This design comes from an exercise in tuning for small area, a short achievable clock period and few clock cycles per item on the open sky130 flow, not from production work. The series may have gaps, and a smaller design here may also do less where the tests do not look. No run shown here included a check of the RTL's function; only the layout flow was run. Power and IR drop assume default switching activity.

==> flow/design.v <==
module top_module(clk, reset, INIT, READY, DONE,
                  input_ram_en, input_ram_addr, input_ram_data,
                  filter_rom_en, filter_rom_addr, filter_rom_data,
                  conv_valid, conv_out);
input clk;
input reset;
input INIT;
output READY;
output DONE;
output input_ram_en;
output [9:0] input_ram_addr;
input [63:0] input_ram_data;
output filter_rom_en;
output filter_rom_addr;
input [63:0] filter_rom_data;
output conv_valid;
output [19:0] conv_out;
reg ready_q;
reg rd_en;
reg [9:0] rd_addr;
wire start = ready_q & INIT;
wire rd_last = (rd_addr == 10'd513);
always @(posedge clk) begin
    if (!reset) begin
        ready_q <= 1'b1;
        rd_en <= 1'b0;
        rd_addr <= 10'd0;
    end else begin
        if (start) begin
            ready_q <= 1'b0;
            rd_en <= 1'b1;
            rd_addr <= 10'd0;
        end else if (rd_en) begin
            rd_addr <= rd_addr + 10'd1;
            if (rd_last) rd_en <= 1'b0;
        end
        if (DONE) ready_q <= 1'b1;
    end
end
assign READY = ready_q;
assign input_ram_en = rd_en;
assign input_ram_addr = rd_addr;
assign filter_rom_en = rd_en;
assign filter_rom_addr = rd_addr[0];
reg [4:0] vo_p;
reg [4:0] last_p;
always @(posedge clk) begin
    if (!reset) begin
        vo_p <= 5'd0;
        last_p <= 5'd0;
    end else begin
        vo_p <= {vo_p[3:0], rd_en & rd_addr[0]};
        last_p <= {last_p[3:0], rd_en & rd_last};
    end
end
assign conv_valid = vo_p[4];
assign DONE = last_p[4];
reg [0:0] g_q;
always @(posedge clk)
    g_q <= {1{vo_p[2]}};
reg [19:0] acc;
wire p1;
wire p2;
wire p3;
wire p4;
wire p5;
wire p6;
wire p7;
wire p8;
wire p9;
wire p10;
wire p11;
wire p12;
wire p13;
wire p14;
wire p15;
wire p16;
wire p17;
wire p18;
wire p19;
wire p20;
wire p21;
wire p22;
wire p23;
wire p24;
wire p25;
wire p26;
wire p27;
wire p28;
wire p29;
wire p30;
wire p31;
wire p32;
wire p33;
wire p34;
wire p35;
wire p36;
wire p37;
wire p38;
wire p39;
wire p40;
wire p41;
wire p42;
wire p43;
wire p44;
wire p45;
wire p46;
wire p47;
wire p48;
wire p49;
wire p50;
wire p51;
wire p52;
wire p53;
wire p54;
wire p55;
wire p56;
wire p57;
wire p58;
wire p59;
wire p60;
wire p61;
wire p62;
wire p63;
wire p64;
wire p65;
wire p66;
wire p67;
wire p68;
wire p69;
wire p70;
wire p71;
wire p72;
wire p73;
wire p74;
wire p75;
wire p76;
wire p77;
wire p78;
wire p79;
wire p80;
wire p81;
wire p82;
wire p83;
wire p84;
wire p85;
wire p86;
wire p87;
wire p88;
wire p89;
wire p90;
wire p91;
wire p92;
wire p93;
wire p94;
wire p95;
wire p96;
wire p97;
wire p98;
wire p99;
wire p100;
wire p101;
wire p102;
wire p103;
wire p104;
wire p105;
wire p106;
wire p107;
wire p108;
wire p109;
wire p110;
wire p111;
wire p112;
wire p113;
wire p114;
wire p115;
wire p116;
wire p117;
wire p118;
wire p119;
wire p120;
wire p121;
wire p122;
wire p123;
wire p124;
wire p125;
wire p126;
wire p127;
wire p128;
wire p129;
wire p130;
wire p131;
wire p132;
wire p133;
wire p134;
wire p135;
wire p136;
wire p137;
wire p138;
wire p139;
wire p140;
wire p141;
wire p142;
wire p143;
wire p144;
wire p145;
wire p146;
wire p147;
wire p148;
wire p149;
wire p150;
wire p151;
wire p152;
wire p153;
wire p154;
wire p155;
wire p156;
wire p157;
wire p158;
wire p159;
wire p160;
wire p161;
wire p162;
wire p163;
wire p164;
wire p165;
wire p166;
wire p167;
wire p168;
wire p169;
wire p170;
wire p171;
wire p172;
wire p173;
wire p174;
wire p175;
wire p176;
wire p177;
wire p178;
wire p179;
wire p180;
wire p181;
wire p182;
wire p183;
wire p184;
wire p185;
wire p186;
wire p187;
wire p188;
wire p189;
wire p190;
wire p191;
wire p192;
wire p193;
wire p194;
wire p195;
wire p196;
wire p197;
wire p198;
wire p199;
wire p200;
wire p201;
wire p202;
wire p203;
wire p204;
wire p205;
wire p206;
wire p207;
wire p208;
wire p209;
wire p210;
wire p211;
wire p212;
wire p213;
wire p214;
wire p215;
wire p216;
wire p217;
wire p218;
wire p219;
wire p220;
wire p221;
wire p222;
wire p223;
wire p224;
wire p225;
wire p226;
wire p227;
wire p228;
wire p229;
wire p230;
wire p231;
wire p232;
wire p233;
wire p234;
wire p235;
wire p236;
wire p237;
wire p238;
wire p239;
wire p240;
wire p241;
wire p242;
wire p243;
wire p244;
wire p245;
wire p246;
wire p247;
wire p248;
wire p249;
wire p250;
wire p251;
wire p252;
wire p253;
wire p254;
wire p255;
wire p256;
wire p257;
wire p258;
wire p259;
wire p260;
wire p261;
wire p262;
wire p263;
wire p264;
wire p265;
wire p266;
wire p267;
wire p268;
wire p269;
wire p270;
wire p271;
wire p272;
wire p273;
wire p274;
wire p275;
wire p276;
wire p277;
wire p278;
wire p279;
wire p280;
wire p281;
wire p282;
wire p283;
wire p284;
wire p285;
wire p286;
wire p287;
wire p288;
wire p289;
wire p290;
wire p291;
wire p292;
wire p293;
wire p294;
wire p295;
wire p296;
wire p297;
wire p298;
wire p299;
wire p300;
wire p301;
wire p302;
wire p303;
wire p304;
wire p305;
wire p306;
wire p307;
wire p308;
wire p309;
wire p310;
wire p311;
wire p312;
wire p313;
wire p314;
wire p315;
wire p316;
wire p317;
wire p318;
wire p319;
wire p320;
wire p321;
wire p322;
wire p323;
wire p324;
wire p325;
wire p326;
wire p327;
wire p328;
wire p329;
wire p330;
wire p331;
wire p332;
wire p333;
wire p334;
wire p335;
wire p336;
wire p337;
wire p338;
wire p339;
wire p340;
wire p341;
wire p342;
wire p343;
wire p344;
wire p345;
wire p346;
wire p347;
wire p348;
wire p349;
wire p350;
wire p351;
wire p352;
wire p353;
wire p354;
wire p355;
wire p356;
wire p357;
wire p358;
wire p359;
wire p360;
wire p361;
wire p362;
wire p363;
wire p364;
wire p365;
wire p366;
wire p367;
wire p368;
wire p369;
wire p370;
wire p371;
wire p372;
wire p373;
wire p374;
wire p375;
wire p376;
wire p377;
wire p378;
wire p379;
wire p380;
wire p381;
wire p382;
wire p383;
wire p384;
wire p385;
wire p386;
wire p387;
wire p388;
wire p389;
wire p390;
wire p391;
wire p392;
wire p393;
wire p394;
wire p395;
wire p396;
wire p397;
wire p398;
wire p399;
wire p400;
wire p401;
wire p402;
wire p403;
wire p404;
wire p405;
wire p406;
wire p407;
wire p408;
wire p409;
wire p410;
wire p411;
wire p412;
wire p413;
wire p414;
wire p415;
wire p416;
wire p417;
wire p418;
wire p419;
wire p420;
wire p421;
wire p422;
wire p423;
wire p424;
wire p425;
wire p426;
wire p427;
wire p428;
wire p429;
wire p430;
wire p431;
wire p432;
wire p433;
wire p434;
wire p435;
wire p436;
wire p437;
wire p438;
wire p439;
wire p440;
wire p441;
wire p442;
wire p443;
wire p444;
wire p445;
wire p446;
wire p447;
wire p448;
wire p449;
wire p450;
wire p451;
wire p452;
wire p453;
wire p454;
wire p455;
wire p456;
wire p457;
wire p458;
wire p459;
wire p460;
wire p461;
wire p462;
wire p463;
wire p464;
wire p465;
wire p466;
wire p467;
wire p468;
wire p469;
wire p470;
wire p471;
wire p472;
wire p473;
wire p474;
wire p475;
wire p476;
wire p477;
wire p478;
wire p479;
wire p480;
wire p481;
wire p482;
wire p483;
wire p484;
wire p485;
wire p486;
wire p487;
wire p488;
wire p489;
wire p490;
wire p491;
wire p492;
wire p493;
wire p494;
wire p495;
wire p496;
wire p497;
wire p498;
wire p499;
wire p500;
wire p501;
wire p502;
wire p503;
wire p504;
wire p505;
wire p506;
wire p507;
wire p508;
wire p509;
wire p510;
wire p511;
wire p512;
wire s513;
wire c514;
wire s515;
wire c516;
wire s517;
wire c518;
wire s519;
wire c520;
wire s521;
wire c522;
wire s523;
wire c524;
wire s525;
wire c526;
wire s527;
wire c528;
wire s529;
wire c530;
wire s531;
wire c532;
wire s533;
wire c534;
wire s535;
wire c536;
wire s537;
wire c538;
wire s539;
wire c540;
wire s541;
wire c542;
wire s543;
wire c544;
wire s545;
wire c546;
wire s547;
wire c548;
wire s549;
wire c550;
wire s551;
wire c552;
wire s553;
wire c554;
wire s555;
wire c556;
wire s557;
wire c558;
wire s559;
wire c560;
wire s561;
wire c562;
wire s563;
wire c564;
wire s565;
wire c566;
wire s567;
wire c568;
wire s569;
wire c570;
wire s571;
wire c572;
wire s573;
wire c574;
wire s575;
wire c576;
wire s577;
wire c578;
wire s579;
wire c580;
wire s581;
wire c582;
wire s583;
wire c584;
wire s585;
wire c586;
wire s587;
wire c588;
wire s589;
wire c590;
wire s591;
wire c592;
wire s593;
wire c594;
wire s595;
wire c596;
wire s597;
wire c598;
wire s599;
wire c600;
wire s601;
wire c602;
wire s603;
wire c604;
wire s605;
wire c606;
wire s607;
wire c608;
wire s609;
wire c610;
wire s611;
wire c612;
wire s613;
wire c614;
wire s615;
wire c616;
wire s617;
wire c618;
wire s619;
wire c620;
wire s621;
wire c622;
wire s623;
wire c624;
wire s625;
wire c626;
wire s627;
wire c628;
wire s629;
wire c630;
wire s631;
wire c632;
wire s633;
wire c634;
wire s635;
wire c636;
wire s637;
wire c638;
wire s639;
wire c640;
wire s641;
wire c642;
wire s643;
wire c644;
wire s645;
wire c646;
wire s647;
wire c648;
wire s649;
wire c650;
wire s651;
wire c652;
wire s653;
wire c654;
wire s655;
wire c656;
wire s657;
wire c658;
wire s659;
wire c660;
wire s661;
wire c662;
wire s663;
wire c664;
wire s665;
wire c666;
wire s667;
wire c668;
wire s669;
wire c670;
wire s671;
wire c672;
wire s673;
wire c674;
wire s675;
wire c676;
wire s677;
wire c678;
wire s679;
wire c680;
wire s681;
wire c682;
wire s683;
wire c684;
wire s685;
wire c686;
wire s687;
wire c688;
wire s689;
wire c690;
wire s691;
wire c692;
wire s693;
wire c694;
wire s695;
wire c696;
wire s697;
wire c698;
wire s699;
wire c700;
wire s701;
wire c702;
wire s703;
wire c704;
wire s705;
wire c706;
wire s707;
wire c708;
wire s709;
wire c710;
wire s711;
wire c712;
wire s713;
wire c714;
wire s715;
wire c716;
wire s717;
wire c718;
wire s719;
wire c720;
wire s721;
wire c722;
wire s723;
wire c724;
wire s725;
wire c726;
wire s727;
wire c728;
wire s729;
wire c730;
wire s731;
wire c732;
wire s733;
wire c734;
wire s735;
wire c736;
wire s737;
wire c738;
wire s739;
wire c740;
wire s741;
wire c742;
wire s743;
wire c744;
wire s745;
wire c746;
wire s747;
wire c748;
wire s749;
wire c750;
wire s751;
wire c752;
wire s753;
wire c754;
wire s755;
wire c756;
wire s757;
wire c758;
wire s759;
wire c760;
wire s761;
wire c762;
wire s763;
wire c764;
wire s765;
wire c766;
wire s767;
wire c768;
wire s769;
wire c770;
wire s771;
wire c772;
wire s773;
wire c774;
wire s775;
wire c776;
wire s777;
wire c778;
wire s779;
wire c780;
wire s781;
wire c782;
wire s783;
wire c784;
wire s785;
wire c786;
wire s787;
wire c788;
wire s789;
wire c790;
wire s791;
wire c792;
wire s793;
wire c794;
wire s795;
wire c796;
wire s797;
wire c798;
wire s799;
wire c800;
wire s801;
wire c802;
wire s803;
wire c804;
wire s805;
wire c806;
wire s807;
wire c808;
wire s809;
wire c810;
wire s811;
wire c812;
wire s813;
wire c814;
wire s815;
wire c816;
wire s817;
wire c818;
wire s819;
wire c820;
wire s821;
wire c822;
wire s823;
wire c824;
wire s825;
wire c826;
wire s827;
wire c828;
wire s829;
wire c830;
wire s831;
wire c832;
wire s833;
wire c834;
wire s835;
wire c836;
wire s837;
wire c838;
wire s839;
wire c840;
wire s841;
wire c842;
wire s843;
wire c844;
wire s845;
wire c846;
wire s847;
wire c848;
wire s849;
wire c850;
wire s851;
wire c852;
wire s853;
wire c854;
wire s855;
wire c856;
wire s857;
wire c858;
wire s859;
wire c860;
wire s861;
wire c862;
wire s863;
wire c864;
wire s865;
wire c866;
wire s867;
wire c868;
wire s869;
wire c870;
wire s871;
wire c872;
wire s873;
wire c874;
wire s875;
wire c876;
wire s877;
wire c878;
wire s879;
wire c880;
wire s881;
wire c882;
wire s883;
wire c884;
wire s885;
wire c886;
wire s887;
wire c888;
wire s889;
wire c890;
wire s891;
wire c892;
wire s893;
wire c894;
wire s895;
wire c896;
wire s897;
wire c898;
wire s899;
wire c900;
wire s901;
wire c902;
wire s903;
wire c904;
wire s905;
wire c906;
wire s907;
wire c908;
wire s909;
wire c910;
wire s911;
wire c912;
wire s913;
wire c914;
wire s915;
wire c916;
wire s917;
wire c918;
wire s919;
wire c920;
wire s921;
wire c922;
wire s923;
wire c924;
wire s925;
wire c926;
wire s927;
wire c928;
wire s929;
wire c930;
wire s931;
wire c932;
wire s933;
wire c934;
wire s935;
wire c936;
wire s937;
wire c938;
wire s939;
wire c940;
wire s941;
wire c942;
wire s943;
wire c944;
wire s945;
wire c946;
wire s947;
wire c948;
wire s949;
wire c950;
wire s951;
wire c952;
wire s953;
wire c954;
wire s955;
wire c956;
wire s957;
wire c958;
wire s959;
wire c960;
wire s961;
wire c962;
wire s963;
wire c964;
wire s965;
wire c966;
wire s967;
wire c968;
wire s969;
wire c970;
wire s971;
wire c972;
wire s973;
wire c974;
wire s975;
wire c976;
wire s977;
wire c978;
wire s979;
wire c980;
wire s981;
wire c982;
wire s983;
wire c984;
wire s985;
wire c986;
wire s987;
wire c988;
wire s989;
wire c990;
wire s991;
wire c992;
wire s993;
wire c994;
wire s995;
wire c996;
wire s997;
wire c998;
wire s999;
wire c1000;
wire s1001;
wire c1002;
wire s1003;
wire c1004;
wire s1005;
wire c1006;
wire s1007;
wire c1008;
wire s1009;
wire c1010;
wire s1011;
wire c1012;
wire s1013;
wire c1014;
wire s1015;
wire c1016;
wire s1017;
wire c1018;
wire s1019;
wire c1020;
wire s1021;
wire c1022;
wire s1023;
wire c1024;
wire s1025;
wire c1026;
wire s1027;
wire c1028;
wire s1029;
wire c1030;
wire s1031;
wire c1032;
wire s1033;
wire c1034;
wire s1035;
wire c1036;
wire s1037;
wire c1038;
wire s1039;
wire c1040;
wire s1041;
wire c1042;
wire s1043;
wire c1044;
wire s1045;
wire c1046;
wire s1047;
wire c1048;
wire s1049;
wire c1050;
wire s1051;
wire c1052;
wire s1053;
wire c1054;
wire s1055;
wire c1056;
wire s1057;
wire c1058;
wire s1059;
wire c1060;
wire s1061;
wire c1062;
wire s1063;
wire c1064;
wire s1065;
wire c1066;
wire s1067;
wire c1068;
wire s1069;
wire c1070;
wire s1071;
wire c1072;
wire s1073;
wire c1074;
wire s1075;
wire c1076;
wire s1077;
wire c1078;
wire s1079;
wire c1080;
wire s1081;
wire c1082;
wire s1083;
wire c1084;
wire s1085;
wire c1086;
wire s1087;
wire c1088;
wire s1089;
wire c1090;
wire s1091;
wire c1092;
wire s1093;
wire c1094;
wire s1095;
wire c1096;
wire s1097;
wire c1098;
wire s1099;
wire c1100;
wire s1101;
wire c1102;
wire s1103;
wire c1104;
wire s1105;
wire c1106;
wire s1107;
wire c1108;
wire s1109;
wire c1110;
wire s1111;
wire c1112;
wire s1113;
wire c1114;
wire s1115;
wire c1116;
wire s1117;
wire c1118;
wire s1119;
wire c1120;
wire s1121;
wire c1122;
wire s1123;
wire c1124;
wire s1125;
wire c1126;
wire s1127;
wire c1128;
wire s1129;
wire c1130;
wire s1131;
wire c1132;
wire s1133;
wire c1134;
wire s1135;
wire c1136;
wire s1137;
wire c1138;
wire s1139;
wire c1140;
wire s1141;
wire c1142;
wire s1143;
wire c1144;
wire s1145;
wire c1146;
wire s1147;
wire c1148;
wire s1149;
wire c1150;
wire s1151;
wire c1152;
wire s1153;
wire c1154;
wire s1155;
wire c1156;
wire s1157;
wire c1158;
wire s1159;
wire c1160;
wire s1161;
wire c1162;
wire s1163;
wire c1164;
wire s1165;
wire c1166;
wire s1167;
wire c1168;
wire s1169;
wire c1170;
wire s1171;
wire c1172;
wire s1173;
wire c1174;
wire s1175;
wire c1176;
wire s1177;
wire c1178;
wire s1179;
wire c1180;
wire s1181;
wire c1182;
wire s1183;
wire c1184;
wire s1185;
wire c1186;
wire s1187;
wire c1188;
wire s1189;
wire c1190;
wire s1191;
wire c1192;
wire s1193;
wire c1194;
wire s1195;
wire c1196;
wire s1197;
wire c1198;
wire s1199;
wire c1200;
wire s1201;
wire c1202;
wire s1203;
wire c1204;
wire s1205;
wire c1206;
wire s1207;
wire c1208;
wire s1373;
wire c1374;
wire s1375;
wire c1376;
wire s1377;
wire c1378;
wire s1379;
wire c1380;
wire s1381;
wire c1382;
wire s1383;
wire c1384;
wire s1385;
wire c1386;
wire s1387;
wire c1388;
wire s1389;
wire c1390;
wire s1391;
wire c1392;
wire s1393;
wire c1394;
wire s1395;
wire c1396;
wire s1397;
wire c1398;
wire s1399;
wire c1400;
wire s1401;
wire c1402;
wire s1403;
wire c1404;
wire s1405;
wire c1406;
wire s1407;
wire c1408;
wire s1409;
wire c1410;
wire s1411;
wire c1412;
wire s1413;
wire c1414;
wire s1415;
wire c1416;
wire s1417;
wire c1418;
wire s1419;
wire c1420;
wire s1421;
wire c1422;
wire s1423;
wire c1424;
wire s1425;
wire c1426;
wire s1427;
wire c1428;
wire s1429;
wire c1430;
wire s1431;
wire c1432;
wire s1433;
wire c1434;
wire s1435;
wire c1436;
wire s1437;
wire c1438;
wire s1439;
wire c1440;
wire s1441;
wire c1442;
wire s1443;
wire c1444;
wire s1445;
wire c1446;
wire s1447;
wire c1448;
wire s1449;
wire c1450;
wire s1451;
wire c1452;
wire s1453;
wire c1454;
wire s1455;
wire c1456;
wire s1457;
wire c1458;
wire s1459;
wire c1460;
wire s1461;
wire c1462;
wire s1463;
wire c1464;
wire s1465;
wire c1466;
wire s1467;
wire c1468;
wire s1469;
wire c1470;
wire s1471;
wire c1472;
wire s1473;
wire c1474;
wire s1475;
wire c1476;
wire s1477;
wire c1478;
wire s1479;
wire c1480;
wire s1481;
wire c1482;
wire s1483;
wire c1484;
wire s1485;
wire c1486;
wire s1487;
wire c1488;
wire s1489;
wire c1490;
wire s1491;
wire c1492;
wire s1493;
wire c1494;
wire s1495;
wire c1496;
wire s1497;
wire c1498;
wire s1499;
wire c1500;
wire s1501;
wire c1502;
wire s1503;
wire c1504;
wire s1505;
wire c1506;
wire s1507;
wire c1508;
wire s1509;
wire c1510;
wire s1511;
wire c1512;
wire s1513;
wire c1514;
wire s1515;
wire c1516;
wire s1517;
wire c1518;
wire s1519;
wire c1520;
wire s1521;
wire c1522;
wire s1523;
wire c1524;
wire s1525;
wire c1526;
wire s1527;
wire c1528;
wire s1529;
wire c1530;
wire s1531;
wire c1532;
wire s1533;
wire c1534;
wire s1535;
wire c1536;
wire s1537;
wire c1538;
wire s1539;
wire c1540;
wire s1541;
wire c1542;
wire s1543;
wire c1544;
wire s1545;
wire c1546;
wire s1547;
wire c1548;
wire s1549;
wire c1550;
wire s1551;
wire c1552;
wire s1553;
wire c1554;
wire s1555;
wire c1556;
wire s1557;
wire c1558;
wire s1559;
wire c1560;
wire s1561;
wire c1562;
wire s1563;
wire c1564;
wire s1565;
wire c1566;
wire s1567;
wire c1568;
wire s1569;
wire c1570;
wire s1571;
wire c1572;
wire s1573;
wire c1574;
wire s1575;
wire c1576;
wire s1577;
wire c1578;
wire s1579;
wire c1580;
wire s1581;
wire c1582;
wire s1583;
wire c1584;
wire s1585;
wire c1586;
wire s1587;
wire c1588;
wire s1589;
wire c1590;
wire s1591;
wire c1592;
wire s1593;
wire c1594;
wire s1595;
wire c1596;
wire s1597;
wire c1598;
wire s1599;
wire c1600;
wire s1651;
wire c1652;
wire s1653;
wire c1654;
wire s1655;
wire c1656;
wire s1657;
wire c1658;
wire s1659;
wire c1660;
wire s1661;
wire c1662;
wire s1663;
wire c1664;
wire s1665;
wire c1666;
wire s1667;
wire c1668;
wire s1669;
wire c1670;
wire s1671;
wire c1672;
wire s1673;
wire c1674;
wire s1675;
wire c1676;
wire s1677;
wire c1678;
wire s1679;
wire c1680;
wire s1681;
wire c1682;
wire s1683;
wire c1684;
wire s1685;
wire c1686;
wire s1687;
wire c1688;
wire s1689;
wire c1690;
wire s1691;
wire c1692;
wire a1722;
wire a1723;
wire a1724;
wire a1725;
wire a1726;
wire a1727;
wire a1728;
wire a1729;
wire a1730;
wire a1731;
wire a1732;
wire a1733;
wire a1734;
wire a1735;
wire a1736;
wire a1737;
wire a1738;
wire a1739;
wire a1740;
wire a1741;
wire s1742;
wire c1743;
wire s1744;
wire c1745;
wire s1746;
wire c1747;
wire s1748;
wire c1749;
wire s1750;
wire c1751;
wire s1752;
wire c1753;
wire s1754;
wire c1755;
wire s1756;
wire c1757;
wire s1758;
wire c1759;
wire s1760;
wire c1761;
wire s1762;
wire c1763;
wire s1764;
wire c1765;
wire s1766;
wire c1767;
wire s1768;
wire c1769;
wire s1770;
wire c1771;
wire s1772;
wire c1773;
wire s1774;
wire c1775;
wire s1776;
wire c1777;
wire s1778;
wire c1779;
wire s1780;
wire c1781;
wire s1782;
wire c1783;
assign p1 = ~(input_ram_data[0] & filter_rom_data[0]);
assign p2 = ~(input_ram_data[0] & filter_rom_data[1]);
assign p3 = ~(input_ram_data[0] & filter_rom_data[2]);
assign p4 = ~(input_ram_data[0] & filter_rom_data[3]);
assign p5 = ~(input_ram_data[0] & filter_rom_data[4]);
assign p6 = ~(input_ram_data[0] & filter_rom_data[5]);
assign p7 = ~(input_ram_data[0] & filter_rom_data[6]);
assign p8 = ~(input_ram_data[0] & filter_rom_data[7]);
assign p9 = ~(input_ram_data[1] & filter_rom_data[0]);
assign p10 = ~(input_ram_data[1] & filter_rom_data[1]);
assign p11 = ~(input_ram_data[1] & filter_rom_data[2]);
assign p12 = ~(input_ram_data[1] & filter_rom_data[3]);
assign p13 = ~(input_ram_data[1] & filter_rom_data[4]);
assign p14 = ~(input_ram_data[1] & filter_rom_data[5]);
assign p15 = ~(input_ram_data[1] & filter_rom_data[6]);
assign p16 = ~(input_ram_data[1] & filter_rom_data[7]);
assign p17 = ~(input_ram_data[2] & filter_rom_data[0]);
assign p18 = ~(input_ram_data[2] & filter_rom_data[1]);
assign p19 = ~(input_ram_data[2] & filter_rom_data[2]);
assign p20 = ~(input_ram_data[2] & filter_rom_data[3]);
assign p21 = ~(input_ram_data[2] & filter_rom_data[4]);
assign p22 = ~(input_ram_data[2] & filter_rom_data[5]);
assign p23 = ~(input_ram_data[2] & filter_rom_data[6]);
assign p24 = ~(input_ram_data[2] & filter_rom_data[7]);
assign p25 = ~(input_ram_data[3] & filter_rom_data[0]);
assign p26 = ~(input_ram_data[3] & filter_rom_data[1]);
assign p27 = ~(input_ram_data[3] & filter_rom_data[2]);
assign p28 = ~(input_ram_data[3] & filter_rom_data[3]);
assign p29 = ~(input_ram_data[3] & filter_rom_data[4]);
assign p30 = ~(input_ram_data[3] & filter_rom_data[5]);
assign p31 = ~(input_ram_data[3] & filter_rom_data[6]);
assign p32 = ~(input_ram_data[3] & filter_rom_data[7]);
assign p33 = ~(input_ram_data[4] & filter_rom_data[0]);
assign p34 = ~(input_ram_data[4] & filter_rom_data[1]);
assign p35 = ~(input_ram_data[4] & filter_rom_data[2]);
assign p36 = ~(input_ram_data[4] & filter_rom_data[3]);
assign p37 = ~(input_ram_data[4] & filter_rom_data[4]);
assign p38 = ~(input_ram_data[4] & filter_rom_data[5]);
assign p39 = ~(input_ram_data[4] & filter_rom_data[6]);
assign p40 = ~(input_ram_data[4] & filter_rom_data[7]);
assign p41 = ~(input_ram_data[5] & filter_rom_data[0]);
assign p42 = ~(input_ram_data[5] & filter_rom_data[1]);
assign p43 = ~(input_ram_data[5] & filter_rom_data[2]);
assign p44 = ~(input_ram_data[5] & filter_rom_data[3]);
assign p45 = ~(input_ram_data[5] & filter_rom_data[4]);
assign p46 = ~(input_ram_data[5] & filter_rom_data[5]);
assign p47 = ~(input_ram_data[5] & filter_rom_data[6]);
assign p48 = ~(input_ram_data[5] & filter_rom_data[7]);
assign p49 = ~(input_ram_data[6] & filter_rom_data[0]);
assign p50 = ~(input_ram_data[6] & filter_rom_data[1]);
assign p51 = ~(input_ram_data[6] & filter_rom_data[2]);
assign p52 = ~(input_ram_data[6] & filter_rom_data[3]);
assign p53 = ~(input_ram_data[6] & filter_rom_data[4]);
assign p54 = ~(input_ram_data[6] & filter_rom_data[5]);
assign p55 = ~(input_ram_data[6] & filter_rom_data[6]);
assign p56 = ~(input_ram_data[6] & filter_rom_data[7]);
assign p57 = ~(input_ram_data[7] & filter_rom_data[0]);
assign p58 = ~(input_ram_data[7] & filter_rom_data[1]);
assign p59 = ~(input_ram_data[7] & filter_rom_data[2]);
assign p60 = ~(input_ram_data[7] & filter_rom_data[3]);
assign p61 = ~(input_ram_data[7] & filter_rom_data[4]);
assign p62 = ~(input_ram_data[7] & filter_rom_data[5]);
assign p63 = ~(input_ram_data[7] & filter_rom_data[6]);
assign p64 = ~(input_ram_data[7] & filter_rom_data[7]);
assign p65 = ~(input_ram_data[8] & filter_rom_data[8]);
assign p66 = ~(input_ram_data[8] & filter_rom_data[9]);
assign p67 = ~(input_ram_data[8] & filter_rom_data[10]);
assign p68 = ~(input_ram_data[8] & filter_rom_data[11]);
assign p69 = ~(input_ram_data[8] & filter_rom_data[12]);
assign p70 = ~(input_ram_data[8] & filter_rom_data[13]);
assign p71 = ~(input_ram_data[8] & filter_rom_data[14]);
assign p72 = ~(input_ram_data[8] & filter_rom_data[15]);
assign p73 = ~(input_ram_data[9] & filter_rom_data[8]);
assign p74 = ~(input_ram_data[9] & filter_rom_data[9]);
assign p75 = ~(input_ram_data[9] & filter_rom_data[10]);
assign p76 = ~(input_ram_data[9] & filter_rom_data[11]);
assign p77 = ~(input_ram_data[9] & filter_rom_data[12]);
assign p78 = ~(input_ram_data[9] & filter_rom_data[13]);
assign p79 = ~(input_ram_data[9] & filter_rom_data[14]);
assign p80 = ~(input_ram_data[9] & filter_rom_data[15]);
assign p81 = ~(input_ram_data[10] & filter_rom_data[8]);
assign p82 = ~(input_ram_data[10] & filter_rom_data[9]);
assign p83 = ~(input_ram_data[10] & filter_rom_data[10]);
assign p84 = ~(input_ram_data[10] & filter_rom_data[11]);
assign p85 = ~(input_ram_data[10] & filter_rom_data[12]);
assign p86 = ~(input_ram_data[10] & filter_rom_data[13]);
assign p87 = ~(input_ram_data[10] & filter_rom_data[14]);
assign p88 = ~(input_ram_data[10] & filter_rom_data[15]);
assign p89 = ~(input_ram_data[11] & filter_rom_data[8]);
assign p90 = ~(input_ram_data[11] & filter_rom_data[9]);
assign p91 = ~(input_ram_data[11] & filter_rom_data[10]);
assign p92 = ~(input_ram_data[11] & filter_rom_data[11]);
assign p93 = ~(input_ram_data[11] & filter_rom_data[12]);
assign p94 = ~(input_ram_data[11] & filter_rom_data[13]);
assign p95 = ~(input_ram_data[11] & filter_rom_data[14]);
assign p96 = ~(input_ram_data[11] & filter_rom_data[15]);
assign p97 = ~(input_ram_data[12] & filter_rom_data[8]);
assign p98 = ~(input_ram_data[12] & filter_rom_data[9]);
assign p99 = ~(input_ram_data[12] & filter_rom_data[10]);
assign p100 = ~(input_ram_data[12] & filter_rom_data[11]);
assign p101 = ~(input_ram_data[12] & filter_rom_data[12]);
assign p102 = ~(input_ram_data[12] & filter_rom_data[13]);
assign p103 = ~(input_ram_data[12] & filter_rom_data[14]);
assign p104 = ~(input_ram_data[12] & filter_rom_data[15]);
assign p105 = ~(input_ram_data[13] & filter_rom_data[8]);
assign p106 = ~(input_ram_data[13] & filter_rom_data[9]);
assign p107 = ~(input_ram_data[13] & filter_rom_data[10]);
assign p108 = ~(input_ram_data[13] & filter_rom_data[11]);
assign p109 = ~(input_ram_data[13] & filter_rom_data[12]);
assign p110 = ~(input_ram_data[13] & filter_rom_data[13]);
assign p111 = ~(input_ram_data[13] & filter_rom_data[14]);
assign p112 = ~(input_ram_data[13] & filter_rom_data[15]);
assign p113 = ~(input_ram_data[14] & filter_rom_data[8]);
assign p114 = ~(input_ram_data[14] & filter_rom_data[9]);
assign p115 = ~(input_ram_data[14] & filter_rom_data[10]);
assign p116 = ~(input_ram_data[14] & filter_rom_data[11]);
assign p117 = ~(input_ram_data[14] & filter_rom_data[12]);
assign p118 = ~(input_ram_data[14] & filter_rom_data[13]);
assign p119 = ~(input_ram_data[14] & filter_rom_data[14]);
assign p120 = ~(input_ram_data[14] & filter_rom_data[15]);
assign p121 = ~(input_ram_data[15] & filter_rom_data[8]);
assign p122 = ~(input_ram_data[15] & filter_rom_data[9]);
assign p123 = ~(input_ram_data[15] & filter_rom_data[10]);
assign p124 = ~(input_ram_data[15] & filter_rom_data[11]);
assign p125 = ~(input_ram_data[15] & filter_rom_data[12]);
assign p126 = ~(input_ram_data[15] & filter_rom_data[13]);
assign p127 = ~(input_ram_data[15] & filter_rom_data[14]);
assign p128 = ~(input_ram_data[15] & filter_rom_data[15]);
assign p129 = ~(input_ram_data[16] & filter_rom_data[16]);
assign p130 = ~(input_ram_data[16] & filter_rom_data[17]);
assign p131 = ~(input_ram_data[16] & filter_rom_data[18]);
assign p132 = ~(input_ram_data[16] & filter_rom_data[19]);
assign p133 = ~(input_ram_data[16] & filter_rom_data[20]);
assign p134 = ~(input_ram_data[16] & filter_rom_data[21]);
assign p135 = ~(input_ram_data[16] & filter_rom_data[22]);
assign p136 = ~(input_ram_data[16] & filter_rom_data[23]);
assign p137 = ~(input_ram_data[17] & filter_rom_data[16]);
assign p138 = ~(input_ram_data[17] & filter_rom_data[17]);
assign p139 = ~(input_ram_data[17] & filter_rom_data[18]);
assign p140 = ~(input_ram_data[17] & filter_rom_data[19]);
assign p141 = ~(input_ram_data[17] & filter_rom_data[20]);
assign p142 = ~(input_ram_data[17] & filter_rom_data[21]);
assign p143 = ~(input_ram_data[17] & filter_rom_data[22]);
assign p144 = ~(input_ram_data[17] & filter_rom_data[23]);
assign p145 = ~(input_ram_data[18] & filter_rom_data[16]);
assign p146 = ~(input_ram_data[18] & filter_rom_data[17]);
assign p147 = ~(input_ram_data[18] & filter_rom_data[18]);
assign p148 = ~(input_ram_data[18] & filter_rom_data[19]);
assign p149 = ~(input_ram_data[18] & filter_rom_data[20]);
assign p150 = ~(input_ram_data[18] & filter_rom_data[21]);
assign p151 = ~(input_ram_data[18] & filter_rom_data[22]);
assign p152 = ~(input_ram_data[18] & filter_rom_data[23]);
assign p153 = ~(input_ram_data[19] & filter_rom_data[16]);
assign p154 = ~(input_ram_data[19] & filter_rom_data[17]);
assign p155 = ~(input_ram_data[19] & filter_rom_data[18]);
assign p156 = ~(input_ram_data[19] & filter_rom_data[19]);
assign p157 = ~(input_ram_data[19] & filter_rom_data[20]);
assign p158 = ~(input_ram_data[19] & filter_rom_data[21]);
assign p159 = ~(input_ram_data[19] & filter_rom_data[22]);
assign p160 = ~(input_ram_data[19] & filter_rom_data[23]);
assign p161 = ~(input_ram_data[20] & filter_rom_data[16]);
assign p162 = ~(input_ram_data[20] & filter_rom_data[17]);
assign p163 = ~(input_ram_data[20] & filter_rom_data[18]);
assign p164 = ~(input_ram_data[20] & filter_rom_data[19]);
assign p165 = ~(input_ram_data[20] & filter_rom_data[20]);
assign p166 = ~(input_ram_data[20] & filter_rom_data[21]);
assign p167 = ~(input_ram_data[20] & filter_rom_data[22]);
assign p168 = ~(input_ram_data[20] & filter_rom_data[23]);
assign p169 = ~(input_ram_data[21] & filter_rom_data[16]);
assign p170 = ~(input_ram_data[21] & filter_rom_data[17]);
assign p171 = ~(input_ram_data[21] & filter_rom_data[18]);
assign p172 = ~(input_ram_data[21] & filter_rom_data[19]);
assign p173 = ~(input_ram_data[21] & filter_rom_data[20]);
assign p174 = ~(input_ram_data[21] & filter_rom_data[21]);
assign p175 = ~(input_ram_data[21] & filter_rom_data[22]);
assign p176 = ~(input_ram_data[21] & filter_rom_data[23]);
assign p177 = ~(input_ram_data[22] & filter_rom_data[16]);
assign p178 = ~(input_ram_data[22] & filter_rom_data[17]);
assign p179 = ~(input_ram_data[22] & filter_rom_data[18]);
assign p180 = ~(input_ram_data[22] & filter_rom_data[19]);
assign p181 = ~(input_ram_data[22] & filter_rom_data[20]);
assign p182 = ~(input_ram_data[22] & filter_rom_data[21]);
assign p183 = ~(input_ram_data[22] & filter_rom_data[22]);
assign p184 = ~(input_ram_data[22] & filter_rom_data[23]);
assign p185 = ~(input_ram_data[23] & filter_rom_data[16]);
assign p186 = ~(input_ram_data[23] & filter_rom_data[17]);
assign p187 = ~(input_ram_data[23] & filter_rom_data[18]);
assign p188 = ~(input_ram_data[23] & filter_rom_data[19]);
assign p189 = ~(input_ram_data[23] & filter_rom_data[20]);
assign p190 = ~(input_ram_data[23] & filter_rom_data[21]);
assign p191 = ~(input_ram_data[23] & filter_rom_data[22]);
assign p192 = ~(input_ram_data[23] & filter_rom_data[23]);
assign p193 = ~(input_ram_data[24] & filter_rom_data[24]);
assign p194 = ~(input_ram_data[24] & filter_rom_data[25]);
assign p195 = ~(input_ram_data[24] & filter_rom_data[26]);
assign p196 = ~(input_ram_data[24] & filter_rom_data[27]);
assign p197 = ~(input_ram_data[24] & filter_rom_data[28]);
assign p198 = ~(input_ram_data[24] & filter_rom_data[29]);
assign p199 = ~(input_ram_data[24] & filter_rom_data[30]);
assign p200 = ~(input_ram_data[24] & filter_rom_data[31]);
assign p201 = ~(input_ram_data[25] & filter_rom_data[24]);
assign p202 = ~(input_ram_data[25] & filter_rom_data[25]);
assign p203 = ~(input_ram_data[25] & filter_rom_data[26]);
assign p204 = ~(input_ram_data[25] & filter_rom_data[27]);
assign p205 = ~(input_ram_data[25] & filter_rom_data[28]);
assign p206 = ~(input_ram_data[25] & filter_rom_data[29]);
assign p207 = ~(input_ram_data[25] & filter_rom_data[30]);
assign p208 = ~(input_ram_data[25] & filter_rom_data[31]);
assign p209 = ~(input_ram_data[26] & filter_rom_data[24]);
assign p210 = ~(input_ram_data[26] & filter_rom_data[25]);
assign p211 = ~(input_ram_data[26] & filter_rom_data[26]);
assign p212 = ~(input_ram_data[26] & filter_rom_data[27]);
assign p213 = ~(input_ram_data[26] & filter_rom_data[28]);
assign p214 = ~(input_ram_data[26] & filter_rom_data[29]);
assign p215 = ~(input_ram_data[26] & filter_rom_data[30]);
assign p216 = ~(input_ram_data[26] & filter_rom_data[31]);
assign p217 = ~(input_ram_data[27] & filter_rom_data[24]);
assign p218 = ~(input_ram_data[27] & filter_rom_data[25]);
assign p219 = ~(input_ram_data[27] & filter_rom_data[26]);
assign p220 = ~(input_ram_data[27] & filter_rom_data[27]);
assign p221 = ~(input_ram_data[27] & filter_rom_data[28]);
assign p222 = ~(input_ram_data[27] & filter_rom_data[29]);
assign p223 = ~(input_ram_data[27] & filter_rom_data[30]);
assign p224 = ~(input_ram_data[27] & filter_rom_data[31]);
assign p225 = ~(input_ram_data[28] & filter_rom_data[24]);
assign p226 = ~(input_ram_data[28] & filter_rom_data[25]);
assign p227 = ~(input_ram_data[28] & filter_rom_data[26]);
assign p228 = ~(input_ram_data[28] & filter_rom_data[27]);
assign p229 = ~(input_ram_data[28] & filter_rom_data[28]);
assign p230 = ~(input_ram_data[28] & filter_rom_data[29]);
assign p231 = ~(input_ram_data[28] & filter_rom_data[30]);
assign p232 = ~(input_ram_data[28] & filter_rom_data[31]);
assign p233 = ~(input_ram_data[29] & filter_rom_data[24]);
assign p234 = ~(input_ram_data[29] & filter_rom_data[25]);
assign p235 = ~(input_ram_data[29] & filter_rom_data[26]);
assign p236 = ~(input_ram_data[29] & filter_rom_data[27]);
assign p237 = ~(input_ram_data[29] & filter_rom_data[28]);
assign p238 = ~(input_ram_data[29] & filter_rom_data[29]);
assign p239 = ~(input_ram_data[29] & filter_rom_data[30]);
assign p240 = ~(input_ram_data[29] & filter_rom_data[31]);
assign p241 = ~(input_ram_data[30] & filter_rom_data[24]);
assign p242 = ~(input_ram_data[30] & filter_rom_data[25]);
assign p243 = ~(input_ram_data[30] & filter_rom_data[26]);
assign p244 = ~(input_ram_data[30] & filter_rom_data[27]);
assign p245 = ~(input_ram_data[30] & filter_rom_data[28]);
assign p246 = ~(input_ram_data[30] & filter_rom_data[29]);
assign p247 = ~(input_ram_data[30] & filter_rom_data[30]);
assign p248 = ~(input_ram_data[30] & filter_rom_data[31]);
assign p249 = ~(input_ram_data[31] & filter_rom_data[24]);
assign p250 = ~(input_ram_data[31] & filter_rom_data[25]);
assign p251 = ~(input_ram_data[31] & filter_rom_data[26]);
assign p252 = ~(input_ram_data[31] & filter_rom_data[27]);
assign p253 = ~(input_ram_data[31] & filter_rom_data[28]);
assign p254 = ~(input_ram_data[31] & filter_rom_data[29]);
assign p255 = ~(input_ram_data[31] & filter_rom_data[30]);
assign p256 = ~(input_ram_data[31] & filter_rom_data[31]);
assign p257 = ~(input_ram_data[32] & filter_rom_data[32]);
assign p258 = ~(input_ram_data[32] & filter_rom_data[33]);
assign p259 = ~(input_ram_data[32] & filter_rom_data[34]);
assign p260 = ~(input_ram_data[32] & filter_rom_data[35]);
assign p261 = ~(input_ram_data[32] & filter_rom_data[36]);
assign p262 = ~(input_ram_data[32] & filter_rom_data[37]);
assign p263 = ~(input_ram_data[32] & filter_rom_data[38]);
assign p264 = ~(input_ram_data[32] & filter_rom_data[39]);
assign p265 = ~(input_ram_data[33] & filter_rom_data[32]);
assign p266 = ~(input_ram_data[33] & filter_rom_data[33]);
assign p267 = ~(input_ram_data[33] & filter_rom_data[34]);
assign p268 = ~(input_ram_data[33] & filter_rom_data[35]);
assign p269 = ~(input_ram_data[33] & filter_rom_data[36]);
assign p270 = ~(input_ram_data[33] & filter_rom_data[37]);
assign p271 = ~(input_ram_data[33] & filter_rom_data[38]);
assign p272 = ~(input_ram_data[33] & filter_rom_data[39]);
assign p273 = ~(input_ram_data[34] & filter_rom_data[32]);
assign p274 = ~(input_ram_data[34] & filter_rom_data[33]);
assign p275 = ~(input_ram_data[34] & filter_rom_data[34]);
assign p276 = ~(input_ram_data[34] & filter_rom_data[35]);
assign p277 = ~(input_ram_data[34] & filter_rom_data[36]);
assign p278 = ~(input_ram_data[34] & filter_rom_data[37]);
assign p279 = ~(input_ram_data[34] & filter_rom_data[38]);
assign p280 = ~(input_ram_data[34] & filter_rom_data[39]);
assign p281 = ~(input_ram_data[35] & filter_rom_data[32]);
assign p282 = ~(input_ram_data[35] & filter_rom_data[33]);
assign p283 = ~(input_ram_data[35] & filter_rom_data[34]);
assign p284 = ~(input_ram_data[35] & filter_rom_data[35]);
assign p285 = ~(input_ram_data[35] & filter_rom_data[36]);
assign p286 = ~(input_ram_data[35] & filter_rom_data[37]);
assign p287 = ~(input_ram_data[35] & filter_rom_data[38]);
assign p288 = ~(input_ram_data[35] & filter_rom_data[39]);
assign p289 = ~(input_ram_data[36] & filter_rom_data[32]);
assign p290 = ~(input_ram_data[36] & filter_rom_data[33]);
assign p291 = ~(input_ram_data[36] & filter_rom_data[34]);
assign p292 = ~(input_ram_data[36] & filter_rom_data[35]);
assign p293 = ~(input_ram_data[36] & filter_rom_data[36]);
assign p294 = ~(input_ram_data[36] & filter_rom_data[37]);
assign p295 = ~(input_ram_data[36] & filter_rom_data[38]);
assign p296 = ~(input_ram_data[36] & filter_rom_data[39]);
assign p297 = ~(input_ram_data[37] & filter_rom_data[32]);
assign p298 = ~(input_ram_data[37] & filter_rom_data[33]);
assign p299 = ~(input_ram_data[37] & filter_rom_data[34]);
assign p300 = ~(input_ram_data[37] & filter_rom_data[35]);
assign p301 = ~(input_ram_data[37] & filter_rom_data[36]);
assign p302 = ~(input_ram_data[37] & filter_rom_data[37]);
assign p303 = ~(input_ram_data[37] & filter_rom_data[38]);
assign p304 = ~(input_ram_data[37] & filter_rom_data[39]);
assign p305 = ~(input_ram_data[38] & filter_rom_data[32]);
assign p306 = ~(input_ram_data[38] & filter_rom_data[33]);
assign p307 = ~(input_ram_data[38] & filter_rom_data[34]);
assign p308 = ~(input_ram_data[38] & filter_rom_data[35]);
assign p309 = ~(input_ram_data[38] & filter_rom_data[36]);
assign p310 = ~(input_ram_data[38] & filter_rom_data[37]);
assign p311 = ~(input_ram_data[38] & filter_rom_data[38]);
assign p312 = ~(input_ram_data[38] & filter_rom_data[39]);
assign p313 = ~(input_ram_data[39] & filter_rom_data[32]);
assign p314 = ~(input_ram_data[39] & filter_rom_data[33]);
assign p315 = ~(input_ram_data[39] & filter_rom_data[34]);
assign p316 = ~(input_ram_data[39] & filter_rom_data[35]);
assign p317 = ~(input_ram_data[39] & filter_rom_data[36]);
assign p318 = ~(input_ram_data[39] & filter_rom_data[37]);
assign p319 = ~(input_ram_data[39] & filter_rom_data[38]);
assign p320 = ~(input_ram_data[39] & filter_rom_data[39]);
assign p321 = ~(input_ram_data[40] & filter_rom_data[40]);
assign p322 = ~(input_ram_data[40] & filter_rom_data[41]);
assign p323 = ~(input_ram_data[40] & filter_rom_data[42]);
assign p324 = ~(input_ram_data[40] & filter_rom_data[43]);
assign p325 = ~(input_ram_data[40] & filter_rom_data[44]);
assign p326 = ~(input_ram_data[40] & filter_rom_data[45]);
assign p327 = ~(input_ram_data[40] & filter_rom_data[46]);
assign p328 = ~(input_ram_data[40] & filter_rom_data[47]);
assign p329 = ~(input_ram_data[41] & filter_rom_data[40]);
assign p330 = ~(input_ram_data[41] & filter_rom_data[41]);
assign p331 = ~(input_ram_data[41] & filter_rom_data[42]);
assign p332 = ~(input_ram_data[41] & filter_rom_data[43]);
assign p333 = ~(input_ram_data[41] & filter_rom_data[44]);
assign p334 = ~(input_ram_data[41] & filter_rom_data[45]);
assign p335 = ~(input_ram_data[41] & filter_rom_data[46]);
assign p336 = ~(input_ram_data[41] & filter_rom_data[47]);
assign p337 = ~(input_ram_data[42] & filter_rom_data[40]);
assign p338 = ~(input_ram_data[42] & filter_rom_data[41]);
assign p339 = ~(input_ram_data[42] & filter_rom_data[42]);
assign p340 = ~(input_ram_data[42] & filter_rom_data[43]);
assign p341 = ~(input_ram_data[42] & filter_rom_data[44]);
assign p342 = ~(input_ram_data[42] & filter_rom_data[45]);
assign p343 = ~(input_ram_data[42] & filter_rom_data[46]);
assign p344 = ~(input_ram_data[42] & filter_rom_data[47]);
assign p345 = ~(input_ram_data[43] & filter_rom_data[40]);
assign p346 = ~(input_ram_data[43] & filter_rom_data[41]);
assign p347 = ~(input_ram_data[43] & filter_rom_data[42]);
assign p348 = ~(input_ram_data[43] & filter_rom_data[43]);
assign p349 = ~(input_ram_data[43] & filter_rom_data[44]);
assign p350 = ~(input_ram_data[43] & filter_rom_data[45]);
assign p351 = ~(input_ram_data[43] & filter_rom_data[46]);
assign p352 = ~(input_ram_data[43] & filter_rom_data[47]);
assign p353 = ~(input_ram_data[44] & filter_rom_data[40]);
assign p354 = ~(input_ram_data[44] & filter_rom_data[41]);
assign p355 = ~(input_ram_data[44] & filter_rom_data[42]);
assign p356 = ~(input_ram_data[44] & filter_rom_data[43]);
assign p357 = ~(input_ram_data[44] & filter_rom_data[44]);
assign p358 = ~(input_ram_data[44] & filter_rom_data[45]);
assign p359 = ~(input_ram_data[44] & filter_rom_data[46]);
assign p360 = ~(input_ram_data[44] & filter_rom_data[47]);
assign p361 = ~(input_ram_data[45] & filter_rom_data[40]);
assign p362 = ~(input_ram_data[45] & filter_rom_data[41]);
assign p363 = ~(input_ram_data[45] & filter_rom_data[42]);
assign p364 = ~(input_ram_data[45] & filter_rom_data[43]);
assign p365 = ~(input_ram_data[45] & filter_rom_data[44]);
assign p366 = ~(input_ram_data[45] & filter_rom_data[45]);
assign p367 = ~(input_ram_data[45] & filter_rom_data[46]);
assign p368 = ~(input_ram_data[45] & filter_rom_data[47]);
assign p369 = ~(input_ram_data[46] & filter_rom_data[40]);
assign p370 = ~(input_ram_data[46] & filter_rom_data[41]);
assign p371 = ~(input_ram_data[46] & filter_rom_data[42]);
assign p372 = ~(input_ram_data[46] & filter_rom_data[43]);
assign p373 = ~(input_ram_data[46] & filter_rom_data[44]);
assign p374 = ~(input_ram_data[46] & filter_rom_data[45]);
assign p375 = ~(input_ram_data[46] & filter_rom_data[46]);
assign p376 = ~(input_ram_data[46] & filter_rom_data[47]);
assign p377 = ~(input_ram_data[47] & filter_rom_data[40]);
assign p378 = ~(input_ram_data[47] & filter_rom_data[41]);
assign p379 = ~(input_ram_data[47] & filter_rom_data[42]);
assign p380 = ~(input_ram_data[47] & filter_rom_data[43]);
assign p381 = ~(input_ram_data[47] & filter_rom_data[44]);
assign p382 = ~(input_ram_data[47] & filter_rom_data[45]);
assign p383 = ~(input_ram_data[47] & filter_rom_data[46]);
assign p384 = ~(input_ram_data[47] & filter_rom_data[47]);
assign p385 = ~(input_ram_data[48] & filter_rom_data[48]);
assign p386 = ~(input_ram_data[48] & filter_rom_data[49]);
assign p387 = ~(input_ram_data[48] & filter_rom_data[50]);
assign p388 = ~(input_ram_data[48] & filter_rom_data[51]);
assign p389 = ~(input_ram_data[48] & filter_rom_data[52]);
assign p390 = ~(input_ram_data[48] & filter_rom_data[53]);
assign p391 = ~(input_ram_data[48] & filter_rom_data[54]);
assign p392 = ~(input_ram_data[48] & filter_rom_data[55]);
assign p393 = ~(input_ram_data[49] & filter_rom_data[48]);
assign p394 = ~(input_ram_data[49] & filter_rom_data[49]);
assign p395 = ~(input_ram_data[49] & filter_rom_data[50]);
assign p396 = ~(input_ram_data[49] & filter_rom_data[51]);
assign p397 = ~(input_ram_data[49] & filter_rom_data[52]);
assign p398 = ~(input_ram_data[49] & filter_rom_data[53]);
assign p399 = ~(input_ram_data[49] & filter_rom_data[54]);
assign p400 = ~(input_ram_data[49] & filter_rom_data[55]);
assign p401 = ~(input_ram_data[50] & filter_rom_data[48]);
assign p402 = ~(input_ram_data[50] & filter_rom_data[49]);
assign p403 = ~(input_ram_data[50] & filter_rom_data[50]);
assign p404 = ~(input_ram_data[50] & filter_rom_data[51]);
assign p405 = ~(input_ram_data[50] & filter_rom_data[52]);
assign p406 = ~(input_ram_data[50] & filter_rom_data[53]);
assign p407 = ~(input_ram_data[50] & filter_rom_data[54]);
assign p408 = ~(input_ram_data[50] & filter_rom_data[55]);
assign p409 = ~(input_ram_data[51] & filter_rom_data[48]);
assign p410 = ~(input_ram_data[51] & filter_rom_data[49]);
assign p411 = ~(input_ram_data[51] & filter_rom_data[50]);
assign p412 = ~(input_ram_data[51] & filter_rom_data[51]);
assign p413 = ~(input_ram_data[51] & filter_rom_data[52]);
assign p414 = ~(input_ram_data[51] & filter_rom_data[53]);
assign p415 = ~(input_ram_data[51] & filter_rom_data[54]);
assign p416 = ~(input_ram_data[51] & filter_rom_data[55]);
assign p417 = ~(input_ram_data[52] & filter_rom_data[48]);
assign p418 = ~(input_ram_data[52] & filter_rom_data[49]);
assign p419 = ~(input_ram_data[52] & filter_rom_data[50]);
assign p420 = ~(input_ram_data[52] & filter_rom_data[51]);
assign p421 = ~(input_ram_data[52] & filter_rom_data[52]);
assign p422 = ~(input_ram_data[52] & filter_rom_data[53]);
assign p423 = ~(input_ram_data[52] & filter_rom_data[54]);
assign p424 = ~(input_ram_data[52] & filter_rom_data[55]);
assign p425 = ~(input_ram_data[53] & filter_rom_data[48]);
assign p426 = ~(input_ram_data[53] & filter_rom_data[49]);
assign p427 = ~(input_ram_data[53] & filter_rom_data[50]);
assign p428 = ~(input_ram_data[53] & filter_rom_data[51]);
assign p429 = ~(input_ram_data[53] & filter_rom_data[52]);
assign p430 = ~(input_ram_data[53] & filter_rom_data[53]);
assign p431 = ~(input_ram_data[53] & filter_rom_data[54]);
assign p432 = ~(input_ram_data[53] & filter_rom_data[55]);
assign p433 = ~(input_ram_data[54] & filter_rom_data[48]);
assign p434 = ~(input_ram_data[54] & filter_rom_data[49]);
assign p435 = ~(input_ram_data[54] & filter_rom_data[50]);
assign p436 = ~(input_ram_data[54] & filter_rom_data[51]);
assign p437 = ~(input_ram_data[54] & filter_rom_data[52]);
assign p438 = ~(input_ram_data[54] & filter_rom_data[53]);
assign p439 = ~(input_ram_data[54] & filter_rom_data[54]);
assign p440 = ~(input_ram_data[54] & filter_rom_data[55]);
assign p441 = ~(input_ram_data[55] & filter_rom_data[48]);
assign p442 = ~(input_ram_data[55] & filter_rom_data[49]);
assign p443 = ~(input_ram_data[55] & filter_rom_data[50]);
assign p444 = ~(input_ram_data[55] & filter_rom_data[51]);
assign p445 = ~(input_ram_data[55] & filter_rom_data[52]);
assign p446 = ~(input_ram_data[55] & filter_rom_data[53]);
assign p447 = ~(input_ram_data[55] & filter_rom_data[54]);
assign p448 = ~(input_ram_data[55] & filter_rom_data[55]);
assign p449 = ~(input_ram_data[56] & filter_rom_data[56]);
assign p450 = ~(input_ram_data[56] & filter_rom_data[57]);
assign p451 = ~(input_ram_data[56] & filter_rom_data[58]);
assign p452 = ~(input_ram_data[56] & filter_rom_data[59]);
assign p453 = ~(input_ram_data[56] & filter_rom_data[60]);
assign p454 = ~(input_ram_data[56] & filter_rom_data[61]);
assign p455 = ~(input_ram_data[56] & filter_rom_data[62]);
assign p456 = ~(input_ram_data[56] & filter_rom_data[63]);
assign p457 = ~(input_ram_data[57] & filter_rom_data[56]);
assign p458 = ~(input_ram_data[57] & filter_rom_data[57]);
assign p459 = ~(input_ram_data[57] & filter_rom_data[58]);
assign p460 = ~(input_ram_data[57] & filter_rom_data[59]);
assign p461 = ~(input_ram_data[57] & filter_rom_data[60]);
assign p462 = ~(input_ram_data[57] & filter_rom_data[61]);
assign p463 = ~(input_ram_data[57] & filter_rom_data[62]);
assign p464 = ~(input_ram_data[57] & filter_rom_data[63]);
assign p465 = ~(input_ram_data[58] & filter_rom_data[56]);
assign p466 = ~(input_ram_data[58] & filter_rom_data[57]);
assign p467 = ~(input_ram_data[58] & filter_rom_data[58]);
assign p468 = ~(input_ram_data[58] & filter_rom_data[59]);
assign p469 = ~(input_ram_data[58] & filter_rom_data[60]);
assign p470 = ~(input_ram_data[58] & filter_rom_data[61]);
assign p471 = ~(input_ram_data[58] & filter_rom_data[62]);
assign p472 = ~(input_ram_data[58] & filter_rom_data[63]);
assign p473 = ~(input_ram_data[59] & filter_rom_data[56]);
assign p474 = ~(input_ram_data[59] & filter_rom_data[57]);
assign p475 = ~(input_ram_data[59] & filter_rom_data[58]);
assign p476 = ~(input_ram_data[59] & filter_rom_data[59]);
assign p477 = ~(input_ram_data[59] & filter_rom_data[60]);
assign p478 = ~(input_ram_data[59] & filter_rom_data[61]);
assign p479 = ~(input_ram_data[59] & filter_rom_data[62]);
assign p480 = ~(input_ram_data[59] & filter_rom_data[63]);
assign p481 = ~(input_ram_data[60] & filter_rom_data[56]);
assign p482 = ~(input_ram_data[60] & filter_rom_data[57]);
assign p483 = ~(input_ram_data[60] & filter_rom_data[58]);
assign p484 = ~(input_ram_data[60] & filter_rom_data[59]);
assign p485 = ~(input_ram_data[60] & filter_rom_data[60]);
assign p486 = ~(input_ram_data[60] & filter_rom_data[61]);
assign p487 = ~(input_ram_data[60] & filter_rom_data[62]);
assign p488 = ~(input_ram_data[60] & filter_rom_data[63]);
assign p489 = ~(input_ram_data[61] & filter_rom_data[56]);
assign p490 = ~(input_ram_data[61] & filter_rom_data[57]);
assign p491 = ~(input_ram_data[61] & filter_rom_data[58]);
assign p492 = ~(input_ram_data[61] & filter_rom_data[59]);
assign p493 = ~(input_ram_data[61] & filter_rom_data[60]);
assign p494 = ~(input_ram_data[61] & filter_rom_data[61]);
assign p495 = ~(input_ram_data[61] & filter_rom_data[62]);
assign p496 = ~(input_ram_data[61] & filter_rom_data[63]);
assign p497 = ~(input_ram_data[62] & filter_rom_data[56]);
assign p498 = ~(input_ram_data[62] & filter_rom_data[57]);
assign p499 = ~(input_ram_data[62] & filter_rom_data[58]);
assign p500 = ~(input_ram_data[62] & filter_rom_data[59]);
assign p501 = ~(input_ram_data[62] & filter_rom_data[60]);
assign p502 = ~(input_ram_data[62] & filter_rom_data[61]);
assign p503 = ~(input_ram_data[62] & filter_rom_data[62]);
assign p504 = ~(input_ram_data[62] & filter_rom_data[63]);
assign p505 = ~(input_ram_data[63] & filter_rom_data[56]);
assign p506 = ~(input_ram_data[63] & filter_rom_data[57]);
assign p507 = ~(input_ram_data[63] & filter_rom_data[58]);
assign p508 = ~(input_ram_data[63] & filter_rom_data[59]);
assign p509 = ~(input_ram_data[63] & filter_rom_data[60]);
assign p510 = ~(input_ram_data[63] & filter_rom_data[61]);
assign p511 = ~(input_ram_data[63] & filter_rom_data[62]);
assign p512 = ~(input_ram_data[63] & filter_rom_data[63]);
fa_cell u_s513 (.a(p1), .b(p129), .c(p193), .s(s513), .co(c514));
fa_cell u_s515 (.a(p257), .b(p321), .c(p385), .s(s515), .co(c516));
fa_cell u_s517 (.a(p449), .b(p65), .c(s513), .s(s517), .co(c518));
fa_cell u_s519 (.a(p130), .b(p137), .c(p194), .s(s519), .co(c520));
fa_cell u_s521 (.a(p2), .b(p201), .c(p258), .s(s521), .co(c522));
fa_cell u_s523 (.a(p265), .b(p322), .c(p329), .s(s523), .co(c524));
fa_cell u_s525 (.a(p386), .b(p393), .c(p450), .s(s525), .co(c526));
fa_cell u_s527 (.a(p457), .b(p66), .c(p73), .s(s527), .co(c528));
fa_cell u_s529 (.a(p9), .b(c514), .c(c516), .s(s529), .co(c530));
fa_cell u_s531 (.a(s519), .b(s521), .c(s523), .s(s531), .co(c532));
fa_cell u_s533 (.a(s525), .b(s527), .c(c518), .s(s533), .co(c534));
fa_cell u_s535 (.a(p10), .b(p131), .c(p138), .s(s535), .co(c536));
fa_cell u_s537 (.a(p145), .b(p17), .c(p195), .s(s537), .co(c538));
fa_cell u_s539 (.a(p202), .b(p209), .c(p259), .s(s539), .co(c540));
fa_cell u_s541 (.a(p266), .b(p273), .c(p3), .s(s541), .co(c542));
fa_cell u_s543 (.a(p323), .b(p330), .c(p337), .s(s543), .co(c544));
fa_cell u_s545 (.a(p387), .b(p394), .c(p401), .s(s545), .co(c546));
fa_cell u_s547 (.a(p451), .b(p458), .c(p465), .s(s547), .co(c548));
fa_cell u_s549 (.a(p67), .b(p74), .c(p81), .s(s549), .co(c550));
fa_cell u_s551 (.a(c520), .b(c522), .c(c524), .s(s551), .co(c552));
fa_cell u_s553 (.a(c526), .b(c528), .c(s535), .s(s553), .co(c554));
fa_cell u_s555 (.a(s537), .b(s539), .c(s541), .s(s555), .co(c556));
fa_cell u_s557 (.a(s543), .b(s545), .c(s547), .s(s557), .co(c558));
fa_cell u_s559 (.a(s549), .b(c530), .c(c532), .s(s559), .co(c560));
fa_cell u_s561 (.a(s551), .b(s553), .c(s555), .s(s561), .co(c562));
fa_cell u_s563 (.a(p11), .b(p132), .c(p139), .s(s563), .co(c564));
fa_cell u_s565 (.a(p146), .b(p153), .c(p18), .s(s565), .co(c566));
fa_cell u_s567 (.a(p196), .b(p203), .c(p210), .s(s567), .co(c568));
fa_cell u_s569 (.a(p217), .b(p25), .c(p260), .s(s569), .co(c570));
fa_cell u_s571 (.a(p267), .b(p274), .c(p281), .s(s571), .co(c572));
fa_cell u_s573 (.a(p324), .b(p331), .c(p338), .s(s573), .co(c574));
fa_cell u_s575 (.a(p345), .b(p388), .c(p395), .s(s575), .co(c576));
fa_cell u_s577 (.a(p4), .b(p402), .c(p409), .s(s577), .co(c578));
fa_cell u_s579 (.a(p452), .b(p459), .c(p466), .s(s579), .co(c580));
fa_cell u_s581 (.a(p473), .b(p68), .c(p75), .s(s581), .co(c582));
fa_cell u_s583 (.a(p82), .b(p89), .c(c536), .s(s583), .co(c584));
fa_cell u_s585 (.a(c538), .b(c540), .c(c542), .s(s585), .co(c586));
fa_cell u_s587 (.a(c544), .b(c546), .c(c548), .s(s587), .co(c588));
fa_cell u_s589 (.a(c550), .b(s563), .c(s565), .s(s589), .co(c590));
fa_cell u_s591 (.a(s567), .b(s569), .c(s571), .s(s591), .co(c592));
fa_cell u_s593 (.a(s573), .b(s575), .c(s577), .s(s593), .co(c594));
fa_cell u_s595 (.a(s579), .b(s581), .c(c552), .s(s595), .co(c596));
fa_cell u_s597 (.a(c554), .b(c556), .c(c558), .s(s597), .co(c598));
fa_cell u_s599 (.a(s583), .b(s585), .c(s587), .s(s599), .co(c600));
fa_cell u_s601 (.a(s589), .b(s591), .c(s593), .s(s601), .co(c602));
fa_cell u_s603 (.a(p12), .b(p133), .c(p140), .s(s603), .co(c604));
fa_cell u_s605 (.a(p147), .b(p154), .c(p161), .s(s605), .co(c606));
fa_cell u_s607 (.a(p19), .b(p197), .c(p204), .s(s607), .co(c608));
fa_cell u_s609 (.a(p211), .b(p218), .c(p225), .s(s609), .co(c610));
fa_cell u_s611 (.a(p26), .b(p261), .c(p268), .s(s611), .co(c612));
fa_cell u_s613 (.a(p275), .b(p282), .c(p289), .s(s613), .co(c614));
fa_cell u_s615 (.a(p325), .b(p33), .c(p332), .s(s615), .co(c616));
fa_cell u_s617 (.a(p339), .b(p346), .c(p353), .s(s617), .co(c618));
fa_cell u_s619 (.a(p389), .b(p396), .c(p403), .s(s619), .co(c620));
fa_cell u_s621 (.a(p410), .b(p417), .c(p453), .s(s621), .co(c622));
fa_cell u_s623 (.a(p460), .b(p467), .c(p474), .s(s623), .co(c624));
fa_cell u_s625 (.a(p481), .b(p5), .c(p69), .s(s625), .co(c626));
fa_cell u_s627 (.a(p76), .b(p83), .c(p90), .s(s627), .co(c628));
fa_cell u_s629 (.a(p97), .b(c564), .c(c566), .s(s629), .co(c630));
fa_cell u_s631 (.a(c568), .b(c570), .c(c572), .s(s631), .co(c632));
fa_cell u_s633 (.a(c574), .b(c576), .c(c578), .s(s633), .co(c634));
fa_cell u_s635 (.a(c580), .b(c582), .c(s603), .s(s635), .co(c636));
fa_cell u_s637 (.a(s605), .b(s607), .c(s609), .s(s637), .co(c638));
fa_cell u_s639 (.a(s611), .b(s613), .c(s615), .s(s639), .co(c640));
fa_cell u_s641 (.a(s617), .b(s619), .c(s621), .s(s641), .co(c642));
fa_cell u_s643 (.a(s623), .b(s625), .c(s627), .s(s643), .co(c644));
fa_cell u_s645 (.a(c584), .b(c586), .c(c588), .s(s645), .co(c646));
fa_cell u_s647 (.a(c590), .b(c592), .c(c594), .s(s647), .co(c648));
fa_cell u_s649 (.a(s629), .b(s631), .c(s633), .s(s649), .co(c650));
fa_cell u_s651 (.a(s635), .b(s637), .c(s639), .s(s651), .co(c652));
fa_cell u_s653 (.a(p105), .b(p13), .c(p134), .s(s653), .co(c654));
fa_cell u_s655 (.a(p141), .b(p148), .c(p155), .s(s655), .co(c656));
fa_cell u_s657 (.a(p162), .b(p169), .c(p198), .s(s657), .co(c658));
fa_cell u_s659 (.a(p20), .b(p205), .c(p212), .s(s659), .co(c660));
fa_cell u_s661 (.a(p219), .b(p226), .c(p233), .s(s661), .co(c662));
fa_cell u_s663 (.a(p262), .b(p269), .c(p27), .s(s663), .co(c664));
fa_cell u_s665 (.a(p276), .b(p283), .c(p290), .s(s665), .co(c666));
fa_cell u_s667 (.a(p297), .b(p326), .c(p333), .s(s667), .co(c668));
fa_cell u_s669 (.a(p34), .b(p340), .c(p347), .s(s669), .co(c670));
fa_cell u_s671 (.a(p354), .b(p361), .c(p390), .s(s671), .co(c672));
fa_cell u_s673 (.a(p397), .b(p404), .c(p41), .s(s673), .co(c674));
fa_cell u_s675 (.a(p411), .b(p418), .c(p425), .s(s675), .co(c676));
fa_cell u_s677 (.a(p454), .b(p461), .c(p468), .s(s677), .co(c678));
fa_cell u_s679 (.a(p475), .b(p482), .c(p489), .s(s679), .co(c680));
fa_cell u_s681 (.a(p6), .b(p70), .c(p77), .s(s681), .co(c682));
fa_cell u_s683 (.a(p84), .b(p91), .c(p98), .s(s683), .co(c684));
fa_cell u_s685 (.a(c604), .b(c606), .c(c608), .s(s685), .co(c686));
fa_cell u_s687 (.a(c610), .b(c612), .c(c614), .s(s687), .co(c688));
fa_cell u_s689 (.a(c616), .b(c618), .c(c620), .s(s689), .co(c690));
fa_cell u_s691 (.a(c622), .b(c624), .c(c626), .s(s691), .co(c692));
fa_cell u_s693 (.a(c628), .b(s653), .c(s655), .s(s693), .co(c694));
fa_cell u_s695 (.a(s657), .b(s659), .c(s661), .s(s695), .co(c696));
fa_cell u_s697 (.a(s663), .b(s665), .c(s667), .s(s697), .co(c698));
fa_cell u_s699 (.a(s669), .b(s671), .c(s673), .s(s699), .co(c700));
fa_cell u_s701 (.a(s675), .b(s677), .c(s679), .s(s701), .co(c702));
fa_cell u_s703 (.a(s681), .b(s683), .c(c630), .s(s703), .co(c704));
fa_cell u_s705 (.a(c632), .b(c634), .c(c636), .s(s705), .co(c706));
fa_cell u_s707 (.a(c638), .b(c640), .c(c642), .s(s707), .co(c708));
fa_cell u_s709 (.a(c644), .b(s685), .c(s687), .s(s709), .co(c710));
fa_cell u_s711 (.a(s689), .b(s691), .c(s693), .s(s711), .co(c712));
fa_cell u_s713 (.a(s695), .b(s697), .c(s699), .s(s713), .co(c714));
fa_cell u_s715 (.a(p106), .b(p113), .c(p135), .s(s715), .co(c716));
fa_cell u_s717 (.a(p14), .b(p142), .c(p149), .s(s717), .co(c718));
fa_cell u_s719 (.a(p156), .b(p163), .c(p170), .s(s719), .co(c720));
fa_cell u_s721 (.a(p177), .b(p199), .c(p206), .s(s721), .co(c722));
fa_cell u_s723 (.a(p21), .b(p213), .c(p220), .s(s723), .co(c724));
fa_cell u_s725 (.a(p227), .b(p234), .c(p241), .s(s725), .co(c726));
fa_cell u_s727 (.a(p263), .b(p270), .c(p277), .s(s727), .co(c728));
fa_cell u_s729 (.a(p28), .b(p284), .c(p291), .s(s729), .co(c730));
fa_cell u_s731 (.a(p298), .b(p305), .c(p327), .s(s731), .co(c732));
fa_cell u_s733 (.a(p334), .b(p341), .c(p348), .s(s733), .co(c734));
fa_cell u_s735 (.a(p35), .b(p355), .c(p362), .s(s735), .co(c736));
fa_cell u_s737 (.a(p369), .b(p391), .c(p398), .s(s737), .co(c738));
fa_cell u_s739 (.a(p405), .b(p412), .c(p419), .s(s739), .co(c740));
fa_cell u_s741 (.a(p42), .b(p426), .c(p433), .s(s741), .co(c742));
fa_cell u_s743 (.a(p455), .b(p462), .c(p469), .s(s743), .co(c744));
fa_cell u_s745 (.a(p476), .b(p483), .c(p49), .s(s745), .co(c746));
fa_cell u_s747 (.a(p490), .b(p497), .c(p7), .s(s747), .co(c748));
fa_cell u_s749 (.a(p71), .b(p78), .c(p85), .s(s749), .co(c750));
fa_cell u_s751 (.a(p92), .b(p99), .c(c654), .s(s751), .co(c752));
fa_cell u_s753 (.a(c656), .b(c658), .c(c660), .s(s753), .co(c754));
fa_cell u_s755 (.a(c662), .b(c664), .c(c666), .s(s755), .co(c756));
fa_cell u_s757 (.a(c668), .b(c670), .c(c672), .s(s757), .co(c758));
fa_cell u_s759 (.a(c674), .b(c676), .c(c678), .s(s759), .co(c760));
fa_cell u_s761 (.a(c680), .b(c682), .c(c684), .s(s761), .co(c762));
fa_cell u_s763 (.a(s715), .b(s717), .c(s719), .s(s763), .co(c764));
fa_cell u_s765 (.a(s721), .b(s723), .c(s725), .s(s765), .co(c766));
fa_cell u_s767 (.a(s727), .b(s729), .c(s731), .s(s767), .co(c768));
fa_cell u_s769 (.a(s733), .b(s735), .c(s737), .s(s769), .co(c770));
fa_cell u_s771 (.a(s739), .b(s741), .c(s743), .s(s771), .co(c772));
fa_cell u_s773 (.a(s745), .b(s747), .c(s749), .s(s773), .co(c774));
fa_cell u_s775 (.a(c686), .b(c688), .c(c690), .s(s775), .co(c776));
fa_cell u_s777 (.a(c692), .b(c694), .c(c696), .s(s777), .co(c778));
fa_cell u_s779 (.a(c698), .b(c700), .c(c702), .s(s779), .co(c780));
fa_cell u_s781 (.a(s751), .b(s753), .c(s755), .s(s781), .co(c782));
fa_cell u_s783 (.a(s757), .b(s759), .c(s761), .s(s783), .co(c784));
fa_cell u_s785 (.a(s763), .b(s765), .c(s767), .s(s785), .co(c786));
fa_cell u_s787 (.a(s769), .b(s771), .c(s773), .s(s787), .co(c788));
fa_cell u_s789 (.a(p100), .b(p107), .c(p114), .s(s789), .co(c790));
fa_cell u_s791 (.a(p121), .b(p136), .c(p143), .s(s791), .co(c792));
fa_cell u_s793 (.a(p15), .b(p150), .c(p157), .s(s793), .co(c794));
fa_cell u_s795 (.a(p164), .b(p171), .c(p178), .s(s795), .co(c796));
fa_cell u_s797 (.a(p185), .b(p200), .c(p207), .s(s797), .co(c798));
fa_cell u_s799 (.a(p214), .b(p22), .c(p221), .s(s799), .co(c800));
fa_cell u_s801 (.a(p228), .b(p235), .c(p242), .s(s801), .co(c802));
fa_cell u_s803 (.a(p249), .b(p264), .c(p271), .s(s803), .co(c804));
fa_cell u_s805 (.a(p278), .b(p285), .c(p29), .s(s805), .co(c806));
fa_cell u_s807 (.a(p292), .b(p299), .c(p306), .s(s807), .co(c808));
fa_cell u_s809 (.a(p313), .b(p328), .c(p335), .s(s809), .co(c810));
fa_cell u_s811 (.a(p342), .b(p349), .c(p356), .s(s811), .co(c812));
fa_cell u_s813 (.a(p36), .b(p363), .c(p370), .s(s813), .co(c814));
fa_cell u_s815 (.a(p377), .b(p392), .c(p399), .s(s815), .co(c816));
fa_cell u_s817 (.a(p406), .b(p413), .c(p420), .s(s817), .co(c818));
fa_cell u_s819 (.a(p427), .b(p43), .c(p434), .s(s819), .co(c820));
fa_cell u_s821 (.a(p441), .b(p456), .c(p463), .s(s821), .co(c822));
fa_cell u_s823 (.a(p470), .b(p477), .c(p484), .s(s823), .co(c824));
fa_cell u_s825 (.a(p491), .b(p498), .c(p50), .s(s825), .co(c826));
fa_cell u_s827 (.a(p505), .b(p57), .c(p72), .s(s827), .co(c828));
fa_cell u_s829 (.a(p79), .b(p8), .c(p86), .s(s829), .co(c830));
fa_cell u_s831 (.a(p93), .b(c716), .c(c718), .s(s831), .co(c832));
fa_cell u_s833 (.a(c720), .b(c722), .c(c724), .s(s833), .co(c834));
fa_cell u_s835 (.a(c726), .b(c728), .c(c730), .s(s835), .co(c836));
fa_cell u_s837 (.a(c732), .b(c734), .c(c736), .s(s837), .co(c838));
fa_cell u_s839 (.a(c738), .b(c740), .c(c742), .s(s839), .co(c840));
fa_cell u_s841 (.a(c744), .b(c746), .c(c748), .s(s841), .co(c842));
fa_cell u_s843 (.a(c750), .b(s789), .c(s791), .s(s843), .co(c844));
fa_cell u_s845 (.a(s793), .b(s795), .c(s797), .s(s845), .co(c846));
fa_cell u_s847 (.a(s799), .b(s801), .c(s803), .s(s847), .co(c848));
fa_cell u_s849 (.a(s805), .b(s807), .c(s809), .s(s849), .co(c850));
fa_cell u_s851 (.a(s811), .b(s813), .c(s815), .s(s851), .co(c852));
fa_cell u_s853 (.a(s817), .b(s819), .c(s821), .s(s853), .co(c854));
fa_cell u_s855 (.a(s823), .b(s825), .c(s827), .s(s855), .co(c856));
fa_cell u_s857 (.a(s829), .b(c752), .c(c754), .s(s857), .co(c858));
fa_cell u_s859 (.a(c756), .b(c758), .c(c760), .s(s859), .co(c860));
fa_cell u_s861 (.a(c762), .b(c764), .c(c766), .s(s861), .co(c862));
fa_cell u_s863 (.a(c768), .b(c770), .c(c772), .s(s863), .co(c864));
fa_cell u_s865 (.a(c774), .b(s831), .c(s833), .s(s865), .co(c866));
fa_cell u_s867 (.a(s835), .b(s837), .c(s839), .s(s867), .co(c868));
fa_cell u_s869 (.a(s841), .b(s843), .c(s845), .s(s869), .co(c870));
fa_cell u_s871 (.a(s847), .b(s849), .c(s851), .s(s871), .co(c872));
fa_cell u_s873 (.a(p101), .b(p108), .c(p115), .s(s873), .co(c874));
fa_cell u_s875 (.a(p122), .b(p144), .c(p151), .s(s875), .co(c876));
fa_cell u_s877 (.a(p158), .b(p16), .c(p165), .s(s877), .co(c878));
fa_cell u_s879 (.a(p172), .b(p179), .c(p186), .s(s879), .co(c880));
fa_cell u_s881 (.a(p208), .b(p215), .c(p222), .s(s881), .co(c882));
fa_cell u_s883 (.a(p229), .b(p23), .c(p236), .s(s883), .co(c884));
fa_cell u_s885 (.a(p243), .b(p250), .c(p272), .s(s885), .co(c886));
fa_cell u_s887 (.a(p279), .b(p286), .c(p293), .s(s887), .co(c888));
fa_cell u_s889 (.a(p30), .b(p300), .c(p307), .s(s889), .co(c890));
fa_cell u_s891 (.a(p314), .b(p336), .c(p343), .s(s891), .co(c892));
fa_cell u_s893 (.a(p350), .b(p357), .c(p364), .s(s893), .co(c894));
fa_cell u_s895 (.a(p37), .b(p371), .c(p378), .s(s895), .co(c896));
fa_cell u_s897 (.a(p400), .b(p407), .c(p414), .s(s897), .co(c898));
fa_cell u_s899 (.a(p421), .b(p428), .c(p435), .s(s899), .co(c900));
fa_cell u_s901 (.a(p44), .b(p442), .c(p464), .s(s901), .co(c902));
fa_cell u_s903 (.a(p471), .b(p478), .c(p485), .s(s903), .co(c904));
fa_cell u_s905 (.a(p492), .b(p499), .c(p506), .s(s905), .co(c906));
fa_cell u_s907 (.a(p51), .b(p58), .c(p80), .s(s907), .co(c908));
fa_cell u_s909 (.a(p87), .b(p94), .c(c790), .s(s909), .co(c910));
fa_cell u_s911 (.a(c792), .b(c794), .c(c796), .s(s911), .co(c912));
fa_cell u_s913 (.a(c798), .b(c800), .c(c802), .s(s913), .co(c914));
fa_cell u_s915 (.a(c804), .b(c806), .c(c808), .s(s915), .co(c916));
fa_cell u_s917 (.a(c810), .b(c812), .c(c814), .s(s917), .co(c918));
fa_cell u_s919 (.a(c816), .b(c818), .c(c820), .s(s919), .co(c920));
fa_cell u_s921 (.a(c822), .b(c824), .c(c826), .s(s921), .co(c922));
fa_cell u_s923 (.a(c828), .b(c830), .c(s873), .s(s923), .co(c924));
fa_cell u_s925 (.a(s875), .b(s877), .c(s879), .s(s925), .co(c926));
fa_cell u_s927 (.a(s881), .b(s883), .c(s885), .s(s927), .co(c928));
fa_cell u_s929 (.a(s887), .b(s889), .c(s891), .s(s929), .co(c930));
fa_cell u_s931 (.a(s893), .b(s895), .c(s897), .s(s931), .co(c932));
fa_cell u_s933 (.a(s899), .b(s901), .c(s903), .s(s933), .co(c934));
fa_cell u_s935 (.a(s905), .b(s907), .c(c832), .s(s935), .co(c936));
fa_cell u_s937 (.a(c834), .b(c836), .c(c838), .s(s937), .co(c938));
fa_cell u_s939 (.a(c840), .b(c842), .c(c844), .s(s939), .co(c940));
fa_cell u_s941 (.a(c846), .b(c848), .c(c850), .s(s941), .co(c942));
fa_cell u_s943 (.a(c852), .b(c854), .c(c856), .s(s943), .co(c944));
fa_cell u_s945 (.a(s909), .b(s911), .c(s913), .s(s945), .co(c946));
fa_cell u_s947 (.a(s915), .b(s917), .c(s919), .s(s947), .co(c948));
fa_cell u_s949 (.a(s921), .b(s923), .c(s925), .s(s949), .co(c950));
fa_cell u_s951 (.a(s927), .b(s929), .c(s931), .s(s951), .co(c952));
fa_cell u_s953 (.a(p102), .b(p109), .c(p116), .s(s953), .co(c954));
fa_cell u_s955 (.a(p123), .b(p152), .c(p159), .s(s955), .co(c956));
fa_cell u_s957 (.a(p166), .b(p173), .c(p180), .s(s957), .co(c958));
fa_cell u_s959 (.a(p187), .b(p216), .c(p223), .s(s959), .co(c960));
fa_cell u_s961 (.a(p230), .b(p237), .c(p24), .s(s961), .co(c962));
fa_cell u_s963 (.a(p244), .b(p251), .c(p280), .s(s963), .co(c964));
fa_cell u_s965 (.a(p287), .b(p294), .c(p301), .s(s965), .co(c966));
fa_cell u_s967 (.a(p308), .b(p31), .c(p315), .s(s967), .co(c968));
fa_cell u_s969 (.a(p344), .b(p351), .c(p358), .s(s969), .co(c970));
fa_cell u_s971 (.a(p365), .b(p372), .c(p379), .s(s971), .co(c972));
fa_cell u_s973 (.a(p38), .b(p408), .c(p415), .s(s973), .co(c974));
fa_cell u_s975 (.a(p422), .b(p429), .c(p436), .s(s975), .co(c976));
fa_cell u_s977 (.a(p443), .b(p45), .c(p472), .s(s977), .co(c978));
fa_cell u_s979 (.a(p479), .b(p486), .c(p493), .s(s979), .co(c980));
fa_cell u_s981 (.a(p500), .b(p507), .c(p52), .s(s981), .co(c982));
fa_cell u_s983 (.a(p59), .b(p88), .c(p95), .s(s983), .co(c984));
fa_cell u_s985 (.a(c874), .b(c876), .c(c878), .s(s985), .co(c986));
fa_cell u_s987 (.a(c880), .b(c882), .c(c884), .s(s987), .co(c988));
fa_cell u_s989 (.a(c886), .b(c888), .c(c890), .s(s989), .co(c990));
fa_cell u_s991 (.a(c892), .b(c894), .c(c896), .s(s991), .co(c992));
fa_cell u_s993 (.a(c898), .b(c900), .c(c902), .s(s993), .co(c994));
fa_cell u_s995 (.a(c904), .b(c906), .c(c908), .s(s995), .co(c996));
fa_cell u_s997 (.a(s953), .b(s955), .c(s957), .s(s997), .co(c998));
fa_cell u_s999 (.a(s959), .b(s961), .c(s963), .s(s999), .co(c1000));
fa_cell u_s1001 (.a(s965), .b(s967), .c(s969), .s(s1001), .co(c1002));
fa_cell u_s1003 (.a(s971), .b(s973), .c(s975), .s(s1003), .co(c1004));
fa_cell u_s1005 (.a(s977), .b(s979), .c(s981), .s(s1005), .co(c1006));
fa_cell u_s1007 (.a(s983), .b(c910), .c(c912), .s(s1007), .co(c1008));
fa_cell u_s1009 (.a(c914), .b(c916), .c(c918), .s(s1009), .co(c1010));
fa_cell u_s1011 (.a(c920), .b(c922), .c(c924), .s(s1011), .co(c1012));
fa_cell u_s1013 (.a(c926), .b(c928), .c(c930), .s(s1013), .co(c1014));
fa_cell u_s1015 (.a(c932), .b(c934), .c(s985), .s(s1015), .co(c1016));
fa_cell u_s1017 (.a(s987), .b(s989), .c(s991), .s(s1017), .co(c1018));
fa_cell u_s1019 (.a(s993), .b(s995), .c(s1001), .s(s1019), .co(c1020));
fa_cell u_s1021 (.a(s1003), .b(s1005), .c(s997), .s(s1021), .co(c1022));
fa_cell u_s1023 (.a(p103), .b(p110), .c(p117), .s(s1023), .co(c1024));
fa_cell u_s1025 (.a(p124), .b(p160), .c(p167), .s(s1025), .co(c1026));
fa_cell u_s1027 (.a(p174), .b(p181), .c(p188), .s(s1027), .co(c1028));
fa_cell u_s1029 (.a(p224), .b(p231), .c(p238), .s(s1029), .co(c1030));
fa_cell u_s1031 (.a(p245), .b(p252), .c(p288), .s(s1031), .co(c1032));
fa_cell u_s1033 (.a(p295), .b(p302), .c(p309), .s(s1033), .co(c1034));
fa_cell u_s1035 (.a(p316), .b(p32), .c(p352), .s(s1035), .co(c1036));
fa_cell u_s1037 (.a(p359), .b(p366), .c(p373), .s(s1037), .co(c1038));
fa_cell u_s1039 (.a(p380), .b(p39), .c(p416), .s(s1039), .co(c1040));
fa_cell u_s1041 (.a(p423), .b(p430), .c(p437), .s(s1041), .co(c1042));
fa_cell u_s1043 (.a(p444), .b(p46), .c(p480), .s(s1043), .co(c1044));
fa_cell u_s1045 (.a(p487), .b(p494), .c(p501), .s(s1045), .co(c1046));
fa_cell u_s1047 (.a(p508), .b(p53), .c(p60), .s(s1047), .co(c1048));
fa_cell u_s1049 (.a(p96), .b(c954), .c(c956), .s(s1049), .co(c1050));
fa_cell u_s1051 (.a(c958), .b(c960), .c(c962), .s(s1051), .co(c1052));
fa_cell u_s1053 (.a(c964), .b(c966), .c(c968), .s(s1053), .co(c1054));
fa_cell u_s1055 (.a(c970), .b(c972), .c(c974), .s(s1055), .co(c1056));
fa_cell u_s1057 (.a(c976), .b(c978), .c(c980), .s(s1057), .co(c1058));
fa_cell u_s1059 (.a(c982), .b(c984), .c(s1023), .s(s1059), .co(c1060));
fa_cell u_s1061 (.a(s1025), .b(s1027), .c(s1029), .s(s1061), .co(c1062));
fa_cell u_s1063 (.a(s1031), .b(s1033), .c(s1035), .s(s1063), .co(c1064));
fa_cell u_s1065 (.a(s1037), .b(s1039), .c(s1041), .s(s1065), .co(c1066));
fa_cell u_s1067 (.a(s1043), .b(s1045), .c(s1047), .s(s1067), .co(c1068));
fa_cell u_s1069 (.a(c986), .b(c988), .c(c990), .s(s1069), .co(c1070));
fa_cell u_s1071 (.a(c992), .b(c994), .c(c996), .s(s1071), .co(c1072));
fa_cell u_s1073 (.a(c1000), .b(c1002), .c(c1004), .s(s1073), .co(c1074));
fa_cell u_s1075 (.a(c1006), .b(c998), .c(s1049), .s(s1075), .co(c1076));
fa_cell u_s1077 (.a(s1051), .b(s1053), .c(s1055), .s(s1077), .co(c1078));
fa_cell u_s1079 (.a(s1057), .b(s1059), .c(s1061), .s(s1079), .co(c1080));
fa_cell u_s1081 (.a(s1063), .b(s1065), .c(s1067), .s(s1081), .co(c1082));
fa_cell u_s1083 (.a(p104), .b(p111), .c(p118), .s(s1083), .co(c1084));
fa_cell u_s1085 (.a(p125), .b(p168), .c(p175), .s(s1085), .co(c1086));
fa_cell u_s1087 (.a(p182), .b(p189), .c(p232), .s(s1087), .co(c1088));
fa_cell u_s1089 (.a(p239), .b(p246), .c(p253), .s(s1089), .co(c1090));
fa_cell u_s1091 (.a(p296), .b(p303), .c(p310), .s(s1091), .co(c1092));
fa_cell u_s1093 (.a(p317), .b(p360), .c(p367), .s(s1093), .co(c1094));
fa_cell u_s1095 (.a(p374), .b(p381), .c(p40), .s(s1095), .co(c1096));
fa_cell u_s1097 (.a(p424), .b(p431), .c(p438), .s(s1097), .co(c1098));
fa_cell u_s1099 (.a(p445), .b(p47), .c(p488), .s(s1099), .co(c1100));
fa_cell u_s1101 (.a(p495), .b(p502), .c(p509), .s(s1101), .co(c1102));
fa_cell u_s1103 (.a(p54), .b(p61), .c(c1024), .s(s1103), .co(c1104));
fa_cell u_s1105 (.a(c1026), .b(c1028), .c(c1030), .s(s1105), .co(c1106));
fa_cell u_s1107 (.a(c1032), .b(c1034), .c(c1036), .s(s1107), .co(c1108));
fa_cell u_s1109 (.a(c1038), .b(c1040), .c(c1042), .s(s1109), .co(c1110));
fa_cell u_s1111 (.a(c1044), .b(c1046), .c(c1048), .s(s1111), .co(c1112));
fa_cell u_s1113 (.a(s1083), .b(s1085), .c(s1087), .s(s1113), .co(c1114));
fa_cell u_s1115 (.a(s1089), .b(s1091), .c(s1093), .s(s1115), .co(c1116));
fa_cell u_s1117 (.a(s1095), .b(s1097), .c(s1099), .s(s1117), .co(c1118));
fa_cell u_s1119 (.a(s1101), .b(c1050), .c(c1052), .s(s1119), .co(c1120));
fa_cell u_s1121 (.a(c1054), .b(c1056), .c(c1058), .s(s1121), .co(c1122));
fa_cell u_s1123 (.a(c1060), .b(c1062), .c(c1064), .s(s1123), .co(c1124));
fa_cell u_s1125 (.a(c1066), .b(c1068), .c(s1103), .s(s1125), .co(c1126));
fa_cell u_s1127 (.a(s1105), .b(s1107), .c(s1109), .s(s1127), .co(c1128));
fa_cell u_s1129 (.a(s1111), .b(s1113), .c(s1115), .s(s1129), .co(c1130));
fa_cell u_s1131 (.a(p112), .b(p119), .c(p126), .s(s1131), .co(c1132));
fa_cell u_s1133 (.a(p176), .b(p183), .c(p190), .s(s1133), .co(c1134));
fa_cell u_s1135 (.a(p240), .b(p247), .c(p254), .s(s1135), .co(c1136));
fa_cell u_s1137 (.a(p304), .b(p311), .c(p318), .s(s1137), .co(c1138));
fa_cell u_s1139 (.a(p368), .b(p375), .c(p382), .s(s1139), .co(c1140));
fa_cell u_s1141 (.a(p432), .b(p439), .c(p446), .s(s1141), .co(c1142));
fa_cell u_s1143 (.a(p48), .b(p496), .c(p503), .s(s1143), .co(c1144));
fa_cell u_s1145 (.a(p510), .b(p55), .c(p62), .s(s1145), .co(c1146));
fa_cell u_s1147 (.a(c1084), .b(c1086), .c(c1088), .s(s1147), .co(c1148));
fa_cell u_s1149 (.a(c1090), .b(c1092), .c(c1094), .s(s1149), .co(c1150));
fa_cell u_s1151 (.a(c1096), .b(c1098), .c(c1100), .s(s1151), .co(c1152));
fa_cell u_s1153 (.a(c1102), .b(s1131), .c(s1133), .s(s1153), .co(c1154));
fa_cell u_s1155 (.a(s1135), .b(s1137), .c(s1139), .s(s1155), .co(c1156));
fa_cell u_s1157 (.a(s1141), .b(s1143), .c(s1145), .s(s1157), .co(c1158));
fa_cell u_s1159 (.a(c1104), .b(c1106), .c(c1108), .s(s1159), .co(c1160));
fa_cell u_s1161 (.a(c1110), .b(c1112), .c(c1114), .s(s1161), .co(c1162));
fa_cell u_s1163 (.a(c1116), .b(c1118), .c(s1147), .s(s1163), .co(c1164));
fa_cell u_s1165 (.a(s1149), .b(s1151), .c(s1153), .s(s1165), .co(c1166));
fa_cell u_s1167 (.a(p120), .b(p127), .c(p184), .s(s1167), .co(c1168));
fa_cell u_s1169 (.a(p191), .b(p248), .c(p255), .s(s1169), .co(c1170));
fa_cell u_s1171 (.a(p312), .b(p319), .c(p376), .s(s1171), .co(c1172));
fa_cell u_s1173 (.a(p383), .b(p440), .c(p447), .s(s1173), .co(c1174));
fa_cell u_s1175 (.a(p504), .b(p511), .c(p56), .s(s1175), .co(c1176));
fa_cell u_s1177 (.a(p63), .b(c1132), .c(c1134), .s(s1177), .co(c1178));
fa_cell u_s1179 (.a(c1136), .b(c1138), .c(c1140), .s(s1179), .co(c1180));
fa_cell u_s1181 (.a(c1142), .b(c1144), .c(c1146), .s(s1181), .co(c1182));
fa_cell u_s1183 (.a(s1167), .b(s1169), .c(s1171), .s(s1183), .co(c1184));
fa_cell u_s1185 (.a(s1173), .b(s1175), .c(c1148), .s(s1185), .co(c1186));
fa_cell u_s1187 (.a(c1150), .b(c1152), .c(c1154), .s(s1187), .co(c1188));
fa_cell u_s1189 (.a(c1156), .b(c1158), .c(s1177), .s(s1189), .co(c1190));
fa_cell u_s1191 (.a(s1179), .b(s1181), .c(s1183), .s(s1191), .co(c1192));
fa_cell u_s1193 (.a(p128), .b(p192), .c(p256), .s(s1193), .co(c1194));
fa_cell u_s1195 (.a(p320), .b(p384), .c(p448), .s(s1195), .co(c1196));
fa_cell u_s1197 (.a(p512), .b(p64), .c(c1168), .s(s1197), .co(c1198));
fa_cell u_s1199 (.a(c1170), .b(c1172), .c(c1174), .s(s1199), .co(c1200));
fa_cell u_s1201 (.a(c1176), .b(s1193), .c(s1195), .s(s1201), .co(c1202));
fa_cell u_s1203 (.a(c1178), .b(c1180), .c(c1182), .s(s1203), .co(c1204));
fa_cell u_s1205 (.a(c1184), .b(s1197), .c(s1199), .s(s1205), .co(c1206));
fa_cell u_s1207 (.a(c1194), .b(c1196), .c(c1198), .s(s1207), .co(c1208));
fa_cell u_s1373 (.a(k1_1211), .b(k1_1212), .c(k1_1213), .s(s1373), .co(c1374));
fa_cell u_s1375 (.a(k1_1214), .b(k1_1215), .c(k1_1216), .s(s1375), .co(c1376));
fa_cell u_s1377 (.a(k1_1217), .b(c1374), .c(s1375), .s(s1377), .co(c1378));
fa_cell u_s1379 (.a(k1_1218), .b(k1_1219), .c(k1_1220), .s(s1379), .co(c1380));
fa_cell u_s1381 (.a(k1_1221), .b(k1_1222), .c(k1_1223), .s(s1381), .co(c1382));
fa_cell u_s1383 (.a(c1376), .b(s1379), .c(s1381), .s(s1383), .co(c1384));
fa_cell u_s1385 (.a(k1_1224), .b(k1_1225), .c(k1_1226), .s(s1385), .co(c1386));
fa_cell u_s1387 (.a(k1_1227), .b(k1_1228), .c(k1_1229), .s(s1387), .co(c1388));
fa_cell u_s1389 (.a(k1_1230), .b(k1_1231), .c(k1_1232), .s(s1389), .co(c1390));
fa_cell u_s1391 (.a(k1_1233), .b(c1380), .c(c1382), .s(s1391), .co(c1392));
fa_cell u_s1393 (.a(s1385), .b(s1387), .c(s1389), .s(s1393), .co(c1394));
fa_cell u_s1395 (.a(c1384), .b(s1391), .c(s1393), .s(s1395), .co(c1396));
fa_cell u_s1397 (.a(k1_1234), .b(k1_1235), .c(k1_1236), .s(s1397), .co(c1398));
fa_cell u_s1399 (.a(k1_1237), .b(k1_1238), .c(k1_1239), .s(s1399), .co(c1400));
fa_cell u_s1401 (.a(k1_1240), .b(k1_1241), .c(k1_1242), .s(s1401), .co(c1402));
fa_cell u_s1403 (.a(k1_1243), .b(k1_1244), .c(c1386), .s(s1403), .co(c1404));
fa_cell u_s1405 (.a(c1388), .b(c1390), .c(s1397), .s(s1405), .co(c1406));
fa_cell u_s1407 (.a(s1399), .b(s1401), .c(c1392), .s(s1407), .co(c1408));
fa_cell u_s1409 (.a(c1394), .b(s1403), .c(s1405), .s(s1409), .co(c1410));
fa_cell u_s1411 (.a(k1_1245), .b(k1_1246), .c(k1_1247), .s(s1411), .co(c1412));
fa_cell u_s1413 (.a(k1_1248), .b(k1_1249), .c(k1_1250), .s(s1413), .co(c1414));
fa_cell u_s1415 (.a(k1_1251), .b(k1_1252), .c(k1_1253), .s(s1415), .co(c1416));
fa_cell u_s1417 (.a(k1_1254), .b(k1_1255), .c(k1_1256), .s(s1417), .co(c1418));
fa_cell u_s1419 (.a(k1_1257), .b(c1398), .c(c1400), .s(s1419), .co(c1420));
fa_cell u_s1421 (.a(c1402), .b(s1411), .c(s1413), .s(s1421), .co(c1422));
fa_cell u_s1423 (.a(s1415), .b(s1417), .c(c1404), .s(s1423), .co(c1424));
fa_cell u_s1425 (.a(c1406), .b(s1419), .c(s1421), .s(s1425), .co(c1426));
fa_cell u_s1427 (.a(c1408), .b(s1423), .c(c1410), .s(s1427), .co(c1428));
fa_cell u_s1429 (.a(k1_1258), .b(k1_1259), .c(k1_1260), .s(s1429), .co(c1430));
fa_cell u_s1431 (.a(k1_1261), .b(k1_1262), .c(k1_1263), .s(s1431), .co(c1432));
fa_cell u_s1433 (.a(k1_1264), .b(k1_1265), .c(k1_1266), .s(s1433), .co(c1434));
fa_cell u_s1435 (.a(k1_1267), .b(k1_1268), .c(k1_1269), .s(s1435), .co(c1436));
fa_cell u_s1437 (.a(k1_1270), .b(k1_1271), .c(k1_1272), .s(s1437), .co(c1438));
fa_cell u_s1439 (.a(k1_1273), .b(k1_1274), .c(c1412), .s(s1439), .co(c1440));
fa_cell u_s1441 (.a(c1414), .b(c1416), .c(c1418), .s(s1441), .co(c1442));
fa_cell u_s1443 (.a(s1429), .b(s1431), .c(s1433), .s(s1443), .co(c1444));
fa_cell u_s1445 (.a(s1435), .b(s1437), .c(c1420), .s(s1445), .co(c1446));
fa_cell u_s1447 (.a(c1422), .b(s1439), .c(s1441), .s(s1447), .co(c1448));
fa_cell u_s1449 (.a(s1443), .b(c1424), .c(s1445), .s(s1449), .co(c1450));
fa_cell u_s1451 (.a(k1_1275), .b(k1_1276), .c(k1_1277), .s(s1451), .co(c1452));
fa_cell u_s1453 (.a(k1_1278), .b(k1_1279), .c(k1_1280), .s(s1453), .co(c1454));
fa_cell u_s1455 (.a(k1_1281), .b(k1_1282), .c(k1_1283), .s(s1455), .co(c1456));
fa_cell u_s1457 (.a(k1_1284), .b(k1_1285), .c(k1_1286), .s(s1457), .co(c1458));
fa_cell u_s1459 (.a(k1_1287), .b(k1_1288), .c(k1_1289), .s(s1459), .co(c1460));
fa_cell u_s1461 (.a(k1_1290), .b(k1_1291), .c(k1_1292), .s(s1461), .co(c1462));
fa_cell u_s1463 (.a(c1430), .b(c1432), .c(c1434), .s(s1463), .co(c1464));
fa_cell u_s1465 (.a(c1436), .b(c1438), .c(s1451), .s(s1465), .co(c1466));
fa_cell u_s1467 (.a(s1453), .b(s1455), .c(s1457), .s(s1467), .co(c1468));
fa_cell u_s1469 (.a(s1459), .b(s1461), .c(c1440), .s(s1469), .co(c1470));
fa_cell u_s1471 (.a(c1442), .b(c1444), .c(s1463), .s(s1471), .co(c1472));
fa_cell u_s1473 (.a(s1465), .b(s1467), .c(c1446), .s(s1473), .co(c1474));
fa_cell u_s1475 (.a(c1448), .b(s1469), .c(s1471), .s(s1475), .co(c1476));
fa_cell u_s1477 (.a(k1_1293), .b(k1_1294), .c(k1_1295), .s(s1477), .co(c1478));
fa_cell u_s1479 (.a(k1_1296), .b(k1_1297), .c(k1_1298), .s(s1479), .co(c1480));
fa_cell u_s1481 (.a(k1_1299), .b(k1_1300), .c(k1_1301), .s(s1481), .co(c1482));
fa_cell u_s1483 (.a(k1_1302), .b(k1_1303), .c(k1_1304), .s(s1483), .co(c1484));
fa_cell u_s1485 (.a(k1_1305), .b(k1_1306), .c(k1_1307), .s(s1485), .co(c1486));
fa_cell u_s1487 (.a(k1_1308), .b(k1_1309), .c(k1_1310), .s(s1487), .co(c1488));
fa_cell u_s1489 (.a(c1452), .b(c1454), .c(c1456), .s(s1489), .co(c1490));
fa_cell u_s1491 (.a(c1458), .b(c1460), .c(c1462), .s(s1491), .co(c1492));
fa_cell u_s1493 (.a(s1477), .b(s1479), .c(s1481), .s(s1493), .co(c1494));
fa_cell u_s1495 (.a(s1483), .b(s1485), .c(s1487), .s(s1495), .co(c1496));
fa_cell u_s1497 (.a(c1464), .b(c1466), .c(c1468), .s(s1497), .co(c1498));
fa_cell u_s1499 (.a(s1489), .b(s1491), .c(s1493), .s(s1499), .co(c1500));
fa_cell u_s1501 (.a(s1495), .b(c1470), .c(c1472), .s(s1501), .co(c1502));
fa_cell u_s1503 (.a(k1_1311), .b(k1_1312), .c(k1_1313), .s(s1503), .co(c1504));
fa_cell u_s1505 (.a(k1_1314), .b(k1_1315), .c(k1_1316), .s(s1505), .co(c1506));
fa_cell u_s1507 (.a(k1_1317), .b(k1_1318), .c(k1_1319), .s(s1507), .co(c1508));
fa_cell u_s1509 (.a(k1_1320), .b(k1_1321), .c(k1_1322), .s(s1509), .co(c1510));
fa_cell u_s1511 (.a(k1_1323), .b(k1_1324), .c(k1_1325), .s(s1511), .co(c1512));
fa_cell u_s1513 (.a(c1478), .b(c1480), .c(c1482), .s(s1513), .co(c1514));
fa_cell u_s1515 (.a(c1484), .b(c1486), .c(c1488), .s(s1515), .co(c1516));
fa_cell u_s1517 (.a(s1503), .b(s1505), .c(s1507), .s(s1517), .co(c1518));
fa_cell u_s1519 (.a(s1509), .b(s1511), .c(c1490), .s(s1519), .co(c1520));
fa_cell u_s1521 (.a(c1492), .b(c1494), .c(c1496), .s(s1521), .co(c1522));
fa_cell u_s1523 (.a(s1513), .b(s1515), .c(s1517), .s(s1523), .co(c1524));
fa_cell u_s1525 (.a(c1498), .b(s1519), .c(c1500), .s(s1525), .co(c1526));
fa_cell u_s1527 (.a(k1_1326), .b(k1_1327), .c(k1_1328), .s(s1527), .co(c1528));
fa_cell u_s1529 (.a(k1_1329), .b(k1_1330), .c(k1_1331), .s(s1529), .co(c1530));
fa_cell u_s1531 (.a(k1_1332), .b(k1_1333), .c(k1_1334), .s(s1531), .co(c1532));
fa_cell u_s1533 (.a(k1_1335), .b(k1_1336), .c(k1_1337), .s(s1533), .co(c1534));
fa_cell u_s1535 (.a(k1_1338), .b(k1_1339), .c(c1504), .s(s1535), .co(c1536));
fa_cell u_s1537 (.a(c1506), .b(c1508), .c(c1510), .s(s1537), .co(c1538));
fa_cell u_s1539 (.a(c1512), .b(s1527), .c(s1529), .s(s1539), .co(c1540));
fa_cell u_s1541 (.a(s1531), .b(s1533), .c(c1514), .s(s1541), .co(c1542));
fa_cell u_s1543 (.a(c1516), .b(c1518), .c(s1535), .s(s1543), .co(c1544));
fa_cell u_s1545 (.a(s1537), .b(s1539), .c(c1520), .s(s1545), .co(c1546));
fa_cell u_s1547 (.a(c1522), .b(s1541), .c(c1524), .s(s1547), .co(c1548));
fa_cell u_s1549 (.a(k1_1340), .b(k1_1341), .c(k1_1342), .s(s1549), .co(c1550));
fa_cell u_s1551 (.a(k1_1343), .b(k1_1344), .c(k1_1345), .s(s1551), .co(c1552));
fa_cell u_s1553 (.a(k1_1346), .b(k1_1347), .c(k1_1348), .s(s1553), .co(c1554));
fa_cell u_s1555 (.a(k1_1349), .b(k1_1350), .c(k1_1351), .s(s1555), .co(c1556));
fa_cell u_s1557 (.a(c1528), .b(c1530), .c(c1532), .s(s1557), .co(c1558));
fa_cell u_s1559 (.a(c1534), .b(s1549), .c(s1551), .s(s1559), .co(c1560));
fa_cell u_s1561 (.a(s1553), .b(s1555), .c(c1536), .s(s1561), .co(c1562));
fa_cell u_s1563 (.a(c1538), .b(c1540), .c(s1557), .s(s1563), .co(c1564));
fa_cell u_s1565 (.a(s1559), .b(c1542), .c(c1544), .s(s1565), .co(c1566));
fa_cell u_s1567 (.a(k1_1352), .b(k1_1353), .c(k1_1354), .s(s1567), .co(c1568));
fa_cell u_s1569 (.a(k1_1355), .b(k1_1356), .c(k1_1357), .s(s1569), .co(c1570));
fa_cell u_s1571 (.a(k1_1358), .b(k1_1359), .c(c1550), .s(s1571), .co(c1572));
fa_cell u_s1573 (.a(c1552), .b(c1554), .c(c1556), .s(s1573), .co(c1574));
fa_cell u_s1575 (.a(s1567), .b(s1569), .c(c1558), .s(s1575), .co(c1576));
fa_cell u_s1577 (.a(c1560), .b(s1571), .c(s1573), .s(s1577), .co(c1578));
fa_cell u_s1579 (.a(c1562), .b(c1564), .c(s1575), .s(s1579), .co(c1580));
fa_cell u_s1581 (.a(k1_1360), .b(k1_1361), .c(k1_1362), .s(s1581), .co(c1582));
fa_cell u_s1583 (.a(k1_1363), .b(k1_1364), .c(k1_1365), .s(s1583), .co(c1584));
fa_cell u_s1585 (.a(k1_1366), .b(c1568), .c(c1570), .s(s1585), .co(c1586));
fa_cell u_s1587 (.a(s1581), .b(s1583), .c(c1572), .s(s1587), .co(c1588));
fa_cell u_s1589 (.a(c1574), .b(s1585), .c(c1576), .s(s1589), .co(c1590));
fa_cell u_s1591 (.a(k1_1367), .b(k1_1368), .c(k1_1369), .s(s1591), .co(c1592));
fa_cell u_s1593 (.a(k1_1370), .b(k1_1371), .c(c1582), .s(s1593), .co(c1594));
fa_cell u_s1595 (.a(c1584), .b(s1591), .c(c1586), .s(s1595), .co(c1596));
fa_cell u_s1597 (.a(s1593), .b(c1588), .c(s1595), .s(s1597), .co(c1598));
fa_cell u_s1599 (.a(k1_1372), .b(c1592), .c(c1594), .s(s1599), .co(c1600));
fa_cell u_s1651 (.a(k2_1608), .b(k2_1609), .c(k2_1610), .s(s1651), .co(c1652));
fa_cell u_s1653 (.a(k2_1611), .b(k2_1612), .c(c1652), .s(s1653), .co(c1654));
fa_cell u_s1655 (.a(k2_1613), .b(k2_1614), .c(k2_1615), .s(s1655), .co(c1656));
fa_cell u_s1657 (.a(k2_1616), .b(s1655), .c(c1654), .s(s1657), .co(c1658));
fa_cell u_s1659 (.a(k2_1617), .b(k2_1618), .c(k2_1619), .s(s1659), .co(c1660));
fa_cell u_s1661 (.a(c1656), .b(s1659), .c(c1658), .s(s1661), .co(c1662));
fa_cell u_s1663 (.a(k2_1620), .b(k2_1621), .c(k2_1622), .s(s1663), .co(c1664));
fa_cell u_s1665 (.a(k2_1623), .b(k2_1624), .c(c1660), .s(s1665), .co(c1666));
fa_cell u_s1667 (.a(k2_1625), .b(k2_1626), .c(k2_1627), .s(s1667), .co(c1668));
fa_cell u_s1669 (.a(k2_1628), .b(c1664), .c(s1667), .s(s1669), .co(c1670));
fa_cell u_s1671 (.a(k2_1629), .b(k2_1630), .c(k2_1631), .s(s1671), .co(c1672));
fa_cell u_s1673 (.a(k2_1632), .b(c1668), .c(s1671), .s(s1673), .co(c1674));
fa_cell u_s1675 (.a(k2_1633), .b(k2_1634), .c(k2_1635), .s(s1675), .co(c1676));
fa_cell u_s1677 (.a(k2_1636), .b(k2_1637), .c(c1672), .s(s1677), .co(c1678));
fa_cell u_s1679 (.a(s1675), .b(c1674), .c(s1677), .s(s1679), .co(c1680));
fa_cell u_s1681 (.a(k2_1638), .b(k2_1639), .c(k2_1640), .s(s1681), .co(c1682));
fa_cell u_s1683 (.a(c1676), .b(s1681), .c(c1678), .s(s1683), .co(c1684));
fa_cell u_s1685 (.a(k2_1641), .b(k2_1642), .c(k2_1643), .s(s1685), .co(c1686));
fa_cell u_s1687 (.a(k2_1644), .b(c1682), .c(s1685), .s(s1687), .co(c1688));
fa_cell u_s1689 (.a(k2_1645), .b(k2_1646), .c(c1686), .s(s1689), .co(c1690));
fa_cell u_s1691 (.a(k2_1647), .b(k2_1648), .c(k2_1649), .s(s1691), .co(c1692));
assign a1722 = ~(acc[0] & g_q[0]);
assign a1723 = ~(acc[1] & g_q[0]);
assign a1724 = ~(acc[2] & g_q[0]);
assign a1725 = ~(acc[3] & g_q[0]);
assign a1726 = ~(acc[4] & g_q[0]);
assign a1727 = ~(acc[5] & g_q[0]);
assign a1728 = ~(acc[6] & g_q[0]);
assign a1729 = ~(acc[7] & g_q[0]);
assign a1730 = ~(acc[8] & g_q[0]);
assign a1731 = ~(acc[9] & g_q[0]);
assign a1732 = ~(acc[10] & g_q[0]);
assign a1733 = ~(acc[11] & g_q[0]);
assign a1734 = ~(acc[12] & g_q[0]);
assign a1735 = ~(acc[13] & g_q[0]);
assign a1736 = ~(acc[14] & g_q[0]);
assign a1737 = ~(acc[15] & g_q[0]);
assign a1738 = ~(acc[16] & g_q[0]);
assign a1739 = ~(acc[17] & g_q[0]);
assign a1740 = ~(acc[18] & g_q[0]);
assign a1741 = ~(acc[19] & g_q[0]);
xnor_cell u_s1742 (.a(k3_1704), .b(k3_1705), .y(s1742));
or_cell u_c1743 (.a(k3_1704), .b(k3_1705), .y(c1743));
xnor_cell u_s1744 (.a(k3_1707), .b(k3_1708), .y(s1744));
or_cell u_c1745 (.a(k3_1707), .b(k3_1708), .y(c1745));
xnor_cell u_s1746 (.a(k3_1709), .b(k3_1710), .y(s1746));
or_cell u_c1747 (.a(k3_1709), .b(k3_1710), .y(c1747));
xnor_cell u_s1748 (.a(k3_1693), .b(k3_1694), .y(s1748));
or_cell u_c1749 (.a(k3_1693), .b(k3_1694), .y(c1749));
xnor_cell u_s1750 (.a(k3_1695), .b(a1723), .y(s1750));
or_cell u_c1751 (.a(k3_1695), .b(a1723), .y(c1751));
xnor_cell u_s1752 (.a(k3_1696), .b(a1724), .y(s1752));
or_cell u_c1753 (.a(k3_1696), .b(a1724), .y(c1753));
fa_cell u_s1754 (.a(k3_1697), .b(k3_1698), .c(a1725), .s(s1754), .co(c1755));
xnor_cell u_s1756 (.a(k3_1699), .b(a1726), .y(s1756));
or_cell u_c1757 (.a(k3_1699), .b(a1726), .y(c1757));
xnor_cell u_s1758 (.a(k3_1700), .b(a1727), .y(s1758));
or_cell u_c1759 (.a(k3_1700), .b(a1727), .y(c1759));
xnor_cell u_s1760 (.a(k3_1701), .b(a1728), .y(s1760));
or_cell u_c1761 (.a(k3_1701), .b(a1728), .y(c1761));
xnor_cell u_s1762 (.a(k3_1702), .b(a1729), .y(s1762));
or_cell u_c1763 (.a(k3_1702), .b(a1729), .y(c1763));
xnor_cell u_s1764 (.a(k3_1703), .b(a1730), .y(s1764));
or_cell u_c1765 (.a(k3_1703), .b(a1730), .y(c1765));
fa_cell u_s1766 (.a(k3_1706), .b(a1731), .c(s1742), .s(s1766), .co(c1767));
fa_cell u_s1768 (.a(a1732), .b(c1743), .c(s1744), .s(s1768), .co(c1769));
fa_cell u_s1770 (.a(a1733), .b(c1745), .c(s1746), .s(s1770), .co(c1771));
fa_cell u_s1772 (.a(k3_1711), .b(a1734), .c(c1747), .s(s1772), .co(c1773));
fa_cell u_s1774 (.a(k3_1712), .b(k3_1713), .c(a1735), .s(s1774), .co(c1775));
fa_cell u_s1776 (.a(k3_1714), .b(k3_1715), .c(a1736), .s(s1776), .co(c1777));
fa_cell u_s1778 (.a(k3_1716), .b(k3_1717), .c(a1737), .s(s1778), .co(c1779));
fa_cell u_s1780 (.a(k3_1718), .b(k3_1719), .c(a1738), .s(s1780), .co(c1781));
fa_cell u_s1782 (.a(k3_1720), .b(k3_1721), .c(a1739), .s(s1782), .co(c1783));
reg k1_1209;
reg k1_1210;
reg k1_1211;
reg k1_1212;
reg k1_1213;
reg k1_1214;
reg k1_1215;
reg k1_1216;
reg k1_1217;
reg k1_1218;
reg k1_1219;
reg k1_1220;
reg k1_1221;
reg k1_1222;
reg k1_1223;
reg k1_1224;
reg k1_1225;
reg k1_1226;
reg k1_1227;
reg k1_1228;
reg k1_1229;
reg k1_1230;
reg k1_1231;
reg k1_1232;
reg k1_1233;
reg k1_1234;
reg k1_1235;
reg k1_1236;
reg k1_1237;
reg k1_1238;
reg k1_1239;
reg k1_1240;
reg k1_1241;
reg k1_1242;
reg k1_1243;
reg k1_1244;
reg k1_1245;
reg k1_1246;
reg k1_1247;
reg k1_1248;
reg k1_1249;
reg k1_1250;
reg k1_1251;
reg k1_1252;
reg k1_1253;
reg k1_1254;
reg k1_1255;
reg k1_1256;
reg k1_1257;
reg k1_1258;
reg k1_1259;
reg k1_1260;
reg k1_1261;
reg k1_1262;
reg k1_1263;
reg k1_1264;
reg k1_1265;
reg k1_1266;
reg k1_1267;
reg k1_1268;
reg k1_1269;
reg k1_1270;
reg k1_1271;
reg k1_1272;
reg k1_1273;
reg k1_1274;
reg k1_1275;
reg k1_1276;
reg k1_1277;
reg k1_1278;
reg k1_1279;
reg k1_1280;
reg k1_1281;
reg k1_1282;
reg k1_1283;
reg k1_1284;
reg k1_1285;
reg k1_1286;
reg k1_1287;
reg k1_1288;
reg k1_1289;
reg k1_1290;
reg k1_1291;
reg k1_1292;
reg k1_1293;
reg k1_1294;
reg k1_1295;
reg k1_1296;
reg k1_1297;
reg k1_1298;
reg k1_1299;
reg k1_1300;
reg k1_1301;
reg k1_1302;
reg k1_1303;
reg k1_1304;
reg k1_1305;
reg k1_1306;
reg k1_1307;
reg k1_1308;
reg k1_1309;
reg k1_1310;
reg k1_1311;
reg k1_1312;
reg k1_1313;
reg k1_1314;
reg k1_1315;
reg k1_1316;
reg k1_1317;
reg k1_1318;
reg k1_1319;
reg k1_1320;
reg k1_1321;
reg k1_1322;
reg k1_1323;
reg k1_1324;
reg k1_1325;
reg k1_1326;
reg k1_1327;
reg k1_1328;
reg k1_1329;
reg k1_1330;
reg k1_1331;
reg k1_1332;
reg k1_1333;
reg k1_1334;
reg k1_1335;
reg k1_1336;
reg k1_1337;
reg k1_1338;
reg k1_1339;
reg k1_1340;
reg k1_1341;
reg k1_1342;
reg k1_1343;
reg k1_1344;
reg k1_1345;
reg k1_1346;
reg k1_1347;
reg k1_1348;
reg k1_1349;
reg k1_1350;
reg k1_1351;
reg k1_1352;
reg k1_1353;
reg k1_1354;
reg k1_1355;
reg k1_1356;
reg k1_1357;
reg k1_1358;
reg k1_1359;
reg k1_1360;
reg k1_1361;
reg k1_1362;
reg k1_1363;
reg k1_1364;
reg k1_1365;
reg k1_1366;
reg k1_1367;
reg k1_1368;
reg k1_1369;
reg k1_1370;
reg k1_1371;
reg k1_1372;
reg k2_1601;
reg k2_1602;
reg k2_1603;
reg k2_1604;
reg k2_1605;
reg k2_1606;
reg k2_1607;
reg k2_1608;
reg k2_1609;
reg k2_1610;
reg k2_1611;
reg k2_1612;
reg k2_1613;
reg k2_1614;
reg k2_1615;
reg k2_1616;
reg k2_1617;
reg k2_1618;
reg k2_1619;
reg k2_1620;
reg k2_1621;
reg k2_1622;
reg k2_1623;
reg k2_1624;
reg k2_1625;
reg k2_1626;
reg k2_1627;
reg k2_1628;
reg k2_1629;
reg k2_1630;
reg k2_1631;
reg k2_1632;
reg k2_1633;
reg k2_1634;
reg k2_1635;
reg k2_1636;
reg k2_1637;
reg k2_1638;
reg k2_1639;
reg k2_1640;
reg k2_1641;
reg k2_1642;
reg k2_1643;
reg k2_1644;
reg k2_1645;
reg k2_1646;
reg k2_1647;
reg k2_1648;
reg k2_1649;
reg k2_1650;
reg k3_1693;
reg k3_1694;
reg k3_1695;
reg k3_1696;
reg k3_1697;
reg k3_1698;
reg k3_1699;
reg k3_1700;
reg k3_1701;
reg k3_1702;
reg k3_1703;
reg k3_1704;
reg k3_1705;
reg k3_1706;
reg k3_1707;
reg k3_1708;
reg k3_1709;
reg k3_1710;
reg k3_1711;
reg k3_1712;
reg k3_1713;
reg k3_1714;
reg k3_1715;
reg k3_1716;
reg k3_1717;
reg k3_1718;
reg k3_1719;
reg k3_1720;
reg k3_1721;
always @(posedge clk) begin
    k1_1209 <= s515;
    k1_1210 <= s517;
    k1_1211 <= s529;
    k1_1212 <= s531;
    k1_1213 <= s533;
    k1_1214 <= s557;
    k1_1215 <= c534;
    k1_1216 <= s559;
    k1_1217 <= s561;
    k1_1218 <= c560;
    k1_1219 <= s595;
    k1_1220 <= c562;
    k1_1221 <= s597;
    k1_1222 <= s599;
    k1_1223 <= s601;
    k1_1224 <= s641;
    k1_1225 <= s643;
    k1_1226 <= c596;
    k1_1227 <= c598;
    k1_1228 <= c600;
    k1_1229 <= s645;
    k1_1230 <= c602;
    k1_1231 <= s647;
    k1_1232 <= s649;
    k1_1233 <= s651;
    k1_1234 <= s701;
    k1_1235 <= c646;
    k1_1236 <= c648;
    k1_1237 <= c650;
    k1_1238 <= s703;
    k1_1239 <= c652;
    k1_1240 <= s705;
    k1_1241 <= s707;
    k1_1242 <= s709;
    k1_1243 <= s711;
    k1_1244 <= s713;
    k1_1245 <= c704;
    k1_1246 <= c706;
    k1_1247 <= c708;
    k1_1248 <= c710;
    k1_1249 <= s775;
    k1_1250 <= c712;
    k1_1251 <= c714;
    k1_1252 <= s777;
    k1_1253 <= s779;
    k1_1254 <= s781;
    k1_1255 <= s783;
    k1_1256 <= s785;
    k1_1257 <= s787;
    k1_1258 <= s853;
    k1_1259 <= s855;
    k1_1260 <= c776;
    k1_1261 <= c778;
    k1_1262 <= c780;
    k1_1263 <= c782;
    k1_1264 <= c784;
    k1_1265 <= s857;
    k1_1266 <= s859;
    k1_1267 <= c786;
    k1_1268 <= c788;
    k1_1269 <= s861;
    k1_1270 <= s863;
    k1_1271 <= s865;
    k1_1272 <= s867;
    k1_1273 <= s869;
    k1_1274 <= s871;
    k1_1275 <= s933;
    k1_1276 <= c858;
    k1_1277 <= c860;
    k1_1278 <= c862;
    k1_1279 <= c864;
    k1_1280 <= c866;
    k1_1281 <= c868;
    k1_1282 <= s935;
    k1_1283 <= s937;
    k1_1284 <= c870;
    k1_1285 <= c872;
    k1_1286 <= s939;
    k1_1287 <= s941;
    k1_1288 <= s943;
    k1_1289 <= s945;
    k1_1290 <= s947;
    k1_1291 <= s949;
    k1_1292 <= s951;
    k1_1293 <= s999;
    k1_1294 <= c936;
    k1_1295 <= c938;
    k1_1296 <= c940;
    k1_1297 <= c942;
    k1_1298 <= c944;
    k1_1299 <= c946;
    k1_1300 <= c948;
    k1_1301 <= s1007;
    k1_1302 <= s1009;
    k1_1303 <= c950;
    k1_1304 <= c952;
    k1_1305 <= s1011;
    k1_1306 <= s1013;
    k1_1307 <= s1015;
    k1_1308 <= s1017;
    k1_1309 <= s1019;
    k1_1310 <= s1021;
    k1_1311 <= c1008;
    k1_1312 <= c1010;
    k1_1313 <= c1012;
    k1_1314 <= c1014;
    k1_1315 <= c1016;
    k1_1316 <= c1018;
    k1_1317 <= s1069;
    k1_1318 <= s1071;
    k1_1319 <= c1020;
    k1_1320 <= c1022;
    k1_1321 <= s1073;
    k1_1322 <= s1075;
    k1_1323 <= s1077;
    k1_1324 <= s1079;
    k1_1325 <= s1081;
    k1_1326 <= s1117;
    k1_1327 <= c1070;
    k1_1328 <= c1072;
    k1_1329 <= c1074;
    k1_1330 <= c1076;
    k1_1331 <= c1078;
    k1_1332 <= s1119;
    k1_1333 <= s1121;
    k1_1334 <= c1080;
    k1_1335 <= c1082;
    k1_1336 <= s1123;
    k1_1337 <= s1125;
    k1_1338 <= s1127;
    k1_1339 <= s1129;
    k1_1340 <= s1155;
    k1_1341 <= s1157;
    k1_1342 <= c1120;
    k1_1343 <= c1122;
    k1_1344 <= c1124;
    k1_1345 <= c1126;
    k1_1346 <= c1128;
    k1_1347 <= s1159;
    k1_1348 <= c1130;
    k1_1349 <= s1161;
    k1_1350 <= s1163;
    k1_1351 <= s1165;
    k1_1352 <= c1160;
    k1_1353 <= c1162;
    k1_1354 <= c1164;
    k1_1355 <= s1185;
    k1_1356 <= c1166;
    k1_1357 <= s1187;
    k1_1358 <= s1189;
    k1_1359 <= s1191;
    k1_1360 <= s1201;
    k1_1361 <= c1186;
    k1_1362 <= c1188;
    k1_1363 <= c1190;
    k1_1364 <= s1203;
    k1_1365 <= c1192;
    k1_1366 <= s1205;
    k1_1367 <= c1200;
    k1_1368 <= c1202;
    k1_1369 <= c1204;
    k1_1370 <= c1206;
    k1_1371 <= s1207;
    k1_1372 <= c1208;
    k2_1601 <= k1_1209;
    k2_1602 <= k1_1210;
    k2_1603 <= s1373;
    k2_1604 <= s1377;
    k2_1605 <= c1378;
    k2_1606 <= s1383;
    k2_1607 <= s1395;
    k2_1608 <= s1407;
    k2_1609 <= c1396;
    k2_1610 <= s1409;
    k2_1611 <= s1425;
    k2_1612 <= s1427;
    k2_1613 <= c1426;
    k2_1614 <= s1447;
    k2_1615 <= c1428;
    k2_1616 <= s1449;
    k2_1617 <= s1473;
    k2_1618 <= c1450;
    k2_1619 <= s1475;
    k2_1620 <= s1497;
    k2_1621 <= s1499;
    k2_1622 <= c1474;
    k2_1623 <= c1476;
    k2_1624 <= s1501;
    k2_1625 <= s1521;
    k2_1626 <= s1523;
    k2_1627 <= c1502;
    k2_1628 <= s1525;
    k2_1629 <= s1543;
    k2_1630 <= s1545;
    k2_1631 <= c1526;
    k2_1632 <= s1547;
    k2_1633 <= s1561;
    k2_1634 <= s1563;
    k2_1635 <= c1546;
    k2_1636 <= c1548;
    k2_1637 <= s1565;
    k2_1638 <= s1577;
    k2_1639 <= c1566;
    k2_1640 <= s1579;
    k2_1641 <= c1578;
    k2_1642 <= s1587;
    k2_1643 <= s1589;
    k2_1644 <= c1580;
    k2_1645 <= c1590;
    k2_1646 <= s1597;
    k2_1647 <= c1596;
    k2_1648 <= s1599;
    k2_1649 <= c1598;
    k2_1650 <= c1600;
    k3_1693 <= k2_1601;
    k3_1694 <= k2_1602;
    k3_1695 <= k2_1603;
    k3_1696 <= k2_1604;
    k3_1697 <= k2_1605;
    k3_1698 <= k2_1606;
    k3_1699 <= k2_1607;
    k3_1700 <= s1651;
    k3_1701 <= s1653;
    k3_1702 <= s1657;
    k3_1703 <= s1661;
    k3_1704 <= s1663;
    k3_1705 <= s1665;
    k3_1706 <= c1662;
    k3_1707 <= c1666;
    k3_1708 <= s1669;
    k3_1709 <= c1670;
    k3_1710 <= s1673;
    k3_1711 <= s1679;
    k3_1712 <= c1680;
    k3_1713 <= s1683;
    k3_1714 <= s1687;
    k3_1715 <= c1684;
    k3_1716 <= c1688;
    k3_1717 <= s1689;
    k3_1718 <= s1691;
    k3_1719 <= c1690;
    k3_1720 <= k2_1650;
    k3_1721 <= c1692;
end
always @(posedge clk)
    acc <= ~({a1741, a1740, s1782, s1780, s1778, s1776, s1774, s1772, s1770, s1768, s1766, s1764, s1762, s1760, s1758, s1756, s1754, s1752, s1750, s1748} + {1'b1, c1783, c1781, c1779, c1777, c1775, c1773, c1771, c1769, c1767, c1765, c1763, c1761, c1759, c1757, c1755, c1753, c1751, c1749, a1722} + 20'd1);
assign conv_out = acc;
endmodule
module fa_cell(input a, input b, input c, output s, output co);
assign s = a ^ b ^ c;
assign co = (a & b) | (a & c) | (b & c);
endmodule
module xnor_cell(input a, input b, output y);
assign y = ~(a ^ b);
endmodule
module or_cell(input a, input b, output y);
assign y = a | b;
endmodule
==> flow/flow/run.sh <==
#!/bin/bash
# Layout flow: the standard ORFS flow (standard.sh), with these changes:
#  - port buffers: at the start of global placement, flow/pre_gpl.tcl removes the
#    synthesis buffers (as the standard flow does there) and puts a
#    sky130_fd_sc_hd__buf_4 on every input port and a sky130_fd_sc_hd__buf_1 on every
#    output port, in place of the standard buffer_ports call; they are kept through
#    the step's own remove_buffers and released for timing repair by
#    flow/post_gpl.tcl;
#  - clock tree synthesis arguments: -sink_clustering_enable -repair_clock_nets -dont_use_dummy_load -buf_list sky130_fd_sc_hd__clkbuf_8 -sink_clustering_size 15 -sink_clustering_max_diameter 60
# The whole make output goes to flow_make.log in the work folder; ORFS also keeps
# each step's own log under orfs/logs/.
set -euo pipefail
export CTS_ARGS="-sink_clustering_enable -repair_clock_nets -dont_use_dummy_load -buf_list sky130_fd_sc_hd__clkbuf_8 -sink_clustering_size 15 -sink_clustering_max_diameter 60"
bash standard.sh "DONT_BUFFER_PORTS=1" "PRE_GLOBAL_PLACE_TCL=$PWD/flow/pre_gpl.tcl" "POST_GLOBAL_PLACE_TCL=$PWD/flow/post_gpl.tcl" "CTS_ARGS=$CTS_ARGS" finish > flow_make.log 2>&1
==> flow/flow/post_gpl.tcl <==
# Let timing repair resize the port buffers again.
unset_dont_touch [get_cells {input* output*}]
==> flow/flow/pre_gpl.tcl <==
# Buffer every input and output port (the standard flow's buffer_ports, with chosen cells).
remove_buffers
buffer_ports -inputs -buffer_cell sky130_fd_sc_hd__buf_4
buffer_ports -outputs -buffer_cell sky130_fd_sc_hd__buf_1
set_dont_touch [get_cells {input* output*}]
puts "port buffers: [llength [get_cells {input* output*}]]"
==> flow/standard.sh <==
#!/bin/bash
# synth_recipe.tcl (not shown) runs the flow's synth.tcl, then flattens the netlist and writes it again
# the make line also repeats each setting of config.mk as NAME=value (left out here)
make -C /OpenROAD-flow-scripts/flow DESIGN_CONFIG=/design/flow/config.mk WORK_HOME=/design/flow/orfs CLKGATE_MAP_FILE= SYNTH_SCRIPT=/design/flow/synth_recipe.tcl "${@:-finish}"
==> flow/config.mk <==
export PLATFORM = sky130hd
export DESIGN_NAME = top_module
export DESIGN_NICKNAME = top_module
export VERILOG_FILES = /design/flow/design.v
export SDC_FILE = /design/flow/constraint.sdc
export NUM_CORES = 4
export LEC_CHECK = 0
export CAP_MARGIN = 20
export CORE_MARGIN = 2
export CORE_UTILIZATION = 55
export PLACE_DENSITY = 0.75
export SETUP_SLACK_MARGIN = 3.45
export SLEW_MARGIN = 20
export SYNTH_HIERARCHICAL = 1
export SYNTH_MINIMUM_KEEP_SIZE = 0
==> flow/constraint.sdc <==
create_clock -name core_clock -period 6.0 [get_ports {clk}]
set_input_delay 1.2000 -clock core_clock [delete_from_list [all_inputs] [get_ports {clk}]]
set_output_delay 1.2000 -clock core_clock [all_outputs]
set_load 0.01 [all_outputs]
==> results.cfg, run 1 <==
[layout]
area_delta_synth_final_pct = 18.08
drive_gt1_share_pct = 33.62
fill_cells = 2654
fin_nets = 2364
diodes = 0
post-route-cell-area_um2 = 23130

[placement]
place_area_um2 = 21800
dp_cells = 2149
dp_hpwl_um = 50180
io_buffers = 166

[sta]
worst_pin_slew_ns = 0.4616
setup_viol = 0
maxSlewViolCount = 0
fin_skew_ns = 0.05795
fin_crit_sh_pct = 42.95
clock.fmax_mhz = 388.0
timing.hold.ws_ns = 0.3284
hold_viol = 0
rsz0062_at_grt = yes
finalCriticalPeriod_ns = 2.577
slew_headroom_pct = 69.04

[critical_path]
crit_chain = buf_8, nand2_2, fa_2, fa_1, fa_2
crit_path_end_kind = flip-flop
cp_max_fo = 8
startpoint = filter_rom_data[54]
start_kind = input port
critPathMaxStageDelay_ns = 0.66
cpMostUsedCell = fa_2
rr_endpoint = k2_1640
ff2ff_path_depth = 4
reg2reg_setup_slack_ns = 3.51
crit_arrival_ns = 3.08
crit_slowest_cell = fa_2
crit_type = in2reg
r2r-start = k1_1326
cp_data_required_time_ns = 6.50

[logic_synthesis]
synth_top_cell_by_area = fa_1
synth_edf_count = 0
ys_types = 47
synth_warnings = 7
yosys-top-cells-area = fa_1 50%, dfxtp_1 29%, nand2_1 11%
yosys_register_bits = 286
avgSynthCellArea_um2 = 11.82
synth_ff_type = dfxtp_1
async_flop_share_pct = 0
synth_cells = 1658
synth-seq-area-share_pct = 29.22
syn_area_um2 = 19590
synth_nets = 2304
synth_top_cell_area_share_pct = 50.48

[pwr]
p_switching_mw = 4.295
p_seq_share_pct = 31.5
power.share.clock_pct = 9.4
p_int_mw = 6.001
p_leak_nw = 8.204
power_frac_comb_pct = 59.1
swShare_pct = 41.72
power.ir.vdd_worst_mv = 0.3546
p_per_area_nw_per_um2 = 445.0

[floorplanning]
rows = 69
core_area_um2 = 35310
start_util_pct = 55.49
die_w_um = 192.7
die_h_um = 192.7

[clock_network]
clock-sinks = 286
clock_latency_ns = 0.57
cts_max_level = 1
cts_buffers = 25
root_buffer = clkbuf_8
clk_pin_slew_worst_paths_ns = 0.09
cts_max_path_buffers = 3
cts_tree = done

[global_routing]
grt_pass1_vias = 13720
gr-usage-all-layers_pct = 34.02
antenna_found_initial = 3
grt_pass1_wl_um = 87780
grt_overflow = 0
grt_max_degree = 16

[routing]
antenna_left = 0
wl_per_cell_um = 27.62
drt_iter0_markers = 1097
drc = 0
vias_per_cell = 5.773
first_pass_iters = 6
vias = 12570

[flow_run]
drv_cap = 0

[min_path]
min-delay-start = k2_1601
hold_end = k3_1693
min_path_type = reg2reg
hold_depth = 0

[run_status]
outcome = finished clean
## run 1: cell usage after synthesis (all sizes together), types with 3 or more instances
master / number
nand2: 552
fa: 494
dfxtp: 286
clkbuf: 129
nor2: 22
ha: 21
xnor2: 21
a21oi: 19
xor2: 15
or2: 13
o21ai: 11
and2: 10
inv: 8
buf: 7
nand2b: 5
a21boi: 4
a31oi: 4
and3: 4
o211ai: 4
a21o: 3
nand3: 3
nand4: 3
## run 1: kinds of logic after synthesis
logic type,synth area share [%]
and+or+nand+nor,12.53
adders and majority gates,51.82
DFF,29.22
buffers and inverters,2.810
AOI/OAI and AO/OA,2.012
xor gates and xnor gates,1.609
## run 1: per-module statistics from Yosys (local to each module, per instance)
module,flops+latches,copies in the design,area (um2)
top_module,286,1,9558
fa_cell,0,493,20.02
xnor_cell,0,11,8.758
or_cell,0,11,6.256
## run 1: through the flow
stage               worst slack (ns)  utilization [%]  total power, mW
floorplan                      3.027                -            7.225
global placement               2.725            61.73            8.881
detailed placement             2.740            61.73            9.121
CTS                            3.430            63.92            10.16
global route                   3.406            65.52            11.27
finish                         3.423            65.52            10.30
## run 1: cells in the final DEF (no fill, tap or decap), drive strengths merged, types with 2 or more instances in the layout
master	Yosys	routed
a21boi	4	4
a21o	3	3
a21oi	19	19
a31oi	4	4
and2	10	10
and3	4	4
buf	7	169
clkbuf	129	25
dfxtp	286	286
fa	494	494
ha	21	21
inv	8	8
nand2	552	552
nand2b	5	5
nand3	3	3
nand3b	2	2
nand4	3	3
nor2	22	22
nor2b	2	2
o211ai	4	4
o21a	2	2
o21ai	11	11
or2	13	13
xnor2	21	21
xor2	15	15
## run 1: state kept, by name, indices dropped and copies added, names as in the netlist, 5 cells and up
name,count
acc,20
rd_addr,10
last_p,5
vo_p,5
## run 1: cell type report
type                            instances  area [um2]  share of cell area [%]
Multi-Input combinational cell       1228       14690                   63.50
Sequential cell                       286        5731                   24.77
Timing Repair Buffer                  169        1763                   7.620
Tap cell                              461       576.8                   2.493
Clock buffer                           25       344.1                   1.487
Inverter                                8       30.03                  0.1298
## run 1: power by group through the flow
stage	Sequential (mW)	Combinational [mW]	Clock (mW)
after global routing	3.33	6.88	1.06
after detailed placement	3.30	5.82	0
after global placement	3.27	5.61	0
final	3.24	6.08	0.972
after floorplan	3.20	4.03	0
after CTS	3.25	5.91	0.996
## run 1: layer usage
metal | part of all wire [%] | up-vias | global-route usage (%)
li1 | - | 5093 | -
met1 | 38 | 6554 | 45.63
met2 | 47 | 761 | 55.73
met3 | 9.3 | 160 | 5.419
met4 | 5.4 | 0 | 14.09
met5 | 0 | - | 0
## run 1: worst max-delay path: cells and delay by family
kind	cells	cell delay (ns)
AND/OR/NAND/NOR	1	0.07
adder cells (fa/ha/maj)	3	1.69
buffers and inverters	1	0.12
## run 1: worst max-delay path by stage
stage,endpoint,cells past startpoint
after floorplan,k1_1273,5
after global placement,k1_1244,5
after detailed placement,k1_1244,5
after CTS,acc[18],10
after global routing,acc[18],9
final,k1_1257,5
## run 1: timing repair
| action | 4_1_cts | 5_1_grt |
|---|---|---|
| hold buffers | 0 | 0 |
| resized for setup | 114 | 152 |
| buffers inserted | 2 | 1 |
| hold endpoints to repair | 0 | 0 |
| pin swaps | 33 | 66 |
| setup endpoints to repair | 48 | 35 |
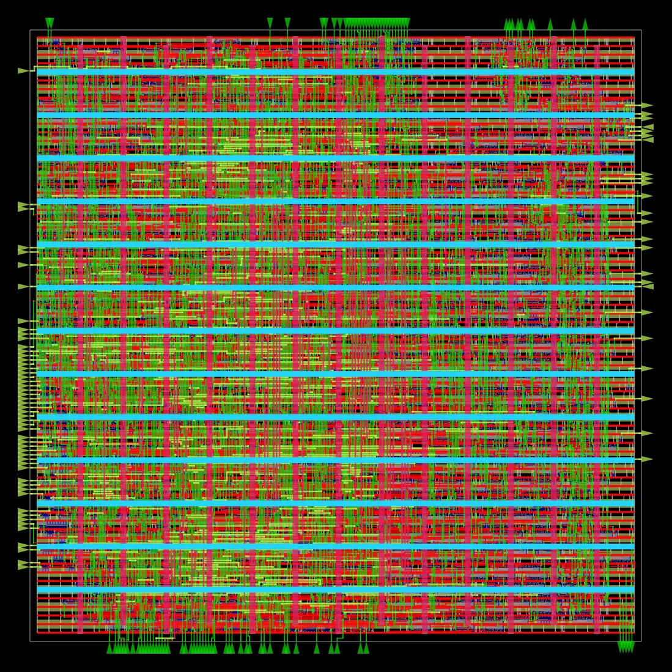
run_1/layout.png
post-detailed-routing wire length: 60140 um
non-filler cells in the finished layout: 2177
# IOs: 167
die area: 37150 um2

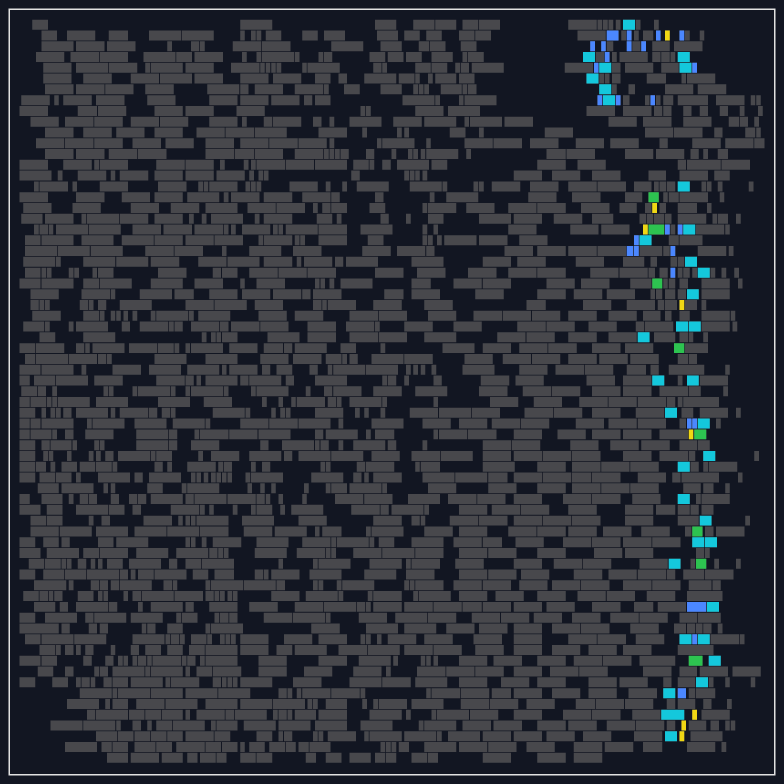
run_1/logic_types.png
legend:
  green:
    family: AND-OR and OR-AND gates
    cells: 8
    most_used: a21o_1
  blue:
    family: NOR gates
    cells: 26
    most_used: nor2_1
  yellow:
    family: inverters
    cells: 8
    most_used: inv_1
  cyan:
    family: XOR/XNOR gates
    cells: 36
    most_used: xnor2_1
    where: a vertical strip on the right

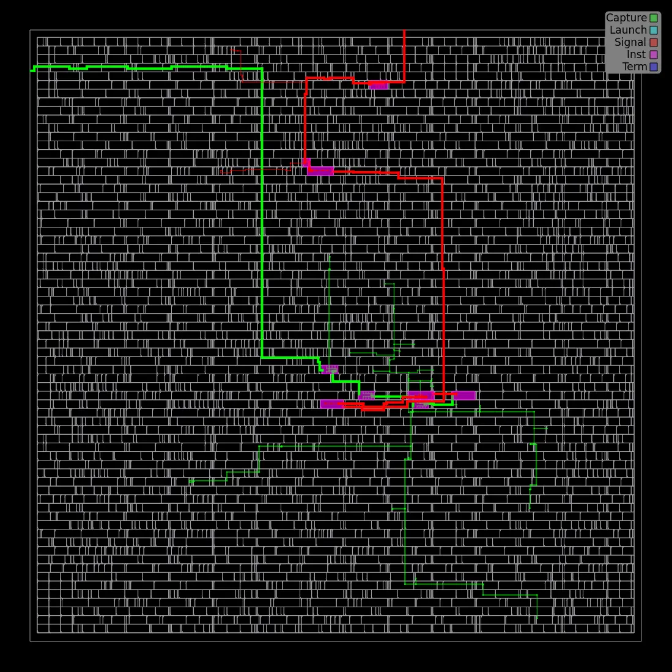
run_1/worst_path.png
setup ws final: 3.423 ns
setup TNS: 0 ns

--- run 2: outline of the changes from run 1 ---
flow/design.v: 3150 -> 2131 lines; modules unchanged: 3
  top_module: edited, 3140 -> 2113 lines
  dec_cell: new, 5 lines
  sel_cell: new, 3 lines
==> module sel_cell as of run 2 <==
module sel_cell(input s1, input s2, input s3, input a, input b, input c, output y);
assign y = ~((s1 & a) | (s2 & b) | (s3 & c));
endmodule
==> module dec_cell as of run 2 <==
module dec_cell(input a, input b, output s1, output s2, output s3);
assign s1 = a & ~b;
assign s2 = ~a & b;
assign s3 = a & b;
endmodule
--- a/flow/config.mk
+++ b/flow/config.mk
@@ -10,5 +10,5 @@
 export CORE_UTILIZATION = 55
 export PLACE_DENSITY = 0.75
-export SETUP_SLACK_MARGIN = 3.45
+export SETUP_SLACK_MARGIN = 3.6
 export SLEW_MARGIN = 20
 export SYNTH_HIERARCHICAL = 1
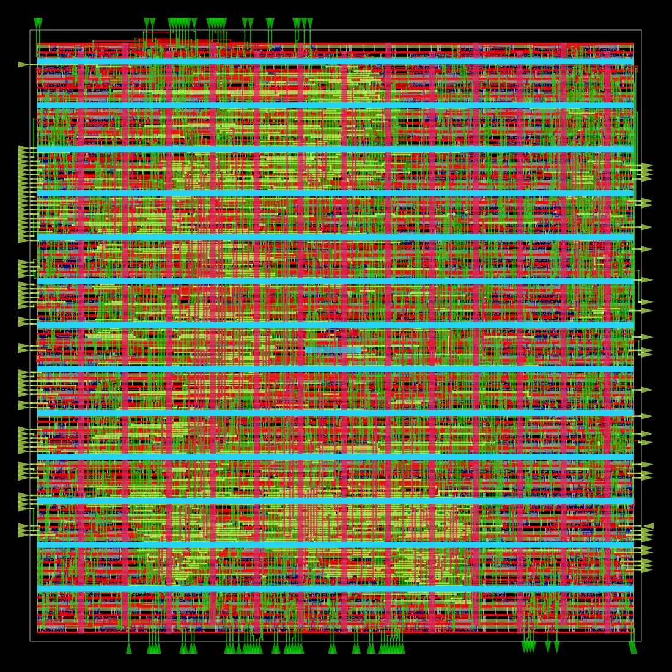
run_2/layout.png
die area: 35800 um2
Finished Cell Area: 22930 um2

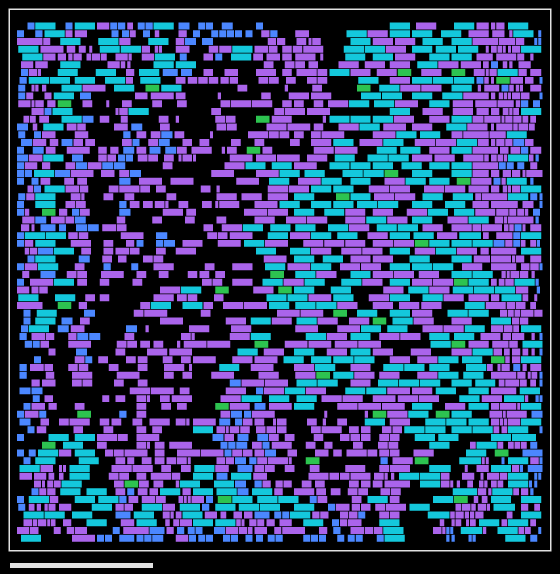
run_2/placement_by_type.png
Bar = 50 um.
legend:
  cyan:
    class: flops
    cells: 365
  purple:
    class: combinational and other logic
    cells: 1031
  green:
    class: clock drivers
    cells: 35
  blue:
    class: other buffers and delay cells
    cells: 250

==> run 2 against run 1 <==
Effect of this change:
- synthesized cell count shrank 15%
- register-to-register slack worse by 0.47 ns
- critical endpoint is now k1_715
- routed wire length is 10% higher
- die area fell by 3.6%
- largest power group unchanged
- global-route usage increased by 2.3 points
- cell count is 2.2% lower
- non-clock buffer count is 81 higher
- highest routed layer is now met5
- count of clock-buffer cells in the layout up 10
- critical path type unchanged
==> results.cfg, run 2 <==
[critical_path]
rr_endpoint = k1_715
crit_path_end_kind = flip-flop
cp_max_fo = 3
start_kind = input port
crit_type = in2reg

[sta]
timing.hold.ws_ns = 0.3059
setup_viol = 0
slew_headroom_pct = 6.267
worst_slack_ns = 2.681
worst_pin_slew_ns = 1.406
clock.fmax_mhz = 301.3
rsz0062_at_grt = yes
finalCriticalPeriod_ns = 3.319

[run_status]
outcome = finished clean

[logic_synthesis]
yosys-top-cells-area = dfxtp_1 39%, fa_1 29%, a222oi_1 14%
synth_warnings = 7
synth.most_common_cell = dfxtp_1
synthAdderAreaFrac_pct = 32.65
yosys.area_share.simple_pct = 8.309
synth_nets = 1864
avgSynthCellArea_um2 = 13.43
synth_top_cell_area_share_pct = 38.73
synth_mux_area_share_pct = 0.1127
synth-seq-area-share_pct = 38.73
synth_top_cell_by_area = dfxtp_1
yosys_register_bits = 365

[floorplanning]
ios = 167

[layout]
fin_nets = 2142
drive_gt1_share_pct = 29.74
area_delta_synth_final_pct = 21.52
largest_register_ffs = 64
mostFrequentLayoutCell = dfxtp_1

[clock_network]
clock-sinks = 365
cts_tree = done

[placement]
post-place-ws_ns = 2.334
io_buffers = 166

[routing]
vias = 14860
vias_per_cell = 6.980
first_pass_iters = 21

[global_routing]
grt_pass1_wl_um = 95250
gr-usage-all-layers_pct = 36.27
antenna_found_initial = 2

[min_path]
hold_depth = 0
hold_end = k2_995

[flow_run]
drv_cap = 0
-- run 2: worst max-delay path, stage by stage --
cell and delay [ns]:
buf_6 0.10, nor2b_4 0.13, a222oi_1 1.16, fa_2 0.70
fa_1 0.43
-- run 2: where the power goes --
part           leakage (nW)  switching [mW]  total, mW  internal, mW
Sequential             3.07           0.665       3.99          3.32
Clock                 0.252           0.788       1.31         0.522
Combinational          5.07            3.38       6.39          3.01
-- run 2: final cells by class --
| class | count | area [um2] |
|---|---|---|
| Multi-Input combinational cell | 1024 | 12480 |
| Inverter | 7 | 26.28 |
| Tap cell | 448 | 560.5 |
| Sequential cell | 365 | 7322 |
| Clock buffer | 35 | 481.7 |
| Fill cell | 2357 | 10690 |
| Timing Repair Buffer | 250 | 2062 |
-- run 2: cell families after synthesis --
| logic type | Yosys count |
|---|---|
| buffers and inverters | 19 |
| AOI/OAI and AO/OA | 363 |
| adders and majority gates | 328 |
| and+or+nand+nor | 275 |
| xor gates and xnor gates | 53 |
| muxes | 2 |
| DFF | 365 |
-- run 2: how the worst max path moves through the flow --
stage / startpoint / end / slack, ns / cells past startpoint
after global placement: input_ram_data[31] / k1_801 / 2.31 / 5
after global routing: input_ram_data[1] / k1_715 / 2.89 / 5
after CTS: input_ram_data[23] / k1_801 / 2.99 / 5
after floorplan: input_ram_data[33] / k1_692 / 3.15 / 4
final: input_ram_data[1] / k1_715 / 2.68 / 5
after detailed placement: input_ram_data[31] / k1_801 / 2.33 / 5
-- run 2: layer usage --
layer / global-route usage [%] / wire [um] / up-vias
met5: 0 / 15 / -
met4: 15.35 / 3655 / 2
met3: 8.471 / 7958 / 241
met2: 56.76 / 29280 / 1190
met1: 48.84 / 25220 / 7384
li1: - / - / 6044
-- run 2: per-stage QoR --
| step | utilization [%] | power, mW |
|---|---|---|
| after global placement | 62.02 | 8.808 |
| after CTS | 66.18 | 10.89 |
| after floorplan | - | 7.184 |
| after global routing | 68.21 | 12.41 |
| after detailed placement | 62.02 | 9.071 |
| final | 68.21 | 11.69 |
-- run 2: per-module statistics from Yosys (local to each module, per instance) --
module / flops+latches / cells inside / cell area (um2)
dec_cell: 0 / 3 / 22.52
fa_cell: 0 / 1 / 20.02
or_cell: 0 / 1 / 6.256
sel_cell: 0 / 1 / 10.01
top_module: 365 / 764 / 10050
xnor_cell: 0 / 1 / 8.758
-- run 2: timing repair --
item	in CTS	in global routing
pin swaps	124	99
gates resized for setup	144	102
setup endpoints to repair	104	117
cloned	0	3
setup buffers	54	30
hold endpoints to repair	0	0
==> inputs of run 3 (changes only) <==
--- a/flow/design.v
+++ b/flow/design.v
@@ -932,46 +932,58 @@
 wire c994;
-wire s1047;
-wire c1048;
-wire s1049;
-wire c1050;
-wire s1051;
-wire c1052;
-wire s1053;
-wire c1054;
-wire s1055;
-wire c1056;
-wire s1057;
-wire c1058;
-wire s1059;
-wire c1060;
-wire s1061;
-wire c1062;
-wire s1063;
-wire c1064;
-wire s1065;
-wire c1066;
-wire s1067;
-wire c1068;
-wire s1069;
-wire c1070;
-wire s1071;
-wire c1072;
-wire s1073;
-wire c1074;
-wire s1075;
-wire c1076;
-wire s1077;
-wire c1078;
-wire s1079;
-wire c1080;
-wire s1081;
-wire c1082;
-wire s1083;
-wire c1084;
-wire s1085;
-wire c1086;
-wire s1087;
-wire c1088;
-wire s1089;
-wire c1090;
+wire s995;
+wire c996;
+wire s997;
+wire c998;
+wire s999;
+wire c1000;
+wire s1001;
+wire c1002;
+wire s1003;
+wire c1004;
+wire s1005;
+wire c1006;
+wire s1007;
+wire c1008;
+wire s1009;
+wire c1010;
+wire s1011;
+wire c1012;
+wire s1056;
+wire c1057;
+wire s1058;
+wire c1059;
+wire s1060;
+wire c1061;
+wire s1062;
+wire c1063;
+wire s1064;
+wire c1065;
+wire s1066;
+wire c1067;
+wire s1068;
+wire c1069;
+wire s1070;
+wire c1071;
+wire s1072;
+wire c1073;
+wire s1074;
+wire c1075;
+wire s1076;
+wire c1077;
+wire s1078;
+wire c1079;
+wire s1080;
+wire c1081;
+wire s1082;
+wire c1083;
+wire s1084;
+wire c1085;
+wire s1086;
+wire c1087;
+wire a1115;
+wire a1116;
+wire a1117;
+wire a1118;
+wire a1119;
+wire a1120;
 wire a1121;
@@ -990,8 +1002,8 @@
 wire a1134;
-wire a1135;
-wire a1136;
-wire a1137;
-wire a1138;
-wire a1139;
-wire a1140;
+wire s1135;
+wire c1136;
+wire s1137;
+wire c1138;
+wire s1139;
+wire c1140;
 wire s1141;
@@ -1026,14 +1038,2 @@
 wire c1170;
-wire s1171;
-wire c1172;
-wire s1173;
-wire c1174;
-wire s1175;
-wire c1176;
-wire s1177;
-wire c1178;
-wire s1179;
-wire c1180;
-wire s1181;
-wire c1182;
 dec_cell u_d1 (.a(input_ram_data[0]), .b(input_ram_data[8]), .s1(d1), .s2(d2), .s3(d3));
@@ -1524,145 +1524,145 @@
 fa_cell u_s853 (.a(c838), .b(c840), .c(s849), .s(s853), .co(c854));
-fa_cell u_s855 (.a(k1_717), .b(k1_718), .c(k1_719), .s(s855), .co(c856));
-fa_cell u_s857 (.a(k1_720), .b(k1_721), .c(k1_722), .s(s857), .co(c858));
-fa_cell u_s859 (.a(k1_723), .b(k1_724), .c(k1_725), .s(s859), .co(c860));
-fa_cell u_s861 (.a(k1_726), .b(c844), .c(c846), .s(s861), .co(c862));
-fa_cell u_s863 (.a(c848), .b(s855), .c(s857), .s(s863), .co(c864));
-fa_cell u_s865 (.a(s859), .b(c850), .c(c852), .s(s865), .co(c866));
-fa_cell u_s867 (.a(k1_727), .b(k1_728), .c(k1_729), .s(s867), .co(c868));
-fa_cell u_s869 (.a(k1_730), .b(k1_731), .c(k1_732), .s(s869), .co(c870));
-fa_cell u_s871 (.a(k1_733), .b(k1_734), .c(k1_735), .s(s871), .co(c872));
-fa_cell u_s873 (.a(k1_736), .b(k1_737), .c(k1_738), .s(s873), .co(c874));
-fa_cell u_s875 (.a(k1_739), .b(c856), .c(c858), .s(s875), .co(c876));
-fa_cell u_s877 (.a(c860), .b(s867), .c(s869), .s(s877), .co(c878));
-fa_cell u_s879 (.a(s871), .b(s873), .c(c862), .s(s879), .co(c880));
-fa_cell u_s881 (.a(c864), .b(s875), .c(s877), .s(s881), .co(c882));
-fa_cell u_s883 (.a(k1_740), .b(k1_741), .c(k1_742), .s(s883), .co(c884));
-fa_cell u_s885 (.a(k1_743), .b(k1_744), .c(k1_745), .s(s885), .co(c886));
-fa_cell u_s887 (.a(k1_746), .b(k1_747), .c(k1_748), .s(s887), .co(c888));
-fa_cell u_s889 (.a(k1_749), .b(k1_750), .c(k1_751), .s(s889), .co(c890));
-fa_cell u_s891 (.a(k1_752), .b(k1_753), .c(k1_754), .s(s891), .co(c892));
-fa_cell u_s893 (.a(c868), .b(c870), .c(c872), .s(s893), .co(c894));
-fa_cell u_s895 (.a(c874), .b(s883), .c(s885), .s(s895), .co(c896));
-fa_cell u_s897 (.a(s887), .b(s889), .c(s891), .s(s897), .co(c898));
-fa_cell u_s899 (.a(c876), .b(c878), .c(s893), .s(s899), .co(c900));
-fa_cell u_s901 (.a(s895), .b(s897), .c(c880), .s(s901), .co(c902));
-fa_cell u_s903 (.a(k1_755), .b(k1_756), .c(k1_757), .s(s903), .co(c904));
-fa_cell u_s905 (.a(k1_758), .b(k1_759), .c(k1_760), .s(s905), .co(c906));
-fa_cell u_s907 (.a(k1_761), .b(k1_762), .c(k1_763), .s(s907), .co(c908));
-fa_cell u_s909 (.a(k1_764), .b(k1_765), .c(k1_766), .s(s909), .co(c910));
-fa_cell u_s911 (.a(k1_767), .b(k1_768), .c(k1_769), .s(s911), .co(c912));
-fa_cell u_s913 (.a(c884), .b(c886), .c(c888), .s(s913), .co(c914));
-fa_cell u_s915 (.a(c890), .b(c892), .c(s903), .s(s915), .co(c916));
-fa_cell u_s917 (.a(s905), .b(s907), .c(s909), .s(s917), .co(c918));
-fa_cell u_s919 (.a(s911), .b(c894), .c(c896), .s(s919), .co(c920));
-fa_cell u_s921 (.a(c898), .b(s913), .c(s915), .s(s921), .co(c922));
-fa_cell u_s923 (.a(k1_770), .b(k1_771), .c(k1_772), .s(s923), .co(c924));
-fa_cell u_s925 (.a(k1_773), .b(k1_774), .c(k1_775), .s(s925), .co(c926));
-fa_cell u_s927 (.a(k1_776), .b(k1_777), .c(k1_778), .s(s927), .co(c928));
-fa_cell u_s929 (.a(k1_779), .b(k1_780), .c(k1_781), .s(s929), .co(c930));
-fa_cell u_s931 (.a(k1_782), .b(c904), .c(c906), .s(s931), .co(c932));
-fa_cell u_s933 (.a(c908), .b(c910), .c(c912), .s(s933), .co(c934));
-fa_cell u_s935 (.a(s923), .b(s925), .c(s927), .s(s935), .co(c936));
-fa_cell u_s937 (.a(s929), .b(c914), .c(c916), .s(s937), .co(c938));
-fa_cell u_s939 (.a(c918), .b(s931), .c(s933), .s(s939), .co(c940));
-fa_cell u_s941 (.a(k1_783), .b(k1_784), .c(k1_785), .s(s941), .co(c942));
-fa_cell u_s943 (.a(k1_786), .b(k1_787), .c(k1_788), .s(s943), .co(c944));
-fa_cell u_s945 (.a(k1_789), .b(k1_790), .c(k1_791), .s(s945), .co(c946));
-fa_cell u_s947 (.a(k1_792), .b(k1_793), .c(c924), .s(s947), .co(c948));
-fa_cell u_s949 (.a(c926), .b(c928), .c(c930), .s(s949), .co(c950));
-fa_cell u_s951 (.a(s941), .b(s943), .c(s945), .s(s951), .co(c952));
-fa_cell u_s953 (.a(c932), .b(c934), .c(c936), .s(s953), .co(c954));
-fa_cell u_s955 (.a(s947), .b(s949), .c(s951), .s(s955), .co(c956));
-fa_cell u_s957 (.a(k1_794), .b(k1_795), .c(k1_796), .s(s957), .co(c958));
-fa_cell u_s959 (.a(k1_797), .b(k1_798), .c(k1_799), .s(s959), .co(c960));
-fa_cell u_s961 (.a(k1_800), .b(k1_801), .c(k1_802), .s(s961), .co(c962));
-fa_cell u_s963 (.a(c942), .b(c944), .c(c946), .s(s963), .co(c964));
-fa_cell u_s965 (.a(s957), .b(s959), .c(s961), .s(s965), .co(c966));
-fa_cell u_s967 (.a(c948), .b(c950), .c(c952), .s(s967), .co(c968));
-fa_cell u_s969 (.a(k1_803), .b(k1_804), .c(k1_805), .s(s969), .co(c970));
-fa_cell u_s971 (.a(k1_806), .b(k1_807), .c(k1_808), .s(s971), .co(c972));
-fa_cell u_s973 (.a(k1_809), .b(c958), .c(c960), .s(s973), .co(c974));
-fa_cell u_s975 (.a(c962), .b(s969), .c(s971), .s(s975), .co(c976));
-fa_cell u_s977 (.a(c964), .b(c966), .c(s973), .s(s977), .co(c978));
-fa_cell u_s979 (.a(k1_810), .b(k1_811), .c(k1_812), .s(s979), .co(c980));
-fa_cell u_s981 (.a(k1_813), .b(k1_814), .c(k1_815), .s(s981), .co(c982));
-fa_cell u_s983 (.a(k1_816), .b(c970), .c(c972), .s(s983), .co(c984));
-fa_cell u_s985 (.a(s979), .b(s981), .c(c974), .s(s985), .co(c986));
-fa_cell u_s987 (.a(k1_817), .b(k1_818), .c(k1_819), .s(s987), .co(c988));
-fa_cell u_s989 (.a(k1_820), .b(c980), .c(c982), .s(s989), .co(c990));
-fa_cell u_s991 (.a(s987), .b(c984), .c(s989), .s(s991), .co(c992));
-fa_cell u_s993 (.a(k1_821), .b(k1_822), .c(c988), .s(s993), .co(c994));
-fa_cell u_s1047 (.a(k2_1002), .b(k2_1003), .c(k2_1004), .s(s1047), .co(c1048));
-fa_cell u_s1049 (.a(k2_1005), .b(k2_1006), .c(k2_1007), .s(s1049), .co(c1050));
-fa_cell u_s1051 (.a(k2_1008), .b(c1048), .c(s1049), .s(s1051), .co(c1052));
-fa_cell u_s1053 (.a(k2_1009), .b(k2_1010), .c(k2_1011), .s(s1053), .co(c1054));
-fa_cell u_s1055 (.a(c1050), .b(s1053), .c(c1052), .s(s1055), .co(c1056));
-fa_cell u_s1057 (.a(k2_1012), .b(k2_1013), .c(k2_1014), .s(s1057), .co(c1058));
-fa_cell u_s1059 (.a(k2_1015), .b(k2_1016), .c(k2_1017), .s(s1059), .co(c1060));
-fa_cell u_s1061 (.a(k2_1018), .b(k2_1019), .c(c1058), .s(s1061), .co(c1062));
-fa_cell u_s1063 (.a(k2_1020), .b(k2_1021), .c(k2_1022), .s(s1063), .co(c1064));
-fa_cell u_s1065 (.a(k2_1023), .b(k2_1024), .c(c1060), .s(s1065), .co(c1066));
-fa_cell u_s1067 (.a(s1063), .b(c1062), .c(s1065), .s(s1067), .co(c1068));
-fa_cell u_s1069 (.a(k2_1025), .b(k2_1026), .c(k2_1027), .s(s1069), .co(c1070));
-fa_cell u_s1071 (.a(k2_1028), .b(c1064), .c(s1069), .s(s1071), .co(c1072));
-fa_cell u_s1073 (.a(k2_1029), .b(k2_1030), .c(k2_1031), .s(s1073), .co(c1074));
-fa_cell u_s1075 (.a(k2_1032), .b(k2_1033), .c(c1070), .s(s1075), .co(c1076));
-fa_cell u_s1077 (.a(s1073), .b(c1072), .c(s1075), .s(s1077), .co(c1078));
-fa_cell u_s1079 (.a(k2_1034), .b(k2_1035), .c(k2_1036), .s(s1079), .co(c1080));
-fa_cell u_s1081 (.a(c1074), .b(s1079), .c(c1076), .s(s1081), .co(c1082));
-fa_cell u_s1083 (.a(k2_1037), .b(k2_1038), .c(k2_1039), .s(s1083), .co(c1084));
-fa_cell u_s1085 (.a(k2_1040), .b(c1080), .c(s1083), .s(s1085), .co(c1086));
-fa_cell u_s1087 (.a(k2_1041), .b(k2_1042), .c(c1084), .s(s1087), .co(c1088));
-fa_cell u_s1089 (.a(k2_1043), .b(k2_1044), .c(k2_1045), .s(s1089), .co(c1090));
-assign a1121 = ~(acc[0] & g_q[0]);
-assign a1122 = ~(acc[1] & g_q[0]);
-assign a1123 = ~(acc[2] & g_q[0]);
-assign a1124 = ~(acc[3] & g_q[0]);
-assign a1125 = ~(acc[4] & g_q[0]);
-assign a1126 = ~(acc[5] & g_q[0]);
-assign a1127 = ~(acc[6] & g_q[0]);
-assign a1128 = ~(acc[7] & g_q[0]);
-assign a1129 = ~(acc[8] & g_q[0]);
-assign a1130 = ~(acc[9] & g_q[0]);
-assign a1131 = ~(acc[10] & g_q[0]);
-assign a1132 = ~(acc[11] & g_q[0]);
-assign a1133 = ~(acc[12] & g_q[0]);
-assign a1134 = ~(acc[13] & g_q[0]);
-assign a1135 = ~(acc[14] & g_q[0]);
-assign a1136 = ~(acc[15] & g_q[0]);
-assign a1137 = ~(acc[16] & g_q[0]);
-assign a1138 = ~(acc[17] & g_q[0]);
-assign a1139 = ~(acc[18] & g_q[0]);
-assign a1140 = ~(acc[19] & g_q[0]);
-xnor_cell u_s1141 (.a(k3_1101), .b(k3_1102), .y(s1141));
-or_cell u_c1142 (.a(k3_1101), .b(k3_1102), .y(c1142));
-xnor_cell u_s1143 (.a(k3_1104), .b(k3_1105), .y(s1143));
-or_cell u_c1144 (.a(k3_1104), .b(k3_1105), .y(c1144));
-xnor_cell u_s1145 (.a(k3_1107), .b(k3_1108), .y(s1145));
-or_cell u_c1146 (.a(k3_1107), .b(k3_1108), .y(c1146));
-xnor_cell u_s1147 (.a(k3_1091), .b(k3_1092), .y(s1147));
-or_cell u_c1148 (.a(k3_1091), .b(k3_1092), .y(c1148));
-xnor_cell u_s1149 (.a(k3_1093), .b(a1122), .y(s1149));
-or_cell u_c1150 (.a(k3_1093), .b(a1122), .y(c1150));
-fa_cell u_s1151 (.a(k3_1094), .b(k3_1095), .c(a1123), .s(s1151), .co(c1152));
-xnor_cell u_s1153 (.a(k3_1096), .b(a1124), .y(s1153));
-or_cell u_c1154 (.a(k3_1096), .b(a1124), .y(c1154));
-xnor_cell u_s1155 (.a(k3_1097), .b(a1125), .y(s1155));
-or_cell u_c1156 (.a(k3_1097), .b(a1125), .y(c1156));
-xnor_cell u_s1157 (.a(k3_1098), .b(a1126), .y(s1157));
-or_cell u_c1158 (.a(k3_1098), .b(a1126), .y(c1158));
-xnor_cell u_s1159 (.a(k3_1099), .b(a1127), .y(s1159));
-or_cell u_c1160 (.a(k3_1099), .b(a1127), .y(c1160));
-xnor_cell u_s1161 (.a(k3_1100), .b(a1128), .y(s1161));
-or_cell u_c1162 (.a(k3_1100), .b(a1128), .y(c1162));
-fa_cell u_s1163 (.a(k3_1103), .b(a1129), .c(s1141), .s(s1163), .co(c1164));
-fa_cell u_s1165 (.a(a1130), .b(c1142), .c(s1143), .s(s1165), .co(c1166));
-fa_cell u_s1167 (.a(k3_1106), .b(a1131), .c(c1144), .s(s1167), .co(c1168));
-fa_cell u_s1169 (.a(k3_1109), .b(a1132), .c(s1145), .s(s1169), .co(c1170));
-fa_cell u_s1171 (.a(k3_1110), .b(a1133), .c(c1146), .s(s1171), .co(c1172));
-fa_cell u_s1173 (.a(k3_1111), .b(k3_1112), .c(a1134), .s(s1173), .co(c1174));
-fa_cell u_s1175 (.a(k3_1113), .b(k3_1114), .c(a1135), .s(s1175), .co(c1176));
-fa_cell u_s1177 (.a(k3_1115), .b(k3_1116), .c(a1136), .s(s1177), .co(c1178));
-fa_cell u_s1179 (.a(k3_1117), .b(k3_1118), .c(a1137), .s(s1179), .co(c1180));
-fa_cell u_s1181 (.a(k3_1119), .b(k3_1120), .c(a1138), .s(s1181), .co(c1182));
+fa_cell u_s855 (.a(s851), .b(c842), .c(s853), .s(s855), .co(c856));
+fa_cell u_s857 (.a(k1_717), .b(k1_718), .c(k1_719), .s(s857), .co(c858));
+fa_cell u_s859 (.a(k1_720), .b(k1_721), .c(k1_722), .s(s859), .co(c860));
+fa_cell u_s861 (.a(k1_723), .b(k1_724), .c(k1_725), .s(s861), .co(c862));
+fa_cell u_s863 (.a(k1_726), .b(c844), .c(c846), .s(s863), .co(c864));
+fa_cell u_s865 (.a(c848), .b(s857), .c(s859), .s(s865), .co(c866));
+fa_cell u_s867 (.a(s861), .b(c850), .c(c852), .s(s867), .co(c868));
+fa_cell u_s869 (.a(s863), .b(s865), .c(c854), .s(s869), .co(c870));
+fa_cell u_s871 (.a(k1_727), .b(k1_728), .c(k1_729), .s(s871), .co(c872));
+fa_cell u_s873 (.a(k1_730), .b(k1_731), .c(k1_732), .s(s873), .co(c874));
+fa_cell u_s875 (.a(k1_733), .b(k1_734), .c(k1_735), .s(s875), .co(c876));
+fa_cell u_s877 (.a(k1_736), .b(k1_737), .c(k1_738), .s(s877), .co(c878));
+fa_cell u_s879 (.a(k1_739), .b(c858), .c(c860), .s(s879), .co(c880));
+fa_cell u_s881 (.a(c862), .b(s871), .c(s873), .s(s881), .co(c882));
+fa_cell u_s883 (.a(s875), .b(s877), .c(c864), .s(s883), .co(c884));
+fa_cell u_s885 (.a(c866), .b(s879), .c(s881), .s(s885), .co(c886));
+fa_cell u_s887 (.a(k1_740), .b(k1_741), .c(k1_742), .s(s887), .co(c888));
+fa_cell u_s889 (.a(k1_743), .b(k1_744), .c(k1_745), .s(s889), .co(c890));
+fa_cell u_s891 (.a(k1_746), .b(k1_747), .c(k1_748), .s(s891), .co(c892));
+fa_cell u_s893 (.a(k1_749), .b(k1_750), .c(k1_751), .s(s893), .co(c894));
+fa_cell u_s895 (.a(k1_752), .b(k1_753), .c(k1_754), .s(s895), .co(c896));
+fa_cell u_s897 (.a(c872), .b(c874), .c(c876), .s(s897), .co(c898));
+fa_cell u_s899 (.a(c878), .b(s887), .c(s889), .s(s899), .co(c900));
+fa_cell u_s901 (.a(s891), .b(s893), .c(s895), .s(s901), .co(c902));
+fa_cell u_s903 (.a(c880), .b(c882), .c(s897), .s(s903), .co(c904));
+fa_cell u_s905 (.a(s899), .b(s901), .c(c884), .s(s905), .co(c906));
+fa_cell u_s907 (.a(k1_755), .b(k1_756), .c(k1_757), .s(s907), .co(c908));
+fa_cell u_s909 (.a(k1_758), .b(k1_759), .c(k1_760), .s(s909), .co(c910));
+fa_cell u_s911 (.a(k1_761), .b(k1_762), .c(k1_763), .s(s911), .co(c912));
+fa_cell u_s913 (.a(k1_764), .b(k1_765), .c(k1_766), .s(s913), .co(c914));
+fa_cell u_s915 (.a(k1_767), .b(k1_768), .c(k1_769), .s(s915), .co(c916));
+fa_cell u_s917 (.a(c888), .b(c890), .c(c892), .s(s917), .co(c918));
+fa_cell u_s919 (.a(c894), .b(c896), .c(s907), .s(s919), .co(c920));
+fa_cell u_s921 (.a(s909), .b(s911), .c(s913), .s(s921), .co(c922));
+fa_cell u_s923 (.a(s915), .b(c898), .c(c900), .s(s923), .co(c924));
+fa_cell u_s925 (.a(c902), .b(s917), .c(s919), .s(s925), .co(c926));
+fa_cell u_s927 (.a(s921), .b(c904), .c(s923), .s(s927), .co(c928));
+fa_cell u_s929 (.a(k1_770), .b(k1_771), .c(k1_772), .s(s929), .co(c930));
+fa_cell u_s931 (.a(k1_773), .b(k1_774), .c(k1_775), .s(s931), .co(c932));
+fa_cell u_s933 (.a(k1_776), .b(k1_777), .c(k1_778), .s(s933), .co(c934));
+fa_cell u_s935 (.a(k1_779), .b(k1_780), .c(k1_781), .s(s935), .co(c936));
+fa_cell u_s937 (.a(k1_782), .b(c908), .c(c910), .s(s937), .co(c938));
+fa_cell u_s939 (.a(c912), .b(c914), .c(c916), .s(s939), .co(c940));
+fa_cell u_s941 (.a(s929), .b(s931), .c(s933), .s(s941), .co(c942));
+fa_cell u_s943 (.a(s935), .b(c918), .c(c920), .s(s943), .co(c944));
+fa_cell u_s945 (.a(c922), .b(s937), .c(s939), .s(s945), .co(c946));
+fa_cell u_s947 (.a(s941), .b(c924), .c(c926), .s(s947), .co(c948));
+fa_cell u_s949 (.a(k1_783), .b(k1_784), .c(k1_785), .s(s949), .co(c950));
+fa_cell u_s951 (.a(k1_786), .b(k1_787), .c(k1_788), .s(s951), .co(c952));
+fa_cell u_s953 (.a(k1_789), .b(k1_790), .c(k1_791), .s(s953), .co(c954));
+fa_cell u_s955 (.a(k1_792), .b(k1_793), .c(c930), .s(s955), .co(c956));
+fa_cell u_s957 (.a(c932), .b(c934), .c(c936), .s(s957), .co(c958));
+fa_cell u_s959 (.a(s949), .b(s951), .c(s953), .s(s959), .co(c960));
+fa_cell u_s961 (.a(c938), .b(c940), .c(c942), .s(s961), .co(c962));
+fa_cell u_s963 (.a(s955), .b(s957), .c(s959), .s(s963), .co(c964));
+fa_cell u_s965 (.a(c944), .b(c946), .c(s961), .s(s965), .co(c966));
+fa_cell u_s967 (.a(k1_794), .b(k1_795), .c(k1_796), .s(s967), .co(c968));
+fa_cell u_s969 (.a(k1_797), .b(k1_798), .c(k1_799), .s(s969), .co(c970));
+fa_cell u_s971 (.a(k1_800), .b(k1_801), .c(k1_802), .s(s971), .co(c972));
+fa_cell u_s973 (.a(c950), .b(c952), .c(c954), .s(s973), .co(c974));
+fa_cell u_s975 (.a(s967), .b(s969), .c(s971), .s(s975), .co(c976));
+fa_cell u_s977 (.a(c956), .b(c958), .c(c960), .s(s977), .co(c978));
+fa_cell u_s979 (.a(s973), .b(s975), .c(c962), .s(s979), .co(c980));
+fa_cell u_s981 (.a(k1_803), .b(k1_804), .c(k1_805), .s(s981), .co(c982));
+fa_cell u_s983 (.a(k1_806), .b(k1_807), .c(k1_808), .s(s983), .co(c984));
+fa_cell u_s985 (.a(k1_809), .b(c968), .c(c970), .s(s985), .co(c986));
+fa_cell u_s987 (.a(c972), .b(s981), .c(s983), .s(s987), .co(c988));
+fa_cell u_s989 (.a(c974), .b(c976), .c(s985), .s(s989), .co(c990));
+fa_cell u_s991 (.a(s987), .b(c978), .c(s989), .s(s991), .co(c992));
+fa_cell u_s993 (.a(k1_810), .b(k1_811), .c(k1_812), .s(s993), .co(c994));
+fa_cell u_s995 (.a(k1_813), .b(k1_814), .c(k1_815), .s(s995), .co(c996));
+fa_cell u_s997 (.a(k1_816), .b(c982), .c(c984), .s(s997), .co(c998));
+fa_cell u_s999 (.a(s993), .b(s995), .c(c986), .s(s999), .co(c1000));
+fa_cell u_s1001 (.a(c988), .b(s997), .c(c990), .s(s1001), .co(c1002));
+fa_cell u_s1003 (.a(k1_817), .b(k1_818), .c(k1_819), .s(s1003), .co(c1004));
+fa_cell u_s1005 (.a(k1_820), .b(c994), .c(c996), .s(s1005), .co(c1006));
+fa_cell u_s1007 (.a(s1003), .b(c998), .c(s1005), .s(s1007), .co(c1008));
+fa_cell u_s1009 (.a(k1_821), .b(k1_822), .c(c1004), .s(s1009), .co(c1010));
+fa_cell u_s1011 (.a(c1006), .b(s1009), .c(c1008), .s(s1011), .co(c1012));
+fa_cell u_s1056 (.a(k2_1021), .b(k2_1022), .c(k2_1023), .s(s1056), .co(c1057));
+fa_cell u_s1058 (.a(k2_1024), .b(k2_1025), .c(k2_1026), .s(s1058), .co(c1059));
+fa_cell u_s1060 (.a(k2_1027), .b(c1057), .c(s1058), .s(s1060), .co(c1061));
+fa_cell u_s1062 (.a(k2_1028), .b(k2_1029), .c(k2_1030), .s(s1062), .co(c1063));
+fa_cell u_s1064 (.a(c1059), .b(s1062), .c(c1061), .s(s1064), .co(c1065));
+fa_cell u_s1066 (.a(k2_1031), .b(k2_1032), .c(k2_1033), .s(s1066), .co(c1067));
+fa_cell u_s1068 (.a(c1063), .b(s1066), .c(c1065), .s(s1068), .co(c1069));
+fa_cell u_s1070 (.a(k2_1034), .b(k2_1035), .c(k2_1036), .s(s1070), .co(c1071));
+fa_cell u_s1072 (.a(k2_1037), .b(c1067), .c(s1070), .s(s1072), .co(c1073));
+fa_cell u_s1074 (.a(k2_1038), .b(k2_1039), .c(k2_1040), .s(s1074), .co(c1075));
+fa_cell u_s1076 (.a(c1071), .b(s1074), .c(c1073), .s(s1076), .co(c1077));
+fa_cell u_s1078 (.a(k2_1041), .b(k2_1042), .c(k2_1043), .s(s1078), .co(c1079));
+fa_cell u_s1080 (.a(k2_1044), .b(c1075), .c(s1078), .s(s1080), .co(c1081));
+fa_cell u_s1082 (.a(k2_1045), .b(k2_1046), .c(c1079), .s(s1082), .co(c1083));
+fa_cell u_s1084 (.a(k2_1047), .b(k2_1048), .c(k2_1049), .s(s1084), .co(c1085));
+fa_cell u_s1086 (.a(k2_1050), .b(k2_1051), .c(k2_1052), .s(s1086), .co(c1087));
+assign a1115 = ~(acc[0] & g_q[0]);
+assign a1116 = ~(acc[1] & g_q[0]);
+assign a1117 = ~(acc[2] & g_q[0]);
+assign a1118 = ~(acc[3] & g_q[0]);
+assign a1119 = ~(acc[4] & g_q[0]);
+assign a1120 = ~(acc[5] & g_q[0]);
+assign a1121 = ~(acc[6] & g_q[0]);
+assign a1122 = ~(acc[7] & g_q[0]);
+assign a1123 = ~(acc[8] & g_q[0]);
+assign a1124 = ~(acc[9] & g_q[0]);
+assign a1125 = ~(acc[10] & g_q[0]);
+assign a1126 = ~(acc[11] & g_q[0]);
+assign a1127 = ~(acc[12] & g_q[0]);
+assign a1128 = ~(acc[13] & g_q[0]);
+assign a1129 = ~(acc[14] & g_q[0]);
+assign a1130 = ~(acc[15] & g_q[0]);
+assign a1131 = ~(acc[16] & g_q[0]);
+assign a1132 = ~(acc[17] & g_q[0]);
+assign a1133 = ~(acc[18] & g_q[0]);
+assign a1134 = ~(acc[19] & g_q[0]);
+xnor_cell u_s1135 (.a(k3_1088), .b(k3_1089), .y(s1135));
+or_cell u_c1136 (.a(k3_1088), .b(k3_1089), .y(c1136));
+xnor_cell u_s1137 (.a(k3_1090), .b(a1116), .y(s1137));
+or_cell u_c1138 (.a(k3_1090), .b(a1116), .y(c1138));
+fa_cell u_s1139 (.a(k3_1091), .b(k3_1092), .c(a1117), .s(s1139), .co(c1140));
+xnor_cell u_s1141 (.a(k3_1093), .b(a1118), .y(s1141));
+or_cell u_c1142 (.a(k3_1093), .b(a1118), .y(c1142));
+xnor_cell u_s1143 (.a(k3_1094), .b(a1119), .y(s1143));
+or_cell u_c1144 (.a(k3_1094), .b(a1119), .y(c1144));
+xnor_cell u_s1145 (.a(k3_1095), .b(a1120), .y(s1145));
+or_cell u_c1146 (.a(k3_1095), .b(a1120), .y(c1146));
+xnor_cell u_s1147 (.a(k3_1096), .b(a1121), .y(s1147));
+or_cell u_c1148 (.a(k3_1096), .b(a1121), .y(c1148));
+xnor_cell u_s1149 (.a(k3_1097), .b(a1122), .y(s1149));
+or_cell u_c1150 (.a(k3_1097), .b(a1122), .y(c1150));
+xnor_cell u_s1151 (.a(k3_1098), .b(a1123), .y(s1151));
+or_cell u_c1152 (.a(k3_1098), .b(a1123), .y(c1152));
+xnor_cell u_s1153 (.a(k3_1099), .b(a1124), .y(s1153));
+or_cell u_c1154 (.a(k3_1099), .b(a1124), .y(c1154));
+fa_cell u_s1155 (.a(k3_1100), .b(k3_1101), .c(a1125), .s(s1155), .co(c1156));
+xnor_cell u_s1157 (.a(k3_1102), .b(a1126), .y(s1157));
+or_cell u_c1158 (.a(k3_1102), .b(a1126), .y(c1158));
+fa_cell u_s1159 (.a(k3_1103), .b(k3_1104), .c(a1127), .s(s1159), .co(c1160));
+fa_cell u_s1161 (.a(k3_1105), .b(k3_1106), .c(a1128), .s(s1161), .co(c1162));
+fa_cell u_s1163 (.a(k3_1107), .b(k3_1108), .c(a1129), .s(s1163), .co(c1164));
+fa_cell u_s1165 (.a(k3_1109), .b(k3_1110), .c(a1130), .s(s1165), .co(c1166));
+fa_cell u_s1167 (.a(k3_1111), .b(k3_1112), .c(a1131), .s(s1167), .co(c1168));
+fa_cell u_s1169 (.a(k3_1113), .b(k3_1114), .c(a1132), .s(s1169), .co(c1170));
 reg k1_685;
@@ -1805,20 +1805,2 @@
 reg k1_822;
-reg k2_995;
-reg k2_996;
-reg k2_997;
-reg k2_998;
-reg k2_999;
-reg k2_1000;
-reg k2_1001;
-reg k2_1002;
-reg k2_1003;
-reg k2_1004;
-reg k2_1005;
-reg k2_1006;
-reg k2_1007;
-reg k2_1008;
-reg k2_1009;
-reg k2_1010;
-reg k2_1011;
-reg k2_1012;
 reg k2_1013;
@@ -1857,2 +1839,14 @@
 reg k2_1046;
+reg k2_1047;
+reg k2_1048;
+reg k2_1049;
+reg k2_1050;
+reg k2_1051;
+reg k2_1052;
+reg k2_1053;
+reg k2_1054;
+reg k2_1055;
+reg k3_1088;
+reg k3_1089;
+reg k3_1090;
 reg k3_1091;
@@ -1881,8 +1875,2 @@
 reg k3_1114;
-reg k3_1115;
-reg k3_1116;
-reg k3_1117;
-reg k3_1118;
-reg k3_1119;
-reg k3_1120;
 always @(posedge clk) begin
@@ -2026,87 +2014,75 @@
     k1_822 <= c684;
-    k2_995 <= k1_685;
-    k2_996 <= k1_686;
-    k2_997 <= s823;
-    k2_998 <= c824;
-    k2_999 <= s825;
-    k2_1000 <= s831;
-    k2_1001 <= s841;
-    k2_1002 <= s851;
-    k2_1003 <= c842;
-    k2_1004 <= s853;
-    k2_1005 <= s861;
-    k2_1006 <= s863;
-    k2_1007 <= c854;
-    k2_1008 <= s865;
-    k2_1009 <= c866;
-    k2_1010 <= s879;
-    k2_1011 <= s881;
-    k2_1012 <= c882;
-    k2_1013 <= s899;
-    k2_1014 <= s901;
-    k2_1015 <= s917;
-    k2_1016 <= c900;
-    k2_1017 <= s919;
-    k2_1018 <= s921;
-    k2_1019 <= c902;
-    k2_1020 <= s935;
-    k2_1021 <= c920;
-    k2_1022 <= c922;
-    k2_1023 <= s937;
-    k2_1024 <= s939;
-    k2_1025 <= c938;
-    k2_1026 <= c940;
-    k2_1027 <= s953;
-    k2_1028 <= s955;
-    k2_1029 <= s963;
-    k2_1030 <= s965;
-    k2_1031 <= c954;
-    k2_1032 <= c956;
-    k2_1033 <= s967;
-    k2_1034 <= s975;
-    k2_1035 <= c968;
-    k2_1036 <= s977;
-    k2_1037 <= c976;
-    k2_1038 <= s983;
-    k2_1039 <= c978;
-    k2_1040 <= s985;
-    k2_1041 <= c986;
-    k2_1042 <= s991;
-    k2_1043 <= c990;
-    k2_1044 <= s993;
-    k2_1045 <= c992;
-    k2_1046 <= c994;
-    k3_1091 <= k2_995;
-    k3_1092 <= k2_996;
-    k3_1093 <= k2_997;
-    k3_1094 <= k2_998;
-    k3_1095 <= k2_999;
-    k3_1096 <= k2_1000;
-    k3_1097 <= k2_1001;
-    k3_1098 <= s1047;
-    k3_1099 <= s1051;
-    k3_1100 <= s1055;
-    k3_1101 <= c1054;
-    k3_1102 <= s1057;
-    k3_1103 <= c1056;
-    k3_1104 <= s1059;
-    k3_1105 <= s1061;
-    k3_1106 <= s1067;
-    k3_1107 <= c1066;
-    k3_1108 <= s1071;
-    k3_1109 <= c1068;
-    k3_1110 <= s1077;
-    k3_1111 <= c1078;
-    k3_1112 <= s1081;
-    k3_1113 <= s1085;
-    k3_1114 <= c1082;
-    k3_1115 <= c1086;
-    k3_1116 <= s1087;
-    k3_1117 <= s1089;
-    k3_1118 <= c1088;
-    k3_1119 <= k2_1046;
-    k3_1120 <= c1090;
+    k2_1013 <= k1_685;
+    k2_1014 <= k1_686;
+    k2_1015 <= s823;
+    k2_1016 <= c824;
+    k2_1017 <= s825;
+    k2_1018 <= s831;
+    k2_1019 <= s841;
+    k2_1020 <= s855;
+    k2_1021 <= s867;
+    k2_1022 <= c856;
+    k2_1023 <= s869;
+    k2_1024 <= c868;
+    k2_1025 <= s883;
+    k2_1026 <= s885;
+    k2_1027 <= c870;
+    k2_1028 <= c886;
+    k2_1029 <= s903;
+    k2_1030 <= s905;
+    k2_1031 <= s925;
+    k2_1032 <= c906;
+    k2_1033 <= s927;
+    k2_1034 <= s943;
+    k2_1035 <= s945;
+    k2_1036 <= c928;
+    k2_1037 <= s947;
+    k2_1038 <= s963;
+    k2_1039 <= c948;
+    k2_1040 <= s965;
+    k2_1041 <= c964;
+    k2_1042 <= s977;
+    k2_1043 <= c966;
+    k2_1044 <= s979;
+    k2_1045 <= c980;
+    k2_1046 <= s991;
+    k2_1047 <= s999;
+    k2_1048 <= c992;
+    k2_1049 <= s1001;
+    k2_1050 <= c1000;
+    k2_1051 <= s1007;
+    k2_1052 <= c1002;
+    k2_1053 <= s1011;
+    k2_1054 <= c1010;
+    k2_1055 <= c1012;
+    k3_1088 <= k2_1013;
+    k3_1089 <= k2_1014;
+    k3_1090 <= k2_1015;
+    k3_1091 <= k2_1016;
+    k3_1092 <= k2_1017;
+    k3_1093 <= k2_1018;
+    k3_1094 <= k2_1019;
+    k3_1095 <= k2_1020;
+    k3_1096 <= s1056;
+    k3_1097 <= s1060;
+    k3_1098 <= s1064;
+    k3_1099 <= s1068;
+    k3_1100 <= s1072;
+    k3_1101 <= c1069;
+    k3_1102 <= s1076;
+    k3_1103 <= s1080;
+    k3_1104 <= c1077;
+    k3_1105 <= c1081;
+    k3_1106 <= s1082;
+    k3_1107 <= s1084;
+    k3_1108 <= c1083;
+    k3_1109 <= c1085;
+    k3_1110 <= s1086;
+    k3_1111 <= k2_1053;
+    k3_1112 <= c1087;
+    k3_1113 <= k2_1054;
+    k3_1114 <= k2_1055;
 end
 always @(posedge clk)
-    acc <= ~({a1140, a1139, s1181, s1179, s1177, s1175, s1173, s1171, s1169, s1167, s1165, s1163, s1161, s1159, s1157, s1155, s1153, s1151, s1149, s1147} + {1'b1, c1182, c1180, c1178, c1176, c1174, c1172, c1170, c1168, c1166, c1164, c1162, c1160, c1158, c1156, c1154, c1152, c1150, c1148, a1121} + 20'd1);
+    acc <= ~({a1134, a1133, s1169, s1167, s1165, s1163, s1161, s1159, s1157, s1155, s1153, s1151, s1149, s1147, s1145, s1143, s1141, s1139, s1137, s1135} + {1'b1, c1170, c1168, c1166, c1164, c1162, c1160, c1158, c1156, c1154, c1152, c1150, c1148, c1146, c1144, c1142, c1140, c1138, c1136, a1115} + 20'd1);
 assign conv_out = acc;
--- a/flow/config.mk
+++ b/flow/config.mk
@@ -9,5 +9,5 @@
 export CORE_MARGIN = 2
-export CORE_UTILIZATION = 55
-export PLACE_DENSITY = 0.75
-export SETUP_SLACK_MARGIN = 3.6
+export CORE_UTILIZATION = 35
+export PLACE_DENSITY = 0.5
+export SETUP_SLACK_MARGIN = 3.5
 export SLEW_MARGIN = 20
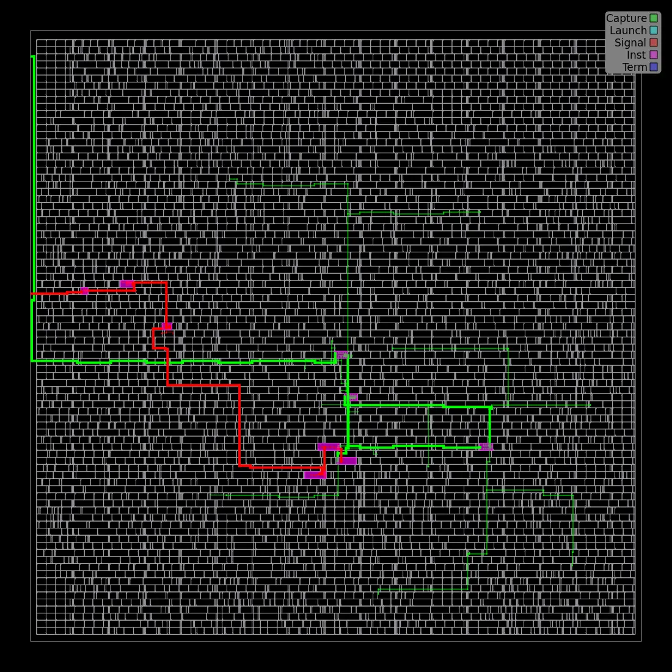
run_3/worst_path.png
setup ws final: 3.024 ns
non-filler cells in the finished layout: 2349
Tmin final: 2.976 ns

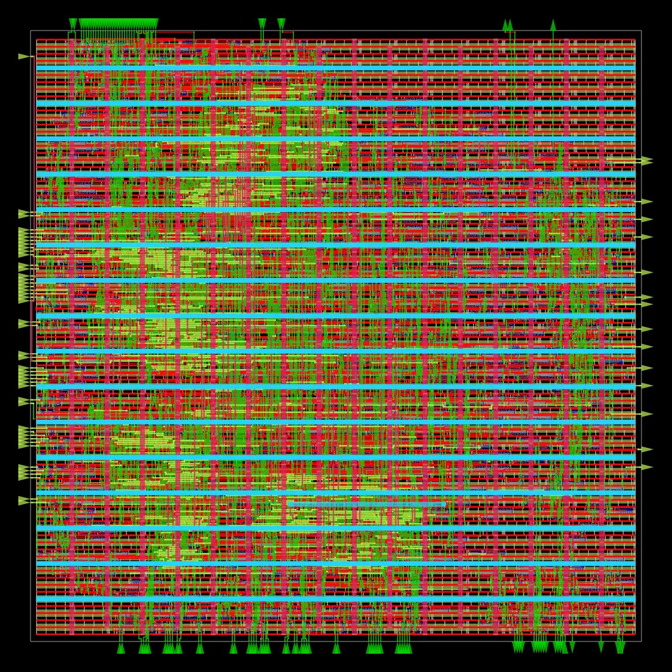
run_3/layout.png
FP Rows: 84
post-detailed-routing wire length: 69420 um
Finished Cell Area: 22840 um2
die width: 234.7 um

==> run 3 against run 2 <==
Effect of this change:
- still clean
- sequential power down 3%
- clock skew up 0.021 ns
- via count down 4.3%
- maximum frequency up 12%
- total power down 4.5%
- synthesized cell count down 0.85%
- sequential cell count down 12
- combinational power down 7.0%
- final area down 0.40%
- largest cell class unchanged
- largest power group unchanged
==> results.cfg, run 3 <==
[global_routing]
grt_pass1_wl_um = 99510
grt_pass1_vias = 14400
antenna_found_initial = 4
grt_max_degree = 16
gr-usage-all-layers_pct = 24.50
grt_overflow = 0

[logic_synthesis]
syn_area_um2 = 18630
synth_top_cell_area_share_pct = 37.94
synth_cells = 1393
synthTopCellsByCount = 353 x dfxtp_1, 274 x fa_1, 256 x a222oi_1, 69 x nand2_1, 54 x ha_1
synth.most_common_cell = dfxtp_1
synth_edf_count = 0
async_flop_share_pct = 0
avgSynthCellArea_um2 = 13.37
synth_ff_type = dfxtp_1
yosys-top-cells-area = dfxtp_1 38%, fa_1 29%, a222oi_1 14%
yosys_register_bits = 353
synth_warnings = 7
synth_top_cell_by_area = dfxtp_1
ys_types = 53
synth-seq-area-share_pct = 37.94
synth_nets = 1852

[critical_path]
r2r-start = f_q[35]
cp_data_required_time_ns = 6.60
crit_type = in2reg
ff2ff_path_depth = 3
crit_arrival_ns = 3.57
rr_endpoint = k1_698
reg2reg_setup_slack_ns = 3.38
crit_path_end_kind = flip-flop
cp_max_fo = 5
start_kind = input port

[pwr]
power.ir.vdd_worst_mv = 0.2436
power_mw = 11.16
p_per_area_nw_per_um2 = 488.8
p_leak_nw = 8.237

[clock_network]
root_buffer = clkbuf_8
cts_buffers = 38
cts_tree = done
clock-sinks = 353
cts_max_path_buffers = 3
clock_latency_ns = 0.64
clk_pin_slew_worst_paths_ns = 0.10
cts_max_level = 2

[min_path]
min-delay-start = k2_1015
hold_end = k3_1090
min_path_type = reg2reg
hold_depth = 0

[sta]
tns_ns = 0
rsz0062_at_grt = yes
fin_crit_sh_pct = 49.60
clock.fmax_mhz = 336.0
maxSlewViolCount = 0
worst_pin_slew_ns = 1.042
slew_headroom_pct = 30.55
hold_viol = 0
fin_skew_ns = 0.07763
setup_viol = 0

[floorplanning]
die_area_um2 = 55080
start_util_pct = 35.45
ios = 167
core_area_um2 = 52550

[layout]
fill_cells = 4940
largest_register = f_q
largest_register_ffs = 64
mostFrequentLayoutCells = 340 x dfxtp_1, 256 x a222oi_1, 217 x fa_1
mostFrequentLayoutCell = dfxtp_1
drive_gt1_share_pct = 28.73
fin_nets = 2121
area_delta_synth_final_pct = 22.60
largest_registers = f_q x64, fab_q x36, acc x20

[flow_run]
drv_cap = 0

[routing]
first_pass_iters = 14
wl_per_cell_um = 29.55
vias = 14220
drt_iter0_markers = 3067
drc = 0
antenna_left = 0
vias_per_cell = 6.053

[placement]
dp_hpwl_um = 53760
io_buffers = 166
place_area_um2 = 20920

[run_status]
outcome = finished clean
run 3: Yosys stat by module (local to each module, per instance):
module	area [um2]	flops+latches	times used	cells inside
dec_cell	22.52	0	32	3
fa_cell	20.02	0	269	1
or_cell	6.256	0	10	1
sel_cell	10.01	0	256	1
top_module	9809	353	1	752
xnor_cell	8.758	0	10	1
run 3: stage by stage:
step | instances | util (%) | setup WS (ns) | hold slack (ns)
after global routing | 2349 | 43.46 | 3.203 | 0.3300
after detailed placement | 2239 | 39.81 | 2.346 | 0.3132
after CTS | 2329 | 42.33 | 3.166 | 0.3302
final | 2349 | 43.46 | 3.024 | 0.3305
after floorplan | 1393 | - | 3.153 | 0.3096
after global placement | 2237 | 39.79 | 2.211 | 0.3139
run 3: repair_timing:
action                     in CTS  in global routing
cloned                          2                  1
setup endpoints to repair      72                 77
gates resized for setup       112                111
buffers inserted               50                 18
pin swaps                     109                109
hold buffers                    0                  0
run 3: critical path: stages:
cell      delay (ns)
buf_4           0.12
nor2b_4         0.14
a222oi_1        0.90
fa_2            0.65
fa_2            0.57
run 3: kinds of logic after synthesis:
family                   count (synthesis)  synth area share (%)
buffers and inverters                   19                0.4634
XOR/XNOR                                53                 2.492
multiplexers                             2                0.1142
AO/OA/AOI/OAI                          363                 17.50
flip-flops                             353                 37.94
AND/OR/NAND/NOR                        275                 8.416
adder cells (fa/ha/maj)                328                 33.07
run 3: where the power goes:
part	internal (mW)	switching (mW)
Combinational	2.81	3.13
Sequential	3.21	0.643
Clock	0.563	0.804
run 3: worst max path at each step:
stage	startpoint	to	slack, ns	depth (start not counted)
floorplan	input_ram_data[33]	k1_692	3.15	4
global placement	input_ram_data[31]	k1_801	2.21	5
detailed placement	input_ram_data[41]	k1_692	2.35	5
CTS	input_ram_data[1]	k1_715	3.17	5
global route	input_ram_data[33]	k1_692	3.20	5
finish	input_ram_data[50]	k1_692	3.02	5
run 3: per-layer routing:
| layer | track usage, % | routed length (um) | part of all wire, % |
|---|---|---|---|
| met5 | 0 | 58 | 0.084 |
| met4 | 7.787 | 2583 | 3.7 |
| met3 | 5.721 | 6387 | 9.2 |
| met2 | 39.31 | 31900 | 46 |
| met1 | 32.78 | 28490 | 41 |
run 3: layout make-up:
type	instances	area [um2]	share of cell area, %
multi-input combinational	1022	12370	54.17
tap	688	860.8	3.769
sequential	353	7088	31.04
clock buffer	38	523.0	2.290
timing repair buffer	240	1966	8.607
antenna	1	2.502	0.01096
inverter	7	26.28	0.1151
==> inputs of run 4 (changes only) <==
--- a/flow/design.v
+++ b/flow/design.v
@@ -1047,3 +1047,3 @@
 sel_cell u_p11 (.s1(d1), .s2(d2), .s3(d3), .a(f_q[7]), .b(f_q[15]), .c(fab_q[7]), .y(p11));
-assign p12 = ~(d3 & fab_q[8]);
+assign p12 = d3 & fab_q[8];
 dec_cell u_d13 (.a(input_ram_data[1]), .b(input_ram_data[9]), .s1(d13), .s2(d14), .s3(d15));
@@ -1057,3 +1057,3 @@
 sel_cell u_p23 (.s1(d13), .s2(d14), .s3(d15), .a(f_q[7]), .b(f_q[15]), .c(fab_q[7]), .y(p23));
-assign p24 = ~(d15 & fab_q[8]);
+assign p24 = d15 & fab_q[8];
 dec_cell u_d25 (.a(input_ram_data[2]), .b(input_ram_data[10]), .s1(d25), .s2(d26), .s3(d27));
@@ -1067,3 +1067,3 @@
 sel_cell u_p35 (.s1(d25), .s2(d26), .s3(d27), .a(f_q[7]), .b(f_q[15]), .c(fab_q[7]), .y(p35));
-assign p36 = ~(d27 & fab_q[8]);
+assign p36 = d27 & fab_q[8];
 dec_cell u_d37 (.a(input_ram_data[3]), .b(input_ram_data[11]), .s1(d37), .s2(d38), .s3(d39));
@@ -1077,3 +1077,3 @@
 sel_cell u_p47 (.s1(d37), .s2(d38), .s3(d39), .a(f_q[7]), .b(f_q[15]), .c(fab_q[7]), .y(p47));
-assign p48 = ~(d39 & fab_q[8]);
+assign p48 = d39 & fab_q[8];
 dec_cell u_d49 (.a(input_ram_data[4]), .b(input_ram_data[12]), .s1(d49), .s2(d50), .s3(d51));
@@ -1087,3 +1087,3 @@
 sel_cell u_p59 (.s1(d49), .s2(d50), .s3(d51), .a(f_q[7]), .b(f_q[15]), .c(fab_q[7]), .y(p59));
-assign p60 = ~(d51 & fab_q[8]);
+assign p60 = d51 & fab_q[8];
 dec_cell u_d61 (.a(input_ram_data[5]), .b(input_ram_data[13]), .s1(d61), .s2(d62), .s3(d63));
@@ -1097,3 +1097,3 @@
 sel_cell u_p71 (.s1(d61), .s2(d62), .s3(d63), .a(f_q[7]), .b(f_q[15]), .c(fab_q[7]), .y(p71));
-assign p72 = ~(d63 & fab_q[8]);
+assign p72 = d63 & fab_q[8];
 dec_cell u_d73 (.a(input_ram_data[6]), .b(input_ram_data[14]), .s1(d73), .s2(d74), .s3(d75));
@@ -1107,3 +1107,3 @@
 sel_cell u_p83 (.s1(d73), .s2(d74), .s3(d75), .a(f_q[7]), .b(f_q[15]), .c(fab_q[7]), .y(p83));
-assign p84 = ~(d75 & fab_q[8]);
+assign p84 = d75 & fab_q[8];
 dec_cell u_d85 (.a(input_ram_data[7]), .b(input_ram_data[15]), .s1(d85), .s2(d86), .s3(d87));
@@ -1117,3 +1117,3 @@
 sel_cell u_p95 (.s1(d85), .s2(d86), .s3(d87), .a(f_q[7]), .b(f_q[15]), .c(fab_q[7]), .y(p95));
-assign p96 = ~(d87 & fab_q[8]);
+assign p96 = d87 & fab_q[8];
 dec_cell u_d97 (.a(input_ram_data[16]), .b(input_ram_data[24]), .s1(d97), .s2(d98), .s3(d99));
@@ -1127,3 +1127,3 @@
 sel_cell u_p107 (.s1(d97), .s2(d98), .s3(d99), .a(f_q[23]), .b(f_q[31]), .c(fab_q[16]), .y(p107));
-assign p108 = ~(d99 & fab_q[17]);
+assign p108 = d99 & fab_q[17];
 dec_cell u_d109 (.a(input_ram_data[17]), .b(input_ram_data[25]), .s1(d109), .s2(d110), .s3(d111));
@@ -1137,3 +1137,3 @@
 sel_cell u_p119 (.s1(d109), .s2(d110), .s3(d111), .a(f_q[23]), .b(f_q[31]), .c(fab_q[16]), .y(p119));
-assign p120 = ~(d111 & fab_q[17]);
+assign p120 = d111 & fab_q[17];
 dec_cell u_d121 (.a(input_ram_data[18]), .b(input_ram_data[26]), .s1(d121), .s2(d122), .s3(d123));
@@ -1147,3 +1147,3 @@
 sel_cell u_p131 (.s1(d121), .s2(d122), .s3(d123), .a(f_q[23]), .b(f_q[31]), .c(fab_q[16]), .y(p131));
-assign p132 = ~(d123 & fab_q[17]);
+assign p132 = d123 & fab_q[17];
 dec_cell u_d133 (.a(input_ram_data[19]), .b(input_ram_data[27]), .s1(d133), .s2(d134), .s3(d135));
@@ -1157,3 +1157,3 @@
 sel_cell u_p143 (.s1(d133), .s2(d134), .s3(d135), .a(f_q[23]), .b(f_q[31]), .c(fab_q[16]), .y(p143));
-assign p144 = ~(d135 & fab_q[17]);
+assign p144 = d135 & fab_q[17];
 dec_cell u_d145 (.a(input_ram_data[20]), .b(input_ram_data[28]), .s1(d145), .s2(d146), .s3(d147));
@@ -1167,3 +1167,3 @@
 sel_cell u_p155 (.s1(d145), .s2(d146), .s3(d147), .a(f_q[23]), .b(f_q[31]), .c(fab_q[16]), .y(p155));
-assign p156 = ~(d147 & fab_q[17]);
+assign p156 = d147 & fab_q[17];
 dec_cell u_d157 (.a(input_ram_data[21]), .b(input_ram_data[29]), .s1(d157), .s2(d158), .s3(d159));
@@ -1177,3 +1177,3 @@
 sel_cell u_p167 (.s1(d157), .s2(d158), .s3(d159), .a(f_q[23]), .b(f_q[31]), .c(fab_q[16]), .y(p167));
-assign p168 = ~(d159 & fab_q[17]);
+assign p168 = d159 & fab_q[17];
 dec_cell u_d169 (.a(input_ram_data[22]), .b(input_ram_data[30]), .s1(d169), .s2(d170), .s3(d171));
@@ -1187,3 +1187,3 @@
 sel_cell u_p179 (.s1(d169), .s2(d170), .s3(d171), .a(f_q[23]), .b(f_q[31]), .c(fab_q[16]), .y(p179));
-assign p180 = ~(d171 & fab_q[17]);
+assign p180 = d171 & fab_q[17];
 dec_cell u_d181 (.a(input_ram_data[23]), .b(input_ram_data[31]), .s1(d181), .s2(d182), .s3(d183));
@@ -1197,3 +1197,3 @@
 sel_cell u_p191 (.s1(d181), .s2(d182), .s3(d183), .a(f_q[23]), .b(f_q[31]), .c(fab_q[16]), .y(p191));
-assign p192 = ~(d183 & fab_q[17]);
+assign p192 = d183 & fab_q[17];
 dec_cell u_d193 (.a(input_ram_data[32]), .b(input_ram_data[40]), .s1(d193), .s2(d194), .s3(d195));
@@ -1207,3 +1207,3 @@
 sel_cell u_p203 (.s1(d193), .s2(d194), .s3(d195), .a(f_q[39]), .b(f_q[47]), .c(fab_q[25]), .y(p203));
-assign p204 = ~(d195 & fab_q[26]);
+assign p204 = d195 & fab_q[26];
 dec_cell u_d205 (.a(input_ram_data[33]), .b(input_ram_data[41]), .s1(d205), .s2(d206), .s3(d207));
@@ -1217,3 +1217,3 @@
 sel_cell u_p215 (.s1(d205), .s2(d206), .s3(d207), .a(f_q[39]), .b(f_q[47]), .c(fab_q[25]), .y(p215));
-assign p216 = ~(d207 & fab_q[26]);
+assign p216 = d207 & fab_q[26];
 dec_cell u_d217 (.a(input_ram_data[34]), .b(input_ram_data[42]), .s1(d217), .s2(d218), .s3(d219));
@@ -1227,3 +1227,3 @@
 sel_cell u_p227 (.s1(d217), .s2(d218), .s3(d219), .a(f_q[39]), .b(f_q[47]), .c(fab_q[25]), .y(p227));
-assign p228 = ~(d219 & fab_q[26]);
+assign p228 = d219 & fab_q[26];
 dec_cell u_d229 (.a(input_ram_data[35]), .b(input_ram_data[43]), .s1(d229), .s2(d230), .s3(d231));
@@ -1237,3 +1237,3 @@
 sel_cell u_p239 (.s1(d229), .s2(d230), .s3(d231), .a(f_q[39]), .b(f_q[47]), .c(fab_q[25]), .y(p239));
-assign p240 = ~(d231 & fab_q[26]);
+assign p240 = d231 & fab_q[26];
 dec_cell u_d241 (.a(input_ram_data[36]), .b(input_ram_data[44]), .s1(d241), .s2(d242), .s3(d243));
@@ -1247,3 +1247,3 @@
 sel_cell u_p251 (.s1(d241), .s2(d242), .s3(d243), .a(f_q[39]), .b(f_q[47]), .c(fab_q[25]), .y(p251));
-assign p252 = ~(d243 & fab_q[26]);
+assign p252 = d243 & fab_q[26];
 dec_cell u_d253 (.a(input_ram_data[37]), .b(input_ram_data[45]), .s1(d253), .s2(d254), .s3(d255));
@@ -1257,3 +1257,3 @@
 sel_cell u_p263 (.s1(d253), .s2(d254), .s3(d255), .a(f_q[39]), .b(f_q[47]), .c(fab_q[25]), .y(p263));
-assign p264 = ~(d255 & fab_q[26]);
+assign p264 = d255 & fab_q[26];
 dec_cell u_d265 (.a(input_ram_data[38]), .b(input_ram_data[46]), .s1(d265), .s2(d266), .s3(d267));
@@ -1267,3 +1267,3 @@
 sel_cell u_p275 (.s1(d265), .s2(d266), .s3(d267), .a(f_q[39]), .b(f_q[47]), .c(fab_q[25]), .y(p275));
-assign p276 = ~(d267 & fab_q[26]);
+assign p276 = d267 & fab_q[26];
 dec_cell u_d277 (.a(input_ram_data[39]), .b(input_ram_data[47]), .s1(d277), .s2(d278), .s3(d279));
@@ -1277,3 +1277,3 @@
 sel_cell u_p287 (.s1(d277), .s2(d278), .s3(d279), .a(f_q[39]), .b(f_q[47]), .c(fab_q[25]), .y(p287));
-assign p288 = ~(d279 & fab_q[26]);
+assign p288 = d279 & fab_q[26];
 dec_cell u_d289 (.a(input_ram_data[48]), .b(input_ram_data[56]), .s1(d289), .s2(d290), .s3(d291));
@@ -1287,3 +1287,3 @@
 sel_cell u_p299 (.s1(d289), .s2(d290), .s3(d291), .a(f_q[55]), .b(f_q[63]), .c(fab_q[34]), .y(p299));
-assign p300 = ~(d291 & fab_q[35]);
+assign p300 = d291 & fab_q[35];
 dec_cell u_d301 (.a(input_ram_data[49]), .b(input_ram_data[57]), .s1(d301), .s2(d302), .s3(d303));
@@ -1297,3 +1297,3 @@
 sel_cell u_p311 (.s1(d301), .s2(d302), .s3(d303), .a(f_q[55]), .b(f_q[63]), .c(fab_q[34]), .y(p311));
-assign p312 = ~(d303 & fab_q[35]);
+assign p312 = d303 & fab_q[35];
 dec_cell u_d313 (.a(input_ram_data[50]), .b(input_ram_data[58]), .s1(d313), .s2(d314), .s3(d315));
@@ -1307,3 +1307,3 @@
 sel_cell u_p323 (.s1(d313), .s2(d314), .s3(d315), .a(f_q[55]), .b(f_q[63]), .c(fab_q[34]), .y(p323));
-assign p324 = ~(d315 & fab_q[35]);
+assign p324 = d315 & fab_q[35];
 dec_cell u_d325 (.a(input_ram_data[51]), .b(input_ram_data[59]), .s1(d325), .s2(d326), .s3(d327));
@@ -1317,3 +1317,3 @@
 sel_cell u_p335 (.s1(d325), .s2(d326), .s3(d327), .a(f_q[55]), .b(f_q[63]), .c(fab_q[34]), .y(p335));
-assign p336 = ~(d327 & fab_q[35]);
+assign p336 = d327 & fab_q[35];
 dec_cell u_d337 (.a(input_ram_data[52]), .b(input_ram_data[60]), .s1(d337), .s2(d338), .s3(d339));
@@ -1327,3 +1327,3 @@
 sel_cell u_p347 (.s1(d337), .s2(d338), .s3(d339), .a(f_q[55]), .b(f_q[63]), .c(fab_q[34]), .y(p347));
-assign p348 = ~(d339 & fab_q[35]);
+assign p348 = d339 & fab_q[35];
 dec_cell u_d349 (.a(input_ram_data[53]), .b(input_ram_data[61]), .s1(d349), .s2(d350), .s3(d351));
@@ -1337,3 +1337,3 @@
 sel_cell u_p359 (.s1(d349), .s2(d350), .s3(d351), .a(f_q[55]), .b(f_q[63]), .c(fab_q[34]), .y(p359));
-assign p360 = ~(d351 & fab_q[35]);
+assign p360 = d351 & fab_q[35];
 dec_cell u_d361 (.a(input_ram_data[54]), .b(input_ram_data[62]), .s1(d361), .s2(d362), .s3(d363));
@@ -1347,3 +1347,3 @@
 sel_cell u_p371 (.s1(d361), .s2(d362), .s3(d363), .a(f_q[55]), .b(f_q[63]), .c(fab_q[34]), .y(p371));
-assign p372 = ~(d363 & fab_q[35]);
+assign p372 = d363 & fab_q[35];
 dec_cell u_d373 (.a(input_ram_data[55]), .b(input_ram_data[63]), .s1(d373), .s2(d374), .s3(d375));
@@ -1357,3 +1357,3 @@
 sel_cell u_p383 (.s1(d373), .s2(d374), .s3(d375), .a(f_q[55]), .b(f_q[63]), .c(fab_q[34]), .y(p383));
-assign p384 = ~(d375 & fab_q[35]);
+assign p384 = d375 & fab_q[35];
 fa_cell u_s385 (.a(p100), .b(p196), .c(p292), .s(s385), .co(c386));
@@ -1619,44 +1619,34 @@
 fa_cell u_s1086 (.a(k2_1050), .b(k2_1051), .c(k2_1052), .s(s1086), .co(c1087));
-assign a1115 = ~(acc[0] & g_q[0]);
-assign a1116 = ~(acc[1] & g_q[0]);
-assign a1117 = ~(acc[2] & g_q[0]);
-assign a1118 = ~(acc[3] & g_q[0]);
-assign a1119 = ~(acc[4] & g_q[0]);
-assign a1120 = ~(acc[5] & g_q[0]);
-assign a1121 = ~(acc[6] & g_q[0]);
-assign a1122 = ~(acc[7] & g_q[0]);
-assign a1123 = ~(acc[8] & g_q[0]);
-assign a1124 = ~(acc[9] & g_q[0]);
-assign a1125 = ~(acc[10] & g_q[0]);
-assign a1126 = ~(acc[11] & g_q[0]);
-assign a1127 = ~(acc[12] & g_q[0]);
-assign a1128 = ~(acc[13] & g_q[0]);
-assign a1129 = ~(acc[14] & g_q[0]);
-assign a1130 = ~(acc[15] & g_q[0]);
-assign a1131 = ~(acc[16] & g_q[0]);
-assign a1132 = ~(acc[17] & g_q[0]);
-assign a1133 = ~(acc[18] & g_q[0]);
-assign a1134 = ~(acc[19] & g_q[0]);
-xnor_cell u_s1135 (.a(k3_1088), .b(k3_1089), .y(s1135));
-or_cell u_c1136 (.a(k3_1088), .b(k3_1089), .y(c1136));
-xnor_cell u_s1137 (.a(k3_1090), .b(a1116), .y(s1137));
-or_cell u_c1138 (.a(k3_1090), .b(a1116), .y(c1138));
+assign a1115 = acc[0] & g_q[0];
+assign a1116 = acc[1] & g_q[0];
+assign a1117 = acc[2] & g_q[0];
+assign a1118 = acc[3] & g_q[0];
+assign a1119 = acc[4] & g_q[0];
+assign a1120 = acc[5] & g_q[0];
+assign a1121 = acc[6] & g_q[0];
+assign a1122 = acc[7] & g_q[0];
+assign a1123 = acc[8] & g_q[0];
+assign a1124 = acc[9] & g_q[0];
+assign a1125 = acc[10] & g_q[0];
+assign a1126 = acc[11] & g_q[0];
+assign a1127 = acc[12] & g_q[0];
+assign a1128 = acc[13] & g_q[0];
+assign a1129 = acc[14] & g_q[0];
+assign a1130 = acc[15] & g_q[0];
+assign a1131 = acc[16] & g_q[0];
+assign a1132 = acc[17] & g_q[0];
+assign a1133 = acc[18] & g_q[0];
+assign a1134 = acc[19] & g_q[0];
+ha_cell u_s1135 (.a(k3_1088), .b(k3_1089), .s(s1135), .co(c1136));
+ha_cell u_s1137 (.a(k3_1090), .b(a1116), .s(s1137), .co(c1138));
 fa_cell u_s1139 (.a(k3_1091), .b(k3_1092), .c(a1117), .s(s1139), .co(c1140));
-xnor_cell u_s1141 (.a(k3_1093), .b(a1118), .y(s1141));
-or_cell u_c1142 (.a(k3_1093), .b(a1118), .y(c1142));
-xnor_cell u_s1143 (.a(k3_1094), .b(a1119), .y(s1143));
-or_cell u_c1144 (.a(k3_1094), .b(a1119), .y(c1144));
-xnor_cell u_s1145 (.a(k3_1095), .b(a1120), .y(s1145));
-or_cell u_c1146 (.a(k3_1095), .b(a1120), .y(c1146));
-xnor_cell u_s1147 (.a(k3_1096), .b(a1121), .y(s1147));
-or_cell u_c1148 (.a(k3_1096), .b(a1121), .y(c1148));
-xnor_cell u_s1149 (.a(k3_1097), .b(a1122), .y(s1149));
-or_cell u_c1150 (.a(k3_1097), .b(a1122), .y(c1150));
-xnor_cell u_s1151 (.a(k3_1098), .b(a1123), .y(s1151));
-or_cell u_c1152 (.a(k3_1098), .b(a1123), .y(c1152));
-xnor_cell u_s1153 (.a(k3_1099), .b(a1124), .y(s1153));
-or_cell u_c1154 (.a(k3_1099), .b(a1124), .y(c1154));
+ha_cell u_s1141 (.a(k3_1093), .b(a1118), .s(s1141), .co(c1142));
+ha_cell u_s1143 (.a(k3_1094), .b(a1119), .s(s1143), .co(c1144));
+ha_cell u_s1145 (.a(k3_1095), .b(a1120), .s(s1145), .co(c1146));
+ha_cell u_s1147 (.a(k3_1096), .b(a1121), .s(s1147), .co(c1148));
+ha_cell u_s1149 (.a(k3_1097), .b(a1122), .s(s1149), .co(c1150));
+ha_cell u_s1151 (.a(k3_1098), .b(a1123), .s(s1151), .co(c1152));
+ha_cell u_s1153 (.a(k3_1099), .b(a1124), .s(s1153), .co(c1154));
 fa_cell u_s1155 (.a(k3_1100), .b(k3_1101), .c(a1125), .s(s1155), .co(c1156));
-xnor_cell u_s1157 (.a(k3_1102), .b(a1126), .y(s1157));
-or_cell u_c1158 (.a(k3_1102), .b(a1126), .y(c1158));
+ha_cell u_s1157 (.a(k3_1102), .b(a1126), .s(s1157), .co(c1158));
 fa_cell u_s1159 (.a(k3_1103), .b(k3_1104), .c(a1127), .s(s1159), .co(c1160));
@@ -2086,3 +2076,3 @@
 always @(posedge clk)
-    acc <= ~({a1134, a1133, s1169, s1167, s1165, s1163, s1161, s1159, s1157, s1155, s1153, s1151, s1149, s1147, s1145, s1143, s1141, s1139, s1137, s1135} + {1'b1, c1170, c1168, c1166, c1164, c1162, c1160, c1158, c1156, c1154, c1152, c1150, c1148, c1146, c1144, c1142, c1140, c1138, c1136, a1115} + 20'd1);
+    acc <= {a1134, a1133, s1169, s1167, s1165, s1163, s1161, s1159, s1157, s1155, s1153, s1151, s1149, s1147, s1145, s1143, s1141, s1139, s1137, s1135} + {1'b0, c1170, c1168, c1166, c1164, c1162, c1160, c1158, c1156, c1154, c1152, c1150, c1148, c1146, c1144, c1142, c1140, c1138, c1136, a1115};
 assign conv_out = acc;
@@ -2099,3 +2089,7 @@
 module sel_cell(input s1, input s2, input s3, input a, input b, input c, output y);
-assign y = ~((s1 & a) | (s2 & b) | (s3 & c));
+assign y = (s1 & a) | (s2 & b) | (s3 & c);
+endmodule
+module ha_cell(input a, input b, output s, output co);
+assign s = a ^ b;
+assign co = a & b;
 endmodule
--- a/flow/config.mk
+++ b/flow/config.mk
@@ -9,4 +9,4 @@
 export CORE_MARGIN = 2
-export CORE_UTILIZATION = 35
-export PLACE_DENSITY = 0.5
+export CORE_UTILIZATION = 30
+export PLACE_DENSITY = 0.45
 export SETUP_SLACK_MARGIN = 3.5
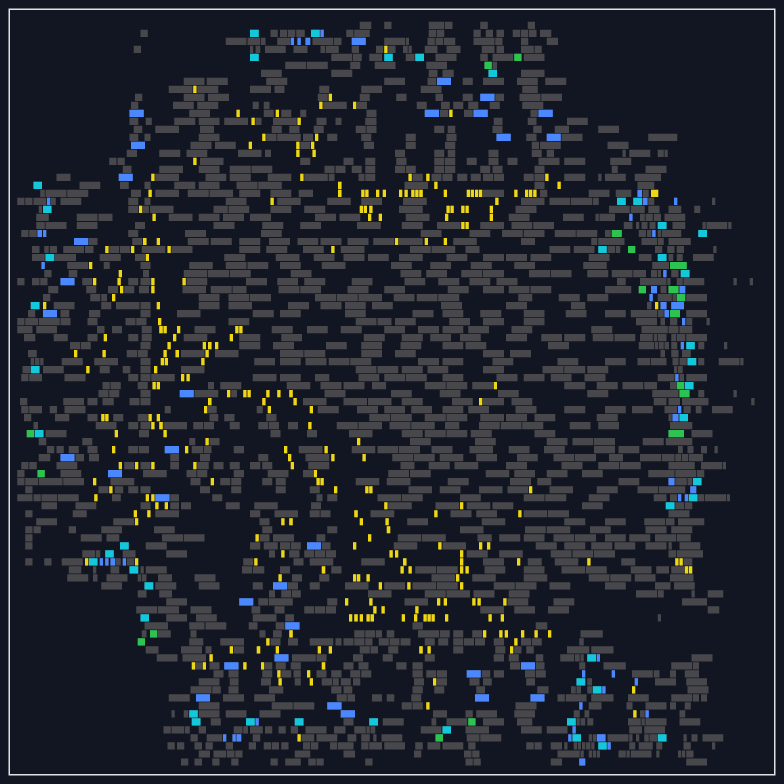
run_4/logic_types.png
legend:
  blue:
    family: NOR gates
    cells: 81
    most_used: nor2_1
    where: all over the die
  cyan:
    family: XOR/XNOR gates
    cells: 45
    most_used: xnor2_1
    where: all over the die
  yellow:
    family: inverters
    cells: 268
    most_used: inv_1
  green:
    family: AND-OR and OR-AND gates
    cells: 18
    most_used: a21o_1
    where: all over the die

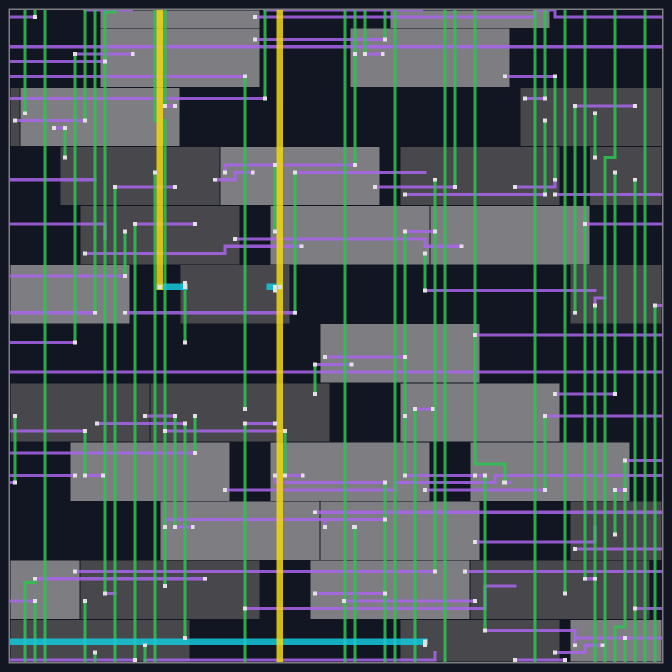
run_4/detail.png
Region (115, 115) to (145, 145) um. Cells in gray, sequential cells in the stronger gray; small squares are vias.
legend:
  cyan:
    layer: metal 3
  green:
    layer: metal 2
  yellow:
    layer: metal 4
  purple:
    layer: metal 1
sequential cells in the window: 16
cells with their middle in the window: 29
most frequent: dfxtp_1 (16), fa_1 (7), fa_2 (5)

==> run 4 against run 3 <==
Effect of this change:
- clock skew is 0.00078 ns lower
- synthesized cell count is 17% higher
- non-clock buffer count is 28 lower
- register-to-register slack better by 0.07 ns
- highest routed layer is now met4
- still clean on timing, DRC and antenna
- first-iteration DRC count is 1.5% higher
- maximum frequency is 6.5% higher
- final area is 4.2% higher
==> results.cfg, run 4 <==
[floorplanning]
die_area_um2 = 67350
rows = 93
start_util_pct = 30.38
die_w_um = 259.5
core_area_um2 = 64460

[logic_synthesis]
avgSynthCellArea_um2 = 12.05
synth.most_common_cell = dfxtp_1
synth_top_cell_by_area = dfxtp_1
async_flop_share_pct = 0
syn_area_um2 = 19590
synth_top_cell_area_share_pct = 36.08
synthTopCellsByCount = 353 x dfxtp_1, 274 x fa_1, 268 x inv_1, 256 x a222oi_1, 64 x ha_1
yosys-top-cells-area = dfxtp_1 36%, fa_1 28%, a222oi_1 13%
synth_cells = 1626
yosys_register_bits = 353
synth_edf_count = 0
synth-seq-area-share_pct = 36.08
synth_warnings = 7

[routing]
wl_met1_um = 27980
totalWireLength_um = 68820
wl_per_cell_um = 25.25
first_pass_iters = 15
drt_iter0_markers = 3114
wl_met2_um = 33250
dr.max_layer_used = met4
wl_met3_um = 5345
antenna_left = 0

[clock_network]
clock_latency_ns = 0.63
clock-sinks = 353
cts_max_path_buffers = 3
clk_pin_slew_worst_paths_ns = 0.09
cts_max_level = 2
hold_buffers = 0
cts_tree = done

[placement]
dp_cells = 2638
io_buffers = 166
dp_hpwl_um = 54430
post-place-ws_ns = 2.354

[critical_path]
worstSetupEndpoint = k1_706
cp_max_fo = 4
ff2ff_path_depth = 11
crit_type = in2reg
start_kind = input port
cp_data_required_time_ns = 6.51
rr_endpoint = acc[12]
crit_arrival_ns = 3.31
r2r-start = g_q
reg2reg_setup_slack_ns = 3.45
crit_path_end_kind = flip-flop
startpoint = input_ram_data[34]

[pwr]
power_mw = 10.46
p_leak_nw = 10.56
p_per_area_nw_per_um2 = 439.5
power.ir.vdd_worst_mv = 0.2215

[sta]
maxSlewViolCount = 0
tns_ns = 0
worst_slack_ns = 3.206
slew_headroom_pct = 43.24
fin_skew_ns = 0.07685
finalCriticalPeriod_ns = 2.794
rsz0062_at_grt = yes
worst_pin_slew_ns = 0.8515
hold_viol = 0
fin_crit_sh_pct = 46.57

[layout]
mostFrequentLayoutCells = 346 x dfxtp_1, 261 x inv_1, 256 x a222oi_1
mostFrequentLayoutCell = dfxtp_1
fin_nets = 2340
area_delta_synth_final_pct = 21.52
largest_register_ffs = 64
final_core_util_pct = 36.92
drive_gt1_share_pct = 27.02
largest_registers = f_q x64, fab_q x36, acc x20

[run_status]
outcome = finished clean

[flow_run]
drv_cap = 0

[global_routing]
gr-usage-all-layers_pct = 20.29
grt_pass1_vias = 15350
grt_pass1_wl_um = 100500
grt_max_degree = 16
grt_overflow = 0

[min_path]
min_path_type = reg2reg
run 4: changes by cell type in the layout (fill, tap and decap cells not counted), sizes merged, moves of 9 or more:
cell,delta
buf,-27
ha,+10
or2,-9
inv,+260
nand2,-41
and2,+50
run 4: worst min path at each step:
stage,slack (ns),end,depth (start not counted),startpoint
after global placement,0.31,k3_1093,0,k2_1018
after detailed placement,0.31,k2_1014,0,k1_686
final,0.33,k3_1090,0,k2_1015
after floorplan,0.31,k2_1013,0,k1_685
after global routing,0.34,k3_1090,0,k2_1015
after CTS,0.33,k2_1014,0,k1_686
run 4: timing repair:
item,4_1_cts,5_1_grt
setup endpoints to repair,73,91
buffers inserted,29,17
gates cloned,0,2
pin swaps,104,110
resized for setup,99,91
run 4: cell families after synthesis:
| logic type | count (synthesis) | share of synthesized area (%) |
|---|---|---|
| buf+inv | 277 | 5.315 |
| flops | 353 | 36.08 |
| simple gates | 264 | 8.126 |
| xor+xnor | 45 | 2.012 |
| fa+ha+maj | 338 | 32.09 |
| compound gates | 349 | 16.37 |
run 4: where the power goes:
part           total (mW)  switching [mW]  internal, mW
Combinational        5.29            2.79          2.50
Sequential           3.80           0.587          3.21
Clock                1.38           0.812         0.564
run 4: metrics by stage:
| stage | hold slack (ns) | instance area (um2) |
|---|---|---|
| 2_1_floorplan | 0.3096 | 20060 |
| 3_3_place_gp | 0.3119 | 22200 |
| 3_5_place_dp | 0.3121 | 22200 |
| 4_1_cts | 0.3327 | 23350 |
| 5_1_grt | 0.3358 | 23800 |
| 6_report | 0.3305 | 23800 |
run 4: per-layer routing:
metal / vias up / GRT usage, %
met5: - / 0
met1: 7290 / 25.77
li1: 6371 / -
met3: 128 / 4.355
met2: 746 / 34.66
met4: 0 / 5.779
run 4: worst max-delay path: stages:
cell and delay [ns]:
buf_6 0.09, nor2b_4 0.13, buf_4 0.14, a222oi_1 0.34
inv_1 0.11, fa_1 0.77, fa_2 0.51
run 4: cell type report:
cell class,count,area (um2)
fillers,6380,40660
repair buffers,212,1643
inverters,268,1010
diodes,2,5.005
clock buffers,38,523.0
flip-flops and latches,353,7078
well taps,855,1070
multi-input cells,998,12470
run 4: modules after synthesis (local to each module, per instance):
module / flops+latches / copies in the design / area (um2)
sel_cell: 0 / 256 / 13.76
ha_cell: 0 / 10 / 12.51
dec_cell: 0 / 32 / 22.52
fa_cell: 0 / 269 / 20.02
top_module: 353 / 1 / 9832
==> run 5: too many edits to list; what changed since run 4 <==
flow/design.v: 2101 -> 3302 lines; modules unchanged: 3
  top_module: edited, 2079 -> 3292 lines
  removed: dec_cell, sel_cell, ha_cell
==> flow/flow/run.sh (replaced) <==
#!/bin/bash
# Layout flow: the standard ORFS flow (standard.sh), with two changes:
#  - the port buffers that global placement puts on every input and output are
#    sky130_fd_sc_hd__buf_1 cells (timing repair may still resize them);
#  - clock tree synthesis arguments: -sink_clustering_enable -repair_clock_nets -dont_use_dummy_load -buf_list sky130_fd_sc_hd__clkbuf_8 -sink_clustering_size 15 -sink_clustering_max_diameter 60
# The whole make output goes to flow_make.log in the work folder; ORFS also keeps
# each step's own log under orfs/logs/.
set -euo pipefail
export BUFFER_PORTS_ARGS="-buffer_cell sky130_fd_sc_hd__buf_1"
export CTS_ARGS="-sink_clustering_enable -repair_clock_nets -dont_use_dummy_load -buf_list sky130_fd_sc_hd__clkbuf_8 -sink_clustering_size 15 -sink_clustering_max_diameter 60"
bash standard.sh "BUFFER_PORTS_ARGS=$BUFFER_PORTS_ARGS" "CTS_ARGS=$CTS_ARGS" finish > flow_make.log 2>&1
--- a/flow/config.mk
+++ b/flow/config.mk
@@ -8,7 +8,7 @@
 export CAP_MARGIN = 20
 export CORE_MARGIN = 2
-export CORE_UTILIZATION = 30
-export PLACE_DENSITY = 0.45
-export SETUP_SLACK_MARGIN = 3.5
+export CORE_UTILIZATION = 55
+export PLACE_DENSITY = 0.75
+export SETUP_SLACK_MARGIN = 3.55
 export SLEW_MARGIN = 20
 export SYNTH_HIERARCHICAL = 1
removed: flow/flow/post_gpl.tcl
removed: flow/flow/pre_gpl.tcl
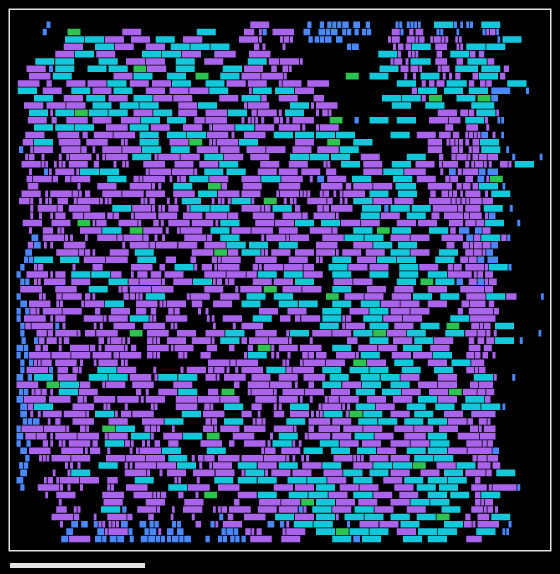
run_5/placement_by_type.png
Bar = 50 um.
legend:
  cyan:
    class: flops
    cells: 362
  purple:
    class: combinational and other logic
    cells: 1236
  green:
    class: clock drivers
    cells: 36
  blue:
    class: other buffers and delay cells
    cells: 184

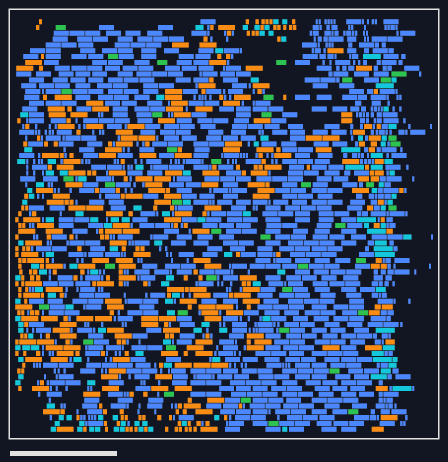
run_5/sizes.png
Bar = 50 um.
legend:
  blue:
    size: _0 and _1 cells
    cells: 1241
    share: 68%
  green:
    size: _6 and larger
    cells: 40
    share: 2.2%
  orange:
    size: _2 cells
    cells: 399
    share: 22%
  cyan:
    size: _3 and _4 cells
    cells: 138
    share: 7.6%

==> run 5 against run 4 <==
Effect of this change:
- global-route usage grew 12 points
- clock skew is 0.0058 ns lower
- register-to-register slack got worse by 0.03 ns
- highest routed layer is now met5
- final area is 1.8% higher
- core utilization is 27 points higher
- still clean on timing, DRC and antenna
- cell count down 14%
- non-clock buffer count shrank 28
- combinational power rose by 31%
- critical endpoint is now acc[17]
- total power grew 15%
- via count shrank 9.2%
- critical path depth grew 3
==> results.cfg, run 5 <==
[placement]
post-place-ws_ns = 2.497

[sta]
worst_slack_ns = 3.415
hold_viol = 0
tns_ns = 0
setup_viol = 0
timing.hold.ws_ns = 0.3284

[routing]
vias_per_cell = 5.661
totalWireLength_um = 61700
first_pass_iters = 5

[layout]
largest_register_ffs = 20
seqCellArea_um2 = 7259
fin_nets = 2466
fill_cells = 2815
mostFrequentLayoutCell = nand2_1
mostFrequentLayoutCells = 371 x nand2_1, 356 x dfxtp_1, 332 x fa_1
final_core_util_pct = 64.17
largest_register = acc

[logic_synthesis]
synthTopCellsByCount = 552 x nand2_1, 494 x fa_1, 362 x dfxtp_1, 128 x clkbuf_1, 22 x nor2_1
synth_edf_count = 0
synth.most_common_cell = nand2_1
synth_nets = 2380
synth_warnings = 7

[min_path]
hold_depth = 0

[global_routing]
grt_use_met3_pct = 9.392
grt_pass1_vias = 14580
gr-usage-all-layers_pct = 32.66
busiest_layer = met2

[floorplanning]
die_h_um = 199.9
start_util_pct = 55.92
core_area_um2 = 37760

[critical_path]
ff2ff_path_depth = 10
crit_arrival_ns = 3.04
start_kind = flip-flop
cp_data_required_time_ns = 6.45

[pwr]
p_leak_nw = 8.793
p_int_mw = 7.151
swShare_pct = 40.78
power_frac_comb_pct = 57.3

[clock_network]
clock-sinks = 362
cts_max_level = 2
hold_buffers = 0

[run_status]
outcome = finished clean

[flow_run]
drv_cap = 0
==> run 5: cell types whose count changed in the layout (fill, tap and decap cells not counted), moves of 31 or more <==
cell,delta
nor2b_4,-31
clkbuf_4,+36
and2_1,-48
fa_1,+174
fa_2,+46
inv_1,-253
nand2_1,+343
and2_4,-35
nand2_2,+119
a222oi_1,-256
nand2_4,+61
ha_1,-33
buf_2,+83
buf_4,-120
==> run 5: per-stage QoR <==
stage	area, um2	std cells
final	24230	2331
after global routing	24230	2330
after CTS	23960	2323
after detailed placement	23000	2275
after global placement	23000	2275
after floorplan	24440	1734
==> run 5: final timing paths <==
| check | from | end | slack (ns) |
|---|---|---|---|
| worst max register to register | k3_1782 | acc[17] | 3.42 |
| worst min register to register | k2_1686 | k3_1792 | 0.33 |
| worst min-delay path | k2_1686 | k3_1792 | 0.33 |
| worst max-delay path | k3_1782 | acc[17] | 3.42 |
==> run 5: modules after synthesis, one instance, submodules excluded <==
module	area [um2]	cells	flip-flops and latches	copies in the design
or_cell	6.256	1	0	11
fa_cell	20.02	1	0	493
top_module	11080	1219	362	1
xnor_cell	8.758	1	0	11
==> run 5: what timing repair did <==
action                     in CTS  in global routing
setup buffers                  12                  6
setup endpoints to repair     145                 33
hold endpoints to repair        0                  0
gates resized for setup       189                 68
pin swaps                      33                 20
==> run 5: per-layer routing <==
metal  wire (um)  share of wire (%)  up-vias
li1            -                  -     5368
met1       23960                 39     6886
met4        2502                4.1        4
met5          27              0.044        -
met3        6390                 10      175
met2       28820                 47      763
==> run 5: worst max-delay path, stage by stage (launching register included) <==
cell and delay (ns):
dfxtp_2 0.33, fa_2 0.57, fa_2 0.45, ha_4 0.26, buf_4 0.14, buf_6 0.12
nand3_1 0.07, a31oi_1 0.08, o21ai_1 0.16, o311ai_2 0.15, xnor2_1 0.15
==> run 5: power groups by stage <==
stage / clock (mW) / combinational (mW) / sequential [mW]
final: 1.34 / 6.92 / 3.81
after global routing: 1.45 / 7.72 / 3.90
after CTS: 1.37 / 6.53 / 3.82
after global placement: 0 / 5.78 / 3.84
after floorplan: 0 / 4.12 / 3.77
after detailed placement: 0 / 5.99 / 3.87
==> run 5: area by class of cell <==
class | instances | area share (%)
antenna | 2 | 0.02066
clock buffer | 36 | 2.045
inverter | 8 | 0.1239
multi-input combinational | 1228 | 60.88
sequential | 362 | 29.96
tap | 511 | 2.639
timing repair buffer | 184 | 4.328
==> run 5: logic make-up (layout without fill, tap and decap cells) <==
group,after synthesis,in the layout,share of synthesized area (%)
AO/OA/AOI/OAI,56,56,1.867
buffers and inverters,144,228,2.607
other,0,2,0
adder cells (fa/ha/maj),515,515,48.08
XOR/XNOR,36,36,1.493
AND/OR/NAND/NOR,621,621,11.63
flip-flops,362,362,34.32

## Gallery

Drive-strength map.
Bar = 50 um.
(a)
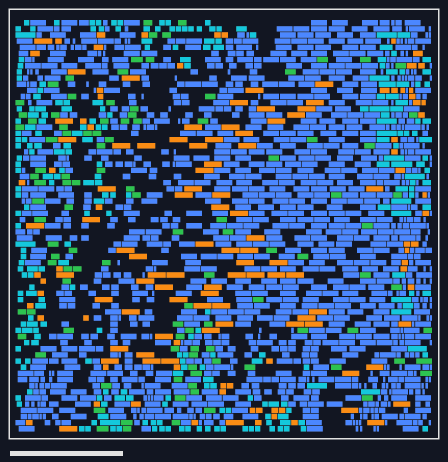
(b)
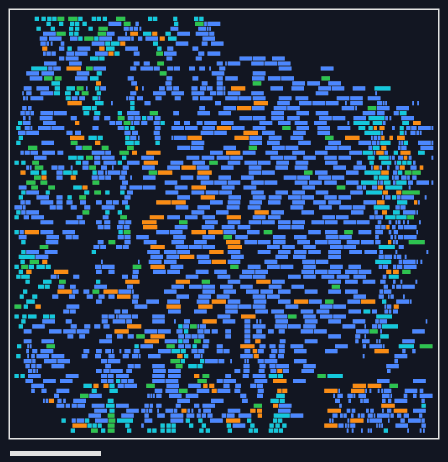
(c)
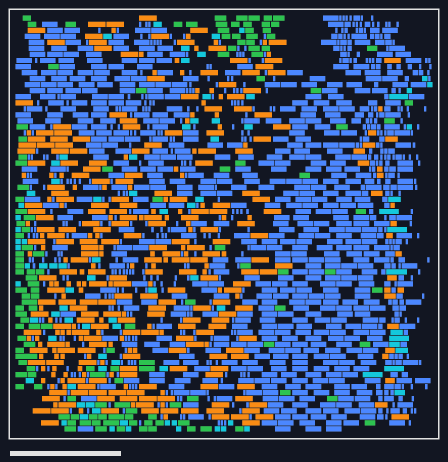
For run 1, see (c).
For run 3, see (b).
For run 2, see (a).

port drivers added, routing unchanged:
How much do the figures lean on ideal ports? The routed layouts below were timed once more, with nothing changed but the port constraints.
Step 1 (the two cells are an assumption about what drives the block):
set clk [get_ports {clk}]
set_driving_cell -lib_cell sky130_fd_sc_hd__clkbuf_16 $clk
set_driving_cell -lib_cell sky130_fd_sc_hd__buf_2 [delete_from_list [all_inputs] $clk]
Step 2 adds t to the input delays and takes it off the output delays; t is the mean of the earliest and latest rising clock arrival at the registers after step 1. Input paths then give back, and output paths get back, about the clock's delay inside the block.
Three values: ideal ports, drivers, drivers and shift; two values: the first two.
run | t (ns) | setup slack, ns | worst register clock-pin slew, ns
run 1 | 0.597 | 3.423 / 3.403 / 2.807 | 0.10 / 0.10
run 2 | 0.597 | 2.681 / 2.693 / 2.096 | 0.10 / 0.10
run 3 | 0.658 | 3.024 / 3.047 / 2.389 | 0.10 / 0.10
run 4 | 0.652 | 3.206 / 3.233 / 2.581 | 0.09 / 0.09
run 5 | 0.604 | 3.415 / 3.415 / 2.954 | 0.10 / 0.10
After both steps every run listed still meets setup and hold. For run 3, which loses most, drivers alone change the setup slack by +0.023 ns; drivers and shift together by -0.635 ns.
